This design comes from an exercise in tuning for small area, a short achievable clock period and few clock cycles per item on the open sky130 flow, not from production work.
Where RTL was checked, it was by simulation tests only, not by an equivalence proof against the original.
Some runs may be left out. An edit can pass the tests and still lose a function that they never use.
For runs 4 to 7, only the layout was checked, not whether the RTL still works.
Power and IR drop assume default switching activity.

===== design/flow/flow/polarity.py =====
#!/usr/bin/env python3
"""Remove inverters around full adders and XOR gates in a mapped sky130 netlist.

A full adder is self-dual: FA(~a,~b,~c) = (~sum, ~cout).  So a full adder may be
replaced by the same cell fed with the complements of its inputs, its outputs then
carrying the complements.  A 2-input XOR absorbs an inversion of any input or of
its output by becoming an XNOR (and the other way round).  This picks, by local
search, which full adders to flip so that fewest signals need an inverted copy, and rebuilds the inverters: one
inverter per signal whose inverted copy some load still needs.  Everything else
in the netlist (registers included) is kept as it is.

usage: polarity.py IN.v OUT.v
"""
import re, sys, collections

src = open(sys.argv[1]).read()
m = re.search(r'^(module .*?;\n)(.*)^endmodule', src, re.S | re.M)
head, body = m.group(1), m.group(2)
inst_re = re.compile(r'^\s*(sky130_fd_sc_hd__\w+)\s+(\S+)\s*\((.*?)\);\n', re.S | re.M)
decls = []
cells = []
pos = 0
for mm in inst_re.finditer(body):
    pre = body[pos:mm.start()]
    decls.append(pre)
    pins = [(p, n.strip()) for p, n in re.findall(r'\.(\w+)\(([^()]*)\)', mm.group(3))]
    cells.append([mm.group(1), mm.group(2), pins])
    pos = mm.end()
tail = body[pos:]
decl_txt = ''.join(decls)
assert 'assign' not in decl_txt and 'assign' not in tail, 'assign statements not handled'

OUTPINS = {'X', 'Y', 'Q', 'Q_N', 'SUM', 'COUT', 'HI', 'LO'}
def is_inv(t):
    return re.match(r'sky130_fd_sc_hd__(clk)?inv_\d+$', t) is not None
def is_xor(t):
    return re.match(r'sky130_fd_sc_hd__x(n)?or2_\d+$', t) is not None
def xor_swap(t):
    return t.replace('__xor2_', '__XNOR2_').replace('__xnor2_', '__xor2_').replace('__XNOR2_', '__xnor2_')
def is_fa(t):
    return re.match(r'sky130_fd_sc_hd__fa_\d+$', t) is not None

ports_out = set()
for mm in re.finditer(r'^\s*output\s+(\[(\d+):(\d+)\]\s+)?(\S+);', head + decl_txt, re.M):
    name = mm.group(4)
    if mm.group(1):
        hi, lo = int(mm.group(2)), int(mm.group(3))
        for i in range(min(hi, lo), max(hi, lo) + 1):
            ports_out.add('%s[%d]' % (name, i))
    else:
        ports_out.add(name)

driver = {}
for ci, (t, n, pins) in enumerate(cells):
    for p, net in pins:
        if p in OUTPINS:
            driver[net] = (ci, p)
invs = set(ci for ci, c in enumerate(cells) if is_inv(c[0]))
fas = [ci for ci, c in enumerate(cells) if is_fa(c[0])]
xors = set(ci for ci, c in enumerate(cells) if is_xor(c[0]))

def base_of(net):
    par = 0
    seen = 0
    while net in driver and driver[net][0] in invs:
        ci = driver[net][0]
        net = dict(cells[ci][2])['A']
        par ^= 1
        seen += 1
        assert seen < 100
    return net, par

# loads: every input pin of a non-inverter cell, plus output ports driven through inverters
loads = []   # (cell index or None, pin, base, parity)
for ci, (t, n, pins) in enumerate(cells):
    if ci in invs:
        continue
    for pi, (p, net) in enumerate(pins):
        if p in OUTPINS:
            continue
        if net.startswith("1'") or net == '':
            continue
        b, par = base_of(net)
        loads.append((ci, pi, b, par))
# output ports driven by inverters need a load entry too
port_loads = []
for net in ports_out:
    if net in driver and driver[net][0] in invs:
        b, par = base_of(net)
        port_loads.append((net, b, par))

fixed = set()
for ci in fas:
    for p, net in cells[ci][2]:
        if p in ('SUM', 'COUT') and net in ports_out:
            fixed.add(ci)
fa_set = set(fas)
flip = collections.defaultdict(int)

by_base = collections.defaultdict(list)
for L in loads:
    by_base[L[2]].append(L)
for net, b, par in port_loads:
    by_base[b].append((None, net, b, par))
cell_bases = collections.defaultdict(set)   # bases touching an FA (as load or driver)
for b, Ls in by_base.items():
    for L in Ls:
        if L[0] is not None and L[0] in fa_set:
            cell_bases[L[0]].add(b)
            # an FA output feeding an xor: the xor's output base is unaffected
    if b in driver and driver[b][0] in fa_set:
        cell_bases[driver[b][0]].add(b)

def wants(b):
    w = set()
    for ci, pi, bb, par in by_base[b]:
        if ci is not None and ci in xors:
            continue
        f = flip[ci] if ci is not None and ci in fa_set else 0
        w.add(par ^ f)
    return w

def out_pol(b):
    # polarity of the physical net b relative to its original value
    if b in driver:
        dc = driver[b][0]
        if dc in fa_set:
            return flip[dc]
        if dc in xors:
            w = wants(b)
            return min(w) if len(w) == 1 else 0
    return 0

def need_inv(b):
    w = wants(b)
    if b in driver and driver[b][0] in xors:
        return 1 if len(w) > 1 else 0
    d = out_pol(b)
    return 1 if any(x != d for x in w) else 0

def cost_around(ci):
    return sum(need_inv(b) for b in cell_bases[ci])

before = sum(need_inv(b) for b in by_base)
changed = True
passes = 0
while changed and passes < 50:
    changed = False
    passes += 1
    for ci in fas:
        if ci in fixed:
            continue
        c0 = cost_around(ci)
        flip[ci] ^= 1
        c1 = cost_around(ci)
        if c1 < c0:
            changed = True
        else:
            flip[ci] ^= 1
# simulated annealing from the greedy result (deterministic seed)
import random, math
rng = random.Random(1)
cur = sum(need_inv(b) for b in by_base)
best = cur; best_flip = dict(flip)
free = [c for c in fas if c not in fixed]
T = 2.0
for it in range(200000):
    ci = free[rng.randrange(len(free))]
    c0 = cost_around(ci)
    flip[ci] ^= 1
    c1 = cost_around(ci)
    dlt = c1 - c0
    if dlt <= 0 or rng.random() < math.exp(-dlt / T):
        cur += dlt
        if cur < best:
            best = cur; best_flip = dict(flip)
    else:
        flip[ci] ^= 1
    T = max(0.05, 2.0 * (1 - it / 150000.0))
flip = collections.defaultdict(int, best_flip)
after = sum(need_inv(b) for b in by_base)

# rebuild
newcells = []
inv_net = {}
extra_wires = []
cnt = [0]
def inverted(b):
    if b not in inv_net:
        cnt[0] += 1
        nn = '_pol_n%d_' % cnt[0]
        extra_wires.append(nn)
        inv_net[b] = nn
        newcells.append(['sky130_fd_sc_hd__inv_1', '_pol_i%d_' % cnt[0], [('A', b), ('Y', nn)]])
    return inv_net[b]
load_map = {}
xor_fix = collections.defaultdict(int)   # parity of input corrections per xor cell
for b, Ls in by_base.items():
    d = out_pol(b)
    for ci, pi, bb, par in Ls:
        if ci is not None and ci in xors:
            load_map[(ci, pi)] = b
            xor_fix[ci] ^= par ^ d
            continue
        f = flip[ci] if ci is not None and ci in fa_set else 0
        want_inv = par ^ f ^ d
        load_map[(ci, pi)] = inverted(b) if want_inv else b
for ci in xors:
    onet = [net for p, net in cells[ci][2] if p in OUTPINS][0]
    if xor_fix[ci] ^ out_pol(onet):
        cells[ci][0] = xor_swap(cells[ci][0])
        newout = 'Y' if '__xnor2_' in cells[ci][0] else 'X'
        cells[ci][2] = [((newout if p in ('X', 'Y') else p), net) for p, net in cells[ci][2]]
out_cells = []
port_assign = []
for ci, (t, n, pins) in enumerate(cells):
    if ci in invs:
        continue
    newpins = []
    for pi, (p, net) in enumerate(pins):
        if (ci, pi) in load_map:
            net = load_map[(ci, pi)]
        newpins.append((p, net))
    out_cells.append([t, n, newpins])
# output ports that were driven by inverters: drive them with a buffer-free inverter or direct
for (ci, net), nn in ((k, v) for k, v in load_map.items() if k[0] is None):
    pass
for net, b, par in port_loads:
    d = out_pol(b)
    if par ^ d:
        cnt[0] += 1
        out_cells.append(['sky130_fd_sc_hd__inv_1', '_pol_o%d_' % cnt[0], [('A', b), ('Y', net)]])
    else:
        cnt[0] += 1
        out_cells.append(['sky130_fd_sc_hd__buf_1', '_pol_o%d_' % cnt[0], [('A', b), ('X', net)]])
out_cells.extend(newcells)

# drop declarations of nets no longer used? keep them (dangling wires are harmless)
o = [head, decl_txt]
for w in extra_wires:
    o.append('  wire %s;\n' % w)
for t, n, pins in out_cells:
    o.append('  %s %s (\n%s\n  );\n' % (t, n, ',\n'.join('    .%s(%s%s)' % (p, net, ' ' if net.startswith('\\') else '') for p, net in pins)))
o.append(tail)
o.append('endmodule\n')
open(sys.argv[2], 'w').write(''.join(o) + src[m.end():])
sys.stderr.write('polarity: %d FAs, %d flipped, inverters %d -> %d (old inverter cells %d), %d passes\n'
                 % (len(fas), sum(flip[c] for c in fas), before, after, len(invs), passes))

===== design/flow/flow/run.sh =====
#!/bin/bash
# Standard layout with two changes:
#  - the port buffers are buf_2 cells rather than the resizer's default pick
#    (a slow delay buffer);
#  - after the standard synthesis, polarity.py flips full adders (which are
#    self-dual) and swaps XOR/XNOR gates to remove inverters around them;
#    registers are untouched.
set -euo pipefail
export BUFFER_PORTS_ARGS="-buffer_cell sky130_fd_sc_hd__buf_2"
R="$PWD/orfs/results/$FLOW_PLATFORM/single_prec_mult/base"
bash standard.sh "$R/1_2_yosys.v" > synth.log 2>&1
python3 flow/polarity.py "$R/1_2_yosys.v" "$R/1_2_yosys.pol.v" > polarity.log 2>&1
cp "$R/1_2_yosys.v" "$R/1_2_yosys.std.v"
mv "$R/1_2_yosys.pol.v" "$R/1_2_yosys.v"
bash standard.sh > standard.log 2>&1

===== design/flow/constraint.sdc =====
create_clock -name core_clock -period 5.0 [get_ports {clk}]
set_input_delay 1.0000 -clock core_clock [delete_from_list [all_inputs] [get_ports {clk}]]
set_output_delay 1.0000 -clock core_clock [all_outputs]
set_load 0.01 [all_outputs]

===== design/flow/standard.sh =====
#!/bin/bash
# synth_recipe.tcl (not shown) runs the flow's synth.tcl, then flattens the netlist and writes it again
# the make line also repeats each setting of config.mk as NAME=value (left out here)
make -C /OpenROAD-flow-scripts/flow DESIGN_CONFIG=/design/flow/config.mk WORK_HOME=/design/flow/orfs CLKGATE_MAP_FILE= SYNTH_SCRIPT=/design/flow/synth_recipe.tcl "${@:-finish}"

===== design/flow/config.mk =====
export PLATFORM = sky130hd
export DESIGN_NAME = single_prec_mult
export DESIGN_NICKNAME = single_prec_mult
export VERILOG_FILES = /design/flow/design.v
export SDC_FILE = /design/flow/constraint.sdc
export NUM_CORES = 4
export LEC_CHECK = 0
export ABC_AREA = 1
export CAP_MARGIN = 20
export CORE_MARGIN = 2
export CORE_UTILIZATION = 66
export CTS_BUF_LIST = sky130_fd_sc_hd__clkbuf_4 sky130_fd_sc_hd__clkbuf_8
export PLACE_DENSITY = 0.74
export SETUP_SLACK_MARGIN = 0.1
export SLEW_MARGIN = 20

===== design/flow/design.v =====
module mant_l1
  (
    input  wire [22:0] x,
    input  wire [22:0] y,
    output wire [76:0] cut
  );
wire s1;
wire c2;
wire s3;
wire c4;
wire s5;
wire c6;
wire s7;
wire c8;
wire s9;
wire c10;
wire s11;
wire c12;
wire s13;
wire c14;
wire s15;
wire c16;
wire s17;
wire c18;
wire s19;
wire c20;
wire s21;
wire c22;
wire s23;
wire c24;
wire s25;
wire c26;
wire s27;
wire c28;
wire s29;
wire c30;
wire s31;
wire c32;
wire s33;
wire c34;
wire s35;
wire c36;
wire s37;
wire c38;
wire s39;
wire c40;
wire s41;
wire c42;
wire s43;
wire c44;
wire s45;
wire c46;
wire s47;
wire c48;
wire s49;
wire c50;
wire s51;
wire c52;
wire s53;
wire c54;
wire s55;
wire c56;
wire s57;
wire c58;
wire s59;
wire c60;
wire s61;
wire c62;
wire s63;
wire c64;
wire s65;
wire c66;
wire s67;
wire c68;
wire s69;
wire c70;
wire s71;
wire c72;
wire s73;
wire c74;
wire s75;
wire c76;
wire s77;
wire c78;
wire s79;
wire c80;
wire s81;
wire c82;
wire s83;
wire c84;
wire s85;
wire c86;
wire s87;
wire c88;
wire s89;
wire c90;
wire s91;
wire c92;
wire s93;
wire c94;
wire s95;
wire c96;
wire s97;
wire c98;
wire s99;
wire c100;
wire s101;
wire c102;
wire s103;
wire c104;
wire s105;
wire c106;
wire s107;
wire c108;
wire s109;
wire c110;
wire s111;
wire c112;
wire s113;
wire c114;
wire s115;
wire c116;
wire s117;
wire c118;
wire s119;
wire c120;
wire s121;
wire c122;
wire s123;
wire c124;
wire s125;
wire c126;
wire s127;
wire c128;
wire s129;
wire c130;
wire s131;
wire c132;
wire s133;
wire c134;
wire s135;
wire c136;
wire s137;
wire c138;
wire s139;
wire c140;
wire s141;
wire c142;
wire s143;
wire c144;
wire s145;
wire c146;
wire s147;
wire c148;
wire s149;
wire c150;
wire s151;
wire c152;
wire s153;
wire c154;
wire s155;
wire c156;
wire s157;
wire c158;
wire s159;
wire c160;
wire s161;
wire c162;
wire s163;
wire c164;
wire s165;
wire c166;
wire s167;
wire c168;
wire s169;
wire c170;
wire s171;
wire c172;
wire s173;
wire c174;
wire s175;
wire c176;
wire s177;
wire c178;
wire s179;
wire c180;
wire s181;
wire c182;
wire s183;
wire c184;
wire s185;
wire c186;
wire s187;
wire c188;
wire s189;
wire c190;
wire s191;
wire c192;
wire s193;
wire c194;
wire s195;
wire c196;
wire s197;
wire c198;
wire s199;
wire c200;
wire s201;
wire c202;
wire s203;
wire c204;
wire s205;
wire c206;
wire s207;
wire c208;
wire s209;
wire c210;
wire s211;
wire c212;
wire s213;
wire c214;
wire s215;
wire c216;
wire s217;
wire c218;
wire s219;
wire c220;
wire s221;
wire c222;
wire s223;
wire c224;
wire s225;
wire c226;
wire s227;
wire c228;
wire s229;
wire c230;
wire s231;
wire c232;
wire s233;
wire c234;
wire s235;
wire c236;
wire s237;
wire c238;
wire s239;
wire c240;
wire s241;
wire c242;
wire s243;
wire c244;
wire s245;
wire c246;
wire s247;
wire c248;
wire s249;
wire c250;
wire s251;
wire c252;
wire s253;
wire c254;
wire s255;
wire c256;
wire s257;
wire c258;
wire s259;
wire c260;
wire s261;
wire c262;
wire s263;
wire c264;
wire s265;
wire c266;
wire s267;
wire c268;
wire s269;
wire c270;
wire s271;
wire c272;
wire s273;
wire c274;
wire s275;
wire c276;
wire s277;
wire c278;
wire s279;
wire c280;
wire s281;
wire c282;
wire s283;
wire c284;
wire s285;
wire c286;
wire s287;
wire c288;
wire s289;
wire c290;
wire s291;
wire c292;
wire s293;
wire c294;
wire s295;
wire c296;
wire s297;
wire c298;
wire s299;
wire c300;
wire s301;
wire c302;
wire s303;
wire c304;
wire s305;
wire c306;
wire s307;
wire c308;
wire s309;
wire c310;
wire s311;
wire c312;
wire s313;
wire c314;
wire s315;
wire c316;
wire s317;
wire c318;
wire s319;
wire c320;
wire s321;
wire c322;
wire s323;
wire c324;
wire s325;
wire c326;
wire s327;
wire c328;
wire s329;
wire c330;
wire s331;
wire c332;
wire s333;
wire c334;
wire s335;
wire c336;
wire s337;
wire c338;
wire s339;
wire c340;
wire s341;
wire c342;
wire s343;
wire c344;
wire s345;
wire c346;
wire s347;
wire c348;
wire s349;
wire c350;
wire s351;
wire c352;
wire s353;
wire c354;
wire s355;
wire c356;
wire s357;
wire c358;
wire s359;
wire c360;
wire s361;
wire c362;
wire s363;
wire c364;
wire s365;
wire c366;
wire s367;
wire c368;
wire s369;
wire c370;
wire s371;
wire c372;
wire s373;
wire c374;
wire s375;
wire c376;
wire s377;
wire c378;
wire s379;
wire c380;
wire s381;
wire c382;
wire s383;
wire c384;
wire s385;
wire c386;
wire s387;
wire c388;
wire s389;
wire c390;
wire s391;
wire c392;
wire s393;
wire c394;
wire s395;
wire c396;
wire s397;
wire c398;
wire s399;
wire c400;
wire s401;
wire c402;
wire s403;
wire c404;
wire s405;
wire c406;
wire s407;
wire c408;
wire s409;
wire c410;
wire s411;
wire c412;
wire s413;
wire c414;
wire s415;
wire c416;
wire s417;
wire c418;
wire s419;
wire c420;
wire s421;
wire c422;
wire s423;
wire c424;
wire s425;
wire c426;
wire s427;
wire c428;
wire s429;
wire c430;
wire s431;
wire c432;
wire s433;
wire c434;
wire s435;
wire c436;
wire s437;
wire c438;
wire s439;
wire c440;
wire s441;
wire c442;
wire s443;
wire c444;
wire s445;
wire c446;
wire s447;
wire c448;
wire s449;
wire c450;
wire s451;
wire c452;
wire s453;
wire c454;
wire s455;
wire c456;
wire s457;
wire c458;
wire s459;
wire c460;
wire s461;
wire c462;
wire s463;
wire c464;
wire s465;
wire c466;
wire s467;
wire c468;
wire s469;
wire c470;
wire s471;
wire c472;
wire s473;
wire c474;
wire s475;
wire c476;
wire s477;
wire c478;
wire s479;
wire c480;
wire s481;
wire c482;
wire s483;
wire c484;
wire s485;
wire c486;
wire s487;
wire c488;
wire s489;
wire c490;
wire s491;
wire c492;
wire s493;
wire c494;
wire s495;
wire c496;
wire s497;
wire c498;
wire s499;
wire c500;
wire s501;
wire c502;
wire s503;
wire c504;
wire s505;
wire c506;
wire s507;
wire c508;
wire s509;
wire c510;
wire s511;
wire c512;
wire s513;
wire c514;
wire s515;
wire c516;
wire s517;
wire c518;
wire s519;
wire c520;
wire s521;
wire c522;
wire s523;
wire c524;
wire s525;
wire c526;
wire s527;
wire c528;
wire s529;
wire c530;
wire s531;
wire c532;
wire s533;
wire c534;
wire s535;
wire c536;
wire s537;
wire c538;
wire s539;
wire c540;
wire s541;
wire c542;
wire s543;
wire c544;
wire s545;
wire c546;
wire s547;
wire c548;
wire s549;
wire c550;
wire s551;
wire c552;
wire s553;
wire c554;
wire s555;
wire c556;
wire s557;
wire c558;
wire s559;
wire c560;
wire s561;
wire c562;
wire s563;
wire c564;
wire s565;
wire c566;
wire s567;
wire c568;
wire s569;
wire c570;
wire s571;
wire c572;
wire s573;
wire c574;
wire s575;
wire c576;
wire s577;
wire c578;
wire one0 = y[0] ^ 1'b0;
wire two0 = (y[1] & ~y[0] & ~1'b0) | (~y[1] & y[0] & 1'b0);
wire neg0 = y[1];
wire pp0_0 = ((one0 & x[0]) | (two0 & 1'b0)) ^ neg0;
wire pp0_1 = ((one0 & x[1]) | (two0 & x[0])) ^ neg0;
wire pp0_2 = ((one0 & x[2]) | (two0 & x[1])) ^ neg0;
wire pp0_3 = ((one0 & x[3]) | (two0 & x[2])) ^ neg0;
wire pp0_4 = ((one0 & x[4]) | (two0 & x[3])) ^ neg0;
wire pp0_5 = ((one0 & x[5]) | (two0 & x[4])) ^ neg0;
wire pp0_6 = ((one0 & x[6]) | (two0 & x[5])) ^ neg0;
wire pp0_7 = ((one0 & x[7]) | (two0 & x[6])) ^ neg0;
wire pp0_8 = ((one0 & x[8]) | (two0 & x[7])) ^ neg0;
wire pp0_9 = ((one0 & x[9]) | (two0 & x[8])) ^ neg0;
wire pp0_10 = ((one0 & x[10]) | (two0 & x[9])) ^ neg0;
wire pp0_11 = ((one0 & x[11]) | (two0 & x[10])) ^ neg0;
wire pp0_12 = ((one0 & x[12]) | (two0 & x[11])) ^ neg0;
wire pp0_13 = ((one0 & x[13]) | (two0 & x[12])) ^ neg0;
wire pp0_14 = ((one0 & x[14]) | (two0 & x[13])) ^ neg0;
wire pp0_15 = ((one0 & x[15]) | (two0 & x[14])) ^ neg0;
wire pp0_16 = ((one0 & x[16]) | (two0 & x[15])) ^ neg0;
wire pp0_17 = ((one0 & x[17]) | (two0 & x[16])) ^ neg0;
wire pp0_18 = ((one0 & x[18]) | (two0 & x[17])) ^ neg0;
wire pp0_19 = ((one0 & x[19]) | (two0 & x[18])) ^ neg0;
wire pp0_20 = ((one0 & x[20]) | (two0 & x[19])) ^ neg0;
wire pp0_21 = ((one0 & x[21]) | (two0 & x[20])) ^ neg0;
wire pp0_22 = ((one0 & x[22]) | (two0 & x[21])) ^ neg0;
wire pp0_23 = ((one0 & 1'b1) | (two0 & x[22])) ^ neg0;
wire pp0_24 = ((one0 & 1'b0) | (two0 & 1'b1)) ^ neg0;
wire one1 = y[2] ^ y[1];
wire two1 = (y[3] & ~y[2] & ~y[1]) | (~y[3] & y[2] & y[1]);
wire neg1 = y[3];
wire pp1_0 = ((one1 & x[0]) | (two1 & 1'b0)) ^ neg1;
wire pp1_1 = ((one1 & x[1]) | (two1 & x[0])) ^ neg1;
wire pp1_2 = ((one1 & x[2]) | (two1 & x[1])) ^ neg1;
wire pp1_3 = ((one1 & x[3]) | (two1 & x[2])) ^ neg1;
wire pp1_4 = ((one1 & x[4]) | (two1 & x[3])) ^ neg1;
wire pp1_5 = ((one1 & x[5]) | (two1 & x[4])) ^ neg1;
wire pp1_6 = ((one1 & x[6]) | (two1 & x[5])) ^ neg1;
wire pp1_7 = ((one1 & x[7]) | (two1 & x[6])) ^ neg1;
wire pp1_8 = ((one1 & x[8]) | (two1 & x[7])) ^ neg1;
wire pp1_9 = ((one1 & x[9]) | (two1 & x[8])) ^ neg1;
wire pp1_10 = ((one1 & x[10]) | (two1 & x[9])) ^ neg1;
wire pp1_11 = ((one1 & x[11]) | (two1 & x[10])) ^ neg1;
wire pp1_12 = ((one1 & x[12]) | (two1 & x[11])) ^ neg1;
wire pp1_13 = ((one1 & x[13]) | (two1 & x[12])) ^ neg1;
wire pp1_14 = ((one1 & x[14]) | (two1 & x[13])) ^ neg1;
wire pp1_15 = ((one1 & x[15]) | (two1 & x[14])) ^ neg1;
wire pp1_16 = ((one1 & x[16]) | (two1 & x[15])) ^ neg1;
wire pp1_17 = ((one1 & x[17]) | (two1 & x[16])) ^ neg1;
wire pp1_18 = ((one1 & x[18]) | (two1 & x[17])) ^ neg1;
wire pp1_19 = ((one1 & x[19]) | (two1 & x[18])) ^ neg1;
wire pp1_20 = ((one1 & x[20]) | (two1 & x[19])) ^ neg1;
wire pp1_21 = ((one1 & x[21]) | (two1 & x[20])) ^ neg1;
wire pp1_22 = ((one1 & x[22]) | (two1 & x[21])) ^ neg1;
wire pp1_23 = ((one1 & 1'b1) | (two1 & x[22])) ^ neg1;
wire pp1_24 = ((one1 & 1'b0) | (two1 & 1'b1)) ^ neg1;
wire one2 = y[4] ^ y[3];
wire two2 = (y[5] & ~y[4] & ~y[3]) | (~y[5] & y[4] & y[3]);
wire neg2 = y[5];
wire pp2_0 = ((one2 & x[0]) | (two2 & 1'b0)) ^ neg2;
wire pp2_1 = ((one2 & x[1]) | (two2 & x[0])) ^ neg2;
wire pp2_2 = ((one2 & x[2]) | (two2 & x[1])) ^ neg2;
wire pp2_3 = ((one2 & x[3]) | (two2 & x[2])) ^ neg2;
wire pp2_4 = ((one2 & x[4]) | (two2 & x[3])) ^ neg2;
wire pp2_5 = ((one2 & x[5]) | (two2 & x[4])) ^ neg2;
wire pp2_6 = ((one2 & x[6]) | (two2 & x[5])) ^ neg2;
wire pp2_7 = ((one2 & x[7]) | (two2 & x[6])) ^ neg2;
wire pp2_8 = ((one2 & x[8]) | (two2 & x[7])) ^ neg2;
wire pp2_9 = ((one2 & x[9]) | (two2 & x[8])) ^ neg2;
wire pp2_10 = ((one2 & x[10]) | (two2 & x[9])) ^ neg2;
wire pp2_11 = ((one2 & x[11]) | (two2 & x[10])) ^ neg2;
wire pp2_12 = ((one2 & x[12]) | (two2 & x[11])) ^ neg2;
wire pp2_13 = ((one2 & x[13]) | (two2 & x[12])) ^ neg2;
wire pp2_14 = ((one2 & x[14]) | (two2 & x[13])) ^ neg2;
wire pp2_15 = ((one2 & x[15]) | (two2 & x[14])) ^ neg2;
wire pp2_16 = ((one2 & x[16]) | (two2 & x[15])) ^ neg2;
wire pp2_17 = ((one2 & x[17]) | (two2 & x[16])) ^ neg2;
wire pp2_18 = ((one2 & x[18]) | (two2 & x[17])) ^ neg2;
wire pp2_19 = ((one2 & x[19]) | (two2 & x[18])) ^ neg2;
wire pp2_20 = ((one2 & x[20]) | (two2 & x[19])) ^ neg2;
wire pp2_21 = ((one2 & x[21]) | (two2 & x[20])) ^ neg2;
wire pp2_22 = ((one2 & x[22]) | (two2 & x[21])) ^ neg2;
wire pp2_23 = ((one2 & 1'b1) | (two2 & x[22])) ^ neg2;
wire pp2_24 = ((one2 & 1'b0) | (two2 & 1'b1)) ^ neg2;
wire one3 = y[6] ^ y[5];
wire two3 = (y[7] & ~y[6] & ~y[5]) | (~y[7] & y[6] & y[5]);
wire neg3 = y[7];
wire pp3_0 = ((one3 & x[0]) | (two3 & 1'b0)) ^ neg3;
wire pp3_1 = ((one3 & x[1]) | (two3 & x[0])) ^ neg3;
wire pp3_2 = ((one3 & x[2]) | (two3 & x[1])) ^ neg3;
wire pp3_3 = ((one3 & x[3]) | (two3 & x[2])) ^ neg3;
wire pp3_4 = ((one3 & x[4]) | (two3 & x[3])) ^ neg3;
wire pp3_5 = ((one3 & x[5]) | (two3 & x[4])) ^ neg3;
wire pp3_6 = ((one3 & x[6]) | (two3 & x[5])) ^ neg3;
wire pp3_7 = ((one3 & x[7]) | (two3 & x[6])) ^ neg3;
wire pp3_8 = ((one3 & x[8]) | (two3 & x[7])) ^ neg3;
wire pp3_9 = ((one3 & x[9]) | (two3 & x[8])) ^ neg3;
wire pp3_10 = ((one3 & x[10]) | (two3 & x[9])) ^ neg3;
wire pp3_11 = ((one3 & x[11]) | (two3 & x[10])) ^ neg3;
wire pp3_12 = ((one3 & x[12]) | (two3 & x[11])) ^ neg3;
wire pp3_13 = ((one3 & x[13]) | (two3 & x[12])) ^ neg3;
wire pp3_14 = ((one3 & x[14]) | (two3 & x[13])) ^ neg3;
wire pp3_15 = ((one3 & x[15]) | (two3 & x[14])) ^ neg3;
wire pp3_16 = ((one3 & x[16]) | (two3 & x[15])) ^ neg3;
wire pp3_17 = ((one3 & x[17]) | (two3 & x[16])) ^ neg3;
wire pp3_18 = ((one3 & x[18]) | (two3 & x[17])) ^ neg3;
wire pp3_19 = ((one3 & x[19]) | (two3 & x[18])) ^ neg3;
wire pp3_20 = ((one3 & x[20]) | (two3 & x[19])) ^ neg3;
wire pp3_21 = ((one3 & x[21]) | (two3 & x[20])) ^ neg3;
wire pp3_22 = ((one3 & x[22]) | (two3 & x[21])) ^ neg3;
wire pp3_23 = ((one3 & 1'b1) | (two3 & x[22])) ^ neg3;
wire pp3_24 = ((one3 & 1'b0) | (two3 & 1'b1)) ^ neg3;
wire one4 = y[8] ^ y[7];
wire two4 = (y[9] & ~y[8] & ~y[7]) | (~y[9] & y[8] & y[7]);
wire neg4 = y[9];
wire pp4_0 = ((one4 & x[0]) | (two4 & 1'b0)) ^ neg4;
wire pp4_1 = ((one4 & x[1]) | (two4 & x[0])) ^ neg4;
wire pp4_2 = ((one4 & x[2]) | (two4 & x[1])) ^ neg4;
wire pp4_3 = ((one4 & x[3]) | (two4 & x[2])) ^ neg4;
wire pp4_4 = ((one4 & x[4]) | (two4 & x[3])) ^ neg4;
wire pp4_5 = ((one4 & x[5]) | (two4 & x[4])) ^ neg4;
wire pp4_6 = ((one4 & x[6]) | (two4 & x[5])) ^ neg4;
wire pp4_7 = ((one4 & x[7]) | (two4 & x[6])) ^ neg4;
wire pp4_8 = ((one4 & x[8]) | (two4 & x[7])) ^ neg4;
wire pp4_9 = ((one4 & x[9]) | (two4 & x[8])) ^ neg4;
wire pp4_10 = ((one4 & x[10]) | (two4 & x[9])) ^ neg4;
wire pp4_11 = ((one4 & x[11]) | (two4 & x[10])) ^ neg4;
wire pp4_12 = ((one4 & x[12]) | (two4 & x[11])) ^ neg4;
wire pp4_13 = ((one4 & x[13]) | (two4 & x[12])) ^ neg4;
wire pp4_14 = ((one4 & x[14]) | (two4 & x[13])) ^ neg4;
wire pp4_15 = ((one4 & x[15]) | (two4 & x[14])) ^ neg4;
wire pp4_16 = ((one4 & x[16]) | (two4 & x[15])) ^ neg4;
wire pp4_17 = ((one4 & x[17]) | (two4 & x[16])) ^ neg4;
wire pp4_18 = ((one4 & x[18]) | (two4 & x[17])) ^ neg4;
wire pp4_19 = ((one4 & x[19]) | (two4 & x[18])) ^ neg4;
wire pp4_20 = ((one4 & x[20]) | (two4 & x[19])) ^ neg4;
wire pp4_21 = ((one4 & x[21]) | (two4 & x[20])) ^ neg4;
wire pp4_22 = ((one4 & x[22]) | (two4 & x[21])) ^ neg4;
wire pp4_23 = ((one4 & 1'b1) | (two4 & x[22])) ^ neg4;
wire pp4_24 = ((one4 & 1'b0) | (two4 & 1'b1)) ^ neg4;
wire one5 = y[10] ^ y[9];
wire two5 = (y[11] & ~y[10] & ~y[9]) | (~y[11] & y[10] & y[9]);
wire neg5 = y[11];
wire pp5_0 = ((one5 & x[0]) | (two5 & 1'b0)) ^ neg5;
wire pp5_1 = ((one5 & x[1]) | (two5 & x[0])) ^ neg5;
wire pp5_2 = ((one5 & x[2]) | (two5 & x[1])) ^ neg5;
wire pp5_3 = ((one5 & x[3]) | (two5 & x[2])) ^ neg5;
wire pp5_4 = ((one5 & x[4]) | (two5 & x[3])) ^ neg5;
wire pp5_5 = ((one5 & x[5]) | (two5 & x[4])) ^ neg5;
wire pp5_6 = ((one5 & x[6]) | (two5 & x[5])) ^ neg5;
wire pp5_7 = ((one5 & x[7]) | (two5 & x[6])) ^ neg5;
wire pp5_8 = ((one5 & x[8]) | (two5 & x[7])) ^ neg5;
wire pp5_9 = ((one5 & x[9]) | (two5 & x[8])) ^ neg5;
wire pp5_10 = ((one5 & x[10]) | (two5 & x[9])) ^ neg5;
wire pp5_11 = ((one5 & x[11]) | (two5 & x[10])) ^ neg5;
wire pp5_12 = ((one5 & x[12]) | (two5 & x[11])) ^ neg5;
wire pp5_13 = ((one5 & x[13]) | (two5 & x[12])) ^ neg5;
wire pp5_14 = ((one5 & x[14]) | (two5 & x[13])) ^ neg5;
wire pp5_15 = ((one5 & x[15]) | (two5 & x[14])) ^ neg5;
wire pp5_16 = ((one5 & x[16]) | (two5 & x[15])) ^ neg5;
wire pp5_17 = ((one5 & x[17]) | (two5 & x[16])) ^ neg5;
wire pp5_18 = ((one5 & x[18]) | (two5 & x[17])) ^ neg5;
wire pp5_19 = ((one5 & x[19]) | (two5 & x[18])) ^ neg5;
wire pp5_20 = ((one5 & x[20]) | (two5 & x[19])) ^ neg5;
wire pp5_21 = ((one5 & x[21]) | (two5 & x[20])) ^ neg5;
wire pp5_22 = ((one5 & x[22]) | (two5 & x[21])) ^ neg5;
wire pp5_23 = ((one5 & 1'b1) | (two5 & x[22])) ^ neg5;
wire pp5_24 = ((one5 & 1'b0) | (two5 & 1'b1)) ^ neg5;
wire one6 = y[12] ^ y[11];
wire two6 = (y[13] & ~y[12] & ~y[11]) | (~y[13] & y[12] & y[11]);
wire neg6 = y[13];
wire pp6_0 = ((one6 & x[0]) | (two6 & 1'b0)) ^ neg6;
wire pp6_1 = ((one6 & x[1]) | (two6 & x[0])) ^ neg6;
wire pp6_2 = ((one6 & x[2]) | (two6 & x[1])) ^ neg6;
wire pp6_3 = ((one6 & x[3]) | (two6 & x[2])) ^ neg6;
wire pp6_4 = ((one6 & x[4]) | (two6 & x[3])) ^ neg6;
wire pp6_5 = ((one6 & x[5]) | (two6 & x[4])) ^ neg6;
wire pp6_6 = ((one6 & x[6]) | (two6 & x[5])) ^ neg6;
wire pp6_7 = ((one6 & x[7]) | (two6 & x[6])) ^ neg6;
wire pp6_8 = ((one6 & x[8]) | (two6 & x[7])) ^ neg6;
wire pp6_9 = ((one6 & x[9]) | (two6 & x[8])) ^ neg6;
wire pp6_10 = ((one6 & x[10]) | (two6 & x[9])) ^ neg6;
wire pp6_11 = ((one6 & x[11]) | (two6 & x[10])) ^ neg6;
wire pp6_12 = ((one6 & x[12]) | (two6 & x[11])) ^ neg6;
wire pp6_13 = ((one6 & x[13]) | (two6 & x[12])) ^ neg6;
wire pp6_14 = ((one6 & x[14]) | (two6 & x[13])) ^ neg6;
wire pp6_15 = ((one6 & x[15]) | (two6 & x[14])) ^ neg6;
wire pp6_16 = ((one6 & x[16]) | (two6 & x[15])) ^ neg6;
wire pp6_17 = ((one6 & x[17]) | (two6 & x[16])) ^ neg6;
wire pp6_18 = ((one6 & x[18]) | (two6 & x[17])) ^ neg6;
wire pp6_19 = ((one6 & x[19]) | (two6 & x[18])) ^ neg6;
wire pp6_20 = ((one6 & x[20]) | (two6 & x[19])) ^ neg6;
wire pp6_21 = ((one6 & x[21]) | (two6 & x[20])) ^ neg6;
wire pp6_22 = ((one6 & x[22]) | (two6 & x[21])) ^ neg6;
wire pp6_23 = ((one6 & 1'b1) | (two6 & x[22])) ^ neg6;
wire pp6_24 = ((one6 & 1'b0) | (two6 & 1'b1)) ^ neg6;
wire one7 = y[14] ^ y[13];
wire two7 = (y[15] & ~y[14] & ~y[13]) | (~y[15] & y[14] & y[13]);
wire neg7 = y[15];
wire pp7_0 = ((one7 & x[0]) | (two7 & 1'b0)) ^ neg7;
wire pp7_1 = ((one7 & x[1]) | (two7 & x[0])) ^ neg7;
wire pp7_2 = ((one7 & x[2]) | (two7 & x[1])) ^ neg7;
wire pp7_3 = ((one7 & x[3]) | (two7 & x[2])) ^ neg7;
wire pp7_4 = ((one7 & x[4]) | (two7 & x[3])) ^ neg7;
wire pp7_5 = ((one7 & x[5]) | (two7 & x[4])) ^ neg7;
wire pp7_6 = ((one7 & x[6]) | (two7 & x[5])) ^ neg7;
wire pp7_7 = ((one7 & x[7]) | (two7 & x[6])) ^ neg7;
wire pp7_8 = ((one7 & x[8]) | (two7 & x[7])) ^ neg7;
wire pp7_9 = ((one7 & x[9]) | (two7 & x[8])) ^ neg7;
wire pp7_10 = ((one7 & x[10]) | (two7 & x[9])) ^ neg7;
wire pp7_11 = ((one7 & x[11]) | (two7 & x[10])) ^ neg7;
wire pp7_12 = ((one7 & x[12]) | (two7 & x[11])) ^ neg7;
wire pp7_13 = ((one7 & x[13]) | (two7 & x[12])) ^ neg7;
wire pp7_14 = ((one7 & x[14]) | (two7 & x[13])) ^ neg7;
wire pp7_15 = ((one7 & x[15]) | (two7 & x[14])) ^ neg7;
wire pp7_16 = ((one7 & x[16]) | (two7 & x[15])) ^ neg7;
wire pp7_17 = ((one7 & x[17]) | (two7 & x[16])) ^ neg7;
wire pp7_18 = ((one7 & x[18]) | (two7 & x[17])) ^ neg7;
wire pp7_19 = ((one7 & x[19]) | (two7 & x[18])) ^ neg7;
wire pp7_20 = ((one7 & x[20]) | (two7 & x[19])) ^ neg7;
wire pp7_21 = ((one7 & x[21]) | (two7 & x[20])) ^ neg7;
wire pp7_22 = ((one7 & x[22]) | (two7 & x[21])) ^ neg7;
wire pp7_23 = ((one7 & 1'b1) | (two7 & x[22])) ^ neg7;
wire pp7_24 = ((one7 & 1'b0) | (two7 & 1'b1)) ^ neg7;
wire one8 = y[16] ^ y[15];
wire two8 = (y[17] & ~y[16] & ~y[15]) | (~y[17] & y[16] & y[15]);
wire neg8 = y[17];
wire pp8_0 = ((one8 & x[0]) | (two8 & 1'b0)) ^ neg8;
wire pp8_1 = ((one8 & x[1]) | (two8 & x[0])) ^ neg8;
wire pp8_2 = ((one8 & x[2]) | (two8 & x[1])) ^ neg8;
wire pp8_3 = ((one8 & x[3]) | (two8 & x[2])) ^ neg8;
wire pp8_4 = ((one8 & x[4]) | (two8 & x[3])) ^ neg8;
wire pp8_5 = ((one8 & x[5]) | (two8 & x[4])) ^ neg8;
wire pp8_6 = ((one8 & x[6]) | (two8 & x[5])) ^ neg8;
wire pp8_7 = ((one8 & x[7]) | (two8 & x[6])) ^ neg8;
wire pp8_8 = ((one8 & x[8]) | (two8 & x[7])) ^ neg8;
wire pp8_9 = ((one8 & x[9]) | (two8 & x[8])) ^ neg8;
wire pp8_10 = ((one8 & x[10]) | (two8 & x[9])) ^ neg8;
wire pp8_11 = ((one8 & x[11]) | (two8 & x[10])) ^ neg8;
wire pp8_12 = ((one8 & x[12]) | (two8 & x[11])) ^ neg8;
wire pp8_13 = ((one8 & x[13]) | (two8 & x[12])) ^ neg8;
wire pp8_14 = ((one8 & x[14]) | (two8 & x[13])) ^ neg8;
wire pp8_15 = ((one8 & x[15]) | (two8 & x[14])) ^ neg8;
wire pp8_16 = ((one8 & x[16]) | (two8 & x[15])) ^ neg8;
wire pp8_17 = ((one8 & x[17]) | (two8 & x[16])) ^ neg8;
wire pp8_18 = ((one8 & x[18]) | (two8 & x[17])) ^ neg8;
wire pp8_19 = ((one8 & x[19]) | (two8 & x[18])) ^ neg8;
wire pp8_20 = ((one8 & x[20]) | (two8 & x[19])) ^ neg8;
wire pp8_21 = ((one8 & x[21]) | (two8 & x[20])) ^ neg8;
wire pp8_22 = ((one8 & x[22]) | (two8 & x[21])) ^ neg8;
wire pp8_23 = ((one8 & 1'b1) | (two8 & x[22])) ^ neg8;
wire pp8_24 = ((one8 & 1'b0) | (two8 & 1'b1)) ^ neg8;
wire one9 = y[18] ^ y[17];
wire two9 = (y[19] & ~y[18] & ~y[17]) | (~y[19] & y[18] & y[17]);
wire neg9 = y[19];
wire pp9_0 = ((one9 & x[0]) | (two9 & 1'b0)) ^ neg9;
wire pp9_1 = ((one9 & x[1]) | (two9 & x[0])) ^ neg9;
wire pp9_2 = ((one9 & x[2]) | (two9 & x[1])) ^ neg9;
wire pp9_3 = ((one9 & x[3]) | (two9 & x[2])) ^ neg9;
wire pp9_4 = ((one9 & x[4]) | (two9 & x[3])) ^ neg9;
wire pp9_5 = ((one9 & x[5]) | (two9 & x[4])) ^ neg9;
wire pp9_6 = ((one9 & x[6]) | (two9 & x[5])) ^ neg9;
wire pp9_7 = ((one9 & x[7]) | (two9 & x[6])) ^ neg9;
wire pp9_8 = ((one9 & x[8]) | (two9 & x[7])) ^ neg9;
wire pp9_9 = ((one9 & x[9]) | (two9 & x[8])) ^ neg9;
wire pp9_10 = ((one9 & x[10]) | (two9 & x[9])) ^ neg9;
wire pp9_11 = ((one9 & x[11]) | (two9 & x[10])) ^ neg9;
wire pp9_12 = ((one9 & x[12]) | (two9 & x[11])) ^ neg9;
wire pp9_13 = ((one9 & x[13]) | (two9 & x[12])) ^ neg9;
wire pp9_14 = ((one9 & x[14]) | (two9 & x[13])) ^ neg9;
wire pp9_15 = ((one9 & x[15]) | (two9 & x[14])) ^ neg9;
wire pp9_16 = ((one9 & x[16]) | (two9 & x[15])) ^ neg9;
wire pp9_17 = ((one9 & x[17]) | (two9 & x[16])) ^ neg9;
wire pp9_18 = ((one9 & x[18]) | (two9 & x[17])) ^ neg9;
wire pp9_19 = ((one9 & x[19]) | (two9 & x[18])) ^ neg9;
wire pp9_20 = ((one9 & x[20]) | (two9 & x[19])) ^ neg9;
wire pp9_21 = ((one9 & x[21]) | (two9 & x[20])) ^ neg9;
wire pp9_22 = ((one9 & x[22]) | (two9 & x[21])) ^ neg9;
wire pp9_23 = ((one9 & 1'b1) | (two9 & x[22])) ^ neg9;
wire pp9_24 = ((one9 & 1'b0) | (two9 & 1'b1)) ^ neg9;
wire one10 = y[20] ^ y[19];
wire two10 = (y[21] & ~y[20] & ~y[19]) | (~y[21] & y[20] & y[19]);
wire neg10 = y[21];
wire pp10_0 = ((one10 & x[0]) | (two10 & 1'b0)) ^ neg10;
wire pp10_1 = ((one10 & x[1]) | (two10 & x[0])) ^ neg10;
wire pp10_2 = ((one10 & x[2]) | (two10 & x[1])) ^ neg10;
wire pp10_3 = ((one10 & x[3]) | (two10 & x[2])) ^ neg10;
wire pp10_4 = ((one10 & x[4]) | (two10 & x[3])) ^ neg10;
wire pp10_5 = ((one10 & x[5]) | (two10 & x[4])) ^ neg10;
wire pp10_6 = ((one10 & x[6]) | (two10 & x[5])) ^ neg10;
wire pp10_7 = ((one10 & x[7]) | (two10 & x[6])) ^ neg10;
wire pp10_8 = ((one10 & x[8]) | (two10 & x[7])) ^ neg10;
wire pp10_9 = ((one10 & x[9]) | (two10 & x[8])) ^ neg10;
wire pp10_10 = ((one10 & x[10]) | (two10 & x[9])) ^ neg10;
wire pp10_11 = ((one10 & x[11]) | (two10 & x[10])) ^ neg10;
wire pp10_12 = ((one10 & x[12]) | (two10 & x[11])) ^ neg10;
wire pp10_13 = ((one10 & x[13]) | (two10 & x[12])) ^ neg10;
wire pp10_14 = ((one10 & x[14]) | (two10 & x[13])) ^ neg10;
wire pp10_15 = ((one10 & x[15]) | (two10 & x[14])) ^ neg10;
wire pp10_16 = ((one10 & x[16]) | (two10 & x[15])) ^ neg10;
wire pp10_17 = ((one10 & x[17]) | (two10 & x[16])) ^ neg10;
wire pp10_18 = ((one10 & x[18]) | (two10 & x[17])) ^ neg10;
wire pp10_19 = ((one10 & x[19]) | (two10 & x[18])) ^ neg10;
wire pp10_20 = ((one10 & x[20]) | (two10 & x[19])) ^ neg10;
wire pp10_21 = ((one10 & x[21]) | (two10 & x[20])) ^ neg10;
wire pp10_22 = ((one10 & x[22]) | (two10 & x[21])) ^ neg10;
wire pp10_23 = ((one10 & 1'b1) | (two10 & x[22])) ^ neg10;
wire pp10_24 = ((one10 & 1'b0) | (two10 & 1'b1)) ^ neg10;
wire one11 = y[22] ^ y[21];
wire two11 = (1'b1 & ~y[22] & ~y[21]) | (~1'b1 & y[22] & y[21]);
wire neg11 = 1'b1;
wire pp11_0 = ((one11 & x[0]) | (two11 & 1'b0)) ^ neg11;
wire pp11_1 = ((one11 & x[1]) | (two11 & x[0])) ^ neg11;
wire pp11_2 = ((one11 & x[2]) | (two11 & x[1])) ^ neg11;
wire pp11_3 = ((one11 & x[3]) | (two11 & x[2])) ^ neg11;
wire pp11_4 = ((one11 & x[4]) | (two11 & x[3])) ^ neg11;
wire pp11_5 = ((one11 & x[5]) | (two11 & x[4])) ^ neg11;
wire pp11_6 = ((one11 & x[6]) | (two11 & x[5])) ^ neg11;
wire pp11_7 = ((one11 & x[7]) | (two11 & x[6])) ^ neg11;
wire pp11_8 = ((one11 & x[8]) | (two11 & x[7])) ^ neg11;
wire pp11_9 = ((one11 & x[9]) | (two11 & x[8])) ^ neg11;
wire pp11_10 = ((one11 & x[10]) | (two11 & x[9])) ^ neg11;
wire pp11_11 = ((one11 & x[11]) | (two11 & x[10])) ^ neg11;
wire pp11_12 = ((one11 & x[12]) | (two11 & x[11])) ^ neg11;
wire pp11_13 = ((one11 & x[13]) | (two11 & x[12])) ^ neg11;
wire pp11_14 = ((one11 & x[14]) | (two11 & x[13])) ^ neg11;
wire pp11_15 = ((one11 & x[15]) | (two11 & x[14])) ^ neg11;
wire pp11_16 = ((one11 & x[16]) | (two11 & x[15])) ^ neg11;
wire pp11_17 = ((one11 & x[17]) | (two11 & x[16])) ^ neg11;
wire pp11_18 = ((one11 & x[18]) | (two11 & x[17])) ^ neg11;
wire pp11_19 = ((one11 & x[19]) | (two11 & x[18])) ^ neg11;
wire pp11_20 = ((one11 & x[20]) | (two11 & x[19])) ^ neg11;
wire pp11_21 = ((one11 & x[21]) | (two11 & x[20])) ^ neg11;
wire pp11_22 = ((one11 & x[22]) | (two11 & x[21])) ^ neg11;
wire pp11_23 = ((one11 & 1'b1) | (two11 & x[22])) ^ neg11;
wire pp11_24 = ((one11 & 1'b0) | (two11 & 1'b1)) ^ neg11;
assign s1 = neg1 ^ pp0_2;
assign c2 = neg1 & pp0_2;
assign s3 = pp0_3 ^ pp1_1;
assign c4 = pp0_3 & pp1_1;
assign s5 = neg2 ^ pp0_4 ^ pp1_2;
assign c6 = (neg2 & pp0_4) | (pp1_2 & (neg2 ^ pp0_4));
assign s7 = pp2_0 ^ c4;
assign c8 = pp2_0 & c4;
assign s9 = pp0_5 ^ pp1_3 ^ pp2_1;
assign c10 = (pp0_5 & pp1_3) | (pp2_1 & (pp0_5 ^ pp1_3));
assign s11 = c6 ^ c8;
assign c12 = c6 & c8;
assign s13 = neg3 ^ pp0_6 ^ pp1_4;
assign c14 = (neg3 & pp0_6) | (pp1_4 & (neg3 ^ pp0_6));
assign s15 = pp2_2 ^ pp3_0 ^ c10;
assign c16 = (pp2_2 & pp3_0) | (c10 & (pp2_2 ^ pp3_0));
assign s17 = s13 ^ c12;
assign c18 = s13 & c12;
assign s19 = pp0_7 ^ pp1_5 ^ pp2_3;
assign c20 = (pp0_7 & pp1_5) | (pp2_3 & (pp0_7 ^ pp1_5));
assign s21 = pp3_1 ^ c14 ^ s19;
assign c22 = (pp3_1 & c14) | (s19 & (pp3_1 ^ c14));
assign s23 = c16 ^ c18;
assign c24 = c16 & c18;
assign s25 = neg4 ^ pp0_8 ^ pp1_6;
assign c26 = (neg4 & pp0_8) | (pp1_6 & (neg4 ^ pp0_8));
assign s27 = pp2_4 ^ pp3_2 ^ pp4_0;
assign c28 = (pp2_4 & pp3_2) | (pp4_0 & (pp2_4 ^ pp3_2));
assign s29 = c20 ^ s25 ^ s27;
assign c30 = (c20 & s25) | (s27 & (c20 ^ s25));
assign s31 = c22 ^ s29;
assign c32 = c22 & s29;
assign s33 = pp0_9 ^ pp1_7 ^ pp2_5;
assign c34 = (pp0_9 & pp1_7) | (pp2_5 & (pp0_9 ^ pp1_7));
assign s35 = pp3_3 ^ pp4_1 ^ c26;
assign c36 = (pp3_3 & pp4_1) | (c26 & (pp3_3 ^ pp4_1));
assign s37 = c28 ^ s33 ^ s35;
assign c38 = (c28 & s33) | (s35 & (c28 ^ s33));
assign s39 = c30 ^ c32;
assign c40 = c30 & c32;
assign s41 = neg5 ^ pp0_10 ^ pp1_8;
assign c42 = (neg5 & pp0_10) | (pp1_8 & (neg5 ^ pp0_10));
assign s43 = pp2_6 ^ pp3_4 ^ pp4_2;
assign c44 = (pp2_6 & pp3_4) | (pp4_2 & (pp2_6 ^ pp3_4));
assign s45 = pp5_0 ^ c34 ^ s41;
assign c46 = (pp5_0 & c34) | (s41 & (pp5_0 ^ c34));
assign s47 = s43 ^ c36 ^ s45;
assign c48 = (s43 & c36) | (s45 & (s43 ^ c36));
assign s49 = c38 ^ s47;
assign c50 = c38 & s47;
assign s51 = pp0_11 ^ pp1_9 ^ pp2_7;
assign c52 = (pp0_11 & pp1_9) | (pp2_7 & (pp0_11 ^ pp1_9));
assign s53 = pp3_5 ^ pp4_3 ^ pp5_1;
assign c54 = (pp3_5 & pp4_3) | (pp5_1 & (pp3_5 ^ pp4_3));
assign s55 = c42 ^ c44 ^ s51;
assign c56 = (c42 & c44) | (s51 & (c42 ^ c44));
assign s57 = s53 ^ c46 ^ s55;
assign c58 = (s53 & c46) | (s55 & (s53 ^ c46));
assign s59 = c48 ^ s57;
assign c60 = c48 & s57;
wire lc0 = (neg0 & pp0_0);
wire lc1 = (pp0_1 & 1'b0) | ((pp0_1 | 1'b0) & lc0);
wire lc2 = (pp1_0 & s1) | ((pp1_0 | s1) & lc1);
wire lc3 = (c2 & s3) | ((c2 | s3) & lc2);
wire lc4 = (s5 & s7) | ((s5 | s7) & lc3);
wire lc5 = (s9 & s11) | ((s9 | s11) & lc4);
wire lc6 = (s15 & s17) | ((s15 | s17) & lc5);
wire lc7 = (s21 & s23) | ((s21 | s23) & lc6);
wire lc8 = (c24 & s31) | ((c24 | s31) & lc7);
wire lc9 = (s37 & s39) | ((s37 | s39) & lc8);
wire lc10 = (c40 & s49) | ((c40 | s49) & lc9);
wire lc11 = (c50 & s59) | ((c50 | s59) & lc10);
assign s61 = neg6 ^ pp0_12 ^ pp1_10;
assign c62 = (neg6 & pp0_12) | (pp1_10 & (neg6 ^ pp0_12));
assign s63 = pp2_8 ^ pp3_6 ^ pp4_4;
assign c64 = (pp2_8 & pp3_6) | (pp4_4 & (pp2_8 ^ pp3_6));
assign s65 = pp5_2 ^ pp6_0 ^ c52;
assign c66 = (pp5_2 & pp6_0) | (c52 & (pp5_2 ^ pp6_0));
assign s67 = c54 ^ s61 ^ s63;
assign c68 = (c54 & s61) | (s63 & (c54 ^ s61));
assign s69 = s65 ^ c56 ^ s67;
assign c70 = (s65 & c56) | (s67 & (s65 ^ c56));
assign s71 = c58 ^ s69 ^ c60;
assign c72 = (c58 & s69) | (c60 & (c58 ^ s69));
assign s73 = pp0_13 ^ pp1_11 ^ pp2_9;
assign c74 = (pp0_13 & pp1_11) | (pp2_9 & (pp0_13 ^ pp1_11));
assign s75 = pp3_7 ^ pp4_5 ^ pp5_3;
assign c76 = (pp3_7 & pp4_5) | (pp5_3 & (pp3_7 ^ pp4_5));
assign s77 = pp6_1 ^ c62 ^ c64;
assign c78 = (pp6_1 & c62) | (c64 & (pp6_1 ^ c62));
assign s79 = s73 ^ s75 ^ c66;
assign c80 = (s73 & s75) | (c66 & (s73 ^ s75));
assign s81 = c68 ^ s77 ^ s79;
assign c82 = (c68 & s77) | (s79 & (c68 ^ s77));
assign s83 = c70 ^ s81;
assign c84 = c70 & s81;
assign s85 = neg7 ^ pp0_14 ^ pp1_12;
assign c86 = (neg7 & pp0_14) | (pp1_12 & (neg7 ^ pp0_14));
assign s87 = pp2_10 ^ pp3_8 ^ pp4_6;
assign c88 = (pp2_10 & pp3_8) | (pp4_6 & (pp2_10 ^ pp3_8));
assign s89 = pp5_4 ^ pp6_2 ^ pp7_0;
assign c90 = (pp5_4 & pp6_2) | (pp7_0 & (pp5_4 ^ pp6_2));
assign s91 = c74 ^ c76 ^ s85;
assign c92 = (c74 & c76) | (s85 & (c74 ^ c76));
assign s93 = s87 ^ s89 ^ c78;
assign c94 = (s87 & s89) | (c78 & (s87 ^ s89));
assign s95 = s91 ^ c80 ^ s93;
assign c96 = (s91 & c80) | (s93 & (s91 ^ c80));
assign s97 = c82 ^ s95;
assign c98 = c82 & s95;
assign s99 = pp0_15 ^ pp1_13 ^ pp2_11;
assign c100 = (pp0_15 & pp1_13) | (pp2_11 & (pp0_15 ^ pp1_13));
assign s101 = pp3_9 ^ pp4_7 ^ pp5_5;
assign c102 = (pp3_9 & pp4_7) | (pp5_5 & (pp3_9 ^ pp4_7));
assign s103 = pp6_3 ^ pp7_1 ^ c86;
assign c104 = (pp6_3 & pp7_1) | (c86 & (pp6_3 ^ pp7_1));
assign s105 = c88 ^ c90 ^ s101;
assign c106 = (c88 & c90) | (s101 & (c88 ^ c90));
assign s107 = s99 ^ s103 ^ c92;
assign c108 = (s99 & s103) | (c92 & (s99 ^ s103));
assign s109 = s105 ^ c94 ^ s107;
assign c110 = (s105 & c94) | (s107 & (s105 ^ c94));
assign s111 = c96 ^ s109;
assign c112 = c96 & s109;
assign s113 = neg8 ^ pp0_16 ^ pp1_14;
assign c114 = (neg8 & pp0_16) | (pp1_14 & (neg8 ^ pp0_16));
assign s115 = pp2_12 ^ pp3_10 ^ pp4_8;
assign c116 = (pp2_12 & pp3_10) | (pp4_8 & (pp2_12 ^ pp3_10));
assign s117 = pp5_6 ^ pp6_4 ^ pp7_2;
assign c118 = (pp5_6 & pp6_4) | (pp7_2 & (pp5_6 ^ pp6_4));
assign s119 = pp8_0 ^ c100 ^ c102;
assign c120 = (pp8_0 & c100) | (c102 & (pp8_0 ^ c100));
assign s121 = s113 ^ s115 ^ s117;
assign c122 = (s113 & s115) | (s117 & (s113 ^ s115));
assign s123 = c104 ^ c106 ^ s119;
assign c124 = (c104 & c106) | (s119 & (c104 ^ c106));
assign s125 = s121 ^ c108 ^ s123;
assign c126 = (s121 & c108) | (s123 & (s121 ^ c108));
assign s127 = c110 ^ s125;
assign c128 = c110 & s125;
assign s129 = pp0_17 ^ pp1_15 ^ pp2_13;
assign c130 = (pp0_17 & pp1_15) | (pp2_13 & (pp0_17 ^ pp1_15));
assign s131 = pp3_11 ^ pp4_9 ^ pp5_7;
assign c132 = (pp3_11 & pp4_9) | (pp5_7 & (pp3_11 ^ pp4_9));
assign s133 = pp6_5 ^ pp7_3 ^ pp8_1;
assign c134 = (pp6_5 & pp7_3) | (pp8_1 & (pp6_5 ^ pp7_3));
assign s135 = c114 ^ c116 ^ c118;
assign c136 = (c114 & c116) | (c118 & (c114 ^ c116));
assign s137 = s129 ^ s131 ^ s133;
assign c138 = (s129 & s131) | (s133 & (s129 ^ s131));
assign s139 = c120 ^ c122 ^ s135;
assign c140 = (c120 & c122) | (s135 & (c120 ^ c122));
assign s141 = s137 ^ c124 ^ s139;
assign c142 = (s137 & c124) | (s139 & (s137 ^ c124));
assign s143 = c126 ^ s141;
assign c144 = c126 & s141;
assign s145 = neg9 ^ pp0_18 ^ pp1_16;
assign c146 = (neg9 & pp0_18) | (pp1_16 & (neg9 ^ pp0_18));
assign s147 = pp2_14 ^ pp3_12 ^ pp4_10;
assign c148 = (pp2_14 & pp3_12) | (pp4_10 & (pp2_14 ^ pp3_12));
assign s149 = pp5_8 ^ pp6_6 ^ pp7_4;
assign c150 = (pp5_8 & pp6_6) | (pp7_4 & (pp5_8 ^ pp6_6));
assign s151 = pp8_2 ^ pp9_0 ^ c130;
assign c152 = (pp8_2 & pp9_0) | (c130 & (pp8_2 ^ pp9_0));
assign s153 = c132 ^ c134 ^ s145;
assign c154 = (c132 & c134) | (s145 & (c132 ^ c134));
assign s155 = s147 ^ s149 ^ c136;
assign c156 = (s147 & s149) | (c136 & (s147 ^ s149));
assign s157 = s151 ^ c138 ^ s153;
assign c158 = (s151 & c138) | (s153 & (s151 ^ c138));
assign s159 = s155 ^ c140 ^ s157;
assign c160 = (s155 & c140) | (s157 & (s155 ^ c140));
assign s161 = c142 ^ s159;
assign c162 = c142 & s159;
assign s163 = pp0_19 ^ pp1_17 ^ pp2_15;
assign c164 = (pp0_19 & pp1_17) | (pp2_15 & (pp0_19 ^ pp1_17));
assign s165 = pp3_13 ^ pp4_11 ^ pp5_9;
assign c166 = (pp3_13 & pp4_11) | (pp5_9 & (pp3_13 ^ pp4_11));
assign s167 = pp6_7 ^ pp7_5 ^ pp8_3;
assign c168 = (pp6_7 & pp7_5) | (pp8_3 & (pp6_7 ^ pp7_5));
assign s169 = pp9_1 ^ c146 ^ c148;
assign c170 = (pp9_1 & c146) | (c148 & (pp9_1 ^ c146));
assign s171 = c150 ^ s163 ^ s165;
assign c172 = (c150 & s163) | (s165 & (c150 ^ s163));
assign s173 = s167 ^ c152 ^ c154;
assign c174 = (s167 & c152) | (c154 & (s167 ^ c152));
assign s175 = s169 ^ s171 ^ c156;
assign c176 = (s169 & s171) | (c156 & (s169 ^ s171));
assign s177 = s173 ^ c158 ^ s175;
assign c178 = (s173 & c158) | (s175 & (s173 ^ c158));
assign s179 = c160 ^ c162;
assign c180 = c160 & c162;
assign s181 = neg10 ^ pp0_20 ^ pp10_0;
assign c182 = (neg10 & pp0_20) | (pp10_0 & (neg10 ^ pp0_20));
assign s183 = pp1_18 ^ pp2_16 ^ pp3_14;
assign c184 = (pp1_18 & pp2_16) | (pp3_14 & (pp1_18 ^ pp2_16));
assign s185 = pp4_12 ^ pp5_10 ^ pp6_8;
assign c186 = (pp4_12 & pp5_10) | (pp6_8 & (pp4_12 ^ pp5_10));
assign s187 = pp7_6 ^ pp8_4 ^ pp9_2;
assign c188 = (pp7_6 & pp8_4) | (pp9_2 & (pp7_6 ^ pp8_4));
assign s189 = c164 ^ c166 ^ c168;
assign c190 = (c164 & c166) | (c168 & (c164 ^ c166));
assign s191 = s181 ^ s183 ^ s185;
assign c192 = (s181 & s183) | (s185 & (s181 ^ s183));
assign s193 = s187 ^ c170 ^ c172;
assign c194 = (s187 & c170) | (c172 & (s187 ^ c170));
assign s195 = s189 ^ s191 ^ c174;
assign c196 = (s189 & s191) | (c174 & (s189 ^ s191));
assign s197 = s193 ^ c176 ^ s195;
assign c198 = (s193 & c176) | (s195 & (s193 ^ c176));
assign s199 = pp0_21 ^ pp10_1 ^ pp1_19;
assign c200 = (pp0_21 & pp10_1) | (pp1_19 & (pp0_21 ^ pp10_1));
assign s201 = pp2_17 ^ pp3_15 ^ pp4_13;
assign c202 = (pp2_17 & pp3_15) | (pp4_13 & (pp2_17 ^ pp3_15));
assign s203 = pp5_11 ^ pp6_9 ^ pp7_7;
assign c204 = (pp5_11 & pp6_9) | (pp7_7 & (pp5_11 ^ pp6_9));
assign s205 = pp8_5 ^ pp9_3 ^ c182;
assign c206 = (pp8_5 & pp9_3) | (c182 & (pp8_5 ^ pp9_3));
assign s207 = c184 ^ c186 ^ c188;
assign c208 = (c184 & c186) | (c188 & (c184 ^ c186));
assign s209 = s199 ^ s201 ^ s203;
assign c210 = (s199 & s201) | (s203 & (s199 ^ s201));
assign s211 = c190 ^ s205 ^ c192;
assign c212 = (c190 & s205) | (c192 & (c190 ^ s205));
assign s213 = s207 ^ s209 ^ c194;
assign c214 = (s207 & s209) | (c194 & (s207 ^ s209));
assign s215 = s211 ^ c196 ^ s213;
assign c216 = (s211 & c196) | (s213 & (s211 ^ c196));
assign s217 = 1'b1 ^ pp0_22 ^ pp10_2;
assign c218 = (1'b1 & pp0_22) | (pp10_2 & (1'b1 ^ pp0_22));
assign s219 = pp11_0 ^ pp1_20 ^ pp2_18;
assign c220 = (pp11_0 & pp1_20) | (pp2_18 & (pp11_0 ^ pp1_20));
assign s221 = pp3_16 ^ pp4_14 ^ pp5_12;
assign c222 = (pp3_16 & pp4_14) | (pp5_12 & (pp3_16 ^ pp4_14));
assign s223 = pp6_10 ^ pp7_8 ^ pp8_6;
assign c224 = (pp6_10 & pp7_8) | (pp8_6 & (pp6_10 ^ pp7_8));
assign s225 = pp9_4 ^ c200 ^ c202;
assign c226 = (pp9_4 & c200) | (c202 & (pp9_4 ^ c200));
assign s227 = c204 ^ s217 ^ s219;
assign c228 = (c204 & s217) | (s219 & (c204 ^ s217));
assign s229 = s221 ^ s223 ^ c206;
assign c230 = (s221 & s223) | (c206 & (s221 ^ s223));
assign s231 = c208 ^ c210 ^ s225;
assign c232 = (c208 & c210) | (s225 & (c208 ^ c210));
assign s233 = s227 ^ s229 ^ c212;
assign c234 = (s227 & s229) | (c212 & (s227 ^ s229));
assign s235 = s231 ^ c214 ^ s233;
assign c236 = (s231 & c214) | (s233 & (s231 ^ c214));
assign s237 = pp0_23 ^ pp10_3 ^ pp11_1;
assign c238 = (pp0_23 & pp10_3) | (pp11_1 & (pp0_23 ^ pp10_3));
assign s239 = pp1_21 ^ pp2_19 ^ pp3_17;
assign c240 = (pp1_21 & pp2_19) | (pp3_17 & (pp1_21 ^ pp2_19));
assign s241 = pp4_15 ^ pp5_13 ^ pp6_11;
assign c242 = (pp4_15 & pp5_13) | (pp6_11 & (pp4_15 ^ pp5_13));
assign s243 = pp7_9 ^ pp8_7 ^ pp9_5;
assign c244 = (pp7_9 & pp8_7) | (pp9_5 & (pp7_9 ^ pp8_7));
assign s245 = c218 ^ c220 ^ c222;
assign c246 = (c218 & c220) | (c222 & (c218 ^ c220));
assign s247 = c224 ^ s237 ^ s239;
assign c248 = (c224 & s237) | (s239 & (c224 ^ s237));
assign s249 = s241 ^ s243 ^ c226;
assign c250 = (s241 & s243) | (c226 & (s241 ^ s243));
assign s251 = c228 ^ s245 ^ s247;
assign c252 = (c228 & s245) | (s247 & (c228 ^ s245));
assign s253 = c230 ^ s249 ^ c232;
assign c254 = (c230 & s249) | (c232 & (c230 ^ s249));
assign s255 = s251 ^ c234 ^ s253;
assign c256 = (s251 & c234) | (s253 & (s251 ^ c234));
assign s257 = x[0] ^ pp0_24 ^ pp10_4;
assign c258 = (x[0] & pp0_24) | (pp10_4 & (x[0] ^ pp0_24));
assign s259 = pp11_2 ^ pp1_22 ^ pp2_20;
assign c260 = (pp11_2 & pp1_22) | (pp2_20 & (pp11_2 ^ pp1_22));
assign s261 = pp3_18 ^ pp4_16 ^ pp5_14;
assign c262 = (pp3_18 & pp4_16) | (pp5_14 & (pp3_18 ^ pp4_16));
assign s263 = pp6_12 ^ pp7_10 ^ pp8_8;
assign c264 = (pp6_12 & pp7_10) | (pp8_8 & (pp6_12 ^ pp7_10));
assign s265 = pp9_6 ^ c238 ^ c240;
assign c266 = (pp9_6 & c238) | (c240 & (pp9_6 ^ c238));
assign s267 = c242 ^ c244 ^ s257;
assign c268 = (c242 & c244) | (s257 & (c242 ^ c244));
assign s269 = s259 ^ s261 ^ s263;
assign c270 = (s259 & s261) | (s263 & (s259 ^ s261));
assign s271 = c246 ^ c248 ^ s265;
assign c272 = (c246 & c248) | (s265 & (c246 ^ c248));
assign s273 = s267 ^ s269 ^ c250;
assign c274 = (s267 & s269) | (c250 & (s267 ^ s269));
assign s275 = c252 ^ s271 ^ s273;
assign c276 = (c252 & s271) | (s273 & (c252 ^ s271));
assign s277 = c254 ^ s275;
assign c278 = c254 & s275;
assign s279 = 1'b1 ^ x[1] ^ ~neg0;
assign c280 = (1'b1 & x[1]) | (~neg0 & (1'b1 ^ x[1]));
assign s281 = pp10_5 ^ pp11_3 ^ pp1_23;
assign c282 = (pp10_5 & pp11_3) | (pp1_23 & (pp10_5 ^ pp11_3));
assign s283 = pp2_21 ^ pp3_19 ^ pp4_17;
assign c284 = (pp2_21 & pp3_19) | (pp4_17 & (pp2_21 ^ pp3_19));
assign s285 = pp5_15 ^ pp6_13 ^ pp7_11;
assign c286 = (pp5_15 & pp6_13) | (pp7_11 & (pp5_15 ^ pp6_13));
assign s287 = pp8_9 ^ pp9_7 ^ s279;
assign c288 = (pp8_9 & pp9_7) | (s279 & (pp8_9 ^ pp9_7));
assign s289 = c258 ^ c260 ^ c262;
assign c290 = (c258 & c260) | (c262 & (c258 ^ c260));
assign s291 = c264 ^ s281 ^ s283;
assign c292 = (c264 & s281) | (s283 & (c264 ^ s281));
assign s293 = s285 ^ s287 ^ c266;
assign c294 = (s285 & s287) | (c266 & (s285 ^ s287));
assign s295 = c268 ^ c270 ^ s289;
assign c296 = (c268 & c270) | (s289 & (c268 ^ c270));
assign s297 = s291 ^ s293 ^ c272;
assign c298 = (s291 & s293) | (c272 & (s291 ^ s293));
assign s299 = s295 ^ c274 ^ s297;
assign c300 = (s295 & c274) | (s297 & (s295 ^ c274));
assign s301 = 1'b1 ^ x[2] ^ pp10_6;
assign c302 = (1'b1 & x[2]) | (pp10_6 & (1'b1 ^ x[2]));
assign s303 = pp11_4 ^ pp1_24 ^ pp2_22;
assign c304 = (pp11_4 & pp1_24) | (pp2_22 & (pp11_4 ^ pp1_24));
assign s305 = pp3_20 ^ pp4_18 ^ pp5_16;
assign c306 = (pp3_20 & pp4_18) | (pp5_16 & (pp3_20 ^ pp4_18));
assign s307 = pp6_14 ^ pp7_12 ^ pp8_10;
assign c308 = (pp6_14 & pp7_12) | (pp8_10 & (pp6_14 ^ pp7_12));
assign s309 = pp9_8 ^ c280 ^ c282;
assign c310 = (pp9_8 & c280) | (c282 & (pp9_8 ^ c280));
assign s311 = c284 ^ c286 ^ s301;
assign c312 = (c284 & c286) | (s301 & (c284 ^ c286));
assign s313 = s303 ^ s305 ^ s307;
assign c314 = (s303 & s305) | (s307 & (s303 ^ s305));
assign s315 = c288 ^ c290 ^ s309;
assign c316 = (c288 & c290) | (s309 & (c288 ^ c290));
assign s317 = c292 ^ s311 ^ s313;
assign c318 = (c292 & s311) | (s313 & (c292 ^ s311));
assign s319 = c294 ^ c296 ^ s315;
assign c320 = (c294 & c296) | (s315 & (c294 ^ c296));
assign s321 = s317 ^ c298 ^ s319;
assign c322 = (s317 & c298) | (s319 & (s317 ^ c298));
assign s323 = x[3] ^ ~neg1 ^ pp10_7;
assign c324 = (x[3] & ~neg1) | (pp10_7 & (x[3] ^ ~neg1));
assign s325 = pp11_5 ^ pp2_23 ^ pp3_21;
assign c326 = (pp11_5 & pp2_23) | (pp3_21 & (pp11_5 ^ pp2_23));
assign s327 = pp4_19 ^ pp5_17 ^ pp6_15;
assign c328 = (pp4_19 & pp5_17) | (pp6_15 & (pp4_19 ^ pp5_17));
assign s329 = pp7_13 ^ pp8_11 ^ pp9_9;
assign c330 = (pp7_13 & pp8_11) | (pp9_9 & (pp7_13 ^ pp8_11));
assign s331 = c302 ^ c304 ^ c306;
assign c332 = (c302 & c304) | (c306 & (c302 ^ c304));
assign s333 = c308 ^ s323 ^ s325;
assign c334 = (c308 & s323) | (s325 & (c308 ^ s323));
assign s335 = s327 ^ s329 ^ c310;
assign c336 = (s327 & s329) | (c310 & (s327 ^ s329));
assign s337 = c312 ^ c314 ^ s331;
assign c338 = (c312 & c314) | (s331 & (c312 ^ c314));
assign s339 = s333 ^ s335 ^ c316;
assign c340 = (s333 & s335) | (c316 & (s333 ^ s335));
assign s341 = c318 ^ s337 ^ s339;
assign c342 = (c318 & s337) | (s339 & (c318 ^ s337));
assign s343 = 1'b1 ^ x[4] ^ pp10_8;
assign c344 = (1'b1 & x[4]) | (pp10_8 & (1'b1 ^ x[4]));
assign s345 = pp11_6 ^ pp2_24 ^ pp3_22;
assign c346 = (pp11_6 & pp2_24) | (pp3_22 & (pp11_6 ^ pp2_24));
assign s347 = pp4_20 ^ pp5_18 ^ pp6_16;
assign c348 = (pp4_20 & pp5_18) | (pp6_16 & (pp4_20 ^ pp5_18));
assign s349 = pp7_14 ^ pp8_12 ^ pp9_10;
assign c350 = (pp7_14 & pp8_12) | (pp9_10 & (pp7_14 ^ pp8_12));
assign s351 = c324 ^ c326 ^ c328;
assign c352 = (c324 & c326) | (c328 & (c324 ^ c326));
assign s353 = c330 ^ s343 ^ s345;
assign c354 = (c330 & s343) | (s345 & (c330 ^ s343));
assign s355 = s347 ^ s349 ^ c332;
assign c356 = (s347 & s349) | (c332 & (s347 ^ s349));
assign s357 = c334 ^ s351 ^ s353;
assign c358 = (c334 & s351) | (s353 & (c334 ^ s351));
assign s359 = c336 ^ s355 ^ c338;
assign c360 = (c336 & s355) | (c338 & (c336 ^ s355));
assign s361 = s357 ^ c340 ^ s359;
assign c362 = (s357 & c340) | (s359 & (s357 ^ c340));
assign s363 = x[5] ^ ~neg2 ^ pp10_9;
assign c364 = (x[5] & ~neg2) | (pp10_9 & (x[5] ^ ~neg2));
assign s365 = pp11_7 ^ pp3_23 ^ pp4_21;
assign c366 = (pp11_7 & pp3_23) | (pp4_21 & (pp11_7 ^ pp3_23));
assign s367 = pp5_19 ^ pp6_17 ^ pp7_15;
assign c368 = (pp5_19 & pp6_17) | (pp7_15 & (pp5_19 ^ pp6_17));
assign s369 = pp8_13 ^ pp9_11 ^ c344;
assign c370 = (pp8_13 & pp9_11) | (c344 & (pp8_13 ^ pp9_11));
assign s371 = c346 ^ c348 ^ c350;
assign c372 = (c346 & c348) | (c350 & (c346 ^ c348));
assign s373 = s363 ^ s365 ^ s367;
assign c374 = (s363 & s365) | (s367 & (s363 ^ s365));
assign s375 = s369 ^ c352 ^ c354;
assign c376 = (s369 & c352) | (c354 & (s369 ^ c352));
assign s377 = s371 ^ s373 ^ c356;
assign c378 = (s371 & s373) | (c356 & (s371 ^ s373));
assign s379 = c358 ^ s375 ^ s377;
assign c380 = (c358 & s375) | (s377 & (c358 ^ s375));
assign s381 = c360 ^ s379;
assign c382 = c360 & s379;
assign s383 = 1'b1 ^ x[6] ^ pp10_10;
assign c384 = (1'b1 & x[6]) | (pp10_10 & (1'b1 ^ x[6]));
assign s385 = pp11_8 ^ pp3_24 ^ pp4_22;
assign c386 = (pp11_8 & pp3_24) | (pp4_22 & (pp11_8 ^ pp3_24));
assign s387 = pp5_20 ^ pp6_18 ^ pp7_16;
assign c388 = (pp5_20 & pp6_18) | (pp7_16 & (pp5_20 ^ pp6_18));
assign s389 = pp8_14 ^ pp9_12 ^ c364;
assign c390 = (pp8_14 & pp9_12) | (c364 & (pp8_14 ^ pp9_12));
assign s391 = c366 ^ c368 ^ s383;
assign c392 = (c366 & c368) | (s383 & (c366 ^ c368));
assign s393 = s385 ^ s387 ^ c370;
assign c394 = (s385 & s387) | (c370 & (s385 ^ s387));
assign s395 = s389 ^ c372 ^ c374;
assign c396 = (s389 & c372) | (c374 & (s389 ^ c372));
assign s397 = s391 ^ s393 ^ c376;
assign c398 = (s391 & s393) | (c376 & (s391 ^ s393));
assign s399 = s395 ^ c378 ^ s397;
assign c400 = (s395 & c378) | (s397 & (s395 ^ c378));
assign s401 = x[7] ^ ~neg3 ^ pp10_11;
assign c402 = (x[7] & ~neg3) | (pp10_11 & (x[7] ^ ~neg3));
assign s403 = pp11_9 ^ pp4_23 ^ pp5_21;
assign c404 = (pp11_9 & pp4_23) | (pp5_21 & (pp11_9 ^ pp4_23));
assign s405 = pp6_19 ^ pp7_17 ^ pp8_15;
assign c406 = (pp6_19 & pp7_17) | (pp8_15 & (pp6_19 ^ pp7_17));
assign s407 = pp9_13 ^ c384 ^ c386;
assign c408 = (pp9_13 & c384) | (c386 & (pp9_13 ^ c384));
assign s409 = c388 ^ s401 ^ s403;
assign c410 = (c388 & s401) | (s403 & (c388 ^ s401));
assign s411 = s405 ^ c390 ^ c392;
assign c412 = (s405 & c390) | (c392 & (s405 ^ c390));
assign s413 = s407 ^ s409 ^ c394;
assign c414 = (s407 & s409) | (c394 & (s407 ^ s409));
assign s415 = s411 ^ c396 ^ s413;
assign c416 = (s411 & c396) | (s413 & (s411 ^ c396));
assign s417 = c398 ^ s415;
assign c418 = c398 & s415;
assign s419 = 1'b1 ^ x[8] ^ pp10_12;
assign c420 = (1'b1 & x[8]) | (pp10_12 & (1'b1 ^ x[8]));
assign s421 = pp11_10 ^ pp4_24 ^ pp5_22;
assign c422 = (pp11_10 & pp4_24) | (pp5_22 & (pp11_10 ^ pp4_24));
assign s423 = pp6_20 ^ pp7_18 ^ pp8_16;
assign c424 = (pp6_20 & pp7_18) | (pp8_16 & (pp6_20 ^ pp7_18));
assign s425 = pp9_14 ^ c402 ^ c404;
assign c426 = (pp9_14 & c402) | (c404 & (pp9_14 ^ c402));
assign s427 = c406 ^ s419 ^ s421;
assign c428 = (c406 & s419) | (s421 & (c406 ^ s419));
assign s429 = s423 ^ c408 ^ c410;
assign c430 = (s423 & c408) | (c410 & (s423 ^ c408));
assign s431 = s425 ^ s427 ^ c412;
assign c432 = (s425 & s427) | (c412 & (s425 ^ s427));
assign s433 = s429 ^ c414 ^ s431;
assign c434 = (s429 & c414) | (s431 & (s429 ^ c414));
assign s435 = c416 ^ s433;
assign c436 = c416 & s433;
assign s437 = x[9] ^ ~neg4 ^ pp10_13;
assign c438 = (x[9] & ~neg4) | (pp10_13 & (x[9] ^ ~neg4));
assign s439 = pp11_11 ^ pp5_23 ^ pp6_21;
assign c440 = (pp11_11 & pp5_23) | (pp6_21 & (pp11_11 ^ pp5_23));
assign s441 = pp7_19 ^ pp8_17 ^ pp9_15;
assign c442 = (pp7_19 & pp8_17) | (pp9_15 & (pp7_19 ^ pp8_17));
assign s443 = c420 ^ c422 ^ c424;
assign c444 = (c420 & c422) | (c424 & (c420 ^ c422));
assign s445 = s437 ^ s439 ^ s441;
assign c446 = (s437 & s439) | (s441 & (s437 ^ s439));
assign s447 = c426 ^ c428 ^ s443;
assign c448 = (c426 & c428) | (s443 & (c426 ^ c428));
assign s449 = s445 ^ c430 ^ s447;
assign c450 = (s445 & c430) | (s447 & (s445 ^ c430));
assign s451 = c432 ^ s449;
assign c452 = c432 & s449;
assign s453 = 1'b1 ^ x[10] ^ pp10_14;
assign c454 = (1'b1 & x[10]) | (pp10_14 & (1'b1 ^ x[10]));
assign s455 = pp11_12 ^ pp5_24 ^ pp6_22;
assign c456 = (pp11_12 & pp5_24) | (pp6_22 & (pp11_12 ^ pp5_24));
assign s457 = pp7_20 ^ pp8_18 ^ pp9_16;
assign c458 = (pp7_20 & pp8_18) | (pp9_16 & (pp7_20 ^ pp8_18));
assign s459 = c438 ^ c440 ^ c442;
assign c460 = (c438 & c440) | (c442 & (c438 ^ c440));
assign s461 = s453 ^ s455 ^ s457;
assign c462 = (s453 & s455) | (s457 & (s453 ^ s455));
assign s463 = c444 ^ c446 ^ s459;
assign c464 = (c444 & c446) | (s459 & (c444 ^ c446));
assign s465 = s461 ^ c448 ^ s463;
assign c466 = (s461 & c448) | (s463 & (s461 ^ c448));
assign s467 = c450 ^ s465;
assign c468 = c450 & s465;
assign s469 = x[11] ^ ~neg5 ^ pp10_15;
assign c470 = (x[11] & ~neg5) | (pp10_15 & (x[11] ^ ~neg5));
assign s471 = pp11_13 ^ pp6_23 ^ pp7_21;
assign c472 = (pp11_13 & pp6_23) | (pp7_21 & (pp11_13 ^ pp6_23));
assign s473 = pp8_19 ^ pp9_17 ^ c454;
assign c474 = (pp8_19 & pp9_17) | (c454 & (pp8_19 ^ pp9_17));
assign s475 = c456 ^ c458 ^ s469;
assign c476 = (c456 & c458) | (s469 & (c456 ^ c458));
assign s477 = s471 ^ s473 ^ c460;
assign c478 = (s471 & s473) | (c460 & (s471 ^ s473));
assign s479 = c462 ^ s475 ^ s477;
assign c480 = (c462 & s475) | (s477 & (c462 ^ s475));
assign s481 = c464 ^ s479 ^ c466;
assign c482 = (c464 & s479) | (c466 & (c464 ^ s479));
assign s483 = 1'b1 ^ x[12] ^ pp10_16;
assign c484 = (1'b1 & x[12]) | (pp10_16 & (1'b1 ^ x[12]));
assign s485 = pp11_14 ^ pp6_24 ^ pp7_22;
assign c486 = (pp11_14 & pp6_24) | (pp7_22 & (pp11_14 ^ pp6_24));
assign s487 = pp8_20 ^ pp9_18 ^ c470;
assign c488 = (pp8_20 & pp9_18) | (c470 & (pp8_20 ^ pp9_18));
assign s489 = c472 ^ s483 ^ s485;
assign c490 = (c472 & s483) | (s485 & (c472 ^ s483));
assign s491 = c474 ^ s487 ^ c476;
assign c492 = (c474 & s487) | (c476 & (c474 ^ s487));
assign s493 = s489 ^ c478 ^ s491;
assign c494 = (s489 & c478) | (s491 & (s489 ^ c478));
assign s495 = c480 ^ s493;
assign c496 = c480 & s493;
assign s497 = x[13] ^ ~neg6 ^ pp10_17;
assign c498 = (x[13] & ~neg6) | (pp10_17 & (x[13] ^ ~neg6));
assign s499 = pp11_15 ^ pp7_23 ^ pp8_21;
assign c500 = (pp11_15 & pp7_23) | (pp8_21 & (pp11_15 ^ pp7_23));
assign s501 = pp9_19 ^ c484 ^ c486;
assign c502 = (pp9_19 & c484) | (c486 & (pp9_19 ^ c484));
assign s503 = s497 ^ s499 ^ c488;
assign c504 = (s497 & s499) | (c488 & (s497 ^ s499));
assign s505 = c490 ^ s501 ^ s503;
assign c506 = (c490 & s501) | (s503 & (c490 ^ s501));
assign s507 = c492 ^ s505 ^ c494;
assign c508 = (c492 & s505) | (c494 & (c492 ^ s505));
assign s509 = 1'b1 ^ x[14] ^ pp10_18;
assign c510 = (1'b1 & x[14]) | (pp10_18 & (1'b1 ^ x[14]));
assign s511 = pp11_16 ^ pp7_24 ^ pp8_22;
assign c512 = (pp11_16 & pp7_24) | (pp8_22 & (pp11_16 ^ pp7_24));
assign s513 = pp9_20 ^ c498 ^ c500;
assign c514 = (pp9_20 & c498) | (c500 & (pp9_20 ^ c498));
assign s515 = s509 ^ s511 ^ c502;
assign c516 = (s509 & s511) | (c502 & (s509 ^ s511));
assign s517 = s513 ^ c504 ^ s515;
assign c518 = (s513 & c504) | (s515 & (s513 ^ c504));
assign s519 = c506 ^ s517;
assign c520 = c506 & s517;
assign s521 = x[15] ^ ~neg7 ^ pp10_19;
assign c522 = (x[15] & ~neg7) | (pp10_19 & (x[15] ^ ~neg7));
assign s523 = pp11_17 ^ pp8_23 ^ pp9_21;
assign c524 = (pp11_17 & pp8_23) | (pp9_21 & (pp11_17 ^ pp8_23));
assign s525 = c510 ^ c512 ^ s521;
assign c526 = (c510 & c512) | (s521 & (c510 ^ c512));
assign s527 = s523 ^ c514 ^ s525;
assign c528 = (s523 & c514) | (s525 & (s523 ^ c514));
assign s529 = c516 ^ s527 ^ c518;
assign c530 = (c516 & s527) | (c518 & (c516 ^ s527));
assign s531 = 1'b1 ^ x[16] ^ pp10_20;
assign c532 = (1'b1 & x[16]) | (pp10_20 & (1'b1 ^ x[16]));
assign s533 = pp11_18 ^ pp8_24 ^ pp9_22;
assign c534 = (pp11_18 & pp8_24) | (pp9_22 & (pp11_18 ^ pp8_24));
assign s535 = c522 ^ c524 ^ s531;
assign c536 = (c522 & c524) | (s531 & (c522 ^ c524));
assign s537 = s533 ^ c526 ^ s535;
assign c538 = (s533 & c526) | (s535 & (s533 ^ c526));
assign s539 = c528 ^ s537;
assign c540 = c528 & s537;
assign s541 = x[17] ^ ~neg8 ^ pp10_21;
assign c542 = (x[17] & ~neg8) | (pp10_21 & (x[17] ^ ~neg8));
assign s543 = pp11_19 ^ pp9_23 ^ c532;
assign c544 = (pp11_19 & pp9_23) | (c532 & (pp11_19 ^ pp9_23));
assign s545 = c534 ^ s541 ^ s543;
assign c546 = (c534 & s541) | (s543 & (c534 ^ s541));
assign s547 = c536 ^ s545 ^ c538;
assign c548 = (c536 & s545) | (c538 & (c536 ^ s545));
assign s549 = 1'b1 ^ x[18] ^ pp10_22;
assign c550 = (1'b1 & x[18]) | (pp10_22 & (1'b1 ^ x[18]));
assign s551 = pp11_20 ^ pp9_24 ^ c542;
assign c552 = (pp11_20 & pp9_24) | (c542 & (pp11_20 ^ pp9_24));
assign s553 = s549 ^ c544 ^ s551;
assign c554 = (s549 & c544) | (s551 & (s549 ^ c544));
assign s555 = c546 ^ s553;
assign c556 = c546 & s553;
assign s557 = x[19] ^ ~neg9 ^ pp10_23;
assign c558 = (x[19] & ~neg9) | (pp10_23 & (x[19] ^ ~neg9));
assign s559 = pp11_21 ^ c550 ^ s557;
assign c560 = (pp11_21 & c550) | (s557 & (pp11_21 ^ c550));
assign s561 = c552 ^ s559 ^ c554;
assign c562 = (c552 & s559) | (c554 & (c552 ^ s559));
assign s563 = 1'b1 ^ x[20] ^ pp10_24;
assign c564 = (1'b1 & x[20]) | (pp10_24 & (1'b1 ^ x[20]));
assign s565 = pp11_22 ^ c558 ^ s563;
assign c566 = (pp11_22 & c558) | (s563 & (pp11_22 ^ c558));
assign s567 = c560 ^ s565;
assign c568 = c560 & s565;
assign s569 = x[21] ^ ~neg10 ^ pp11_23;
assign c570 = (x[21] & ~neg10) | (pp11_23 & (x[21] ^ ~neg10));
assign s571 = c564 ^ s569 ^ c566;
assign c572 = (c564 & s569) | (c566 & (c564 ^ s569));
assign s573 = 1'b1 ^ x[22] ^ pp11_24;
assign c574 = (1'b1 & x[22]) | (pp11_24 & (1'b1 ^ x[22]));
assign s575 = c570 ^ s573;
assign c576 = c570 & s573;
assign s577 = 1'b1 ^ c574;
assign c578 = 1'b1 & c574;
assign cut = {c576, s577, c572, s575, s571, c568, c562, s567, s561, c556, c548, s555, s547, c540, c530, s539, s529, c520, c508, s519, s507, c496, c482, s495, s481, c468, s467, c452, c436, s451, c434, s435, c418, s417, c400, c382, s399, c380, s381, c362, s361, c342, c322, s341, c320, s321, c300, c278, s299, c276, s277, c256, s255, c236, s235, c216, s215, c198, c180, s197, c178, s179, s177, s161, c144, s143, c128, s127, c112, s111, c98, s97, c84, c72, s83, lc11, s71};
endmodule
module mant_l2
  (
    input  wire [76:0] q,
    output wire [24:0] p
  );
wire s579;
wire c580;
wire s581;
wire c582;
wire s583;
wire c584;
wire s585;
wire c586;
wire s587;
wire c588;
wire s589;
wire c590;
wire s591;
wire c592;
wire s593;
wire c594;
wire s595;
wire c596;
wire s597;
wire c598;
wire s599;
wire c600;
wire s601;
wire c602;
wire s603;
wire c604;
wire s605;
wire c606;
wire s607;
wire c608;
wire s609;
wire c610;
wire s611;
wire c612;
wire s613;
wire c614;
wire s615;
wire c616;
wire s617;
wire c618;
wire s619;
wire c620;
wire s621;
wire c622;
wire s623;
wire c624;
wire s625;
wire c626;
wire s627;
wire c628;
wire s629;
wire c630;
wire s631;
wire c632;
wire s633;
wire c634;
assign s579 = q[16] ^ q[17];
assign c580 = q[16] & q[17];
assign s581 = q[19] ^ q[20];
assign c582 = q[19] & q[20];
assign s583 = q[21] ^ q[22];
assign c584 = q[21] & q[22];
assign s585 = q[23] ^ q[24];
assign c586 = q[23] & q[24];
assign s587 = q[25] ^ q[26];
assign c588 = q[25] & q[26];
assign s589 = q[27] ^ q[28] ^ q[29];
assign c590 = (q[27] & q[28]) | (q[29] & (q[27] ^ q[28]));
assign s591 = q[30] ^ q[31];
assign c592 = q[30] & q[31];
assign s593 = q[32] ^ q[33] ^ q[34];
assign c594 = (q[32] & q[33]) | (q[34] & (q[32] ^ q[33]));
assign s595 = q[35] ^ q[36];
assign c596 = q[35] & q[36];
assign s597 = q[37] ^ q[38];
assign c598 = q[37] & q[38];
assign s599 = q[39] ^ q[40] ^ q[41];
assign c600 = (q[39] & q[40]) | (q[41] & (q[39] ^ q[40]));
assign s601 = q[42] ^ q[43];
assign c602 = q[42] & q[43];
assign s603 = q[44] ^ q[45];
assign c604 = q[44] & q[45];
assign s605 = q[46] ^ q[47] ^ q[48];
assign c606 = (q[46] & q[47]) | (q[48] & (q[46] ^ q[47]));
assign s607 = q[49] ^ q[50];
assign c608 = q[49] & q[50];
assign s609 = q[51] ^ q[52];
assign c610 = q[51] & q[52];
assign s611 = q[53] ^ q[54];
assign c612 = q[53] & q[54];
assign s613 = q[55] ^ q[56];
assign c614 = q[55] & q[56];
assign s615 = q[57] ^ q[58];
assign c616 = q[57] & q[58];
assign s617 = q[59] ^ q[60];
assign c618 = q[59] & q[60];
assign s619 = q[61] ^ q[62];
assign c620 = q[61] & q[62];
assign s621 = q[63] ^ q[64];
assign c622 = q[63] & q[64];
assign s623 = q[65] ^ q[66];
assign c624 = q[65] & q[66];
assign s625 = q[67] ^ q[68];
assign c626 = q[67] & q[68];
assign s627 = q[69] ^ q[70];
assign c628 = q[69] & q[70];
assign s629 = q[71] ^ q[72];
assign c630 = q[71] & q[72];
assign s631 = q[73] ^ q[74];
assign c632 = q[73] & q[74];
assign s633 = q[75] ^ q[76];
assign c634 = q[75] & q[76];
wire [35:0] fa_a = {c632, c630, c628, c626, c624, c622, c620, c618, c616, c614, c612, c610, c608, s607, c604, c602, s601, c598, c596, s595, c592, s591, c588, c586, c584, c582, c580, q[18], q[14], q[12], q[10], q[8], q[6], q[4], q[2], q[0]};
wire [35:0] fa_b = {s633, s631, s629, s627, s625, s623, s621, s619, s617, s615, s613, s611, s609, c606, s605, s603, c600, s599, s597, c594, s593, c590, s589, s587, s585, s583, s581, s579, q[15], q[13], q[11], q[9], q[7], q[5], q[3], q[1]};
wire [35:0] fg = fa_a & fa_b;
wire [35:0] fp = fa_a ^ fa_b;
wire bg1 = fg[1] | (fp[1] & fg[0]);
wire bp1 = fp[1] & fp[0];
wire bg2 = fg[3] | (fp[3] & fg[2]);
wire bp2 = fp[3] & fp[2];
wire bg3 = fg[5] | (fp[5] & fg[4]);
wire bp3 = fp[5] & fp[4];
wire bg4 = fg[7] | (fp[7] & fg[6]);
wire bp4 = fp[7] & fp[6];
wire bg5 = fg[9] | (fp[9] & fg[8]);
wire bp5 = fp[9] & fp[8];
wire bg6 = fg[11] | (fp[11] & fg[10]);
wire bp6 = fp[11] & fp[10];
wire bg7 = fg[13] | (fp[13] & fg[12]);
wire bp7 = fp[13] & fp[12];
wire bg8 = fg[15] | (fp[15] & fg[14]);
wire bp8 = fp[15] & fp[14];
wire bg9 = fg[17] | (fp[17] & fg[16]);
wire bp9 = fp[17] & fp[16];
wire bg10 = fg[19] | (fp[19] & fg[18]);
wire bp10 = fp[19] & fp[18];
wire bg11 = fg[21] | (fp[21] & fg[20]);
wire bp11 = fp[21] & fp[20];
wire bg12 = fg[23] | (fp[23] & fg[22]);
wire bp12 = fp[23] & fp[22];
wire bg13 = fg[25] | (fp[25] & fg[24]);
wire bp13 = fp[25] & fp[24];
wire bg14 = fg[27] | (fp[27] & fg[26]);
wire bp14 = fp[27] & fp[26];
wire bg15 = fg[29] | (fp[29] & fg[28]);
wire bp15 = fp[29] & fp[28];
wire bg16 = fg[31] | (fp[31] & fg[30]);
wire bp16 = fp[31] & fp[30];
wire bg17 = fg[33] | (fp[33] & fg[32]);
wire bp17 = fp[33] & fp[32];
wire bg18 = fg[35] | (fp[35] & fg[34]);
wire bp18 = fp[35] & fp[34];
wire bg19 = fg[2] | (fp[2] & bg1);
wire bp19 = fp[2] & bp1;
wire bg20 = bg2 | (bp2 & bg1);
wire bp20 = bp2 & bp1;
wire bg21 = fg[6] | (fp[6] & bg3);
wire bp21 = fp[6] & bp3;
wire bg22 = bg4 | (bp4 & bg3);
wire bp22 = bp4 & bp3;
wire bg23 = fg[10] | (fp[10] & bg5);
wire bp23 = fp[10] & bp5;
wire bg24 = bg6 | (bp6 & bg5);
wire bp24 = bp6 & bp5;
wire bg25 = fg[14] | (fp[14] & bg7);
wire bp25 = fp[14] & bp7;
wire bg26 = bg8 | (bp8 & bg7);
wire bp26 = bp8 & bp7;
wire bg27 = fg[18] | (fp[18] & bg9);
wire bp27 = fp[18] & bp9;
wire bg28 = bg10 | (bp10 & bg9);
wire bp28 = bp10 & bp9;
wire bg29 = fg[22] | (fp[22] & bg11);
wire bp29 = fp[22] & bp11;
wire bg30 = bg12 | (bp12 & bg11);
wire bp30 = bp12 & bp11;
wire bg31 = fg[26] | (fp[26] & bg13);
wire bp31 = fp[26] & bp13;
wire bg32 = bg14 | (bp14 & bg13);
wire bp32 = bp14 & bp13;
wire bg33 = fg[30] | (fp[30] & bg15);
wire bp33 = fp[30] & bp15;
wire bg34 = bg16 | (bp16 & bg15);
wire bp34 = bp16 & bp15;
wire bg35 = fg[34] | (fp[34] & bg17);
wire bp35 = fp[34] & bp17;
wire bg36 = bg18 | (bp18 & bg17);
wire bp36 = bp18 & bp17;
wire bg37 = fg[4] | (fp[4] & bg20);
wire bp37 = fp[4] & bp20;
wire bg38 = bg3 | (bp3 & bg20);
wire bp38 = bp3 & bp20;
wire bg39 = bg21 | (bp21 & bg20);
wire bp39 = bp21 & bp20;
wire bg40 = bg22 | (bp22 & bg20);
wire bp40 = bp22 & bp20;
wire bg41 = fg[12] | (fp[12] & bg24);
wire bp41 = fp[12] & bp24;
wire bg42 = bg7 | (bp7 & bg24);
wire bp42 = bp7 & bp24;
wire bg43 = bg25 | (bp25 & bg24);
wire bp43 = bp25 & bp24;
wire bg44 = bg26 | (bp26 & bg24);
wire bp44 = bp26 & bp24;
wire bg45 = fg[20] | (fp[20] & bg28);
wire bp45 = fp[20] & bp28;
wire bg46 = bg11 | (bp11 & bg28);
wire bp46 = bp11 & bp28;
wire bg47 = bg29 | (bp29 & bg28);
wire bp47 = bp29 & bp28;
wire bg48 = bg30 | (bp30 & bg28);
wire bp48 = bp30 & bp28;
wire bg49 = fg[28] | (fp[28] & bg32);
wire bp49 = fp[28] & bp32;
wire bg50 = bg15 | (bp15 & bg32);
wire bp50 = bp15 & bp32;
wire bg51 = bg33 | (bp33 & bg32);
wire bp51 = bp33 & bp32;
wire bg52 = bg34 | (bp34 & bg32);
wire bp52 = bp34 & bp32;
wire bg53 = fg[8] | (fp[8] & bg40);
wire bp53 = fp[8] & bp40;
wire bg54 = bg5 | (bp5 & bg40);
wire bp54 = bp5 & bp40;
wire bg55 = bg23 | (bp23 & bg40);
wire bp55 = bp23 & bp40;
wire bg56 = bg24 | (bp24 & bg40);
wire bp56 = bp24 & bp40;
wire bg57 = bg41 | (bp41 & bg40);
wire bp57 = bp41 & bp40;
wire bg58 = bg42 | (bp42 & bg40);
wire bp58 = bp42 & bp40;
wire bg59 = bg43 | (bp43 & bg40);
wire bp59 = bp43 & bp40;
wire bg60 = bg44 | (bp44 & bg40);
wire bp60 = bp44 & bp40;
wire bg61 = fg[24] | (fp[24] & bg48);
wire bp61 = fp[24] & bp48;
wire bg62 = bg13 | (bp13 & bg48);
wire bp62 = bp13 & bp48;
wire bg63 = bg31 | (bp31 & bg48);
wire bp63 = bp31 & bp48;
wire bg64 = bg32 | (bp32 & bg48);
wire bp64 = bp32 & bp48;
wire bg65 = bg49 | (bp49 & bg48);
wire bp65 = bp49 & bp48;
wire bg66 = bg50 | (bp50 & bg48);
wire bp66 = bp50 & bp48;
wire bg67 = bg51 | (bp51 & bg48);
wire bp67 = bp51 & bp48;
wire bg68 = bg52 | (bp52 & bg48);
wire bp68 = bp52 & bp48;
wire bg69 = fg[16] | (fp[16] & bg60);
wire bp69 = fp[16] & bp60;
wire bg70 = bg9 | (bp9 & bg60);
wire bp70 = bp9 & bp60;
wire bg71 = bg27 | (bp27 & bg60);
wire bp71 = bp27 & bp60;
wire bg72 = bg28 | (bp28 & bg60);
wire bp72 = bp28 & bp60;
wire bg73 = bg45 | (bp45 & bg60);
wire bp73 = bp45 & bp60;
wire bg74 = bg46 | (bp46 & bg60);
wire bp74 = bp46 & bp60;
wire bg75 = bg47 | (bp47 & bg60);
wire bp75 = bp47 & bp60;
wire bg76 = bg48 | (bp48 & bg60);
wire bp76 = bp48 & bp60;
wire bg77 = bg61 | (bp61 & bg60);
wire bp77 = bp61 & bp60;
wire bg78 = bg62 | (bp62 & bg60);
wire bp78 = bp62 & bp60;
wire bg79 = bg63 | (bp63 & bg60);
wire bp79 = bp63 & bp60;
wire bg80 = bg64 | (bp64 & bg60);
wire bp80 = bp64 & bp60;
wire bg81 = bg65 | (bp65 & bg60);
wire bp81 = bp65 & bp60;
wire bg82 = bg66 | (bp66 & bg60);
wire bp82 = bp66 & bp60;
wire bg83 = bg67 | (bp67 & bg60);
wire bp83 = bp67 & bp60;
wire bg84 = bg68 | (bp68 & bg60);
wire bp84 = bp68 & bp60;
wire bg85 = fg[32] | (fp[32] & bg84);
wire bp85 = fp[32] & bp84;
wire bg86 = bg17 | (bp17 & bg84);
wire bp86 = bp17 & bp84;
wire bg87 = bg35 | (bp35 & bg84);
wire bp87 = bp35 & bp84;
wire bg88 = bg36 | (bp36 & bg84);
wire bp88 = bp36 & bp84;
wire [35:0] fsum = {fp[35] ^ bg87, fp[34] ^ bg86, fp[33] ^ bg85, fp[32] ^ bg84, fp[31] ^ bg83, fp[30] ^ bg82, fp[29] ^ bg81, fp[28] ^ bg80, fp[27] ^ bg79, fp[26] ^ bg78, fp[25] ^ bg77, fp[24] ^ bg76, fp[23] ^ bg75, fp[22] ^ bg74, fp[21] ^ bg73, fp[20] ^ bg72, fp[19] ^ bg71, fp[18] ^ bg70, fp[17] ^ bg69, fp[16] ^ bg60, fp[15] ^ bg59, fp[14] ^ bg58, fp[13] ^ bg57, fp[12] ^ bg56, fp[11] ^ bg55, fp[10] ^ bg54, fp[9] ^ bg53, fp[8] ^ bg40, fp[7] ^ bg39, fp[6] ^ bg38, fp[5] ^ bg37, fp[4] ^ bg20, fp[3] ^ bg19, fp[2] ^ bg1, fp[1] ^ fg[0], fp[0]};
assign p = fsum[35:11];
endmodule
module mant_pipe
  (
    input  wire        clk,
    input  wire        en,
    input  wire [22:0] x,
    input  wire [22:0] y,
    output wire [24:0] p
  );
wire [76:0] cut;
reg  [76:0] cut_q;
mant_l1 mant_l1 (.x(x), .y(y), .cut(cut));
always @(posedge clk)
  if (en)
    cut_q <= cut;
mant_l2 mant_l2 (.q(cut_q), .p(p));
endmodule
module single_prec_mult
  (
    input  wire        clk,
    input  wire        reset,
    input  wire        start,
    input  wire [31:0] a,
    input  wire [31:0] b,
    output wire [31:0] product,
    output reg         mult_done
  );
wire        prod0 = (a[30:0] == 31'd0) || (b[30:0] == 31'd0);
wire [24:0] p;                    
reg  [ 7:0] e_q;                  
reg         s_q;
reg         z_q;
always @(posedge clk, posedge reset)
  if (reset)
    mult_done <= 1'b0;
  else if (start)
    mult_done <= 1'b1;
always @(posedge clk)
  if (start) begin
    e_q <= a[30:23] + b[30:23] + 8'd129;
    s_q <= a[31] ^ b[31];
    z_q <= prod0;
  end
mant_pipe mant_pipe (.clk(clk), .en(start), .x(a[22:0]), .y(b[22:0]), .p(p));
wire        sel_hi = ~z_q &  p[24];
wire        sel_lo = ~z_q & ~p[24];
wire [ 7:0] e_inc  = e_q + 8'd1;
wire [ 7:0] o_exp  = ({8{sel_hi}} & e_inc) | ({8{sel_lo}} & e_q);
wire [22:0] o_man  = ({23{sel_hi}} & p[23:1]) | ({23{sel_lo}} & p[22:0]);
assign product = {s_q, o_exp, o_man};
endmodule

**Run 1: where the registers sit**

Scale: 3 px per um.
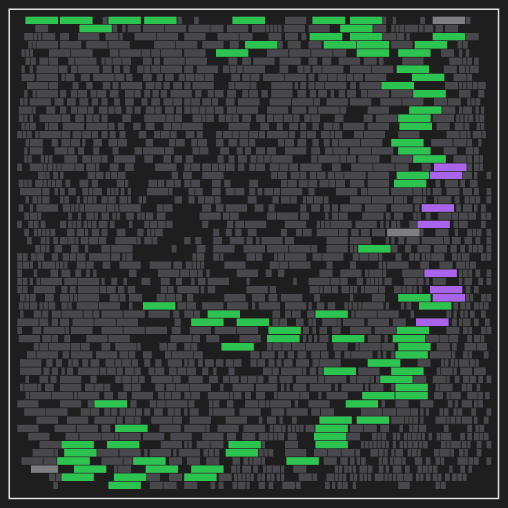
mant_pipe.cut_q: marked green, placed flops 77, where spread over the die. e_q: marked purple, placed flops 8, where east.

**Run 1: placement density heat map**

Scale: 2 px per um. The die is cut into 16 by 16 equal tiles; dark blue is low, red is high, 0 to 100% covered.
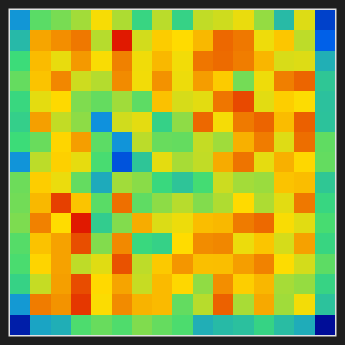
The mean over all tiles is 67%. 38% of the tiles are over 75% full. The fullest tile reaches 97%.

==> impl_metrics.tcl, run 1 <==
set metrics [dict create \
    setup_tns_ps 0 \
    endpoint_kind "primary output" \
    drive_gt1_share_pct 14.0 \
    clock_path_buffers 2 \
    vias 14117 \
    clkLatencyLatePin_ps 390 \
    period_share_pct 92.5 \
    hpwl_um 39100 \
    synthesis.nets 2177 \
    slew_viol_final 0 \
    min_period_ps 4620 \
    overflow 0 \
    maxSlewHeadroom_pct 31.4 \
    clkSinkCount 88 \
    yosysWarnings 2 \
    cp-endpoint "product[6]" \
    power_density_nw_per_um2 658 \
    start_util_pct 66.5 \
    antenna_found_initial 0 \
    worst_path_max_delay_cell "fa_1" \
    track_usage_pct 39.6 \
    core-area_um2 25000 \
    syn_area_per_cell_um2 9.52 \
    instances_no_fill 2158 \
    drtIter0Drc 1693 \
    die_w_um 163 \
    multiInputGateArea_um2 12800 \
    r2r_start "mult_done" \
    start_kind "register" \
    first_pass_iters 6 \
    cts_tree "done" \
    critPathMaxFanout 7 \
    vias_per_cell 6.54 \
    hold_class "input port to async pin" \
    worstPathArrival_ps 3620 \
    crit_type "register to primary output" \
    h-tree-depth 3 \
    peakVddDrop_v 0.000756 \
    maxCapViolations 0 \
    syn-cell-area_um2 16600 \
    die_area_um2 26400 \
    cts-root-buf "clkbuf_8" \
    grt_pass1_vias 14118 \
    rrSetupSlack_ps 4220 \
    fmax_mhz 216 \
    hold_viol 0 \
    postSynthCellCount 1743 \
    rsz0062_at_grt "no" \
    regArea_um2 2640 \
    nFillCells 1886 \
    wl_per_cell_um 23.6 \
    status "complete, no violations" \
    nets 2257 \
    grt_max_degree 64 \
    wl_um 50900 \
    syn2layout_area_growth_pct 9.19 \
    place_inst 2138 \
    crit_chain "fa_1 > ha_1 > a21oi_1 > o21ai_0 > a21oi_1 > nand2_4 > buf_4 > fa_1 > xor2_1 > nand3_1 > nand2_1 > buf_2" \
    clk_pin_slew_worst_paths_ps 110 \
    critPathLaunch "mant_pipe.cut_q[32]" \
    numCtsBuffers 9 \
    gp_congestion 1.03 \
    rows 58 \
    reg2reg_depth 1 \
    finalClockSkew_ps 0 \
    hold_ws_ps 424 \
    setup_violations 0 \
]
Testbench counts for the RTL of run 1, summed over its fixed seeds: cycles 2,048, items 2,048.
**Run 1: close-up of the layout**

Window x 31 to 51, y 31 to 51 um. Cells in gray, sequential cells in the stronger gray; small squares are vias.
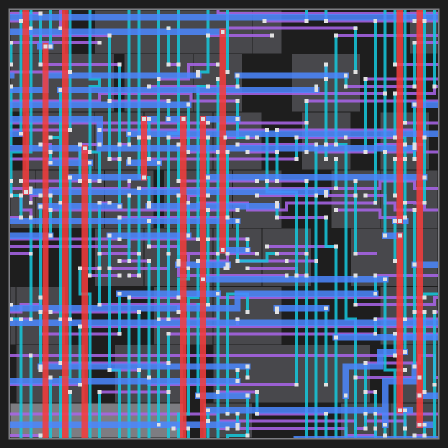
met2: marked cyan. met3: marked blue. met1: marked purple. met4: marked red.
37 logic cells have their middle in the window. Sequential cells in the window: 1. Most frequent: o22ai_1 (16), xnor2_1 (10). Netlist names of flops here include mant_pipe.cut_q (1).

[run 1: power breakdown]
part	total, uW	switching, uW	internal [uW]
registers	1850	141	1710
logic	9590	5620	3970
clock network	488	307	182
[run 1: stage by stage]
step                      power [uW]  worst slack [ps]  utilization [%]  instance area, um2
after global placement         10800               144             71.7               17900
after global routing           13300               212             72.6               18100
after floorplan                 8430               125                -               16600
after detailed placement       11200               122             71.7               17900
final                          11900               375             72.6               18100
after CTS                      11800               208             72.4               18100
[run 1: worst min path at each step]
stage / start / to / depth (start not counted)
after floorplan: mult_done / mult_done / 1
after global placement: mult_done / mult_done / 1
after detailed placement: mult_done / mult_done / 1
after CTS: reset / mult_done / 2
after global routing: reset / mult_done / 2
final: reset / mult_done / 2
[run 1: critical path, delay by kind of cell, from the launching register on]
kind | cells | cell delay [ps]
AOI/OAI and AO/OA | 3 | 490
xor gates and xnor gates | 1 | 340
buffers and inverters | 2 | 300
adders and majority gates | 3 | 1330
DFF | 1 | 420
and+or+nand+nor | 3 | 350
[run 1: per-layer routing]
metal  GRT usage [%]  wire (um)  vias up
met2            59.8      21900     1059
met1            55.1      20100     6762
li1                -          -     6089
met5               0          0        -
met4            14.2       2140        0
met3            11.2       6740      207
[run 1: state kept, by name, indices dropped and copies added, names as in the netlist]
name	count
mult_done	1
s_q	1
mant_pipe.cut_q	77
e_q	8
z_q	1
[run 1: layout make-up]
type	count	area share (%)
timing repair buffer	209	8.48
inverter	162	3.36
sequential	88	14.6
clock buffer	9	0.684
clock inverter	7	0.256
tap	330	2.28
multi-input combinational	1353	70.4
[run 1: repair_timing]
item | in CTS | in global routing
setup endpoints to repair | 3 | 29
pin swaps | 0 | 1
hold buffers | 0 | 0
buffers inserted | 0 | 4
gates resized for setup | 1 | 1
[run 1: layout by cell type, fill, tap and decap left out, drive strengths merged]
master	count
o21a	1
dfrtp	1
a21boi	2
fa	252
a31oi	2
nand3b	9
nor3	3
a21o	2
a21oi	36
o22ai	264
nor4	11
o21bai	4
or2	5
a211oi	1
xnor2	134
nor2	45
o21ai	29
ha	115
nand3	85
inv	164
a221oi	1
clkinv	5
clkbuf	9
o22a	1
buf	209
nand2	190
nand4	9
edfxtp	87
xor2	152
==> run 1 -> run 2 <==
--- a/design/flow/config.mk
+++ b/design/flow/config.mk
@@ -10,5 +10,5 @@
 export CORE_MARGIN = 2
-export CORE_UTILIZATION = 66
+export CORE_UTILIZATION = 70
 export CTS_BUF_LIST = sky130_fd_sc_hd__clkbuf_4 sky130_fd_sc_hd__clkbuf_8
-export PLACE_DENSITY = 0.74
+export PLACE_DENSITY = 0.8
 export SETUP_SLACK_MARGIN = 0.1
==> impl_metrics.tcl, run 2 <==
set metrics [dict create \
    antenna_found_initial 0 \
    start_kind "register" \
    grt_pass1_vias 14071 \
    syn_area_per_cell_um2 9.52 \
    core-area_um2 23400 \
    fmax_mhz 217 \
    wl_per_cell_um 23.9 \
    layout_commonest_cell "o22ai_1" \
    vias_per_cell 6.59 \
    track_usage_pct 42.9 \
    clkPwrFrac_pct 4.5 \
    endpoint_kind "primary output" \
    drive_gt1_share_pct 14.3 \
    min_period_ps 4620 \
    start_util_pct 70.9 \
    hold_class "input port to async pin" \
    maxSlewHeadroom_pct 34.1 \
    cts_tree "done" \
    reg2reg_depth 1 \
    p_comb_share_pct 80.2 \
    clkSinkCount 88 \
    postSynthCellCount 1743 \
    grt_max_degree 66 \
    maxCapViolations 0 \
    routed.top_layer "met4" \
    overflow 0 \
    swShare_pct 51.1 \
    top_regs "mant_pipe.cut_q: 77 flops, e_q: 8 flops" \
    clk_pin_slew_worst_paths_ps 100 \
    r2r_start "mult_done" \
    first_pass_iters 8 \
    rsz0062_at_grt "no" \
    layout_common_cells "o22ai_1, fa_1, nand2_1" \
    setup_tns_ps 0 \
    rows 56 \
    slew_viol_final 0 \
    nets 2262 \
    largest_reg_flops 77 \
    hold_viol 0 \
    status "complete, no violations" \
    wl_met2_um 22500 \
    syn-cell-area_um2 16600 \
    die_w_um 158 \
    worstPathArrival_ps 3620 \
    drtIter0Drc 1733 \
    cts-root-buf "clkbuf_8" \
    rrSetupSlack_ps 4210 \
    worst_path_max_delay_cell "fa_1" \
    die_area_um2 25000 \
    power_density_nw_per_um2 666 \
    wl_met3_um 7050 \
    syn2layout_area_growth_pct 9.32 \
    post-route-util_pct 77.5 \
    critPathMaxFanout 9 \
    vias 14191 \
    period_share_pct 92.4 \
    h-tree-depth 3 \
]
-- run 2: cell types whose count changed in the layout (fill, tap and decap cells not counted), moves of 2 or more --
cell	previous run	this run
buf_4	94	101
buf_12	17	15
clkbuf_4	0	2
clkinv_1	3	1
-- run 2: worst max-delay path: cells and delay by family (launching register included) --
kind | cells | cell delay [ps]
and+or+nand+nor | 3 | 400
adders and majority gates | 3 | 1250
DFF | 1 | 420
AOI/OAI and AO/OA | 4 | 810
xor gates and xnor gates | 1 | 190
buffers and inverters | 1 | 160
-- run 2: worst max-delay path by stage --
stage / slack, ps / to / depth (start not counted) / start
after detailed placement: 60 / mant_pipe.cut_q[38] / 12 / b[21]
after global routing: 160 / product[22] / 13 / mant_pipe.cut_q[32]
after CTS: 190 / product[2] / 15 / mant_pipe.cut_q[32]
final: 380 / product[22] / 12 / mant_pipe.cut_q[46]
after floorplan: 130 / mant_pipe.cut_q[45] / 14 / b[21]
after global placement: 140 / mant_pipe.cut_q[38] / 12 / b[21]
-- run 2: cell type report --
class,count,area (um2)
Multi-Input combinational cell,1353,12800
Fill cell,1624,5260
Sequential cell,88,2640
Timing Repair Buffer,214,1550
Inverter,162,608
Tap cell,319,399
Clock buffer,11,139
Clock inverter,5,56.3
-- run 2: metal layers --
metal	track usage, %	vias up
met2	65.7	1104
met5	0	-
met4	16.4	0
met3	13.0	204
met1	58.1	6789
li1	-	6094
-- run 2: power groups by stage --
stage	logic, uW	registers, uW	clock network, uW
3_3_place_gp	8970	1850	0
4_1_cts	9530	1850	540
2_1_floorplan	6620	1810	0
3_5_place_dp	9460	1870	0
6_report	9690	1850	542
5_1_grt	10900	1880	563
-- run 2: stage by stage --
stage	hold slack, ps	area, um2	worst slack (ps)	std cells	power [uW]
floorplan	512	16600	125	1743	8430
global placement	451	17900	141	2136	10800
detailed placement	464	17900	56.9	2136	11300
CTS	424	18100	188	2152	11900
global route	423	18100	164	2152	13300
finish	424	18100	382	2152	12100
-- run 2: timing repair --
| action | 4_1_cts | 5_1_grt |
|---|---|---|
| endpoints found under the hold margin | 0 | 0 |
| resized for setup | 0 | 3 |
| endpoints found under the setup margin | 0 | 31 |
**Run 2: the clock network**

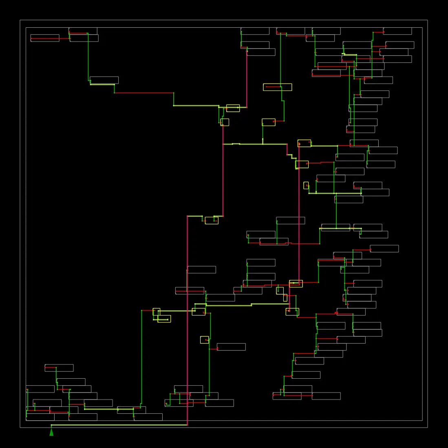
Clk power: 542 uW
clk_buf instances: 11
clock latency (worst-skew pair): 390 ps
Max Clock Skew: 0 ps

**Run 2: close-up of the layout**

Window x 29 to 49, y 29 to 49 um. Cells in gray, sequential cells in the stronger gray; small squares are vias.
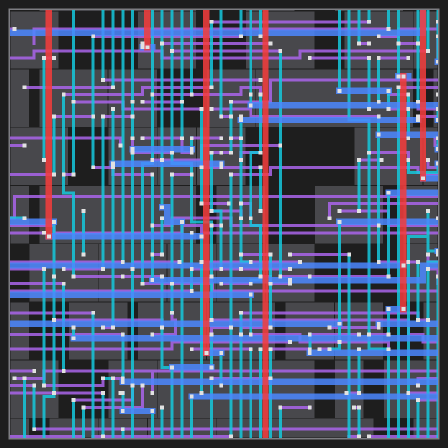
met4: marked red. met1: marked purple. met2: marked cyan. met3: marked blue.
Most frequent: o22ai_1 (14), xnor2_1 (11), fa_1 (3). 32 logic cells have their middle in the window. Sequential cells in the window: 0.

==> run 2 -> run 3 <==
--- a/design/flow/config.mk
+++ b/design/flow/config.mk
@@ -13,3 +13,3 @@
 export PLACE_DENSITY = 0.8
-export SETUP_SLACK_MARGIN = 0.1
+export SETUP_SLACK_MARGIN = 0.25
 export SLEW_MARGIN = 20
==> impl_metrics.tcl, run 3 <==
set metrics [dict create \
    rows 56 \
    start_util_pct 70.9 \
    critPathMaxFanout 13 \
    synthesis.nets 2177 \
    fmax_mhz 212 \
    critical_path_required_ps 4000 \
    hpwl_um 39500 \
    hold_class "input port to async pin" \
    track_usage_pct 42.1 \
    p_leak_uw 0.00800 \
    drive_gt1_share_pct 15.6 \
    vias 14379 \
    gp_congestion 1.04 \
    cts-root-buf "clkbuf_8" \
    dp_slack_ps -114 \
    yosysWarnings 2 \
    first_pass_iters 7 \
    post-route-util_pct 78.3 \
    status "complete, no violations" \
    setup_violations 0 \
    worstPathArrival_ps 3710 \
    cts_hold_buf 0 \
    endpoint_kind "primary output" \
    maxCapViolations 0 \
    hold_viol 0 \
    fin_ws_ps 290 \
    die_area_um2 25000 \
    worst_path_max_delay_cell "fa_1" \
    die_y_um 158 \
    syn-cell-area_um2 16600 \
    clk_pin_slew_worst_paths_ps 110 \
    reg2reg_depth 1 \
    die_w_um 158 \
    cts_tree "done" \
    wl_um 51700 \
    nets 2280 \
    core-area_um2 23400 \
    layout_common_cells "o22ai_1, fa_1, nand2_1" \
    worstMarginPinSlew_ps 995 \
    h-tree-depth 3 \
    drc 0 \
    start_kind "register" \
    clock_path_buffers 2 \
    slew_viol_final 0 \
    num_io_pins 100 \
    wl_per_cell_um 23.8 \
    overflow 0 \
    crit_chain "fa_1 > ha_1 > a21oi_1 > o21ai_0 > a21oi_2 > nand2_4 > nand2_2 > nand2_4 > fa_1 > xor2_1 > nand4_1 > o21ai_0 > buf_2" \
    power_density_nw_per_um2 671 \
    vias_per_cell 6.62 \
    rrSetupSlack_ps 4230 \
    layout_commonest_cell "o22ai_1" \
    antenna_found_initial 1 \
    crit_type "register to primary output" \
    drtIter0Drc 1947 \
    drtAntennaViolNets 0 \
    regMostFlops "mant_pipe.cut_q" \
    clkLatencyLatePin_ps 390 \
    maxSlewHeadroom_pct 33.6 \
    grt_max_degree 63 \
    grt_pass1_wl_um 77800 \
    max_stage_delay_ps 560 \
    port_buffers 99 \
    period_share_pct 94.2 \
    top_regs "mant_pipe.cut_q: 77 flops, e_q: 8 flops" \
    postSynthCellCount 1743 \
    largest_reg_flops 77 \
    peakVddDrop_v 0.000605 \
    grt_pass1_vias 14060 \
    syn2layout_area_growth_pct 10.4 \
    finalClockSkew_ps 0 \
    min_period_ps 4710 \
    syn_area_per_cell_um2 9.52 \
    rsz0062_at_grt "no" \
]
run 3: final cells by class:
cell class	instances	area, um2
clock buffer	9	124
inverter	162	608
sequential	88	2640
clock inverter	7	103
antenna	1	2.50
fill	1668	5080
timing repair buffer	231	1640
tap	319	399
multi-input combinational	1354	12800
run 3: path summary, 6_finish.rpt:
| kind | from | endpoint |
|---|---|---|
| setup / recovery | mant_pipe.cut_q[33] | product[22] |
| hold / removal | reset | mult_done |
| setup reg to reg | mult_done | mult_done |
| hold reg to reg | mult_done | mult_done |
| max in group asynchronous | reset | mult_done |
| min in group core_clock | mult_done | mult_done |
run 3: timing repair:
action | in CTS | in global routing
setup endpoints to repair | 31 | 26
setup buffers | 0 | 5
gates resized for setup | 2 | 8
gates cloned | 0 | 1
pin swaps | 0 | 2
run 3: where the power goes:
part / switching [uW] / internal (uW)
Combinational: 5830 / 4010
Sequential: 143 / 1700
Clock: 315 / 289
Total: 6290 / 6000
run 3: per-layer routing:
layer  share of wire [%]  vias up  wire (um)  track usage (%)
met5                   0        -          0                0
met4                 4.6        0       2370             15.7
met3                  14      213       7310             11.0
met2                  43     1135      22200             63.7
met1                  38     6905      19800             59.1
li1                    -     6126          -                -
run 3: through the flow:
step	setup TNS [ps]	instance area (um2)	std cells	hold WS [ps]	total power, uW
after global placement	-7990	18000	2148	450	10800
after detailed placement	-236	18000	2148	446	11300
final	0	18300	2171	418	12300
after CTS	0	18200	2164	415	12000
after global routing	0	18300	2171	428	13500
after floorplan	0	16600	1743	512	8430
run 3: critical path: cells and delay by family (launching register included):
family                   cells  cell delay [ps]
flip-flops                   1              450
AO/OA/AOI/OAI                4              640
adder cells (fa/ha/maj)      3             1320
XOR/XNOR                     1              230
buffers and inverters        1              150
AND/OR/NAND/NOR              4              510
**Run 3: where the registers sit**

Scale: 3 px per um.
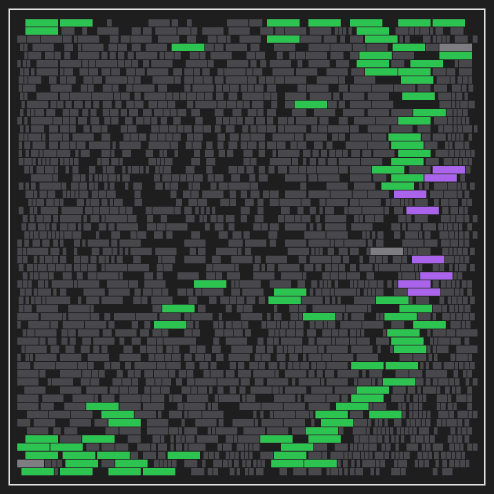
mant_pipe.cut_q: marked green, placed flops 77, where spread over the die. e_q: marked purple, placed flops 8, where east.
Another 3 sequential cells are not colored.

**Run 3: the clock network**

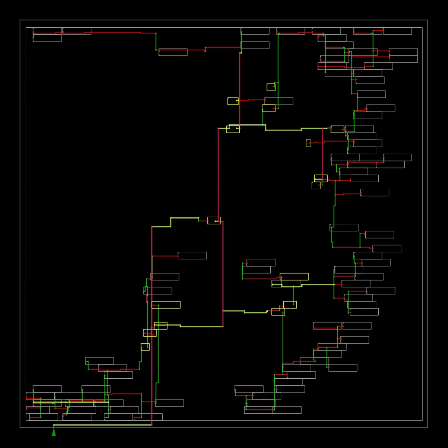
total CTS buffers: 9
Clk power: 605 uW
clk_buf instances: 9
clock sink total: 88
Seq Cell Count: 88

==> run 3 -> run 4 <==
--- a/design/flow/design.v
+++ b/design/flow/design.v
@@ -4,3 +4,3 @@
     input  wire [22:0] y,
-    output wire [76:0] cut
+    output wire [71:0] cut
   );
@@ -980,14 +980,2 @@
 assign c60 = c48 & s57;
-wire lc0 = (neg0 & pp0_0);
-wire lc1 = (pp0_1 & 1'b0) | ((pp0_1 | 1'b0) & lc0);
-wire lc2 = (pp1_0 & s1) | ((pp1_0 | s1) & lc1);
-wire lc3 = (c2 & s3) | ((c2 | s3) & lc2);
-wire lc4 = (s5 & s7) | ((s5 | s7) & lc3);
-wire lc5 = (s9 & s11) | ((s9 | s11) & lc4);
-wire lc6 = (s15 & s17) | ((s15 | s17) & lc5);
-wire lc7 = (s21 & s23) | ((s21 | s23) & lc6);
-wire lc8 = (c24 & s31) | ((c24 | s31) & lc7);
-wire lc9 = (s37 & s39) | ((s37 | s39) & lc8);
-wire lc10 = (c40 & s49) | ((c40 | s49) & lc9);
-wire lc11 = (c50 & s59) | ((c50 | s59) & lc10);
 assign s61 = neg6 ^ pp0_12 ^ pp1_10;
@@ -1002,4 +990,4 @@
 assign c70 = (s65 & c56) | (s67 & (s65 ^ c56));
-assign s71 = c58 ^ s69 ^ c60;
-assign c72 = (c58 & s69) | (c60 & (c58 ^ s69));
+assign s71 = c58 ^ s69;
+assign c72 = c58 & s69;
 assign s73 = pp0_13 ^ pp1_11 ^ pp2_9;
@@ -1014,4 +1002,4 @@
 assign c82 = (c68 & s77) | (s79 & (c68 ^ s77));
-assign s83 = c70 ^ s81;
-assign c84 = c70 & s81;
+assign s83 = c70 ^ c72;
+assign c84 = c70 & c72;
 assign s85 = neg7 ^ pp0_14 ^ pp1_12;
@@ -1030,2 +1018,17 @@
 assign c98 = c82 & s95;
+wire lc0 = (neg0 & pp0_0);
+wire lc1 = (pp0_1 & 1'b0) | ((pp0_1 | 1'b0) & lc0);
+wire lc2 = (pp1_0 & s1) | ((pp1_0 | s1) & lc1);
+wire lc3 = (c2 & s3) | ((c2 | s3) & lc2);
+wire lc4 = (s5 & s7) | ((s5 | s7) & lc3);
+wire lc5 = (s9 & s11) | ((s9 | s11) & lc4);
+wire lc6 = (s15 & s17) | ((s15 | s17) & lc5);
+wire lc7 = (s21 & s23) | ((s21 | s23) & lc6);
+wire lc8 = (c24 & s31) | ((c24 | s31) & lc7);
+wire lc9 = (s37 & s39) | ((s37 | s39) & lc8);
+wire lc10 = (c40 & s49) | ((c40 | s49) & lc9);
+wire lc11 = (c50 & s59) | ((c50 | s59) & lc10);
+wire lc12 = (c60 & s71) | ((c60 | s71) & lc11);
+wire lc13 = (s81 & s83) | ((s81 | s83) & lc12);
+wire lc14 = (c84 & s97) | ((c84 | s97) & lc13);
 assign s99 = pp0_15 ^ pp1_13 ^ pp2_11;
@@ -1510,3 +1513,3 @@
 assign c578 = 1'b1 & c574;
-assign cut = {c576, s577, c572, s575, s571, c568, c562, s567, s561, c556, c548, s555, s547, c540, c530, s539, s529, c520, c508, s519, s507, c496, c482, s495, s481, c468, s467, c452, c436, s451, c434, s435, c418, s417, c400, c382, s399, c380, s381, c362, s361, c342, c322, s341, c320, s321, c300, c278, s299, c276, s277, c256, s255, c236, s235, c216, s215, c198, c180, s197, c178, s179, s177, s161, c144, s143, c128, s127, c112, s111, c98, s97, c84, c72, s83, lc11, s71};
+assign cut = {c576, s577, c572, s575, s571, c568, c562, s567, s561, c556, c548, s555, s547, c540, c530, s539, s529, c520, c508, s519, s507, c496, c482, s495, s481, c468, s467, c452, c436, s451, c434, s435, c418, s417, c400, c382, s399, c380, s381, c362, s361, c342, c322, s341, c320, s321, c300, c278, s299, c276, s277, c256, s255, c236, s235, c216, s215, c198, c180, s197, c178, s179, s177, s161, c144, s143, c128, s127, c112, lc14, s111, c98};
 endmodule
@@ -1514,3 +1517,3 @@
   (
-    input  wire [76:0] q,
+    input  wire [71:0] q,
     output wire [24:0] p
@@ -1573,62 +1576,82 @@
 wire c634;
-assign s579 = q[16] ^ q[17];
-assign c580 = q[16] & q[17];
-assign s581 = q[19] ^ q[20];
-assign c582 = q[19] & q[20];
-assign s583 = q[21] ^ q[22];
-assign c584 = q[21] & q[22];
-assign s585 = q[23] ^ q[24];
-assign c586 = q[23] & q[24];
-assign s587 = q[25] ^ q[26];
-assign c588 = q[25] & q[26];
-assign s589 = q[27] ^ q[28] ^ q[29];
-assign c590 = (q[27] & q[28]) | (q[29] & (q[27] ^ q[28]));
-assign s591 = q[30] ^ q[31];
-assign c592 = q[30] & q[31];
-assign s593 = q[32] ^ q[33] ^ q[34];
-assign c594 = (q[32] & q[33]) | (q[34] & (q[32] ^ q[33]));
-assign s595 = q[35] ^ q[36];
-assign c596 = q[35] & q[36];
-assign s597 = q[37] ^ q[38];
-assign c598 = q[37] & q[38];
-assign s599 = q[39] ^ q[40] ^ q[41];
-assign c600 = (q[39] & q[40]) | (q[41] & (q[39] ^ q[40]));
-assign s601 = q[42] ^ q[43];
-assign c602 = q[42] & q[43];
-assign s603 = q[44] ^ q[45];
-assign c604 = q[44] & q[45];
-assign s605 = q[46] ^ q[47] ^ q[48];
-assign c606 = (q[46] & q[47]) | (q[48] & (q[46] ^ q[47]));
-assign s607 = q[49] ^ q[50];
-assign c608 = q[49] & q[50];
-assign s609 = q[51] ^ q[52];
-assign c610 = q[51] & q[52];
-assign s611 = q[53] ^ q[54];
-assign c612 = q[53] & q[54];
-assign s613 = q[55] ^ q[56];
-assign c614 = q[55] & q[56];
-assign s615 = q[57] ^ q[58];
-assign c616 = q[57] & q[58];
-assign s617 = q[59] ^ q[60];
-assign c618 = q[59] & q[60];
-assign s619 = q[61] ^ q[62];
-assign c620 = q[61] & q[62];
-assign s621 = q[63] ^ q[64];
-assign c622 = q[63] & q[64];
-assign s623 = q[65] ^ q[66];
-assign c624 = q[65] & q[66];
-assign s625 = q[67] ^ q[68];
-assign c626 = q[67] & q[68];
-assign s627 = q[69] ^ q[70];
-assign c628 = q[69] & q[70];
-assign s629 = q[71] ^ q[72];
-assign c630 = q[71] & q[72];
-assign s631 = q[73] ^ q[74];
-assign c632 = q[73] & q[74];
-assign s633 = q[75] ^ q[76];
-assign c634 = q[75] & q[76];
-wire [35:0] fa_a = {c632, c630, c628, c626, c624, c622, c620, c618, c616, c614, c612, c610, c608, s607, c604, c602, s601, c598, c596, s595, c592, s591, c588, c586, c584, c582, c580, q[18], q[14], q[12], q[10], q[8], q[6], q[4], q[2], q[0]};
-wire [35:0] fa_b = {s633, s631, s629, s627, s625, s623, s621, s619, s617, s615, s613, s611, s609, c606, s605, s603, c600, s599, s597, c594, s593, c590, s589, s587, s585, s583, s581, s579, q[15], q[13], q[11], q[9], q[7], q[5], q[3], q[1]};
-wire [35:0] fg = fa_a & fa_b;
-wire [35:0] fp = fa_a ^ fa_b;
+wire s635;
+wire c636;
+wire s637;
+wire c638;
+wire s639;
+wire c640;
+wire s641;
+wire c642;
+wire s643;
+wire c644;
+assign s579 = q[0] ^ q[1];
+assign c580 = q[0] & q[1];
+assign s581 = q[3] ^ q[4];
+assign c582 = q[3] & q[4];
+assign s583 = q[5] ^ q[6];
+assign c584 = q[5] & q[6];
+assign s585 = q[7] ^ q[8];
+assign c586 = q[7] & q[8];
+assign s587 = q[10] ^ q[9];
+assign c588 = q[10] & q[9];
+assign s589 = q[11] ^ q[12] ^ q[13];
+assign c590 = (q[11] & q[12]) | (q[13] & (q[11] ^ q[12]));
+assign s591 = q[14] ^ q[15];
+assign c592 = q[14] & q[15];
+assign s593 = q[16] ^ q[17];
+assign c594 = q[16] & q[17];
+assign s595 = q[18] ^ q[19];
+assign c596 = q[18] & q[19];
+assign s597 = q[20] ^ q[21];
+assign c598 = q[20] & q[21];
+assign s599 = q[22] ^ q[23] ^ q[24];
+assign c600 = (q[22] & q[23]) | (q[24] & (q[22] ^ q[23]));
+assign s601 = q[25] ^ q[26];
+assign c602 = q[25] & q[26];
+assign s603 = q[27] ^ q[28] ^ q[29];
+assign c604 = (q[27] & q[28]) | (q[29] & (q[27] ^ q[28]));
+assign s605 = q[30] ^ q[31];
+assign c606 = q[30] & q[31];
+assign s607 = q[32] ^ q[33];
+assign c608 = q[32] & q[33];
+assign s609 = q[34] ^ q[35] ^ q[36];
+assign c610 = (q[34] & q[35]) | (q[36] & (q[34] ^ q[35]));
+assign s611 = q[37] ^ q[38];
+assign c612 = q[37] & q[38];
+assign s613 = q[39] ^ q[40];
+assign c614 = q[39] & q[40];
+assign s615 = q[41] ^ q[42] ^ q[43];
+assign c616 = (q[41] & q[42]) | (q[43] & (q[41] ^ q[42]));
+assign s617 = q[44] ^ q[45];
+assign c618 = q[44] & q[45];
+assign s619 = q[46] ^ q[47];
+assign c620 = q[46] & q[47];
+assign s621 = q[48] ^ q[49];
+assign c622 = q[48] & q[49];
+assign s623 = q[50] ^ q[51];
+assign c624 = q[50] & q[51];
+assign s625 = q[52] ^ q[53];
+assign c626 = q[52] & q[53];
+assign s627 = q[54] ^ q[55];
+assign c628 = q[54] & q[55];
+assign s629 = q[56] ^ q[57];
+assign c630 = q[56] & q[57];
+assign s631 = q[58] ^ q[59];
+assign c632 = q[58] & q[59];
+assign s633 = q[60] ^ q[61];
+assign c634 = q[60] & q[61];
+assign s635 = q[62] ^ q[63];
+assign c636 = q[62] & q[63];
+assign s637 = q[64] ^ q[65];
+assign c638 = q[64] & q[65];
+assign s639 = q[66] ^ q[67];
+assign c640 = q[66] & q[67];
+assign s641 = q[68] ^ q[69];
+assign c642 = q[68] & q[69];
+assign s643 = q[70] ^ q[71];
+assign c644 = q[70] & q[71];
+wire [32:0] fa_a = {c642, c640, c638, c636, c634, c632, c630, c628, c626, c624, c622, c620, c618, s617, c614, c612, s611, c608, c606, s605, c602, s601, c598, c596, c594, c592, s591, c588, c586, c584, c582, c580, q[2]};
+wire [32:0] fa_b = {s643, s641, s639, s637, s635, s633, s631, s629, s627, s625, s623, s621, s619, c616, s615, s613, c610, s609, s607, c604, s603, c600, s599, s597, s595, s593, c590, s589, s587, s585, s583, s581, s579};
+wire [32:0] fg = fa_a & fa_b;
+wire [32:0] fp = fa_a ^ fa_b;
 wire bg1 = fg[1] | (fp[1] & fg[0]);
@@ -1665,148 +1688,134 @@
 wire bp16 = fp[31] & fp[30];
-wire bg17 = fg[33] | (fp[33] & fg[32]);
-wire bp17 = fp[33] & fp[32];
-wire bg18 = fg[35] | (fp[35] & fg[34]);
-wire bp18 = fp[35] & fp[34];
-wire bg19 = fg[2] | (fp[2] & bg1);
-wire bp19 = fp[2] & bp1;
-wire bg20 = bg2 | (bp2 & bg1);
-wire bp20 = bp2 & bp1;
-wire bg21 = fg[6] | (fp[6] & bg3);
-wire bp21 = fp[6] & bp3;
-wire bg22 = bg4 | (bp4 & bg3);
-wire bp22 = bp4 & bp3;
-wire bg23 = fg[10] | (fp[10] & bg5);
-wire bp23 = fp[10] & bp5;
-wire bg24 = bg6 | (bp6 & bg5);
-wire bp24 = bp6 & bp5;
-wire bg25 = fg[14] | (fp[14] & bg7);
-wire bp25 = fp[14] & bp7;
-wire bg26 = bg8 | (bp8 & bg7);
-wire bp26 = bp8 & bp7;
-wire bg27 = fg[18] | (fp[18] & bg9);
-wire bp27 = fp[18] & bp9;
-wire bg28 = bg10 | (bp10 & bg9);
-wire bp28 = bp10 & bp9;
-wire bg29 = fg[22] | (fp[22] & bg11);
-wire bp29 = fp[22] & bp11;
-wire bg30 = bg12 | (bp12 & bg11);
-wire bp30 = bp12 & bp11;
-wire bg31 = fg[26] | (fp[26] & bg13);
-wire bp31 = fp[26] & bp13;
-wire bg32 = bg14 | (bp14 & bg13);
-wire bp32 = bp14 & bp13;
-wire bg33 = fg[30] | (fp[30] & bg15);
-wire bp33 = fp[30] & bp15;
-wire bg34 = bg16 | (bp16 & bg15);
-wire bp34 = bp16 & bp15;
-wire bg35 = fg[34] | (fp[34] & bg17);
-wire bp35 = fp[34] & bp17;
-wire bg36 = bg18 | (bp18 & bg17);
-wire bp36 = bp18 & bp17;
-wire bg37 = fg[4] | (fp[4] & bg20);
-wire bp37 = fp[4] & bp20;
-wire bg38 = bg3 | (bp3 & bg20);
-wire bp38 = bp3 & bp20;
-wire bg39 = bg21 | (bp21 & bg20);
-wire bp39 = bp21 & bp20;
-wire bg40 = bg22 | (bp22 & bg20);
-wire bp40 = bp22 & bp20;
-wire bg41 = fg[12] | (fp[12] & bg24);
-wire bp41 = fp[12] & bp24;
-wire bg42 = bg7 | (bp7 & bg24);
-wire bp42 = bp7 & bp24;
-wire bg43 = bg25 | (bp25 & bg24);
-wire bp43 = bp25 & bp24;
-wire bg44 = bg26 | (bp26 & bg24);
-wire bp44 = bp26 & bp24;
-wire bg45 = fg[20] | (fp[20] & bg28);
-wire bp45 = fp[20] & bp28;
-wire bg46 = bg11 | (bp11 & bg28);
-wire bp46 = bp11 & bp28;
-wire bg47 = bg29 | (bp29 & bg28);
-wire bp47 = bp29 & bp28;
-wire bg48 = bg30 | (bp30 & bg28);
-wire bp48 = bp30 & bp28;
-wire bg49 = fg[28] | (fp[28] & bg32);
-wire bp49 = fp[28] & bp32;
-wire bg50 = bg15 | (bp15 & bg32);
-wire bp50 = bp15 & bp32;
-wire bg51 = bg33 | (bp33 & bg32);
-wire bp51 = bp33 & bp32;
-wire bg52 = bg34 | (bp34 & bg32);
-wire bp52 = bp34 & bp32;
-wire bg53 = fg[8] | (fp[8] & bg40);
-wire bp53 = fp[8] & bp40;
-wire bg54 = bg5 | (bp5 & bg40);
-wire bp54 = bp5 & bp40;
-wire bg55 = bg23 | (bp23 & bg40);
-wire bp55 = bp23 & bp40;
-wire bg56 = bg24 | (bp24 & bg40);
-wire bp56 = bp24 & bp40;
-wire bg57 = bg41 | (bp41 & bg40);
-wire bp57 = bp41 & bp40;
-wire bg58 = bg42 | (bp42 & bg40);
-wire bp58 = bp42 & bp40;
-wire bg59 = bg43 | (bp43 & bg40);
-wire bp59 = bp43 & bp40;
-wire bg60 = bg44 | (bp44 & bg40);
-wire bp60 = bp44 & bp40;
-wire bg61 = fg[24] | (fp[24] & bg48);
-wire bp61 = fp[24] & bp48;
-wire bg62 = bg13 | (bp13 & bg48);
-wire bp62 = bp13 & bp48;
-wire bg63 = bg31 | (bp31 & bg48);
-wire bp63 = bp31 & bp48;
-wire bg64 = bg32 | (bp32 & bg48);
-wire bp64 = bp32 & bp48;
-wire bg65 = bg49 | (bp49 & bg48);
-wire bp65 = bp49 & bp48;
-wire bg66 = bg50 | (bp50 & bg48);
-wire bp66 = bp50 & bp48;
-wire bg67 = bg51 | (bp51 & bg48);
-wire bp67 = bp51 & bp48;
-wire bg68 = bg52 | (bp52 & bg48);
-wire bp68 = bp52 & bp48;
-wire bg69 = fg[16] | (fp[16] & bg60);
-wire bp69 = fp[16] & bp60;
-wire bg70 = bg9 | (bp9 & bg60);
-wire bp70 = bp9 & bp60;
-wire bg71 = bg27 | (bp27 & bg60);
-wire bp71 = bp27 & bp60;
-wire bg72 = bg28 | (bp28 & bg60);
-wire bp72 = bp28 & bp60;
-wire bg73 = bg45 | (bp45 & bg60);
-wire bp73 = bp45 & bp60;
-wire bg74 = bg46 | (bp46 & bg60);
-wire bp74 = bp46 & bp60;
-wire bg75 = bg47 | (bp47 & bg60);
-wire bp75 = bp47 & bp60;
-wire bg76 = bg48 | (bp48 & bg60);
-wire bp76 = bp48 & bp60;
-wire bg77 = bg61 | (bp61 & bg60);
-wire bp77 = bp61 & bp60;
-wire bg78 = bg62 | (bp62 & bg60);
-wire bp78 = bp62 & bp60;
-wire bg79 = bg63 | (bp63 & bg60);
-wire bp79 = bp63 & bp60;
-wire bg80 = bg64 | (bp64 & bg60);
-wire bp80 = bp64 & bp60;
-wire bg81 = bg65 | (bp65 & bg60);
-wire bp81 = bp65 & bp60;
-wire bg82 = bg66 | (bp66 & bg60);
-wire bp82 = bp66 & bp60;
-wire bg83 = bg67 | (bp67 & bg60);
-wire bp83 = bp67 & bp60;
-wire bg84 = bg68 | (bp68 & bg60);
-wire bp84 = bp68 & bp60;
-wire bg85 = fg[32] | (fp[32] & bg84);
-wire bp85 = fp[32] & bp84;
-wire bg86 = bg17 | (bp17 & bg84);
-wire bp86 = bp17 & bp84;
-wire bg87 = bg35 | (bp35 & bg84);
-wire bp87 = bp35 & bp84;
-wire bg88 = bg36 | (bp36 & bg84);
-wire bp88 = bp36 & bp84;
-wire [35:0] fsum = {fp[35] ^ bg87, fp[34] ^ bg86, fp[33] ^ bg85, fp[32] ^ bg84, fp[31] ^ bg83, fp[30] ^ bg82, fp[29] ^ bg81, fp[28] ^ bg80, fp[27] ^ bg79, fp[26] ^ bg78, fp[25] ^ bg77, fp[24] ^ bg76, fp[23] ^ bg75, fp[22] ^ bg74, fp[21] ^ bg73, fp[20] ^ bg72, fp[19] ^ bg71, fp[18] ^ bg70, fp[17] ^ bg69, fp[16] ^ bg60, fp[15] ^ bg59, fp[14] ^ bg58, fp[13] ^ bg57, fp[12] ^ bg56, fp[11] ^ bg55, fp[10] ^ bg54, fp[9] ^ bg53, fp[8] ^ bg40, fp[7] ^ bg39, fp[6] ^ bg38, fp[5] ^ bg37, fp[4] ^ bg20, fp[3] ^ bg19, fp[2] ^ bg1, fp[1] ^ fg[0], fp[0]};
-assign p = fsum[35:11];
+wire bg17 = fg[2] | (fp[2] & bg1);
+wire bp17 = fp[2] & bp1;
+wire bg18 = bg2 | (bp2 & bg1);
+wire bp18 = bp2 & bp1;
+wire bg19 = fg[6] | (fp[6] & bg3);
+wire bp19 = fp[6] & bp3;
+wire bg20 = bg4 | (bp4 & bg3);
+wire bp20 = bp4 & bp3;
+wire bg21 = fg[10] | (fp[10] & bg5);
+wire bp21 = fp[10] & bp5;
+wire bg22 = bg6 | (bp6 & bg5);
+wire bp22 = bp6 & bp5;
+wire bg23 = fg[14] | (fp[14] & bg7);
+wire bp23 = fp[14] & bp7;
+wire bg24 = bg8 | (bp8 & bg7);
+wire bp24 = bp8 & bp7;
+wire bg25 = fg[18] | (fp[18] & bg9);
+wire bp25 = fp[18] & bp9;
+wire bg26 = bg10 | (bp10 & bg9);
+wire bp26 = bp10 & bp9;
+wire bg27 = fg[22] | (fp[22] & bg11);
+wire bp27 = fp[22] & bp11;
+wire bg28 = bg12 | (bp12 & bg11);
+wire bp28 = bp12 & bp11;
+wire bg29 = fg[26] | (fp[26] & bg13);
+wire bp29 = fp[26] & bp13;
+wire bg30 = bg14 | (bp14 & bg13);
+wire bp30 = bp14 & bp13;
+wire bg31 = fg[30] | (fp[30] & bg15);
+wire bp31 = fp[30] & bp15;
+wire bg32 = bg16 | (bp16 & bg15);
+wire bp32 = bp16 & bp15;
+wire bg33 = fg[4] | (fp[4] & bg18);
+wire bp33 = fp[4] & bp18;
+wire bg34 = bg3 | (bp3 & bg18);
+wire bp34 = bp3 & bp18;
+wire bg35 = bg19 | (bp19 & bg18);
+wire bp35 = bp19 & bp18;
+wire bg36 = bg20 | (bp20 & bg18);
+wire bp36 = bp20 & bp18;
+wire bg37 = fg[12] | (fp[12] & bg22);
+wire bp37 = fp[12] & bp22;
+wire bg38 = bg7 | (bp7 & bg22);
+wire bp38 = bp7 & bp22;
+wire bg39 = bg23 | (bp23 & bg22);
+wire bp39 = bp23 & bp22;
+wire bg40 = bg24 | (bp24 & bg22);
+wire bp40 = bp24 & bp22;
+wire bg41 = fg[20] | (fp[20] & bg26);
+wire bp41 = fp[20] & bp26;
+wire bg42 = bg11 | (bp11 & bg26);
+wire bp42 = bp11 & bp26;
+wire bg43 = bg27 | (bp27 & bg26);
+wire bp43 = bp27 & bp26;
+wire bg44 = bg28 | (bp28 & bg26);
+wire bp44 = bp28 & bp26;
+wire bg45 = fg[28] | (fp[28] & bg30);
+wire bp45 = fp[28] & bp30;
+wire bg46 = bg15 | (bp15 & bg30);
+wire bp46 = bp15 & bp30;
+wire bg47 = bg31 | (bp31 & bg30);
+wire bp47 = bp31 & bp30;
+wire bg48 = bg32 | (bp32 & bg30);
+wire bp48 = bp32 & bp30;
+wire bg49 = fg[8] | (fp[8] & bg36);
+wire bp49 = fp[8] & bp36;
+wire bg50 = bg5 | (bp5 & bg36);
+wire bp50 = bp5 & bp36;
+wire bg51 = bg21 | (bp21 & bg36);
+wire bp51 = bp21 & bp36;
+wire bg52 = bg22 | (bp22 & bg36);
+wire bp52 = bp22 & bp36;
+wire bg53 = bg37 | (bp37 & bg36);
+wire bp53 = bp37 & bp36;
+wire bg54 = bg38 | (bp38 & bg36);
+wire bp54 = bp38 & bp36;
+wire bg55 = bg39 | (bp39 & bg36);
+wire bp55 = bp39 & bp36;
+wire bg56 = bg40 | (bp40 & bg36);
+wire bp56 = bp40 & bp36;
+wire bg57 = fg[24] | (fp[24] & bg44);
+wire bp57 = fp[24] & bp44;
+wire bg58 = bg13 | (bp13 & bg44);
+wire bp58 = bp13 & bp44;
+wire bg59 = bg29 | (bp29 & bg44);
+wire bp59 = bp29 & bp44;
+wire bg60 = bg30 | (bp30 & bg44);
+wire bp60 = bp30 & bp44;
+wire bg61 = bg45 | (bp45 & bg44);
+wire bp61 = bp45 & bp44;
+wire bg62 = bg46 | (bp46 & bg44);
+wire bp62 = bp46 & bp44;
+wire bg63 = bg47 | (bp47 & bg44);
+wire bp63 = bp47 & bp44;
+wire bg64 = bg48 | (bp48 & bg44);
+wire bp64 = bp48 & bp44;
+wire bg65 = fg[16] | (fp[16] & bg56);
+wire bp65 = fp[16] & bp56;
+wire bg66 = bg9 | (bp9 & bg56);
+wire bp66 = bp9 & bp56;
+wire bg67 = bg25 | (bp25 & bg56);
+wire bp67 = bp25 & bp56;
+wire bg68 = bg26 | (bp26 & bg56);
+wire bp68 = bp26 & bp56;
+wire bg69 = bg41 | (bp41 & bg56);
+wire bp69 = bp41 & bp56;
+wire bg70 = bg42 | (bp42 & bg56);
+wire bp70 = bp42 & bp56;
+wire bg71 = bg43 | (bp43 & bg56);
+wire bp71 = bp43 & bp56;
+wire bg72 = bg44 | (bp44 & bg56);
+wire bp72 = bp44 & bp56;
+wire bg73 = bg57 | (bp57 & bg56);
+wire bp73 = bp57 & bp56;
+wire bg74 = bg58 | (bp58 & bg56);
+wire bp74 = bp58 & bp56;
+wire bg75 = bg59 | (bp59 & bg56);
+wire bp75 = bp59 & bp56;
+wire bg76 = bg60 | (bp60 & bg56);
+wire bp76 = bp60 & bp56;
+wire bg77 = bg61 | (bp61 & bg56);
+wire bp77 = bp61 & bp56;
+wire bg78 = bg62 | (bp62 & bg56);
+wire bp78 = bp62 & bp56;
+wire bg79 = bg63 | (bp63 & bg56);
+wire bp79 = bp63 & bp56;
+wire bg80 = bg64 | (bp64 & bg56);
+wire bp80 = bp64 & bp56;
+wire bg81 = fg[32] | (fp[32] & bg80);
+wire bp81 = fp[32] & bp80;
+wire [32:0] fsum = {fp[32] ^ bg80, fp[31] ^ bg79, fp[30] ^ bg78, fp[29] ^ bg77, fp[28] ^ bg76, fp[27] ^ bg75, fp[26] ^ bg74, fp[25] ^ bg73, fp[24] ^ bg72, fp[23] ^ bg71, fp[22] ^ bg70, fp[21] ^ bg69, fp[20] ^ bg68, fp[19] ^ bg67, fp[18] ^ bg66, fp[17] ^ bg65, fp[16] ^ bg56, fp[15] ^ bg55, fp[14] ^ bg54, fp[13] ^ bg53, fp[12] ^ bg52, fp[11] ^ bg51, fp[10] ^ bg50, fp[9] ^ bg49, fp[8] ^ bg36, fp[7] ^ bg35, fp[6] ^ bg34, fp[5] ^ bg33, fp[4] ^ bg18, fp[3] ^ bg17, fp[2] ^ bg1, fp[1] ^ fg[0], fp[0]};
+assign p = fsum[32:8];
 endmodule
@@ -1820,4 +1829,4 @@
   );
-wire [76:0] cut;
-reg  [76:0] cut_q;
+wire [71:0] cut;
+reg  [71:0] cut_q;
 mant_l1 mant_l1 (.x(x), .y(y), .cut(cut));
--- a/design/flow/config.mk
+++ b/design/flow/config.mk
@@ -11,5 +11,5 @@
 export CORE_UTILIZATION = 70
-export CTS_BUF_LIST = sky130_fd_sc_hd__clkbuf_4 sky130_fd_sc_hd__clkbuf_8
+export CTS_BUF_LIST = sky130_fd_sc_hd__clkbuf_8 sky130_fd_sc_hd__clkbuf_16
 export PLACE_DENSITY = 0.8
-export SETUP_SLACK_MARGIN = 0.25
+export SETUP_SLACK_MARGIN = 0.1
 export SLEW_MARGIN = 20
==> impl_metrics.tcl, run 4 <==
set metrics [dict create \
    status "complete, no violations" \
    dp_slack_ps 71.2 \
    first_pass_iters 6 \
    drtIter0Drc 2061 \
    peakVddDrop_v 0.000661 \
    vias_per_cell 6.83 \
    critPathMaxFanout 15 \
    slew_viol_final 0 \
    n_antenna_cell 0 \
    power_density_nw_per_um2 668 \
    layout_commonest_cell "o22ai_1" \
    rsz0062_at_grt "no" \
    start_kind "register" \
    drtAntennaViolNets 0 \
    grt_max_degree 49 \
    cts-root-buf "clkbuf_16" \
    endpoint_kind "primary output" \
    h-tree-depth 3 \
    critical_path_required_ps 4000 \
    path_buf_inv 2 \
    maxSlewHeadroom_pct 38.3 \
    cts_tree "done" \
    drc 0 \
    overflow 0 \
    syn-cell-area_um2 16100 \
    die_area_um2 24300 \
    clock_path_buffers 2 \
    syn_area_per_cell_um2 9.73 \
    crit_chain "fa_1 > ha_1 > a21oi_1 > o21a_1 > nand2_1 > nand3_1 > nand2_1 > buf_4 > fa_1 > xnor2_1 > nand3b_1 > o21ai_0 > buf_2" \
    crit_type "register to primary output" \
    max_stage_delay_ps 490 \
    grt_pass1_vias 13762 \
    nets 2184 \
    num_io_pins 100 \
    fmax_mhz 212 \
    hold_viol 0 \
    cts_hold_buf 0 \
    antenna_found_initial 0 \
    top_regs "mant_pipe.cut_q: 72 flops, e_q: 8 flops" \
    worst_path_max_delay_cell "fa_1" \
    min_period_ps 4710 \
    die_y_um 156 \
    dpl_cell_area_um2 17500 \
    postSynthCellCount 1657 \
    clkSinkCount 83 \
    synthesis.nets 2093 \
    largest_reg_flops 72 \
    p_leak_uw 0.00766 \
    final_area_um2 17900 \
    core-area_um2 22600 \
    drive_gt1_share_pct 14.4 \
    start_util_pct 71.2 \
    grt_pass1_wl_um 78400 \
    port_buffers 99 \
    regMostFlops "mant_pipe.cut_q" \
    layout_common_cells "o22ai_1, fa_1, inv_1" \
    setup_tns_ps 0 \
    fin_ws_ps 292 \
    gp_congestion 0.999 \
    hpwl_um 39200 \
    post-route-util_pct 79.0 \
    maxCapViolations 0 \
    wl_um 50600 \
    wl_per_cell_um 24.8 \
    numCtsBuffers 9 \
    die_w_um 156 \
    path_delay_family "adder cells" \
    clk_pin_slew_worst_paths_ps 90 \
    worstMarginPinSlew_ps 917 \
    nFillCells 1509 \
    worstPathArrival_ps 3710 \
    rows 55 \
    vias 13925 \
    yosysWarnings 2 \
    setup_violations 0 \
    hold_class "input port to async pin" \
    period_share_pct 94.2 \
    syn2layout_area_growth_pct 10.9 \
    track_usage_pct 43.2 \
    finalClockSkew_ps 0 \
]
run 4: cell types whose count changed in the layout (fill, tap and decap cells not counted), moves of 9 or more:
cell       delta
nand3_2      -11
nor2_1       -10
o21ai_1      +11
buf_12        +9
clkbuf_8      -9
nand3_1      -29
nand2_1      -54
buf_4        -27
o21ai_0      +15
clkbuf_16     +9
run 4: cell type report:
class | instances | area (um2) | area share (%)
Multi-Input combinational cell | 1283 | 12500 | 69.9
Sequential cell | 83 | 2490 | 13.9
Timing Repair Buffer | 213 | 1620 | 9.04
Inverter | 158 | 597 | 3.34
Tap cell | 285 | 357 | 1.99
Clock buffer | 9 | 225 | 1.26
Clock inverter | 7 | 100 | 0.559
run 4: path summary, 6_finish.rpt:
path                                      from          to  slack [ps]  cells after the start
min reg2reg                          mult_done   mult_done         500                      1
max reg2reg                          mult_done   mult_done        4190                      1
max in group asynchronous                reset   mult_done        4450                      2
min in group core_clock              mult_done   mult_done         500                      1
max                        mant_pipe.cut_q[11]  product[9]         290                     13
min                                      reset   mult_done         470                      2
run 4: power breakdown:
part | switching (uW) | internal, uW | leakage, uW | total (uW)
Clock | 330 | 444 | 0.000160 | 774
Combinational | 5450 | 3990 | 0.00669 | 9440
Sequential | 134 | 1610 | 0.000808 | 1740
run 4: stage by stage:
| stage | hold slack, ps | instances | power (uW) |
|---|---|---|---|
| final | 465 | 2038 | 12000 |
| after global routing | 462 | 2038 | 13200 |
| after CTS | 454 | 2037 | 11900 |
| after detailed placement | 484 | 2021 | 11000 |
| after global placement | 444 | 2021 | 10500 |
| after floorplan | 512 | 1657 | 8110 |
run 4: per-layer routing:
metal / track usage (%) / up-vias / share of wire (%) / routed length (um)
met3: 13.5 / 216 / 15 / 7520
met1: 60.3 / 6648 / 37 / 18900
li1: - / 5857 / - / -
met5: 0.207 / - / 0 / 0
met4: 17.1 / 0 / 5.3 / 2670
met2: 63.5 / 1204 / 42 / 21500
run 4: repair_timing:
item | in CTS | in global routing
gates resized for setup | 0 | 2
buffers inserted | 0 | 1
endpoints found under the setup margin | 0 | 15
**Run 4: the clock network**

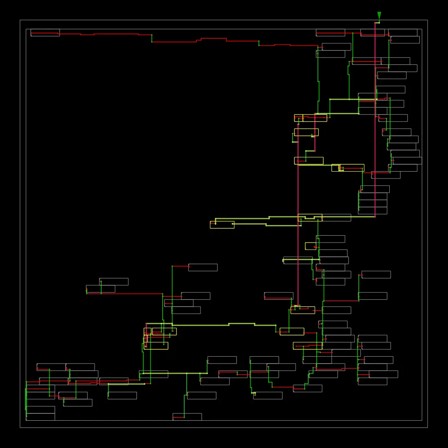
Seq Cell Count: 83
clock latency (worst-skew pair): 350 ps
Clk power: 774 uW

**Run 4: close-up of the layout**

Window x 29 to 49, y 29 to 49 um. Cells in gray, sequential cells in the stronger gray; small squares are vias.
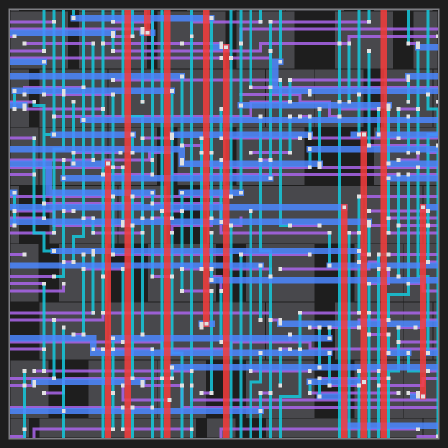
met3: marked blue. met4: marked red. met1: marked purple. met2: marked cyan.
34 logic cells have their middle in the window. Most frequent: o22ai_1 (12), xnor2_1 (9), xor2_1 (5). Sequential cells in the window: 0.

**Run 4: where the registers sit**

Scale: 3 px per um.
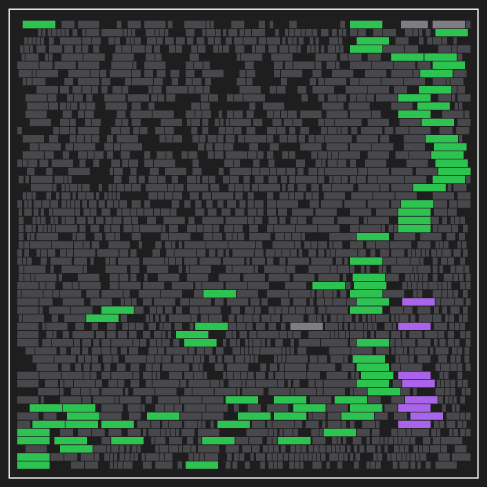

--- run 5: outline of the changes from run 4 ---
design/flow/design.v: 1871 -> 1867 lines; modules unchanged: 1
  mant_l1: edited, 1515 -> 1533 lines
  mant_l2: edited, 306 -> 284 lines
  mant_pipe: edited, 16 -> 16 lines
==> module mant_l2 as of run 5 <==
module mant_l2
  (
    input  wire [74:0] q,
    output wire [24:0] p
  );
wire s595;
wire c596;
wire s597;
wire c598;
wire s599;
wire c600;
wire s601;
wire c602;
wire s603;
wire c604;
wire s605;
wire c606;
wire s607;
wire c608;
wire s609;
wire c610;
wire s611;
wire c612;
wire s613;
wire c614;
wire s615;
wire c616;
wire s617;
wire c618;
wire s619;
wire c620;
wire s621;
wire c622;
wire s623;
wire c624;
wire s625;
wire c626;
wire s627;
wire c628;
wire s629;
wire c630;
wire s631;
wire c632;
wire s633;
wire c634;
wire s635;
wire c636;
wire s637;
wire c638;
wire s639;
wire c640;
wire s641;
wire c642;
assign s595 = q[24] ^ q[25];
assign c596 = q[24] & q[25];
assign s597 = q[27] ^ q[28];
assign c598 = q[27] & q[28];
assign s599 = q[29] ^ q[30] ^ q[31];
assign c600 = (q[29] & q[30]) | (q[31] & (q[29] ^ q[30]));
assign s601 = q[32] ^ q[33];
assign c602 = q[32] & q[33];
assign s603 = q[34] ^ q[35];
assign c604 = q[34] & q[35];
assign s605 = q[36] ^ q[37] ^ q[38];
assign c606 = (q[36] & q[37]) | (q[38] & (q[36] ^ q[37]));
assign s607 = q[39] ^ q[40];
assign c608 = q[39] & q[40];
assign s609 = q[41] ^ q[42];
assign c610 = q[41] & q[42];
assign s611 = q[43] ^ q[44];
assign c612 = q[43] & q[44];
assign s613 = q[45] ^ q[46];
assign c614 = q[45] & q[46];
assign s615 = q[47] ^ q[48];
assign c616 = q[47] & q[48];
assign s617 = q[49] ^ q[50];
assign c618 = q[49] & q[50];
assign s619 = q[51] ^ q[52];
assign c620 = q[51] & q[52];
assign s621 = q[53] ^ q[54];
assign c622 = q[53] & q[54];
assign s623 = q[55] ^ q[56];
assign c624 = q[55] & q[56];
assign s625 = q[57] ^ q[58];
assign c626 = q[57] & q[58];
assign s627 = q[59] ^ q[60];
assign c628 = q[59] & q[60];
assign s629 = q[61] ^ q[62];
assign c630 = q[61] & q[62];
assign s631 = q[63] ^ q[64];
assign c632 = q[63] & q[64];
assign s633 = q[65] ^ q[66];
assign c634 = q[65] & q[66];
assign s635 = q[67] ^ q[68];
assign c636 = q[67] & q[68];
assign s637 = q[69] ^ q[70];
assign c638 = q[69] & q[70];
assign s639 = q[71] ^ q[72];
assign c640 = q[71] & q[72];
assign s641 = q[73] ^ q[74];
assign c642 = q[73] & q[74];
wire [35:0] fa_a = {c640, c638, c636, c634, c632, c630, c628, c626, c624, c622, c620, c618, c616, c614, c612, c610, c608, s607, c604, c602, s601, c598, c596, q[26], q[22], q[20], q[18], q[16], q[14], q[12], q[10], q[8], q[6], q[4], q[2], q[0]};
wire [35:0] fa_b = {s641, s639, s637, s635, s633, s631, s629, s627, s625, s623, s621, s619, s617, s615, s613, s611, s609, c606, s605, s603, c600, s599, s597, s595, q[23], q[21], q[19], q[17], q[15], q[13], q[11], q[9], q[7], q[5], q[3], q[1]};
wire [35:0] fg = fa_a & fa_b;
wire [35:0] fp = fa_a ^ fa_b;
wire bg1 = fg[1] | (fp[1] & fg[0]);
wire bp1 = fp[1] & fp[0];
wire bg2 = fg[3] | (fp[3] & fg[2]);
wire bp2 = fp[3] & fp[2];
wire bg3 = fg[5] | (fp[5] & fg[4]);
wire bp3 = fp[5] & fp[4];
wire bg4 = fg[7] | (fp[7] & fg[6]);
wire bp4 = fp[7] & fp[6];
wire bg5 = fg[9] | (fp[9] & fg[8]);
wire bp5 = fp[9] & fp[8];
wire bg6 = fg[11] | (fp[11] & fg[10]);
wire bp6 = fp[11] & fp[10];
wire bg7 = fg[13] | (fp[13] & fg[12]);
wire bp7 = fp[13] & fp[12];
wire bg8 = fg[15] | (fp[15] & fg[14]);
wire bp8 = fp[15] & fp[14];
wire bg9 = fg[17] | (fp[17] & fg[16]);
wire bp9 = fp[17] & fp[16];
wire bg10 = fg[19] | (fp[19] & fg[18]);
wire bp10 = fp[19] & fp[18];
wire bg11 = fg[21] | (fp[21] & fg[20]);
wire bp11 = fp[21] & fp[20];
wire bg12 = fg[23] | (fp[23] & fg[22]);
wire bp12 = fp[23] & fp[22];
wire bg13 = fg[25] | (fp[25] & fg[24]);
wire bp13 = fp[25] & fp[24];
wire bg14 = fg[27] | (fp[27] & fg[26]);
wire bp14 = fp[27] & fp[26];
wire bg15 = fg[29] | (fp[29] & fg[28]);
wire bp15 = fp[29] & fp[28];
wire bg16 = fg[31] | (fp[31] & fg[30]);
wire bp16 = fp[31] & fp[30];
wire bg17 = fg[33] | (fp[33] & fg[32]);
wire bp17 = fp[33] & fp[32];
wire bg18 = fg[35] | (fp[35] & fg[34]);
wire bp18 = fp[35] & fp[34];
wire bg19 = fg[2] | (fp[2] & bg1);
wire bp19 = fp[2] & bp1;
wire bg20 = bg2 | (bp2 & bg1);
wire bp20 = bp2 & bp1;
wire bg21 = fg[6] | (fp[6] & bg3);
wire bp21 = fp[6] & bp3;
wire bg22 = bg4 | (bp4 & bg3);
wire bp22 = bp4 & bp3;
wire bg23 = fg[10] | (fp[10] & bg5);
wire bp23 = fp[10] & bp5;
wire bg24 = bg6 | (bp6 & bg5);
wire bp24 = bp6 & bp5;
wire bg25 = fg[14] | (fp[14] & bg7);
wire bp25 = fp[14] & bp7;
wire bg26 = bg8 | (bp8 & bg7);
wire bp26 = bp8 & bp7;
wire bg27 = fg[18] | (fp[18] & bg9);
wire bp27 = fp[18] & bp9;
wire bg28 = bg10 | (bp10 & bg9);
wire bp28 = bp10 & bp9;
wire bg29 = fg[22] | (fp[22] & bg11);
wire bp29 = fp[22] & bp11;
wire bg30 = bg12 | (bp12 & bg11);
wire bp30 = bp12 & bp11;
wire bg31 = fg[26] | (fp[26] & bg13);
wire bp31 = fp[26] & bp13;
wire bg32 = bg14 | (bp14 & bg13);
wire bp32 = bp14 & bp13;
wire bg33 = fg[30] | (fp[30] & bg15);
wire bp33 = fp[30] & bp15;
wire bg34 = bg16 | (bp16 & bg15);
wire bp34 = bp16 & bp15;
wire bg35 = fg[34] | (fp[34] & bg17);
wire bp35 = fp[34] & bp17;
wire bg36 = bg18 | (bp18 & bg17);
wire bp36 = bp18 & bp17;
wire bg37 = fg[4] | (fp[4] & bg20);
wire bp37 = fp[4] & bp20;
wire bg38 = bg3 | (bp3 & bg20);
wire bp38 = bp3 & bp20;
wire bg39 = bg21 | (bp21 & bg20);
wire bp39 = bp21 & bp20;
wire bg40 = bg22 | (bp22 & bg20);
wire bp40 = bp22 & bp20;
wire bg41 = fg[12] | (fp[12] & bg24);
wire bp41 = fp[12] & bp24;
wire bg42 = bg7 | (bp7 & bg24);
wire bp42 = bp7 & bp24;
wire bg43 = bg25 | (bp25 & bg24);
wire bp43 = bp25 & bp24;
wire bg44 = bg26 | (bp26 & bg24);
wire bp44 = bp26 & bp24;
wire bg45 = fg[20] | (fp[20] & bg28);
wire bp45 = fp[20] & bp28;
wire bg46 = bg11 | (bp11 & bg28);
wire bp46 = bp11 & bp28;
wire bg47 = bg29 | (bp29 & bg28);
wire bp47 = bp29 & bp28;
wire bg48 = bg30 | (bp30 & bg28);
wire bp48 = bp30 & bp28;
wire bg49 = fg[28] | (fp[28] & bg32);
wire bp49 = fp[28] & bp32;
wire bg50 = bg15 | (bp15 & bg32);
wire bp50 = bp15 & bp32;
wire bg51 = bg33 | (bp33 & bg32);
wire bp51 = bp33 & bp32;
wire bg52 = bg34 | (bp34 & bg32);
wire bp52 = bp34 & bp32;
wire bg53 = fg[8] | (fp[8] & bg40);
wire bp53 = fp[8] & bp40;
wire bg54 = bg5 | (bp5 & bg40);
wire bp54 = bp5 & bp40;
wire bg55 = bg23 | (bp23 & bg40);
wire bp55 = bp23 & bp40;
wire bg56 = bg24 | (bp24 & bg40);
wire bp56 = bp24 & bp40;
wire bg57 = bg41 | (bp41 & bg40);
wire bp57 = bp41 & bp40;
wire bg58 = bg42 | (bp42 & bg40);
wire bp58 = bp42 & bp40;
wire bg59 = bg43 | (bp43 & bg40);
wire bp59 = bp43 & bp40;
wire bg60 = bg44 | (bp44 & bg40);
wire bp60 = bp44 & bp40;
wire bg61 = fg[24] | (fp[24] & bg48);
wire bp61 = fp[24] & bp48;
wire bg62 = bg13 | (bp13 & bg48);
wire bp62 = bp13 & bp48;
wire bg63 = bg31 | (bp31 & bg48);
wire bp63 = bp31 & bp48;
wire bg64 = bg32 | (bp32 & bg48);
wire bp64 = bp32 & bp48;
wire bg65 = bg49 | (bp49 & bg48);
wire bp65 = bp49 & bp48;
wire bg66 = bg50 | (bp50 & bg48);
wire bp66 = bp50 & bp48;
wire bg67 = bg51 | (bp51 & bg48);
wire bp67 = bp51 & bp48;
wire bg68 = bg52 | (bp52 & bg48);
wire bp68 = bp52 & bp48;
wire bg69 = fg[16] | (fp[16] & bg60);
wire bp69 = fp[16] & bp60;
wire bg70 = bg9 | (bp9 & bg60);
wire bp70 = bp9 & bp60;
wire bg71 = bg27 | (bp27 & bg60);
wire bp71 = bp27 & bp60;
wire bg72 = bg28 | (bp28 & bg60);
wire bp72 = bp28 & bp60;
wire bg73 = bg45 | (bp45 & bg60);
wire bp73 = bp45 & bp60;
wire bg74 = bg46 | (bp46 & bg60);
wire bp74 = bp46 & bp60;
wire bg75 = bg47 | (bp47 & bg60);
wire bp75 = bp47 & bp60;
wire bg76 = bg48 | (bp48 & bg60);
wire bp76 = bp48 & bp60;
wire bg77 = bg61 | (bp61 & bg60);
wire bp77 = bp61 & bp60;
wire bg78 = bg62 | (bp62 & bg60);
wire bp78 = bp62 & bp60;
wire bg79 = bg63 | (bp63 & bg60);
wire bp79 = bp63 & bp60;
wire bg80 = bg64 | (bp64 & bg60);
wire bp80 = bp64 & bp60;
wire bg81 = bg65 | (bp65 & bg60);
wire bp81 = bp65 & bp60;
wire bg82 = bg66 | (bp66 & bg60);
wire bp82 = bp66 & bp60;
wire bg83 = bg67 | (bp67 & bg60);
wire bp83 = bp67 & bp60;
wire bg84 = bg68 | (bp68 & bg60);
wire bp84 = bp68 & bp60;
wire bg85 = fg[32] | (fp[32] & bg84);
wire bp85 = fp[32] & bp84;
wire bg86 = bg17 | (bp17 & bg84);
wire bp86 = bp17 & bp84;
wire bg87 = bg35 | (bp35 & bg84);
wire bp87 = bp35 & bp84;
wire bg88 = bg36 | (bp36 & bg84);
wire bp88 = bp36 & bp84;
wire [35:0] fsum = {fp[35] ^ bg87, fp[34] ^ bg86, fp[33] ^ bg85, fp[32] ^ bg84, fp[31] ^ bg83, fp[30] ^ bg82, fp[29] ^ bg81, fp[28] ^ bg80, fp[27] ^ bg79, fp[26] ^ bg78, fp[25] ^ bg77, fp[24] ^ bg76, fp[23] ^ bg75, fp[22] ^ bg74, fp[21] ^ bg73, fp[20] ^ bg72, fp[19] ^ bg71, fp[18] ^ bg70, fp[17] ^ bg69, fp[16] ^ bg60, fp[15] ^ bg59, fp[14] ^ bg58, fp[13] ^ bg57, fp[12] ^ bg56, fp[11] ^ bg55, fp[10] ^ bg54, fp[9] ^ bg53, fp[8] ^ bg40, fp[7] ^ bg39, fp[6] ^ bg38, fp[5] ^ bg37, fp[4] ^ bg20, fp[3] ^ bg19, fp[2] ^ bg1, fp[1] ^ fg[0], fp[0]};
assign p = fsum[35:11];
endmodule
==> module mant_pipe as of run 5 <==
module mant_pipe
  (
    input  wire        clk,
    input  wire        en,
    input  wire [22:0] x,
    input  wire [22:0] y,
    output wire [24:0] p
  );
wire [74:0] cut;
reg  [74:0] cut_q;
mant_l1 mant_l1 (.x(x), .y(y), .cut(cut));
always @(posedge clk)
  if (en)
    cut_q <= cut;
mant_l2 mant_l2 (.q(cut_q), .p(p));
endmodule
--- a/design/flow/flow/run.sh
+++ b/design/flow/flow/run.sh
@@ -4,6 +4,5 @@
 #    (a slow delay buffer);
 #  - after the standard synthesis, polarity.py flips full adders (which are
-#    self-dual) and swaps XOR/XNOR gates to remove inverters around them;
-#    registers are untouched.
+#    self-dual) to remove inverters between them; registers are untouched.
 set -euo pipefail
 export BUFFER_PORTS_ARGS="-buffer_cell sky130_fd_sc_hd__buf_2"
--- a/design/flow/flow/polarity.py
+++ b/design/flow/flow/polarity.py
@@ -1,10 +1,9 @@
 #!/usr/bin/env python3
-"""Remove inverters around full adders and XOR gates in a mapped sky130 netlist.
+"""Remove inverters around full adders in a mapped sky130 netlist.
 
 A full adder is self-dual: FA(~a,~b,~c) = (~sum, ~cout).  So a full adder may be
 replaced by the same cell fed with the complements of its inputs, its outputs then
-carrying the complements.  A 2-input XOR absorbs an inversion of any input or of
-its output by becoming an XNOR (and the other way round).  This picks, by local
-search, which full adders to flip so that fewest signals need an inverted copy, and rebuilds the inverters: one
+carrying the complements.  This picks, by local search, which full adders to flip
+so that fewest signals need an inverted copy, and rebuilds the inverters: one
 inverter per signal whose inverted copy some load still needs.  Everything else
 in the netlist (registers included) is kept as it is.
@@ -34,8 +33,4 @@
 def is_inv(t):
     return re.match(r'sky130_fd_sc_hd__(clk)?inv_\d+$', t) is not None
-def is_xor(t):
-    return re.match(r'sky130_fd_sc_hd__x(n)?or2_\d+$', t) is not None
-def xor_swap(t):
-    return t.replace('__xor2_', '__XNOR2_').replace('__xnor2_', '__xor2_').replace('__XNOR2_', '__xnor2_')
 def is_fa(t):
     return re.match(r'sky130_fd_sc_hd__fa_\d+$', t) is not None
@@ -58,5 +53,4 @@
 invs = set(ci for ci, c in enumerate(cells) if is_inv(c[0]))
 fas = [ci for ci, c in enumerate(cells) if is_fa(c[0])]
-xors = set(ci for ci, c in enumerate(cells) if is_xor(c[0]))
 
 def base_of(net):
@@ -108,34 +102,14 @@
         if L[0] is not None and L[0] in fa_set:
             cell_bases[L[0]].add(b)
-            # an FA output feeding an xor: the xor's output base is unaffected
     if b in driver and driver[b][0] in fa_set:
         cell_bases[driver[b][0]].add(b)
 
-def wants(b):
-    w = set()
+def need_inv(b):
+    d = flip[driver[b][0]] if b in driver and driver[b][0] in fa_set else 0
     for ci, pi, bb, par in by_base[b]:
-        if ci is not None and ci in xors:
-            continue
         f = flip[ci] if ci is not None and ci in fa_set else 0
-        w.add(par ^ f)
-    return w
-
-def out_pol(b):
-    # polarity of the physical net b relative to its original value
-    if b in driver:
-        dc = driver[b][0]
-        if dc in fa_set:
-            return flip[dc]
-        if dc in xors:
-            w = wants(b)
-            return min(w) if len(w) == 1 else 0
+        if par ^ f ^ d:
+            return 1
     return 0
-
-def need_inv(b):
-    w = wants(b)
-    if b in driver and driver[b][0] in xors:
-        return 1 if len(w) > 1 else 0
-    d = out_pol(b)
-    return 1 if any(x != d for x in w) else 0
 
 def cost_around(ci):
@@ -195,21 +169,10 @@
     return inv_net[b]
 load_map = {}
-xor_fix = collections.defaultdict(int)   # parity of input corrections per xor cell
 for b, Ls in by_base.items():
-    d = out_pol(b)
+    d = flip[driver[b][0]] if b in driver and driver[b][0] in fa_set else 0
     for ci, pi, bb, par in Ls:
-        if ci is not None and ci in xors:
-            load_map[(ci, pi)] = b
-            xor_fix[ci] ^= par ^ d
-            continue
         f = flip[ci] if ci is not None and ci in fa_set else 0
         want_inv = par ^ f ^ d
         load_map[(ci, pi)] = inverted(b) if want_inv else b
-for ci in xors:
-    onet = [net for p, net in cells[ci][2] if p in OUTPINS][0]
-    if xor_fix[ci] ^ out_pol(onet):
-        cells[ci][0] = xor_swap(cells[ci][0])
-        newout = 'Y' if '__xnor2_' in cells[ci][0] else 'X'
-        cells[ci][2] = [((newout if p in ('X', 'Y') else p), net) for p, net in cells[ci][2]]
 out_cells = []
 port_assign = []
@@ -227,5 +190,5 @@
     pass
 for net, b, par in port_loads:
-    d = out_pol(b)
+    d = flip[driver[b][0]] if b in driver and driver[b][0] in fa_set else 0
     if par ^ d:
         cnt[0] += 1
--- a/design/flow/config.mk
+++ b/design/flow/config.mk
@@ -10,5 +10,4 @@
 export CORE_MARGIN = 2
 export CORE_UTILIZATION = 70
-export CTS_BUF_LIST = sky130_fd_sc_hd__clkbuf_8 sky130_fd_sc_hd__clkbuf_16
 export PLACE_DENSITY = 0.8
 export SETUP_SLACK_MARGIN = 0.1
**Run 5: where the registers sit**

Scale: 3 px per um.
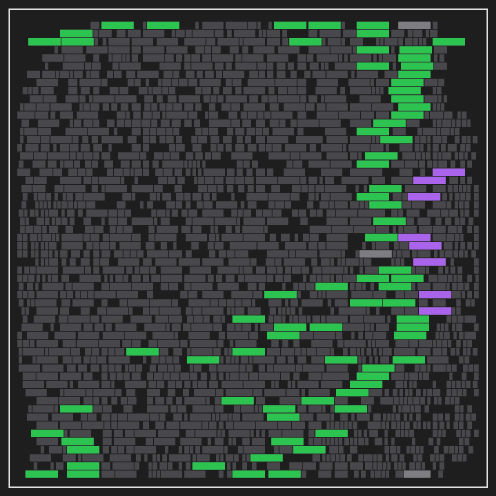
e_q: marked purple, placed flops 8, where east. mant_pipe.cut_q: marked green, placed flops 75, where spread over the die.
Another 3 sequential cells are not colored.

**Run 5: close-up of the layout**

Window x 30 to 50, y 30 to 50 um. Cells in gray, sequential cells in the stronger gray; small squares are vias.
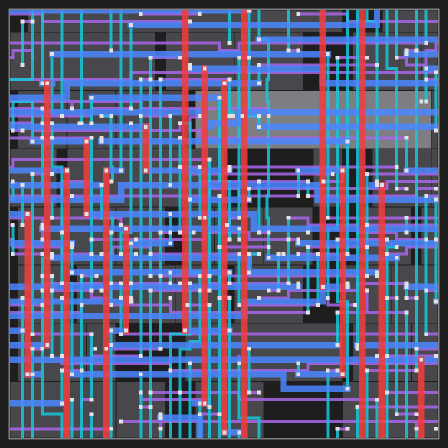
met1: marked purple. met2: marked cyan. met3: marked blue. met4: marked red.
Netlist names of flops here include mant_pipe.cut_q (1). Sequential cells in the window: 1. 34 logic cells have their middle in the window. Most frequent: o22ai_1 (14), xor2_1 (9), fa_1 (4).

==> impl_metrics.tcl, run 5 <==
set metrics [dict create \
    status "complete, no violations" \
    r2r_start "mult_done" \
    power_density_nw_per_um2 687 \
    slew_viol_final 0 \
    finalClockSkew_ps 0 \
    die_y_um 159 \
    endpoint_kind "register" \
    wl_met1_um 18600 \
    cts_hold_buf 0 \
    worstPathArrival_ps 4750 \
    gp_congestion 0.991 \
    rrSetupSlack_ps 4230 \
    syn_area_per_cell_um2 9.37 \
    die_area_um2 25200 \
    power_switching_uw 6410 \
    p_seq_share_pct 15.0 \
    maxSlewHeadroom_pct 32.3 \
    period_share_pct 92.8 \
    maxCapViolations 0 \
    start_kind "input port" \
    swShare_pct 50.1 \
    track_usage_pct 40.4 \
    vias 14429 \
    n_antenna_cell 0 \
    top_regs "mant_pipe.cut_q: 75 flops, e_q: 8 flops" \
    r2r-end "mult_done" \
    reg2reg_depth 1 \
    regMostFlops "mant_pipe.cut_q" \
    worst_path_max_delay_cell "fa_1" \
    num_io_pins 100 \
    hold_viol 0 \
    p_leak_uw 0.00875 \
    max_stage_delay_ps 530 \
    nets 2331 \
    clkSinkCount 86 \
    start_util_pct 71.5 \
    drc 0 \
    setup_violations 0 \
    layout_commonest_cell "xor2_1" \
    grt_pass1_wl_um 79300 \
    grt_max_degree 63 \
    post-route-util_pct 79.5 \
    dp_slack_ps -101 \
    peakVddDrop_v 0.000530 \
    cts-root-buf "clkbuf_16" \
    h-tree-depth 3 \
    hpwl_um 37700 \
    drtAntennaViolNets 0 \
    path_buf_inv 5 \
    path_delay_family "adder cells" \
    vias_per_cell 6.54 \
    cts_tree "done" \
    drtIter0Drc 2009 \
    die_w_um 159 \
    overflow 0 \
    critical_path_required_ps 5100 \
    p_comb_share_pct 79.4 \
    p_int_uw 6400 \
    worstMarginPinSlew_ps 1010 \
    crit_chain "buf_2 > inv_2 > ha_1 > inv_1 > buf_4 > o22ai_1 > fa_1 > fa_1 > fa_1 > fa_1 > fa_1 > inv_1 > ha_1" \
    numCtsBuffers 9 \
    drive_gt1_share_pct 13.7 \
    routed.top_layer "met4" \
]
==> run 5: cell types whose count changed in the layout (fill, tap and decap cells not counted), moves of 7 or more <==
| cell | previous run | this run |
|---|---|---|
| nand3_1 | 44 | 92 |
| nand2_1 | 124 | 146 |
| inv_1 | 158 | 226 |
| ha_1 | 117 | 129 |
| a21oi_1 | 33 | 40 |
| xnor2_1 | 141 | 8 |
| buf_12 | 21 | 28 |
| nand2_2 | 2 | 11 |
| xor2_1 | 154 | 277 |
| o21ai_1 | 18 | 9 |
| o21ai_0 | 34 | 21 |
==> run 5: layer usage <==
metal  GRT usage (%)  vias up
li1                -     6228
met1            53.7     6874
met2            62.1     1086
met3            11.3      241
met4            18.2        0
met5               0        -
==> run 5: power by group through the flow <==
stage / Combinational (uW) / Sequential (uW) / Clock, uW
2_1_floorplan: 7190 / 1860 / 0
3_3_place_gp: 9450 / 1920 / 0
3_5_place_dp: 9980 / 1930 / 0
4_1_cts: 10100 / 1920 / 723
5_1_grt: 11600 / 1940 / 745
6_report: 10200 / 1920 / 713
==> run 5: metrics by stage <==
stage               total power, uW  cells  hold slack, ps  instance area [um2]
CTS                           12800   2207             444                18600
floorplan                      9050   1790             512                16800
global placement              11400   2191             446                18300
detailed placement            11900   2191             451                18300
finish                        12800   2207             455                18700
global route                  14300   2207             456                18700
==> run 5: area by class of cell <==
class                           instances  area, um2
Inverter                              229        860
Clock inverter                          7       72.6
Tap cell                              319        399
Clock buffer                            9        225
Timing Repair Buffer                  216       1730
Fill cell                            1518       4820
Sequential cell                        86       2580
Multi-Input combinational cell       1341      12800
==> run 5: worst max path at each step <==
stage	from	end	depth (start not counted)
2_1_floorplan	b[19]	mant_pipe.cut_q[42]	13
3_3_place_gp	b[3]	mant_pipe.cut_q[1]	15
3_5_place_dp	b[3]	mant_pipe.cut_q[1]	15
4_1_cts	b[3]	mant_pipe.cut_q[1]	15
5_1_grt	mant_pipe.cut_q[29]	product[4]	15
6_report	b[21]	mant_pipe.cut_q[28]	13
==> run 5: what timing repair did <==
action | 4_1_cts | 5_1_grt
endpoints found under the setup margin | 0 | 23
resized for setup | 0 | 3
buffers inserted | 0 | 0
--- run 6: outline of the changes from run 5 ---
design/flow/design.v: 1867 -> 1870 lines; modules unchanged: 1
  mant_l1: edited, 1533 -> 1532 lines
  mant_l2: edited, 284 -> 288 lines
  mant_pipe: edited, 16 -> 16 lines
==> module mant_pipe as of run 6 <==
module mant_pipe
  (
    input  wire        clk,
    input  wire        en,
    input  wire [22:0] x,
    input  wire [22:0] y,
    output wire [24:0] p
  );
wire [75:0] cut;
reg  [75:0] cut_q;
mant_l1 mant_l1 (.x(x), .y(y), .cut(cut));
always @(posedge clk)
  if (en)
    cut_q <= cut;
mant_l2 mant_l2 (.q(cut_q), .p(p));
endmodule
==> module mant_l2 as of run 6 <==
module mant_l2
  (
    input  wire [75:0] q,
    output wire [24:0] p
  );
wire s589;
wire c590;
wire s591;
wire c592;
wire s593;
wire c594;
wire s595;
wire c596;
wire s597;
wire c598;
wire s599;
wire c600;
wire s601;
wire c602;
wire s603;
wire c604;
wire s605;
wire c606;
wire s607;
wire c608;
wire s609;
wire c610;
wire s611;
wire c612;
wire s613;
wire c614;
wire s615;
wire c616;
wire s617;
wire c618;
wire s619;
wire c620;
wire s621;
wire c622;
wire s623;
wire c624;
wire s625;
wire c626;
wire s627;
wire c628;
wire s629;
wire c630;
wire s631;
wire c632;
wire s633;
wire c634;
wire s635;
wire c636;
wire s637;
wire c638;
assign s589 = q[22] ^ q[23];
assign c590 = q[22] & q[23];
assign s591 = q[25] ^ q[26];
assign c592 = q[25] & q[26];
assign s593 = q[27] ^ q[28] ^ q[29];
assign c594 = (q[27] & q[28]) | (q[29] & (q[27] ^ q[28]));
assign s595 = q[30] ^ q[31];
assign c596 = q[30] & q[31];
assign s597 = q[32] ^ q[33];
assign c598 = q[32] & q[33];
assign s599 = q[34] ^ q[35] ^ q[36];
assign c600 = (q[34] & q[35]) | (q[36] & (q[34] ^ q[35]));
assign s601 = q[37] ^ q[38];
assign c602 = q[37] & q[38];
assign s603 = q[39] ^ q[40];
assign c604 = q[39] & q[40];
assign s605 = q[41] ^ q[42] ^ q[43];
assign c606 = (q[41] & q[42]) | (q[43] & (q[41] ^ q[42]));
assign s607 = q[44] ^ q[45];
assign c608 = q[44] & q[45];
assign s609 = q[46] ^ q[47];
assign c610 = q[46] & q[47];
assign s611 = q[48] ^ q[49];
assign c612 = q[48] & q[49];
assign s613 = q[50] ^ q[51];
assign c614 = q[50] & q[51];
assign s615 = q[52] ^ q[53];
assign c616 = q[52] & q[53];
assign s617 = q[54] ^ q[55];
assign c618 = q[54] & q[55];
assign s619 = q[56] ^ q[57];
assign c620 = q[56] & q[57];
assign s621 = q[58] ^ q[59];
assign c622 = q[58] & q[59];
assign s623 = q[60] ^ q[61];
assign c624 = q[60] & q[61];
assign s625 = q[62] ^ q[63];
assign c626 = q[62] & q[63];
assign s627 = q[64] ^ q[65];
assign c628 = q[64] & q[65];
assign s629 = q[66] ^ q[67];
assign c630 = q[66] & q[67];
assign s631 = q[68] ^ q[69];
assign c632 = q[68] & q[69];
assign s633 = q[70] ^ q[71];
assign c634 = q[70] & q[71];
assign s635 = q[72] ^ q[73];
assign c636 = q[72] & q[73];
assign s637 = q[74] ^ q[75];
assign c638 = q[74] & q[75];
wire [35:0] fa_a = {c636, c634, c632, c630, c628, c626, c624, c622, c620, c618, c616, c614, c612, c610, c608, s607, c604, c602, s601, c598, c596, s595, c592, c590, q[24], q[20], q[18], q[16], q[14], q[12], q[10], q[8], q[6], q[4], q[2], q[0]};
wire [35:0] fa_b = {s637, s635, s633, s631, s629, s627, s625, s623, s621, s619, s617, s615, s613, s611, s609, c606, s605, s603, c600, s599, s597, c594, s593, s591, s589, q[21], q[19], q[17], q[15], q[13], q[11], q[9], q[7], q[5], q[3], q[1]};
wire [35:0] fg = fa_a & fa_b;
wire [35:0] fp = fa_a ^ fa_b;
wire bg1 = fg[1] | (fp[1] & fg[0]);
wire bp1 = fp[1] & fp[0];
wire bg2 = fg[3] | (fp[3] & fg[2]);
wire bp2 = fp[3] & fp[2];
wire bg3 = fg[5] | (fp[5] & fg[4]);
wire bp3 = fp[5] & fp[4];
wire bg4 = fg[7] | (fp[7] & fg[6]);
wire bp4 = fp[7] & fp[6];
wire bg5 = fg[9] | (fp[9] & fg[8]);
wire bp5 = fp[9] & fp[8];
wire bg6 = fg[11] | (fp[11] & fg[10]);
wire bp6 = fp[11] & fp[10];
wire bg7 = fg[13] | (fp[13] & fg[12]);
wire bp7 = fp[13] & fp[12];
wire bg8 = fg[15] | (fp[15] & fg[14]);
wire bp8 = fp[15] & fp[14];
wire bg9 = fg[17] | (fp[17] & fg[16]);
wire bp9 = fp[17] & fp[16];
wire bg10 = fg[19] | (fp[19] & fg[18]);
wire bp10 = fp[19] & fp[18];
wire bg11 = fg[21] | (fp[21] & fg[20]);
wire bp11 = fp[21] & fp[20];
wire bg12 = fg[23] | (fp[23] & fg[22]);
wire bp12 = fp[23] & fp[22];
wire bg13 = fg[25] | (fp[25] & fg[24]);
wire bp13 = fp[25] & fp[24];
wire bg14 = fg[27] | (fp[27] & fg[26]);
wire bp14 = fp[27] & fp[26];
wire bg15 = fg[29] | (fp[29] & fg[28]);
wire bp15 = fp[29] & fp[28];
wire bg16 = fg[31] | (fp[31] & fg[30]);
wire bp16 = fp[31] & fp[30];
wire bg17 = fg[33] | (fp[33] & fg[32]);
wire bp17 = fp[33] & fp[32];
wire bg18 = fg[35] | (fp[35] & fg[34]);
wire bp18 = fp[35] & fp[34];
wire bg19 = fg[2] | (fp[2] & bg1);
wire bp19 = fp[2] & bp1;
wire bg20 = bg2 | (bp2 & bg1);
wire bp20 = bp2 & bp1;
wire bg21 = fg[6] | (fp[6] & bg3);
wire bp21 = fp[6] & bp3;
wire bg22 = bg4 | (bp4 & bg3);
wire bp22 = bp4 & bp3;
wire bg23 = fg[10] | (fp[10] & bg5);
wire bp23 = fp[10] & bp5;
wire bg24 = bg6 | (bp6 & bg5);
wire bp24 = bp6 & bp5;
wire bg25 = fg[14] | (fp[14] & bg7);
wire bp25 = fp[14] & bp7;
wire bg26 = bg8 | (bp8 & bg7);
wire bp26 = bp8 & bp7;
wire bg27 = fg[18] | (fp[18] & bg9);
wire bp27 = fp[18] & bp9;
wire bg28 = bg10 | (bp10 & bg9);
wire bp28 = bp10 & bp9;
wire bg29 = fg[22] | (fp[22] & bg11);
wire bp29 = fp[22] & bp11;
wire bg30 = bg12 | (bp12 & bg11);
wire bp30 = bp12 & bp11;
wire bg31 = fg[26] | (fp[26] & bg13);
wire bp31 = fp[26] & bp13;
wire bg32 = bg14 | (bp14 & bg13);
wire bp32 = bp14 & bp13;
wire bg33 = fg[30] | (fp[30] & bg15);
wire bp33 = fp[30] & bp15;
wire bg34 = bg16 | (bp16 & bg15);
wire bp34 = bp16 & bp15;
wire bg35 = fg[34] | (fp[34] & bg17);
wire bp35 = fp[34] & bp17;
wire bg36 = bg18 | (bp18 & bg17);
wire bp36 = bp18 & bp17;
wire bg37 = fg[4] | (fp[4] & bg20);
wire bp37 = fp[4] & bp20;
wire bg38 = bg3 | (bp3 & bg20);
wire bp38 = bp3 & bp20;
wire bg39 = bg21 | (bp21 & bg20);
wire bp39 = bp21 & bp20;
wire bg40 = bg22 | (bp22 & bg20);
wire bp40 = bp22 & bp20;
wire bg41 = fg[12] | (fp[12] & bg24);
wire bp41 = fp[12] & bp24;
wire bg42 = bg7 | (bp7 & bg24);
wire bp42 = bp7 & bp24;
wire bg43 = bg25 | (bp25 & bg24);
wire bp43 = bp25 & bp24;
wire bg44 = bg26 | (bp26 & bg24);
wire bp44 = bp26 & bp24;
wire bg45 = fg[20] | (fp[20] & bg28);
wire bp45 = fp[20] & bp28;
wire bg46 = bg11 | (bp11 & bg28);
wire bp46 = bp11 & bp28;
wire bg47 = bg29 | (bp29 & bg28);
wire bp47 = bp29 & bp28;
wire bg48 = bg30 | (bp30 & bg28);
wire bp48 = bp30 & bp28;
wire bg49 = fg[28] | (fp[28] & bg32);
wire bp49 = fp[28] & bp32;
wire bg50 = bg15 | (bp15 & bg32);
wire bp50 = bp15 & bp32;
wire bg51 = bg33 | (bp33 & bg32);
wire bp51 = bp33 & bp32;
wire bg52 = bg34 | (bp34 & bg32);
wire bp52 = bp34 & bp32;
wire bg53 = fg[8] | (fp[8] & bg40);
wire bp53 = fp[8] & bp40;
wire bg54 = bg5 | (bp5 & bg40);
wire bp54 = bp5 & bp40;
wire bg55 = bg23 | (bp23 & bg40);
wire bp55 = bp23 & bp40;
wire bg56 = bg24 | (bp24 & bg40);
wire bp56 = bp24 & bp40;
wire bg57 = bg41 | (bp41 & bg40);
wire bp57 = bp41 & bp40;
wire bg58 = bg42 | (bp42 & bg40);
wire bp58 = bp42 & bp40;
wire bg59 = bg43 | (bp43 & bg40);
wire bp59 = bp43 & bp40;
wire bg60 = bg44 | (bp44 & bg40);
wire bp60 = bp44 & bp40;
wire bg61 = fg[24] | (fp[24] & bg48);
wire bp61 = fp[24] & bp48;
wire bg62 = bg13 | (bp13 & bg48);
wire bp62 = bp13 & bp48;
wire bg63 = bg31 | (bp31 & bg48);
wire bp63 = bp31 & bp48;
wire bg64 = bg32 | (bp32 & bg48);
wire bp64 = bp32 & bp48;
wire bg65 = bg49 | (bp49 & bg48);
wire bp65 = bp49 & bp48;
wire bg66 = bg50 | (bp50 & bg48);
wire bp66 = bp50 & bp48;
wire bg67 = bg51 | (bp51 & bg48);
wire bp67 = bp51 & bp48;
wire bg68 = bg52 | (bp52 & bg48);
wire bp68 = bp52 & bp48;
wire bg69 = fg[16] | (fp[16] & bg60);
wire bp69 = fp[16] & bp60;
wire bg70 = bg9 | (bp9 & bg60);
wire bp70 = bp9 & bp60;
wire bg71 = bg27 | (bp27 & bg60);
wire bp71 = bp27 & bp60;
wire bg72 = bg28 | (bp28 & bg60);
wire bp72 = bp28 & bp60;
wire bg73 = bg45 | (bp45 & bg60);
wire bp73 = bp45 & bp60;
wire bg74 = bg46 | (bp46 & bg60);
wire bp74 = bp46 & bp60;
wire bg75 = bg47 | (bp47 & bg60);
wire bp75 = bp47 & bp60;
wire bg76 = bg48 | (bp48 & bg60);
wire bp76 = bp48 & bp60;
wire bg77 = bg61 | (bp61 & bg60);
wire bp77 = bp61 & bp60;
wire bg78 = bg62 | (bp62 & bg60);
wire bp78 = bp62 & bp60;
wire bg79 = bg63 | (bp63 & bg60);
wire bp79 = bp63 & bp60;
wire bg80 = bg64 | (bp64 & bg60);
wire bp80 = bp64 & bp60;
wire bg81 = bg65 | (bp65 & bg60);
wire bp81 = bp65 & bp60;
wire bg82 = bg66 | (bp66 & bg60);
wire bp82 = bp66 & bp60;
wire bg83 = bg67 | (bp67 & bg60);
wire bp83 = bp67 & bp60;
wire bg84 = bg68 | (bp68 & bg60);
wire bp84 = bp68 & bp60;
wire bg85 = fg[32] | (fp[32] & bg84);
wire bp85 = fp[32] & bp84;
wire bg86 = bg17 | (bp17 & bg84);
wire bp86 = bp17 & bp84;
wire bg87 = bg35 | (bp35 & bg84);
wire bp87 = bp35 & bp84;
wire bg88 = bg36 | (bp36 & bg84);
wire bp88 = bp36 & bp84;
wire [35:0] fsum = {fp[35] ^ bg87, fp[34] ^ bg86, fp[33] ^ bg85, fp[32] ^ bg84, fp[31] ^ bg83, fp[30] ^ bg82, fp[29] ^ bg81, fp[28] ^ bg80, fp[27] ^ bg79, fp[26] ^ bg78, fp[25] ^ bg77, fp[24] ^ bg76, fp[23] ^ bg75, fp[22] ^ bg74, fp[21] ^ bg73, fp[20] ^ bg72, fp[19] ^ bg71, fp[18] ^ bg70, fp[17] ^ bg69, fp[16] ^ bg60, fp[15] ^ bg59, fp[14] ^ bg58, fp[13] ^ bg57, fp[12] ^ bg56, fp[11] ^ bg55, fp[10] ^ bg54, fp[9] ^ bg53, fp[8] ^ bg40, fp[7] ^ bg39, fp[6] ^ bg38, fp[5] ^ bg37, fp[4] ^ bg20, fp[3] ^ bg19, fp[2] ^ bg1, fp[1] ^ fg[0], fp[0]};
assign p = fsum[35:11];
endmodule
--- a/design/flow/flow/run.sh
+++ b/design/flow/flow/run.sh
@@ -4,5 +4,6 @@
 #    (a slow delay buffer);
 #  - after the standard synthesis, polarity.py flips full adders (which are
-#    self-dual) to remove inverters between them; registers are untouched.
+#    self-dual) and swaps XOR/XNOR gates to remove inverters around them;
+#    registers are untouched.
 set -euo pipefail
 export BUFFER_PORTS_ARGS="-buffer_cell sky130_fd_sc_hd__buf_2"
--- a/design/flow/flow/polarity.py
+++ b/design/flow/flow/polarity.py
@@ -1,9 +1,10 @@
 #!/usr/bin/env python3
-"""Remove inverters around full adders in a mapped sky130 netlist.
+"""Remove inverters around full adders and XOR gates in a mapped sky130 netlist.
 
 A full adder is self-dual: FA(~a,~b,~c) = (~sum, ~cout).  So a full adder may be
 replaced by the same cell fed with the complements of its inputs, its outputs then
-carrying the complements.  This picks, by local search, which full adders to flip
-so that fewest signals need an inverted copy, and rebuilds the inverters: one
+carrying the complements.  A 2-input XOR absorbs an inversion of any input or of
+its output by becoming an XNOR (and the other way round).  This picks, by local
+search, which full adders to flip so that fewest signals need an inverted copy, and rebuilds the inverters: one
 inverter per signal whose inverted copy some load still needs.  Everything else
 in the netlist (registers included) is kept as it is.
@@ -33,4 +34,8 @@
 def is_inv(t):
     return re.match(r'sky130_fd_sc_hd__(clk)?inv_\d+$', t) is not None
+def is_xor(t):
+    return re.match(r'sky130_fd_sc_hd__x(n)?or2_\d+$', t) is not None
+def xor_swap(t):
+    return t.replace('__xor2_', '__XNOR2_').replace('__xnor2_', '__xor2_').replace('__XNOR2_', '__xnor2_')
 def is_fa(t):
     return re.match(r'sky130_fd_sc_hd__fa_\d+$', t) is not None
@@ -53,4 +58,5 @@
 invs = set(ci for ci, c in enumerate(cells) if is_inv(c[0]))
 fas = [ci for ci, c in enumerate(cells) if is_fa(c[0])]
+xors = set(ci for ci, c in enumerate(cells) if is_xor(c[0]))
 
 def base_of(net):
@@ -102,14 +108,34 @@
         if L[0] is not None and L[0] in fa_set:
             cell_bases[L[0]].add(b)
+            # an FA output feeding an xor: the xor's output base is unaffected
     if b in driver and driver[b][0] in fa_set:
         cell_bases[driver[b][0]].add(b)
 
+def wants(b):
+    w = set()
+    for ci, pi, bb, par in by_base[b]:
+        if ci is not None and ci in xors:
+            continue
+        f = flip[ci] if ci is not None and ci in fa_set else 0
+        w.add(par ^ f)
+    return w
+
+def out_pol(b):
+    # polarity of the physical net b relative to its original value
+    if b in driver:
+        dc = driver[b][0]
+        if dc in fa_set:
+            return flip[dc]
+        if dc in xors:
+            w = wants(b)
+            return min(w) if len(w) == 1 else 0
+    return 0
+
 def need_inv(b):
-    d = flip[driver[b][0]] if b in driver and driver[b][0] in fa_set else 0
-    for ci, pi, bb, par in by_base[b]:
-        f = flip[ci] if ci is not None and ci in fa_set else 0
-        if par ^ f ^ d:
-            return 1
-    return 0
+    w = wants(b)
+    if b in driver and driver[b][0] in xors:
+        return 1 if len(w) > 1 else 0
+    d = out_pol(b)
+    return 1 if any(x != d for x in w) else 0
 
 def cost_around(ci):
@@ -169,10 +195,21 @@
     return inv_net[b]
 load_map = {}
+xor_fix = collections.defaultdict(int)   # parity of input corrections per xor cell
 for b, Ls in by_base.items():
-    d = flip[driver[b][0]] if b in driver and driver[b][0] in fa_set else 0
+    d = out_pol(b)
     for ci, pi, bb, par in Ls:
+        if ci is not None and ci in xors:
+            load_map[(ci, pi)] = b
+            xor_fix[ci] ^= par ^ d
+            continue
         f = flip[ci] if ci is not None and ci in fa_set else 0
         want_inv = par ^ f ^ d
         load_map[(ci, pi)] = inverted(b) if want_inv else b
+for ci in xors:
+    onet = [net for p, net in cells[ci][2] if p in OUTPINS][0]
+    if xor_fix[ci] ^ out_pol(onet):
+        cells[ci][0] = xor_swap(cells[ci][0])
+        newout = 'Y' if '__xnor2_' in cells[ci][0] else 'X'
+        cells[ci][2] = [((newout if p in ('X', 'Y') else p), net) for p, net in cells[ci][2]]
 out_cells = []
 port_assign = []
@@ -190,5 +227,5 @@
     pass
 for net, b, par in port_loads:
-    d = flip[driver[b][0]] if b in driver and driver[b][0] in fa_set else 0
+    d = out_pol(b)
     if par ^ d:
         cnt[0] += 1
--- a/design/flow/config.mk
+++ b/design/flow/config.mk
@@ -10,4 +10,5 @@
 export CORE_MARGIN = 2
 export CORE_UTILIZATION = 70
+export CTS_BUF_LIST = sky130_fd_sc_hd__clkbuf_4 sky130_fd_sc_hd__clkbuf_8
 export PLACE_DENSITY = 0.8
 export SETUP_SLACK_MARGIN = 0.1
**Run 6: the clock network**

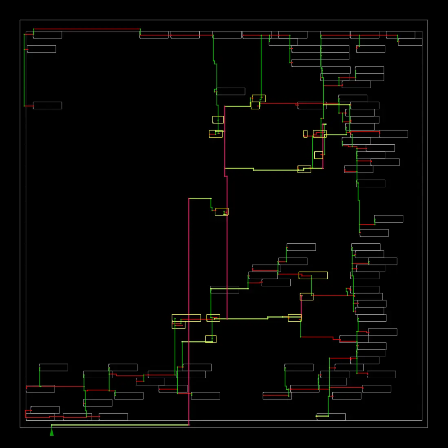
clock sink total: 87
clock latency (worst-skew pair): 390 ps

==> impl_metrics.tcl, run 6 <==
set metrics [dict create \
    status "complete, no violations" \
    power_switching_uw 5960 \
    r2r-end "mult_done" \
    start_kind "input port" \
    setup_violations 0 \
    drtAntennaViolNets 0 \
    r2r_start "mult_done" \
    fmax_mhz 211 \
    n_antenna_cell 0 \
    endpoint_kind "register" \
    yosysWarnings 2 \
    synthesis.nets 2138 \
    syn2layout_area_growth_pct 10.6 \
    nets 2248 \
    syn-cell-area_um2 16300 \
    critPathMaxFanout 13 \
    fin_ws_ps 262 \
    p_int_uw 6060 \
    first_pass_iters 7 \
    crit_type "input port to register" \
    worstPathArrival_ps 4880 \
    clkPwrFrac_pct 5.0 \
    vias_per_cell 6.58 \
    path_delay_family "adder cells" \
    cts_hold_buf 0 \
    worstMarginPinSlew_ps 1040 \
    vias 14010 \
    crit_chain "buf_2 > or2_2 > nand2_1 > nand2_1 > buf_4 > o22ai_1 > xnor2_1 > fa_1 > fa_1 > inv_1 > fa_1 > fa_1 > inv_1 > fa_1" \
    cts-root-buf "clkbuf_8" \
    die_area_um2 24500 \
    rrSetupSlack_ps 4210 \
    clk_pin_slew_worst_paths_ps 110 \
    swShare_pct 49.6 \
    core-area_um2 22800 \
    min_period_ps 4740 \
    antenna_found_initial 0 \
    regMostFlops "mant_pipe.cut_q" \
    layout_common_cells "o22ai_1, fa_1, nand2_1" \
    cts_setup_buffers 0 \
    worst_path_max_delay_cell "fa_1" \
    rsz0062_at_grt "no" \
    wl_um 50900 \
    slew_viol_final 0 \
    syn_area_per_cell_um2 9.58 \
    peakVddDrop_v 0.000636 \
    dp_slack_ps -172 \
    path_buf_inv 4 \
    die_y_um 157 \
    drive_gt1_share_pct 15.2 \
    port_buffers 99 \
    p_seq_share_pct 15.7 \
]
**Run 6: close-up of the layout**

Window x 29 to 49, y 29 to 49 um. Cells in gray, sequential cells in the stronger gray; small squares are vias.
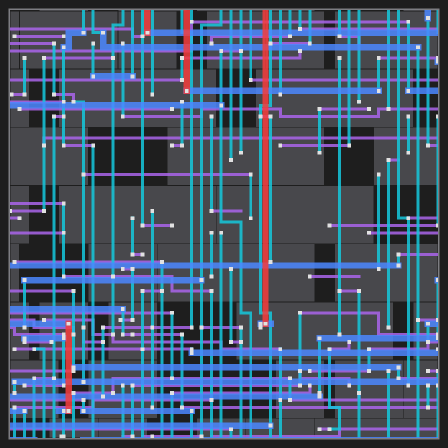
met2: marked cyan. met4: marked red. met3: marked blue. met1: marked purple.
Most frequent: fa_1 (9), o22ai_1 (5). 24 logic cells have their middle in the window. Sequential cells in the window: 0.

==> run 6: how the worst max path moves through the flow <==
stage | startpoint | endpoint | slack, ps | depth (start not counted)
floorplan | b[21] | mant_pipe.cut_q[47] | 40 | 14
global placement | b[13] | mant_pipe.cut_q[51] | -170 | 14
detailed placement | b[13] | mant_pipe.cut_q[51] | -170 | 14
CTS | b[13] | mant_pipe.cut_q[51] | 230 | 14
global route | mant_pipe.cut_q[41] | product[12] | 160 | 17
finish | b[15] | mant_pipe.cut_q[51] | 260 | 14
==> run 6: metal layers <==
metal  wire length [um]  up-vias  GRT usage (%)
met2              22700     1113           66.8
met3               6800      218           11.3
met1              18900     6671           57.4
li1                   -     6008              -
met4               2510        0           17.1
met5                  0        -              0
==> run 6: cell type report <==
cell class                 count  area, um2  share of cell area (%)
multi-input combinational   1333      12600                    69.8
inverter                     148        556                    3.08
tap                          313        392                    2.17
sequential                    87       2610                    14.5
clock buffer                   9        124                   0.687
clock inverter                 7        104                   0.576
timing repair buffer         233       1660                    9.19
==> run 6: metrics by stage <==
stage                     util (%)  power [uW]  hold WS (ps)  cell area [um2]
after floorplan                  -        8410           512            16300
after global placement        78.1       10700           451            17800
after detailed placement      78.1       11300           460            17800
after CTS                     79.1       12000           412            18000
after global routing          79.2       13300           420            18000
final                         79.2       12000           419            18000
==> run 6: power by group through the flow <==
stage	Clock [uW]	Combinational, uW	Sequential, uW
floorplan	0	6570	1840
global placement	0	8810	1880
detailed placement	0	9430	1900
CTS	606	9480	1880
global route	630	10800	1910
finish	600	9540	1880
==> run 6: what timing repair did <==
action	CTS	global route
resized for setup	0	3
endpoints found under the setup margin	0	31
hold endpoints to repair	0	0
## Run 7: large edit since run 6, in outline
design/flow/design.v: 1870 -> 1865 lines; modules unchanged: 1
  mant_l1: edited, 1532 -> 1513 lines
  mant_l2: edited, 288 -> 302 lines
  mant_pipe: edited, 16 -> 16 lines
==> module mant_pipe as of run 7 <==
module mant_pipe
  (
    input  wire        clk,
    input  wire        en,
    input  wire [22:0] x,
    input  wire [22:0] y,
    output wire [24:0] p
  );
wire [80:0] cut;
reg  [80:0] cut_q;
mant_l1 mant_l1 (.x(x), .y(y), .cut(cut));
always @(posedge clk)
  if (en)
    cut_q <= cut;
mant_l2 mant_l2 (.q(cut_q), .p(p));
endmodule
==> module mant_l2 as of run 7 <==
module mant_l2
  (
    input  wire [80:0] q,
    output wire [24:0] p
  );
wire s585;
wire c586;
wire s587;
wire c588;
wire s589;
wire c590;
wire s591;
wire c592;
wire s593;
wire c594;
wire s595;
wire c596;
wire s597;
wire c598;
wire s599;
wire c600;
wire s601;
wire c602;
wire s603;
wire c604;
wire s605;
wire c606;
wire s607;
wire c608;
wire s609;
wire c610;
wire s611;
wire c612;
wire s613;
wire c614;
wire s615;
wire c616;
wire s617;
wire c618;
wire s619;
wire c620;
wire s621;
wire c622;
wire s623;
wire c624;
wire s625;
wire c626;
wire s627;
wire c628;
wire s629;
wire c630;
wire s631;
wire c632;
wire s633;
wire c634;
wire s635;
wire c636;
assign s585 = q[26] ^ q[27];
assign c586 = q[26] & q[27];
assign s587 = q[29] ^ q[30];
assign c588 = q[29] & q[30];
assign s589 = q[31] ^ q[32] ^ q[33];
assign c590 = (q[31] & q[32]) | (q[33] & (q[31] ^ q[32]));
assign s591 = q[34] ^ q[35];
assign c592 = q[34] & q[35];
assign s593 = q[36] ^ q[37];
assign c594 = q[36] & q[37];
assign s595 = q[38] ^ q[39] ^ q[40];
assign c596 = (q[38] & q[39]) | (q[40] & (q[38] ^ q[39]));
assign s597 = q[41] ^ q[42];
assign c598 = q[41] & q[42];
assign s599 = q[43] ^ q[44];
assign c600 = q[43] & q[44];
assign s601 = q[45] ^ q[46] ^ q[47];
assign c602 = (q[45] & q[46]) | (q[47] & (q[45] ^ q[46]));
assign s603 = q[48] ^ c600;
assign c604 = q[48] & c600;
assign s605 = q[49] ^ q[50] ^ c602;
assign c606 = (q[49] & q[50]) | (c602 & (q[49] ^ q[50]));
assign s607 = q[51] ^ q[52];
assign c608 = q[51] & q[52];
assign s609 = q[53] ^ q[54];
assign c610 = q[53] & q[54];
assign s611 = q[55] ^ q[56];
assign c612 = q[55] & q[56];
assign s613 = q[57] ^ q[58];
assign c614 = q[57] & q[58];
assign s615 = q[59] ^ q[60];
assign c616 = q[59] & q[60];
assign s617 = q[61] ^ q[62];
assign c618 = q[61] & q[62];
assign s619 = q[63] ^ q[64];
assign c620 = q[63] & q[64];
assign s621 = q[65] ^ q[66];
assign c622 = q[65] & q[66];
assign s623 = q[67] ^ q[68];
assign c624 = q[67] & q[68];
assign s625 = q[69] ^ q[70];
assign c626 = q[69] & q[70];
assign s627 = q[71] ^ q[72];
assign c628 = q[71] & q[72];
assign s629 = q[73] ^ q[74];
assign c630 = q[73] & q[74];
assign s631 = q[75] ^ q[76];
assign c632 = q[75] & q[76];
assign s633 = q[77] ^ q[78];
assign c634 = q[77] & q[78];
assign s635 = q[79] ^ q[80];
assign c636 = q[79] & q[80];
wire [37:0] fa_a = {c634, c632, c630, c628, c626, c624, c622, c620, c618, c616, c614, c612, c610, c608, s607, c604, s601, c598, s597, c594, c592, s591, c588, c586, q[28], q[24], q[22], q[20], q[18], q[16], q[14], q[12], q[10], q[8], q[6], q[4], q[2], q[0]};
wire [37:0] fa_b = {s635, s633, s631, s629, s627, s625, s623, s621, s619, s617, s615, s613, s611, s609, c606, s605, s603, s599, c596, s595, s593, c590, s589, s587, s585, q[25], q[23], q[21], q[19], q[17], q[15], q[13], q[11], q[9], q[7], q[5], q[3], q[1]};
wire [37:0] fg = fa_a & fa_b;
wire [37:0] fp = fa_a ^ fa_b;
wire bg1 = fg[1] | (fp[1] & fg[0]);
wire bp1 = fp[1] & fp[0];
wire bg2 = fg[3] | (fp[3] & fg[2]);
wire bp2 = fp[3] & fp[2];
wire bg3 = fg[5] | (fp[5] & fg[4]);
wire bp3 = fp[5] & fp[4];
wire bg4 = fg[7] | (fp[7] & fg[6]);
wire bp4 = fp[7] & fp[6];
wire bg5 = fg[9] | (fp[9] & fg[8]);
wire bp5 = fp[9] & fp[8];
wire bg6 = fg[11] | (fp[11] & fg[10]);
wire bp6 = fp[11] & fp[10];
wire bg7 = fg[13] | (fp[13] & fg[12]);
wire bp7 = fp[13] & fp[12];
wire bg8 = fg[15] | (fp[15] & fg[14]);
wire bp8 = fp[15] & fp[14];
wire bg9 = fg[17] | (fp[17] & fg[16]);
wire bp9 = fp[17] & fp[16];
wire bg10 = fg[19] | (fp[19] & fg[18]);
wire bp10 = fp[19] & fp[18];
wire bg11 = fg[21] | (fp[21] & fg[20]);
wire bp11 = fp[21] & fp[20];
wire bg12 = fg[23] | (fp[23] & fg[22]);
wire bp12 = fp[23] & fp[22];
wire bg13 = fg[25] | (fp[25] & fg[24]);
wire bp13 = fp[25] & fp[24];
wire bg14 = fg[27] | (fp[27] & fg[26]);
wire bp14 = fp[27] & fp[26];
wire bg15 = fg[29] | (fp[29] & fg[28]);
wire bp15 = fp[29] & fp[28];
wire bg16 = fg[31] | (fp[31] & fg[30]);
wire bp16 = fp[31] & fp[30];
wire bg17 = fg[33] | (fp[33] & fg[32]);
wire bp17 = fp[33] & fp[32];
wire bg18 = fg[35] | (fp[35] & fg[34]);
wire bp18 = fp[35] & fp[34];
wire bg19 = fg[37] | (fp[37] & fg[36]);
wire bp19 = fp[37] & fp[36];
wire bg20 = fg[2] | (fp[2] & bg1);
wire bp20 = fp[2] & bp1;
wire bg21 = bg2 | (bp2 & bg1);
wire bp21 = bp2 & bp1;
wire bg22 = fg[6] | (fp[6] & bg3);
wire bp22 = fp[6] & bp3;
wire bg23 = bg4 | (bp4 & bg3);
wire bp23 = bp4 & bp3;
wire bg24 = fg[10] | (fp[10] & bg5);
wire bp24 = fp[10] & bp5;
wire bg25 = bg6 | (bp6 & bg5);
wire bp25 = bp6 & bp5;
wire bg26 = fg[14] | (fp[14] & bg7);
wire bp26 = fp[14] & bp7;
wire bg27 = bg8 | (bp8 & bg7);
wire bp27 = bp8 & bp7;
wire bg28 = fg[18] | (fp[18] & bg9);
wire bp28 = fp[18] & bp9;
wire bg29 = bg10 | (bp10 & bg9);
wire bp29 = bp10 & bp9;
wire bg30 = fg[22] | (fp[22] & bg11);
wire bp30 = fp[22] & bp11;
wire bg31 = bg12 | (bp12 & bg11);
wire bp31 = bp12 & bp11;
wire bg32 = fg[26] | (fp[26] & bg13);
wire bp32 = fp[26] & bp13;
wire bg33 = bg14 | (bp14 & bg13);
wire bp33 = bp14 & bp13;
wire bg34 = fg[30] | (fp[30] & bg15);
wire bp34 = fp[30] & bp15;
wire bg35 = bg16 | (bp16 & bg15);
wire bp35 = bp16 & bp15;
wire bg36 = fg[34] | (fp[34] & bg17);
wire bp36 = fp[34] & bp17;
wire bg37 = bg18 | (bp18 & bg17);
wire bp37 = bp18 & bp17;
wire bg38 = fg[4] | (fp[4] & bg21);
wire bp38 = fp[4] & bp21;
wire bg39 = bg3 | (bp3 & bg21);
wire bp39 = bp3 & bp21;
wire bg40 = bg22 | (bp22 & bg21);
wire bp40 = bp22 & bp21;
wire bg41 = bg23 | (bp23 & bg21);
wire bp41 = bp23 & bp21;
wire bg42 = fg[12] | (fp[12] & bg25);
wire bp42 = fp[12] & bp25;
wire bg43 = bg7 | (bp7 & bg25);
wire bp43 = bp7 & bp25;
wire bg44 = bg26 | (bp26 & bg25);
wire bp44 = bp26 & bp25;
wire bg45 = bg27 | (bp27 & bg25);
wire bp45 = bp27 & bp25;
wire bg46 = fg[20] | (fp[20] & bg29);
wire bp46 = fp[20] & bp29;
wire bg47 = bg11 | (bp11 & bg29);
wire bp47 = bp11 & bp29;
wire bg48 = bg30 | (bp30 & bg29);
wire bp48 = bp30 & bp29;
wire bg49 = bg31 | (bp31 & bg29);
wire bp49 = bp31 & bp29;
wire bg50 = fg[28] | (fp[28] & bg33);
wire bp50 = fp[28] & bp33;
wire bg51 = bg15 | (bp15 & bg33);
wire bp51 = bp15 & bp33;
wire bg52 = bg34 | (bp34 & bg33);
wire bp52 = bp34 & bp33;
wire bg53 = bg35 | (bp35 & bg33);
wire bp53 = bp35 & bp33;
wire bg54 = fg[36] | (fp[36] & bg37);
wire bp54 = fp[36] & bp37;
wire bg55 = bg19 | (bp19 & bg37);
wire bp55 = bp19 & bp37;
wire bg56 = fg[8] | (fp[8] & bg41);
wire bp56 = fp[8] & bp41;
wire bg57 = bg5 | (bp5 & bg41);
wire bp57 = bp5 & bp41;
wire bg58 = bg24 | (bp24 & bg41);
wire bp58 = bp24 & bp41;
wire bg59 = bg25 | (bp25 & bg41);
wire bp59 = bp25 & bp41;
wire bg60 = bg42 | (bp42 & bg41);
wire bp60 = bp42 & bp41;
wire bg61 = bg43 | (bp43 & bg41);
wire bp61 = bp43 & bp41;
wire bg62 = bg44 | (bp44 & bg41);
wire bp62 = bp44 & bp41;
wire bg63 = bg45 | (bp45 & bg41);
wire bp63 = bp45 & bp41;
wire bg64 = fg[24] | (fp[24] & bg49);
wire bp64 = fp[24] & bp49;
wire bg65 = bg13 | (bp13 & bg49);
wire bp65 = bp13 & bp49;
wire bg66 = bg32 | (bp32 & bg49);
wire bp66 = bp32 & bp49;
wire bg67 = bg33 | (bp33 & bg49);
wire bp67 = bp33 & bp49;
wire bg68 = bg50 | (bp50 & bg49);
wire bp68 = bp50 & bp49;
wire bg69 = bg51 | (bp51 & bg49);
wire bp69 = bp51 & bp49;
wire bg70 = bg52 | (bp52 & bg49);
wire bp70 = bp52 & bp49;
wire bg71 = bg53 | (bp53 & bg49);
wire bp71 = bp53 & bp49;
wire bg72 = fg[16] | (fp[16] & bg63);
wire bp72 = fp[16] & bp63;
wire bg73 = bg9 | (bp9 & bg63);
wire bp73 = bp9 & bp63;
wire bg74 = bg28 | (bp28 & bg63);
wire bp74 = bp28 & bp63;
wire bg75 = bg29 | (bp29 & bg63);
wire bp75 = bp29 & bp63;
wire bg76 = bg46 | (bp46 & bg63);
wire bp76 = bp46 & bp63;
wire bg77 = bg47 | (bp47 & bg63);
wire bp77 = bp47 & bp63;
wire bg78 = bg48 | (bp48 & bg63);
wire bp78 = bp48 & bp63;
wire bg79 = bg49 | (bp49 & bg63);
wire bp79 = bp49 & bp63;
wire bg80 = bg64 | (bp64 & bg63);
wire bp80 = bp64 & bp63;
wire bg81 = bg65 | (bp65 & bg63);
wire bp81 = bp65 & bp63;
wire bg82 = bg66 | (bp66 & bg63);
wire bp82 = bp66 & bp63;
wire bg83 = bg67 | (bp67 & bg63);
wire bp83 = bp67 & bp63;
wire bg84 = bg68 | (bp68 & bg63);
wire bp84 = bp68 & bp63;
wire bg85 = bg69 | (bp69 & bg63);
wire bp85 = bp69 & bp63;
wire bg86 = bg70 | (bp70 & bg63);
wire bp86 = bp70 & bp63;
wire bg87 = bg71 | (bp71 & bg63);
wire bp87 = bp71 & bp63;
wire bg88 = fg[32] | (fp[32] & bg87);
wire bp88 = fp[32] & bp87;
wire bg89 = bg17 | (bp17 & bg87);
wire bp89 = bp17 & bp87;
wire bg90 = bg36 | (bp36 & bg87);
wire bp90 = bp36 & bp87;
wire bg91 = bg37 | (bp37 & bg87);
wire bp91 = bp37 & bp87;
wire bg92 = bg54 | (bp54 & bg87);
wire bp92 = bp54 & bp87;
wire bg93 = bg55 | (bp55 & bg87);
wire bp93 = bp55 & bp87;
wire [37:0] fsum = {fp[37] ^ bg92, fp[36] ^ bg91, fp[35] ^ bg90, fp[34] ^ bg89, fp[33] ^ bg88, fp[32] ^ bg87, fp[31] ^ bg86, fp[30] ^ bg85, fp[29] ^ bg84, fp[28] ^ bg83, fp[27] ^ bg82, fp[26] ^ bg81, fp[25] ^ bg80, fp[24] ^ bg79, fp[23] ^ bg78, fp[22] ^ bg77, fp[21] ^ bg76, fp[20] ^ bg75, fp[19] ^ bg74, fp[18] ^ bg73, fp[17] ^ bg72, fp[16] ^ bg63, fp[15] ^ bg62, fp[14] ^ bg61, fp[13] ^ bg60, fp[12] ^ bg59, fp[11] ^ bg58, fp[10] ^ bg57, fp[9] ^ bg56, fp[8] ^ bg41, fp[7] ^ bg40, fp[6] ^ bg39, fp[5] ^ bg38, fp[4] ^ bg21, fp[3] ^ bg20, fp[2] ^ bg1, fp[1] ^ fg[0], fp[0]};
assign p = fsum[37:13];
endmodule
--- a/design/flow/flow/run.sh
+++ b/design/flow/flow/run.sh
@@ -4,6 +4,5 @@
 #    (a slow delay buffer);
 #  - after the standard synthesis, polarity.py flips full adders (which are
-#    self-dual) and swaps XOR/XNOR gates to remove inverters around them;
-#    registers are untouched.
+#    self-dual) to remove inverters between them; registers are untouched.
 set -euo pipefail
 export BUFFER_PORTS_ARGS="-buffer_cell sky130_fd_sc_hd__buf_2"
--- a/design/flow/flow/polarity.py
+++ b/design/flow/flow/polarity.py
@@ -1,10 +1,9 @@
 #!/usr/bin/env python3
-"""Remove inverters around full adders and XOR gates in a mapped sky130 netlist.
+"""Remove inverters around full adders in a mapped sky130 netlist.
 
 A full adder is self-dual: FA(~a,~b,~c) = (~sum, ~cout).  So a full adder may be
 replaced by the same cell fed with the complements of its inputs, its outputs then
-carrying the complements.  A 2-input XOR absorbs an inversion of any input or of
-its output by becoming an XNOR (and the other way round).  This picks, by local
-search, which full adders to flip so that fewest signals need an inverted copy, and rebuilds the inverters: one
+carrying the complements.  This picks, by local search, which full adders to flip
+so that fewest signals need an inverted copy, and rebuilds the inverters: one
 inverter per signal whose inverted copy some load still needs.  Everything else
 in the netlist (registers included) is kept as it is.
@@ -34,8 +33,4 @@
 def is_inv(t):
     return re.match(r'sky130_fd_sc_hd__(clk)?inv_\d+$', t) is not None
-def is_xor(t):
-    return re.match(r'sky130_fd_sc_hd__x(n)?or2_\d+$', t) is not None
-def xor_swap(t):
-    return t.replace('__xor2_', '__XNOR2_').replace('__xnor2_', '__xor2_').replace('__XNOR2_', '__xnor2_')
 def is_fa(t):
     return re.match(r'sky130_fd_sc_hd__fa_\d+$', t) is not None
@@ -58,5 +53,4 @@
 invs = set(ci for ci, c in enumerate(cells) if is_inv(c[0]))
 fas = [ci for ci, c in enumerate(cells) if is_fa(c[0])]
-xors = set(ci for ci, c in enumerate(cells) if is_xor(c[0]))
 
 def base_of(net):
@@ -108,34 +102,14 @@
         if L[0] is not None and L[0] in fa_set:
             cell_bases[L[0]].add(b)
-            # an FA output feeding an xor: the xor's output base is unaffected
     if b in driver and driver[b][0] in fa_set:
         cell_bases[driver[b][0]].add(b)
 
-def wants(b):
-    w = set()
+def need_inv(b):
+    d = flip[driver[b][0]] if b in driver and driver[b][0] in fa_set else 0
     for ci, pi, bb, par in by_base[b]:
-        if ci is not None and ci in xors:
-            continue
         f = flip[ci] if ci is not None and ci in fa_set else 0
-        w.add(par ^ f)
-    return w
-
-def out_pol(b):
-    # polarity of the physical net b relative to its original value
-    if b in driver:
-        dc = driver[b][0]
-        if dc in fa_set:
-            return flip[dc]
-        if dc in xors:
-            w = wants(b)
-            return min(w) if len(w) == 1 else 0
+        if par ^ f ^ d:
+            return 1
     return 0
-
-def need_inv(b):
-    w = wants(b)
-    if b in driver and driver[b][0] in xors:
-        return 1 if len(w) > 1 else 0
-    d = out_pol(b)
-    return 1 if any(x != d for x in w) else 0
 
 def cost_around(ci):
@@ -195,21 +169,10 @@
     return inv_net[b]
 load_map = {}
-xor_fix = collections.defaultdict(int)   # parity of input corrections per xor cell
 for b, Ls in by_base.items():
-    d = out_pol(b)
+    d = flip[driver[b][0]] if b in driver and driver[b][0] in fa_set else 0
     for ci, pi, bb, par in Ls:
-        if ci is not None and ci in xors:
-            load_map[(ci, pi)] = b
-            xor_fix[ci] ^= par ^ d
-            continue
         f = flip[ci] if ci is not None and ci in fa_set else 0
         want_inv = par ^ f ^ d
         load_map[(ci, pi)] = inverted(b) if want_inv else b
-for ci in xors:
-    onet = [net for p, net in cells[ci][2] if p in OUTPINS][0]
-    if xor_fix[ci] ^ out_pol(onet):
-        cells[ci][0] = xor_swap(cells[ci][0])
-        newout = 'Y' if '__xnor2_' in cells[ci][0] else 'X'
-        cells[ci][2] = [((newout if p in ('X', 'Y') else p), net) for p, net in cells[ci][2]]
 out_cells = []
 port_assign = []
@@ -227,5 +190,5 @@
     pass
 for net, b, par in port_loads:
-    d = out_pol(b)
+    d = flip[driver[b][0]] if b in driver and driver[b][0] in fa_set else 0
     if par ^ d:
         cnt[0] += 1
--- a/design/flow/config.mk
+++ b/design/flow/config.mk
@@ -10,5 +10,4 @@
 export CORE_MARGIN = 2
 export CORE_UTILIZATION = 70
-export CTS_BUF_LIST = sky130_fd_sc_hd__clkbuf_4 sky130_fd_sc_hd__clkbuf_8
 export PLACE_DENSITY = 0.8
 export SETUP_SLACK_MARGIN = 0.1
==> impl_metrics.tcl, run 7 <==
set metrics [dict create \
    status "complete, no violations" \
    worstPathArrival_ps 4850 \
    period_share_pct 94.8 \
    dp_slack_ps -38.6 \
    start_util_pct 71.0 \
    wl_um 52100 \
    postSynthCellCount 1813 \
    drc 0 \
    critical_path_required_ps 5100 \
    wl_per_cell_um 23.4 \
    drtAntennaViolNets 0 \
    cts_setup_buffers 0 \
    grt_max_degree 63 \
    syn_area_per_cell_um2 9.46 \
    slew_viol_final 0 \
    min_period_ps 4740 \
    clock_path_buffers 2 \
    h-tree-depth 3 \
    setup_tns_ps 0 \
    track_usage_pct 41.8 \
    nFillCells 1626 \
    critPathMaxFanout 12 \
    antenna_found_initial 0 \
    largest_reg_flops 81 \
    overflow 0 \
    die_w_um 161 \
    endpoint_kind "register" \
    n_antenna_cell 0 \
    hold_viol 0 \
    layout_common_cells "xor2_1, o22ai_1, fa_1" \
    p_leak_uw 0.00886 \
    vias 14383 \
    start_kind "input port" \
    gp_congestion 1.02 \
    drive_gt1_share_pct 14.9 \
    finalClockSkew_ps 0 \
    port_buffers 99 \
    power_density_nw_per_um2 682 \
    worstMarginPinSlew_ps 906 \
    dpl_cell_area_um2 18600 \
    die_y_um 161 \
    hold_class "input port to async pin" \
    regMostFlops "mant_pipe.cut_q" \
    vias_per_cell 6.47 \
    clk_pin_slew_worst_paths_ps 70 \
    cts-root-buf "clkbuf_16" \
    fmax_mhz 211 \
    peakVddDrop_v 0.000702 \
    synthesis.nets 2258 \
    rrSetupSlack_ps 4230 \
    drtIter0Drc 1788 \
    rows 57 \
    syn-cell-area_um2 17200 \
    yosysWarnings 2 \
    layout_commonest_cell "xor2_1" \
    hpwl_um 40000 \
    top_regs "mant_pipe.cut_q: 81 flops, e_q: 8 flops" \
    syn2layout_area_growth_pct 10.2 \
    first_pass_iters 8 \
    clkSinkCount 92 \
    final_area_um2 18900 \
    grt_pass1_vias 14914 \
    maxCapViolations 0 \
    fin_ws_ps 258 \
    clkLatencyLatePin_ps 350 \
    maxSlewHeadroom_pct 39.6 \
    numCtsBuffers 9 \
    crit_type "input port to register" \
    rsz0062_at_grt "yes" \
    grt_pass1_wl_um 82300 \
    nets 2339 \
]
[run 7: cell count changes in the layout (fill, tap and decap cells not counted), moves of 12 or more]
cell     before  now
nand3_2       1   20
xor2_1      100  279
xnor2_1     194    8
nand3_1      33   69
buf_4       122   88
buf_12       12   24
inv_1       148  228
nand2_1     213  169
[run 7: path summary, 6_finish.rpt]
path,startpoint,to,depth (start not counted)
setup / recovery,b[15],mant_pipe.cut_q[42],13
hold / removal,reset,mult_done,2
setup reg to reg,mult_done,mult_done,1
hold reg to reg,mult_done,mult_done,1
max in group asynchronous,reset,mult_done,2
min in group core_clock,mult_done,mult_done,1
[run 7: timing repair]
item	in CTS	in global routing
hold buffers	0	0
resized for setup	0	3
hold endpoints to repair	0	0
endpoints found under the setup margin	0	31
[run 7: layout make-up]
cell class	instances	area, um2	area share [%]
Clock buffer	10	229	1.21
Inverter	229	861	4.56
Multi-Input combinational cell	1352	12900	68.5
Sequential cell	92	2760	14.6
Timing Repair Buffer	210	1630	8.63
Clock inverter	6	71.3	0.377
Tap cell	324	405	2.15
[run 7: routing by layer]
metal / up-vias / GRT usage [%] / wire, um
met5: - / 0 / 0
li1: 6216 / - / -
met3: 220 / 12.3 / 6640
met1: 6918 / 56.6 / 19900
met4: 0 / 17.2 / 2510
met2: 1029 / 63.8 / 23000
[run 7: critical path, cell delays in order]
cell and delay [ps]:
buf_2 140, or2_2 320, nand2_1 70, nand2_1 310
buf_4 330, o22ai_1 250, xor2_1 260, fa_1 470
fa_1 420, fa_1 460, fa_1 500, inv_1 50
ha_1 270
[run 7: power breakdown]
part	total [uW]	switching [uW]	internal, uW
registers	1950	143	1810
clock network	754	360	394
logic	10200	6020	4160
total	12900	6520	6360
[run 7: stage by stage]
step                total power (uW)  utilization (%)  hold slack [ps]  cells
floorplan                       9160                -              512   1813
global placement               11500             76.8              448   2207
finish                         12900             78.2              470   2223
detailed placement             12000             76.8              460   2207
global route                   14300             78.2              468   2223
CTS                            12900             78.1              462   2223
**Run 7: placement density heat map**

Scale: 2 px per um. The die is cut into 16 by 16 equal tiles; dark blue is low, red is high, 0 to 100% covered.
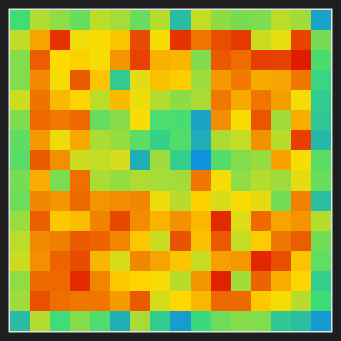
The mean over all tiles is 72%. 48% of the tiles are over 75% full. The fullest tile reaches 97%.

**Run 7: close-up of the layout**

Window x 30 to 50, y 30 to 50 um. Cells in gray, sequential cells in the stronger gray; small squares are vias.
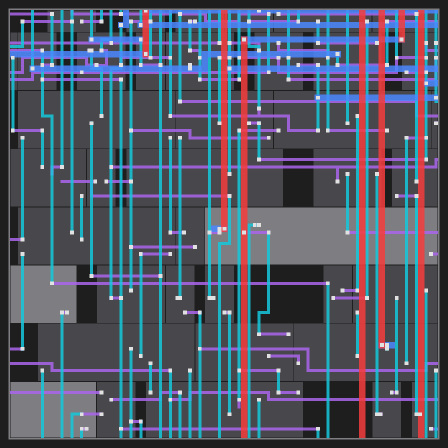
met1: marked purple. met4: marked red. met2: marked cyan. met3: marked blue.
Most frequent: fa_1 (7), inv_1 (7), xor2_1 (4). 28 logic cells have their middle in the window. Netlist names of flops here include mant_pipe.cut_q (1). Sequential cells in the window: 1.


==> screenshots <==
Pin map.
Scale: 2 px per um. Pins as bars across the die edge, other pins in gray.
picture 1
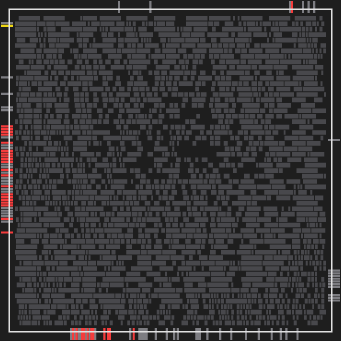
picture 2
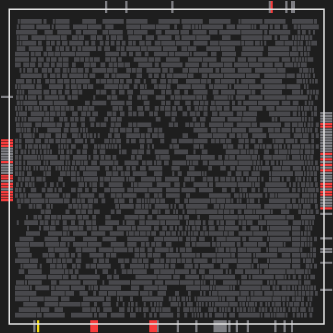
picture 3
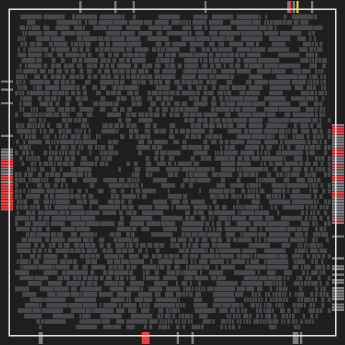
picture 4
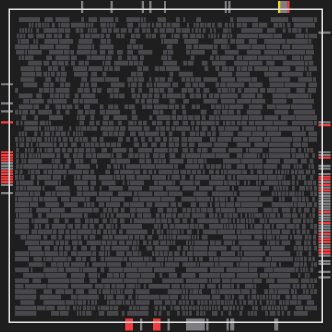
Run 7 is picture 1.
Run 4 is picture 4.
Run 6 is picture 2.
Run 1 is picture 3.

Key to picture 3:
start: marked yellow, pins 1, direction input, edge north. a: marked red, pins 32, direction input, edge 15 west, 12 east, 4 south, 1 north.
All pins by edge: 52 east, 27 west, 12 south, 9 north.

## afterwards: timing with drivers on the ports
The results above use ideal ports. As a check the final layouts listed here were re-extracted and re-timed, cells and wires unchanged. Step 1 (the two cells are an assumption about what drives the block):
set clk [get_ports {clk}]
set_driving_cell -lib_cell sky130_fd_sc_hd__clkbuf_16 $clk
set_driving_cell -lib_cell sky130_fd_sc_hd__buf_2 [delete_from_list [all_inputs] $clk]
Step 2 adds t to the input delays and takes it off the output delays; t is the mean of the earliest and latest rising clock arrival at the registers after step 1. Input paths then give back, and output paths get back, about the clock's delay inside the block. a / b / c = ideal / step 1 / step 2; a / b = the first two.
run	t (ns)	slack for setup (ns)	worst setup path at the end	clock arrival spread, ns	worst slew at a driven data input, ns
run 1	0.429	0.375 / 0.332 / 0.022	input to register	0.018 / 0.017	0.05
run 2	0.427	0.382 / 0.338 / -0.002	input to register	0.014 / 0.013	0.05
run 3	0.434	0.290 / 0.247 / 0.004	input to register	0.014 / 0.014	0.06
run 4	0.406	0.292 / 0.241 / -0.039	input to register	0.031 / 0.031	0.05
run 5	0.407	0.358 / 0.374 / -0.033	input to register	0.016 / 0.016	0.06
run 6	0.434	0.262 / 0.280 / -0.155	input to register	0.015 / 0.015	0.04
run 7	0.408	0.258 / 0.211 / -0.118	input to register	0.019 / 0.018	0.05
Met with ideal ports but missed after step 2: setup timing in 5 of these runs. The setup slack of run 6, which loses most, moves by +0.018 ns with the drivers and by -0.417 ns with both steps.
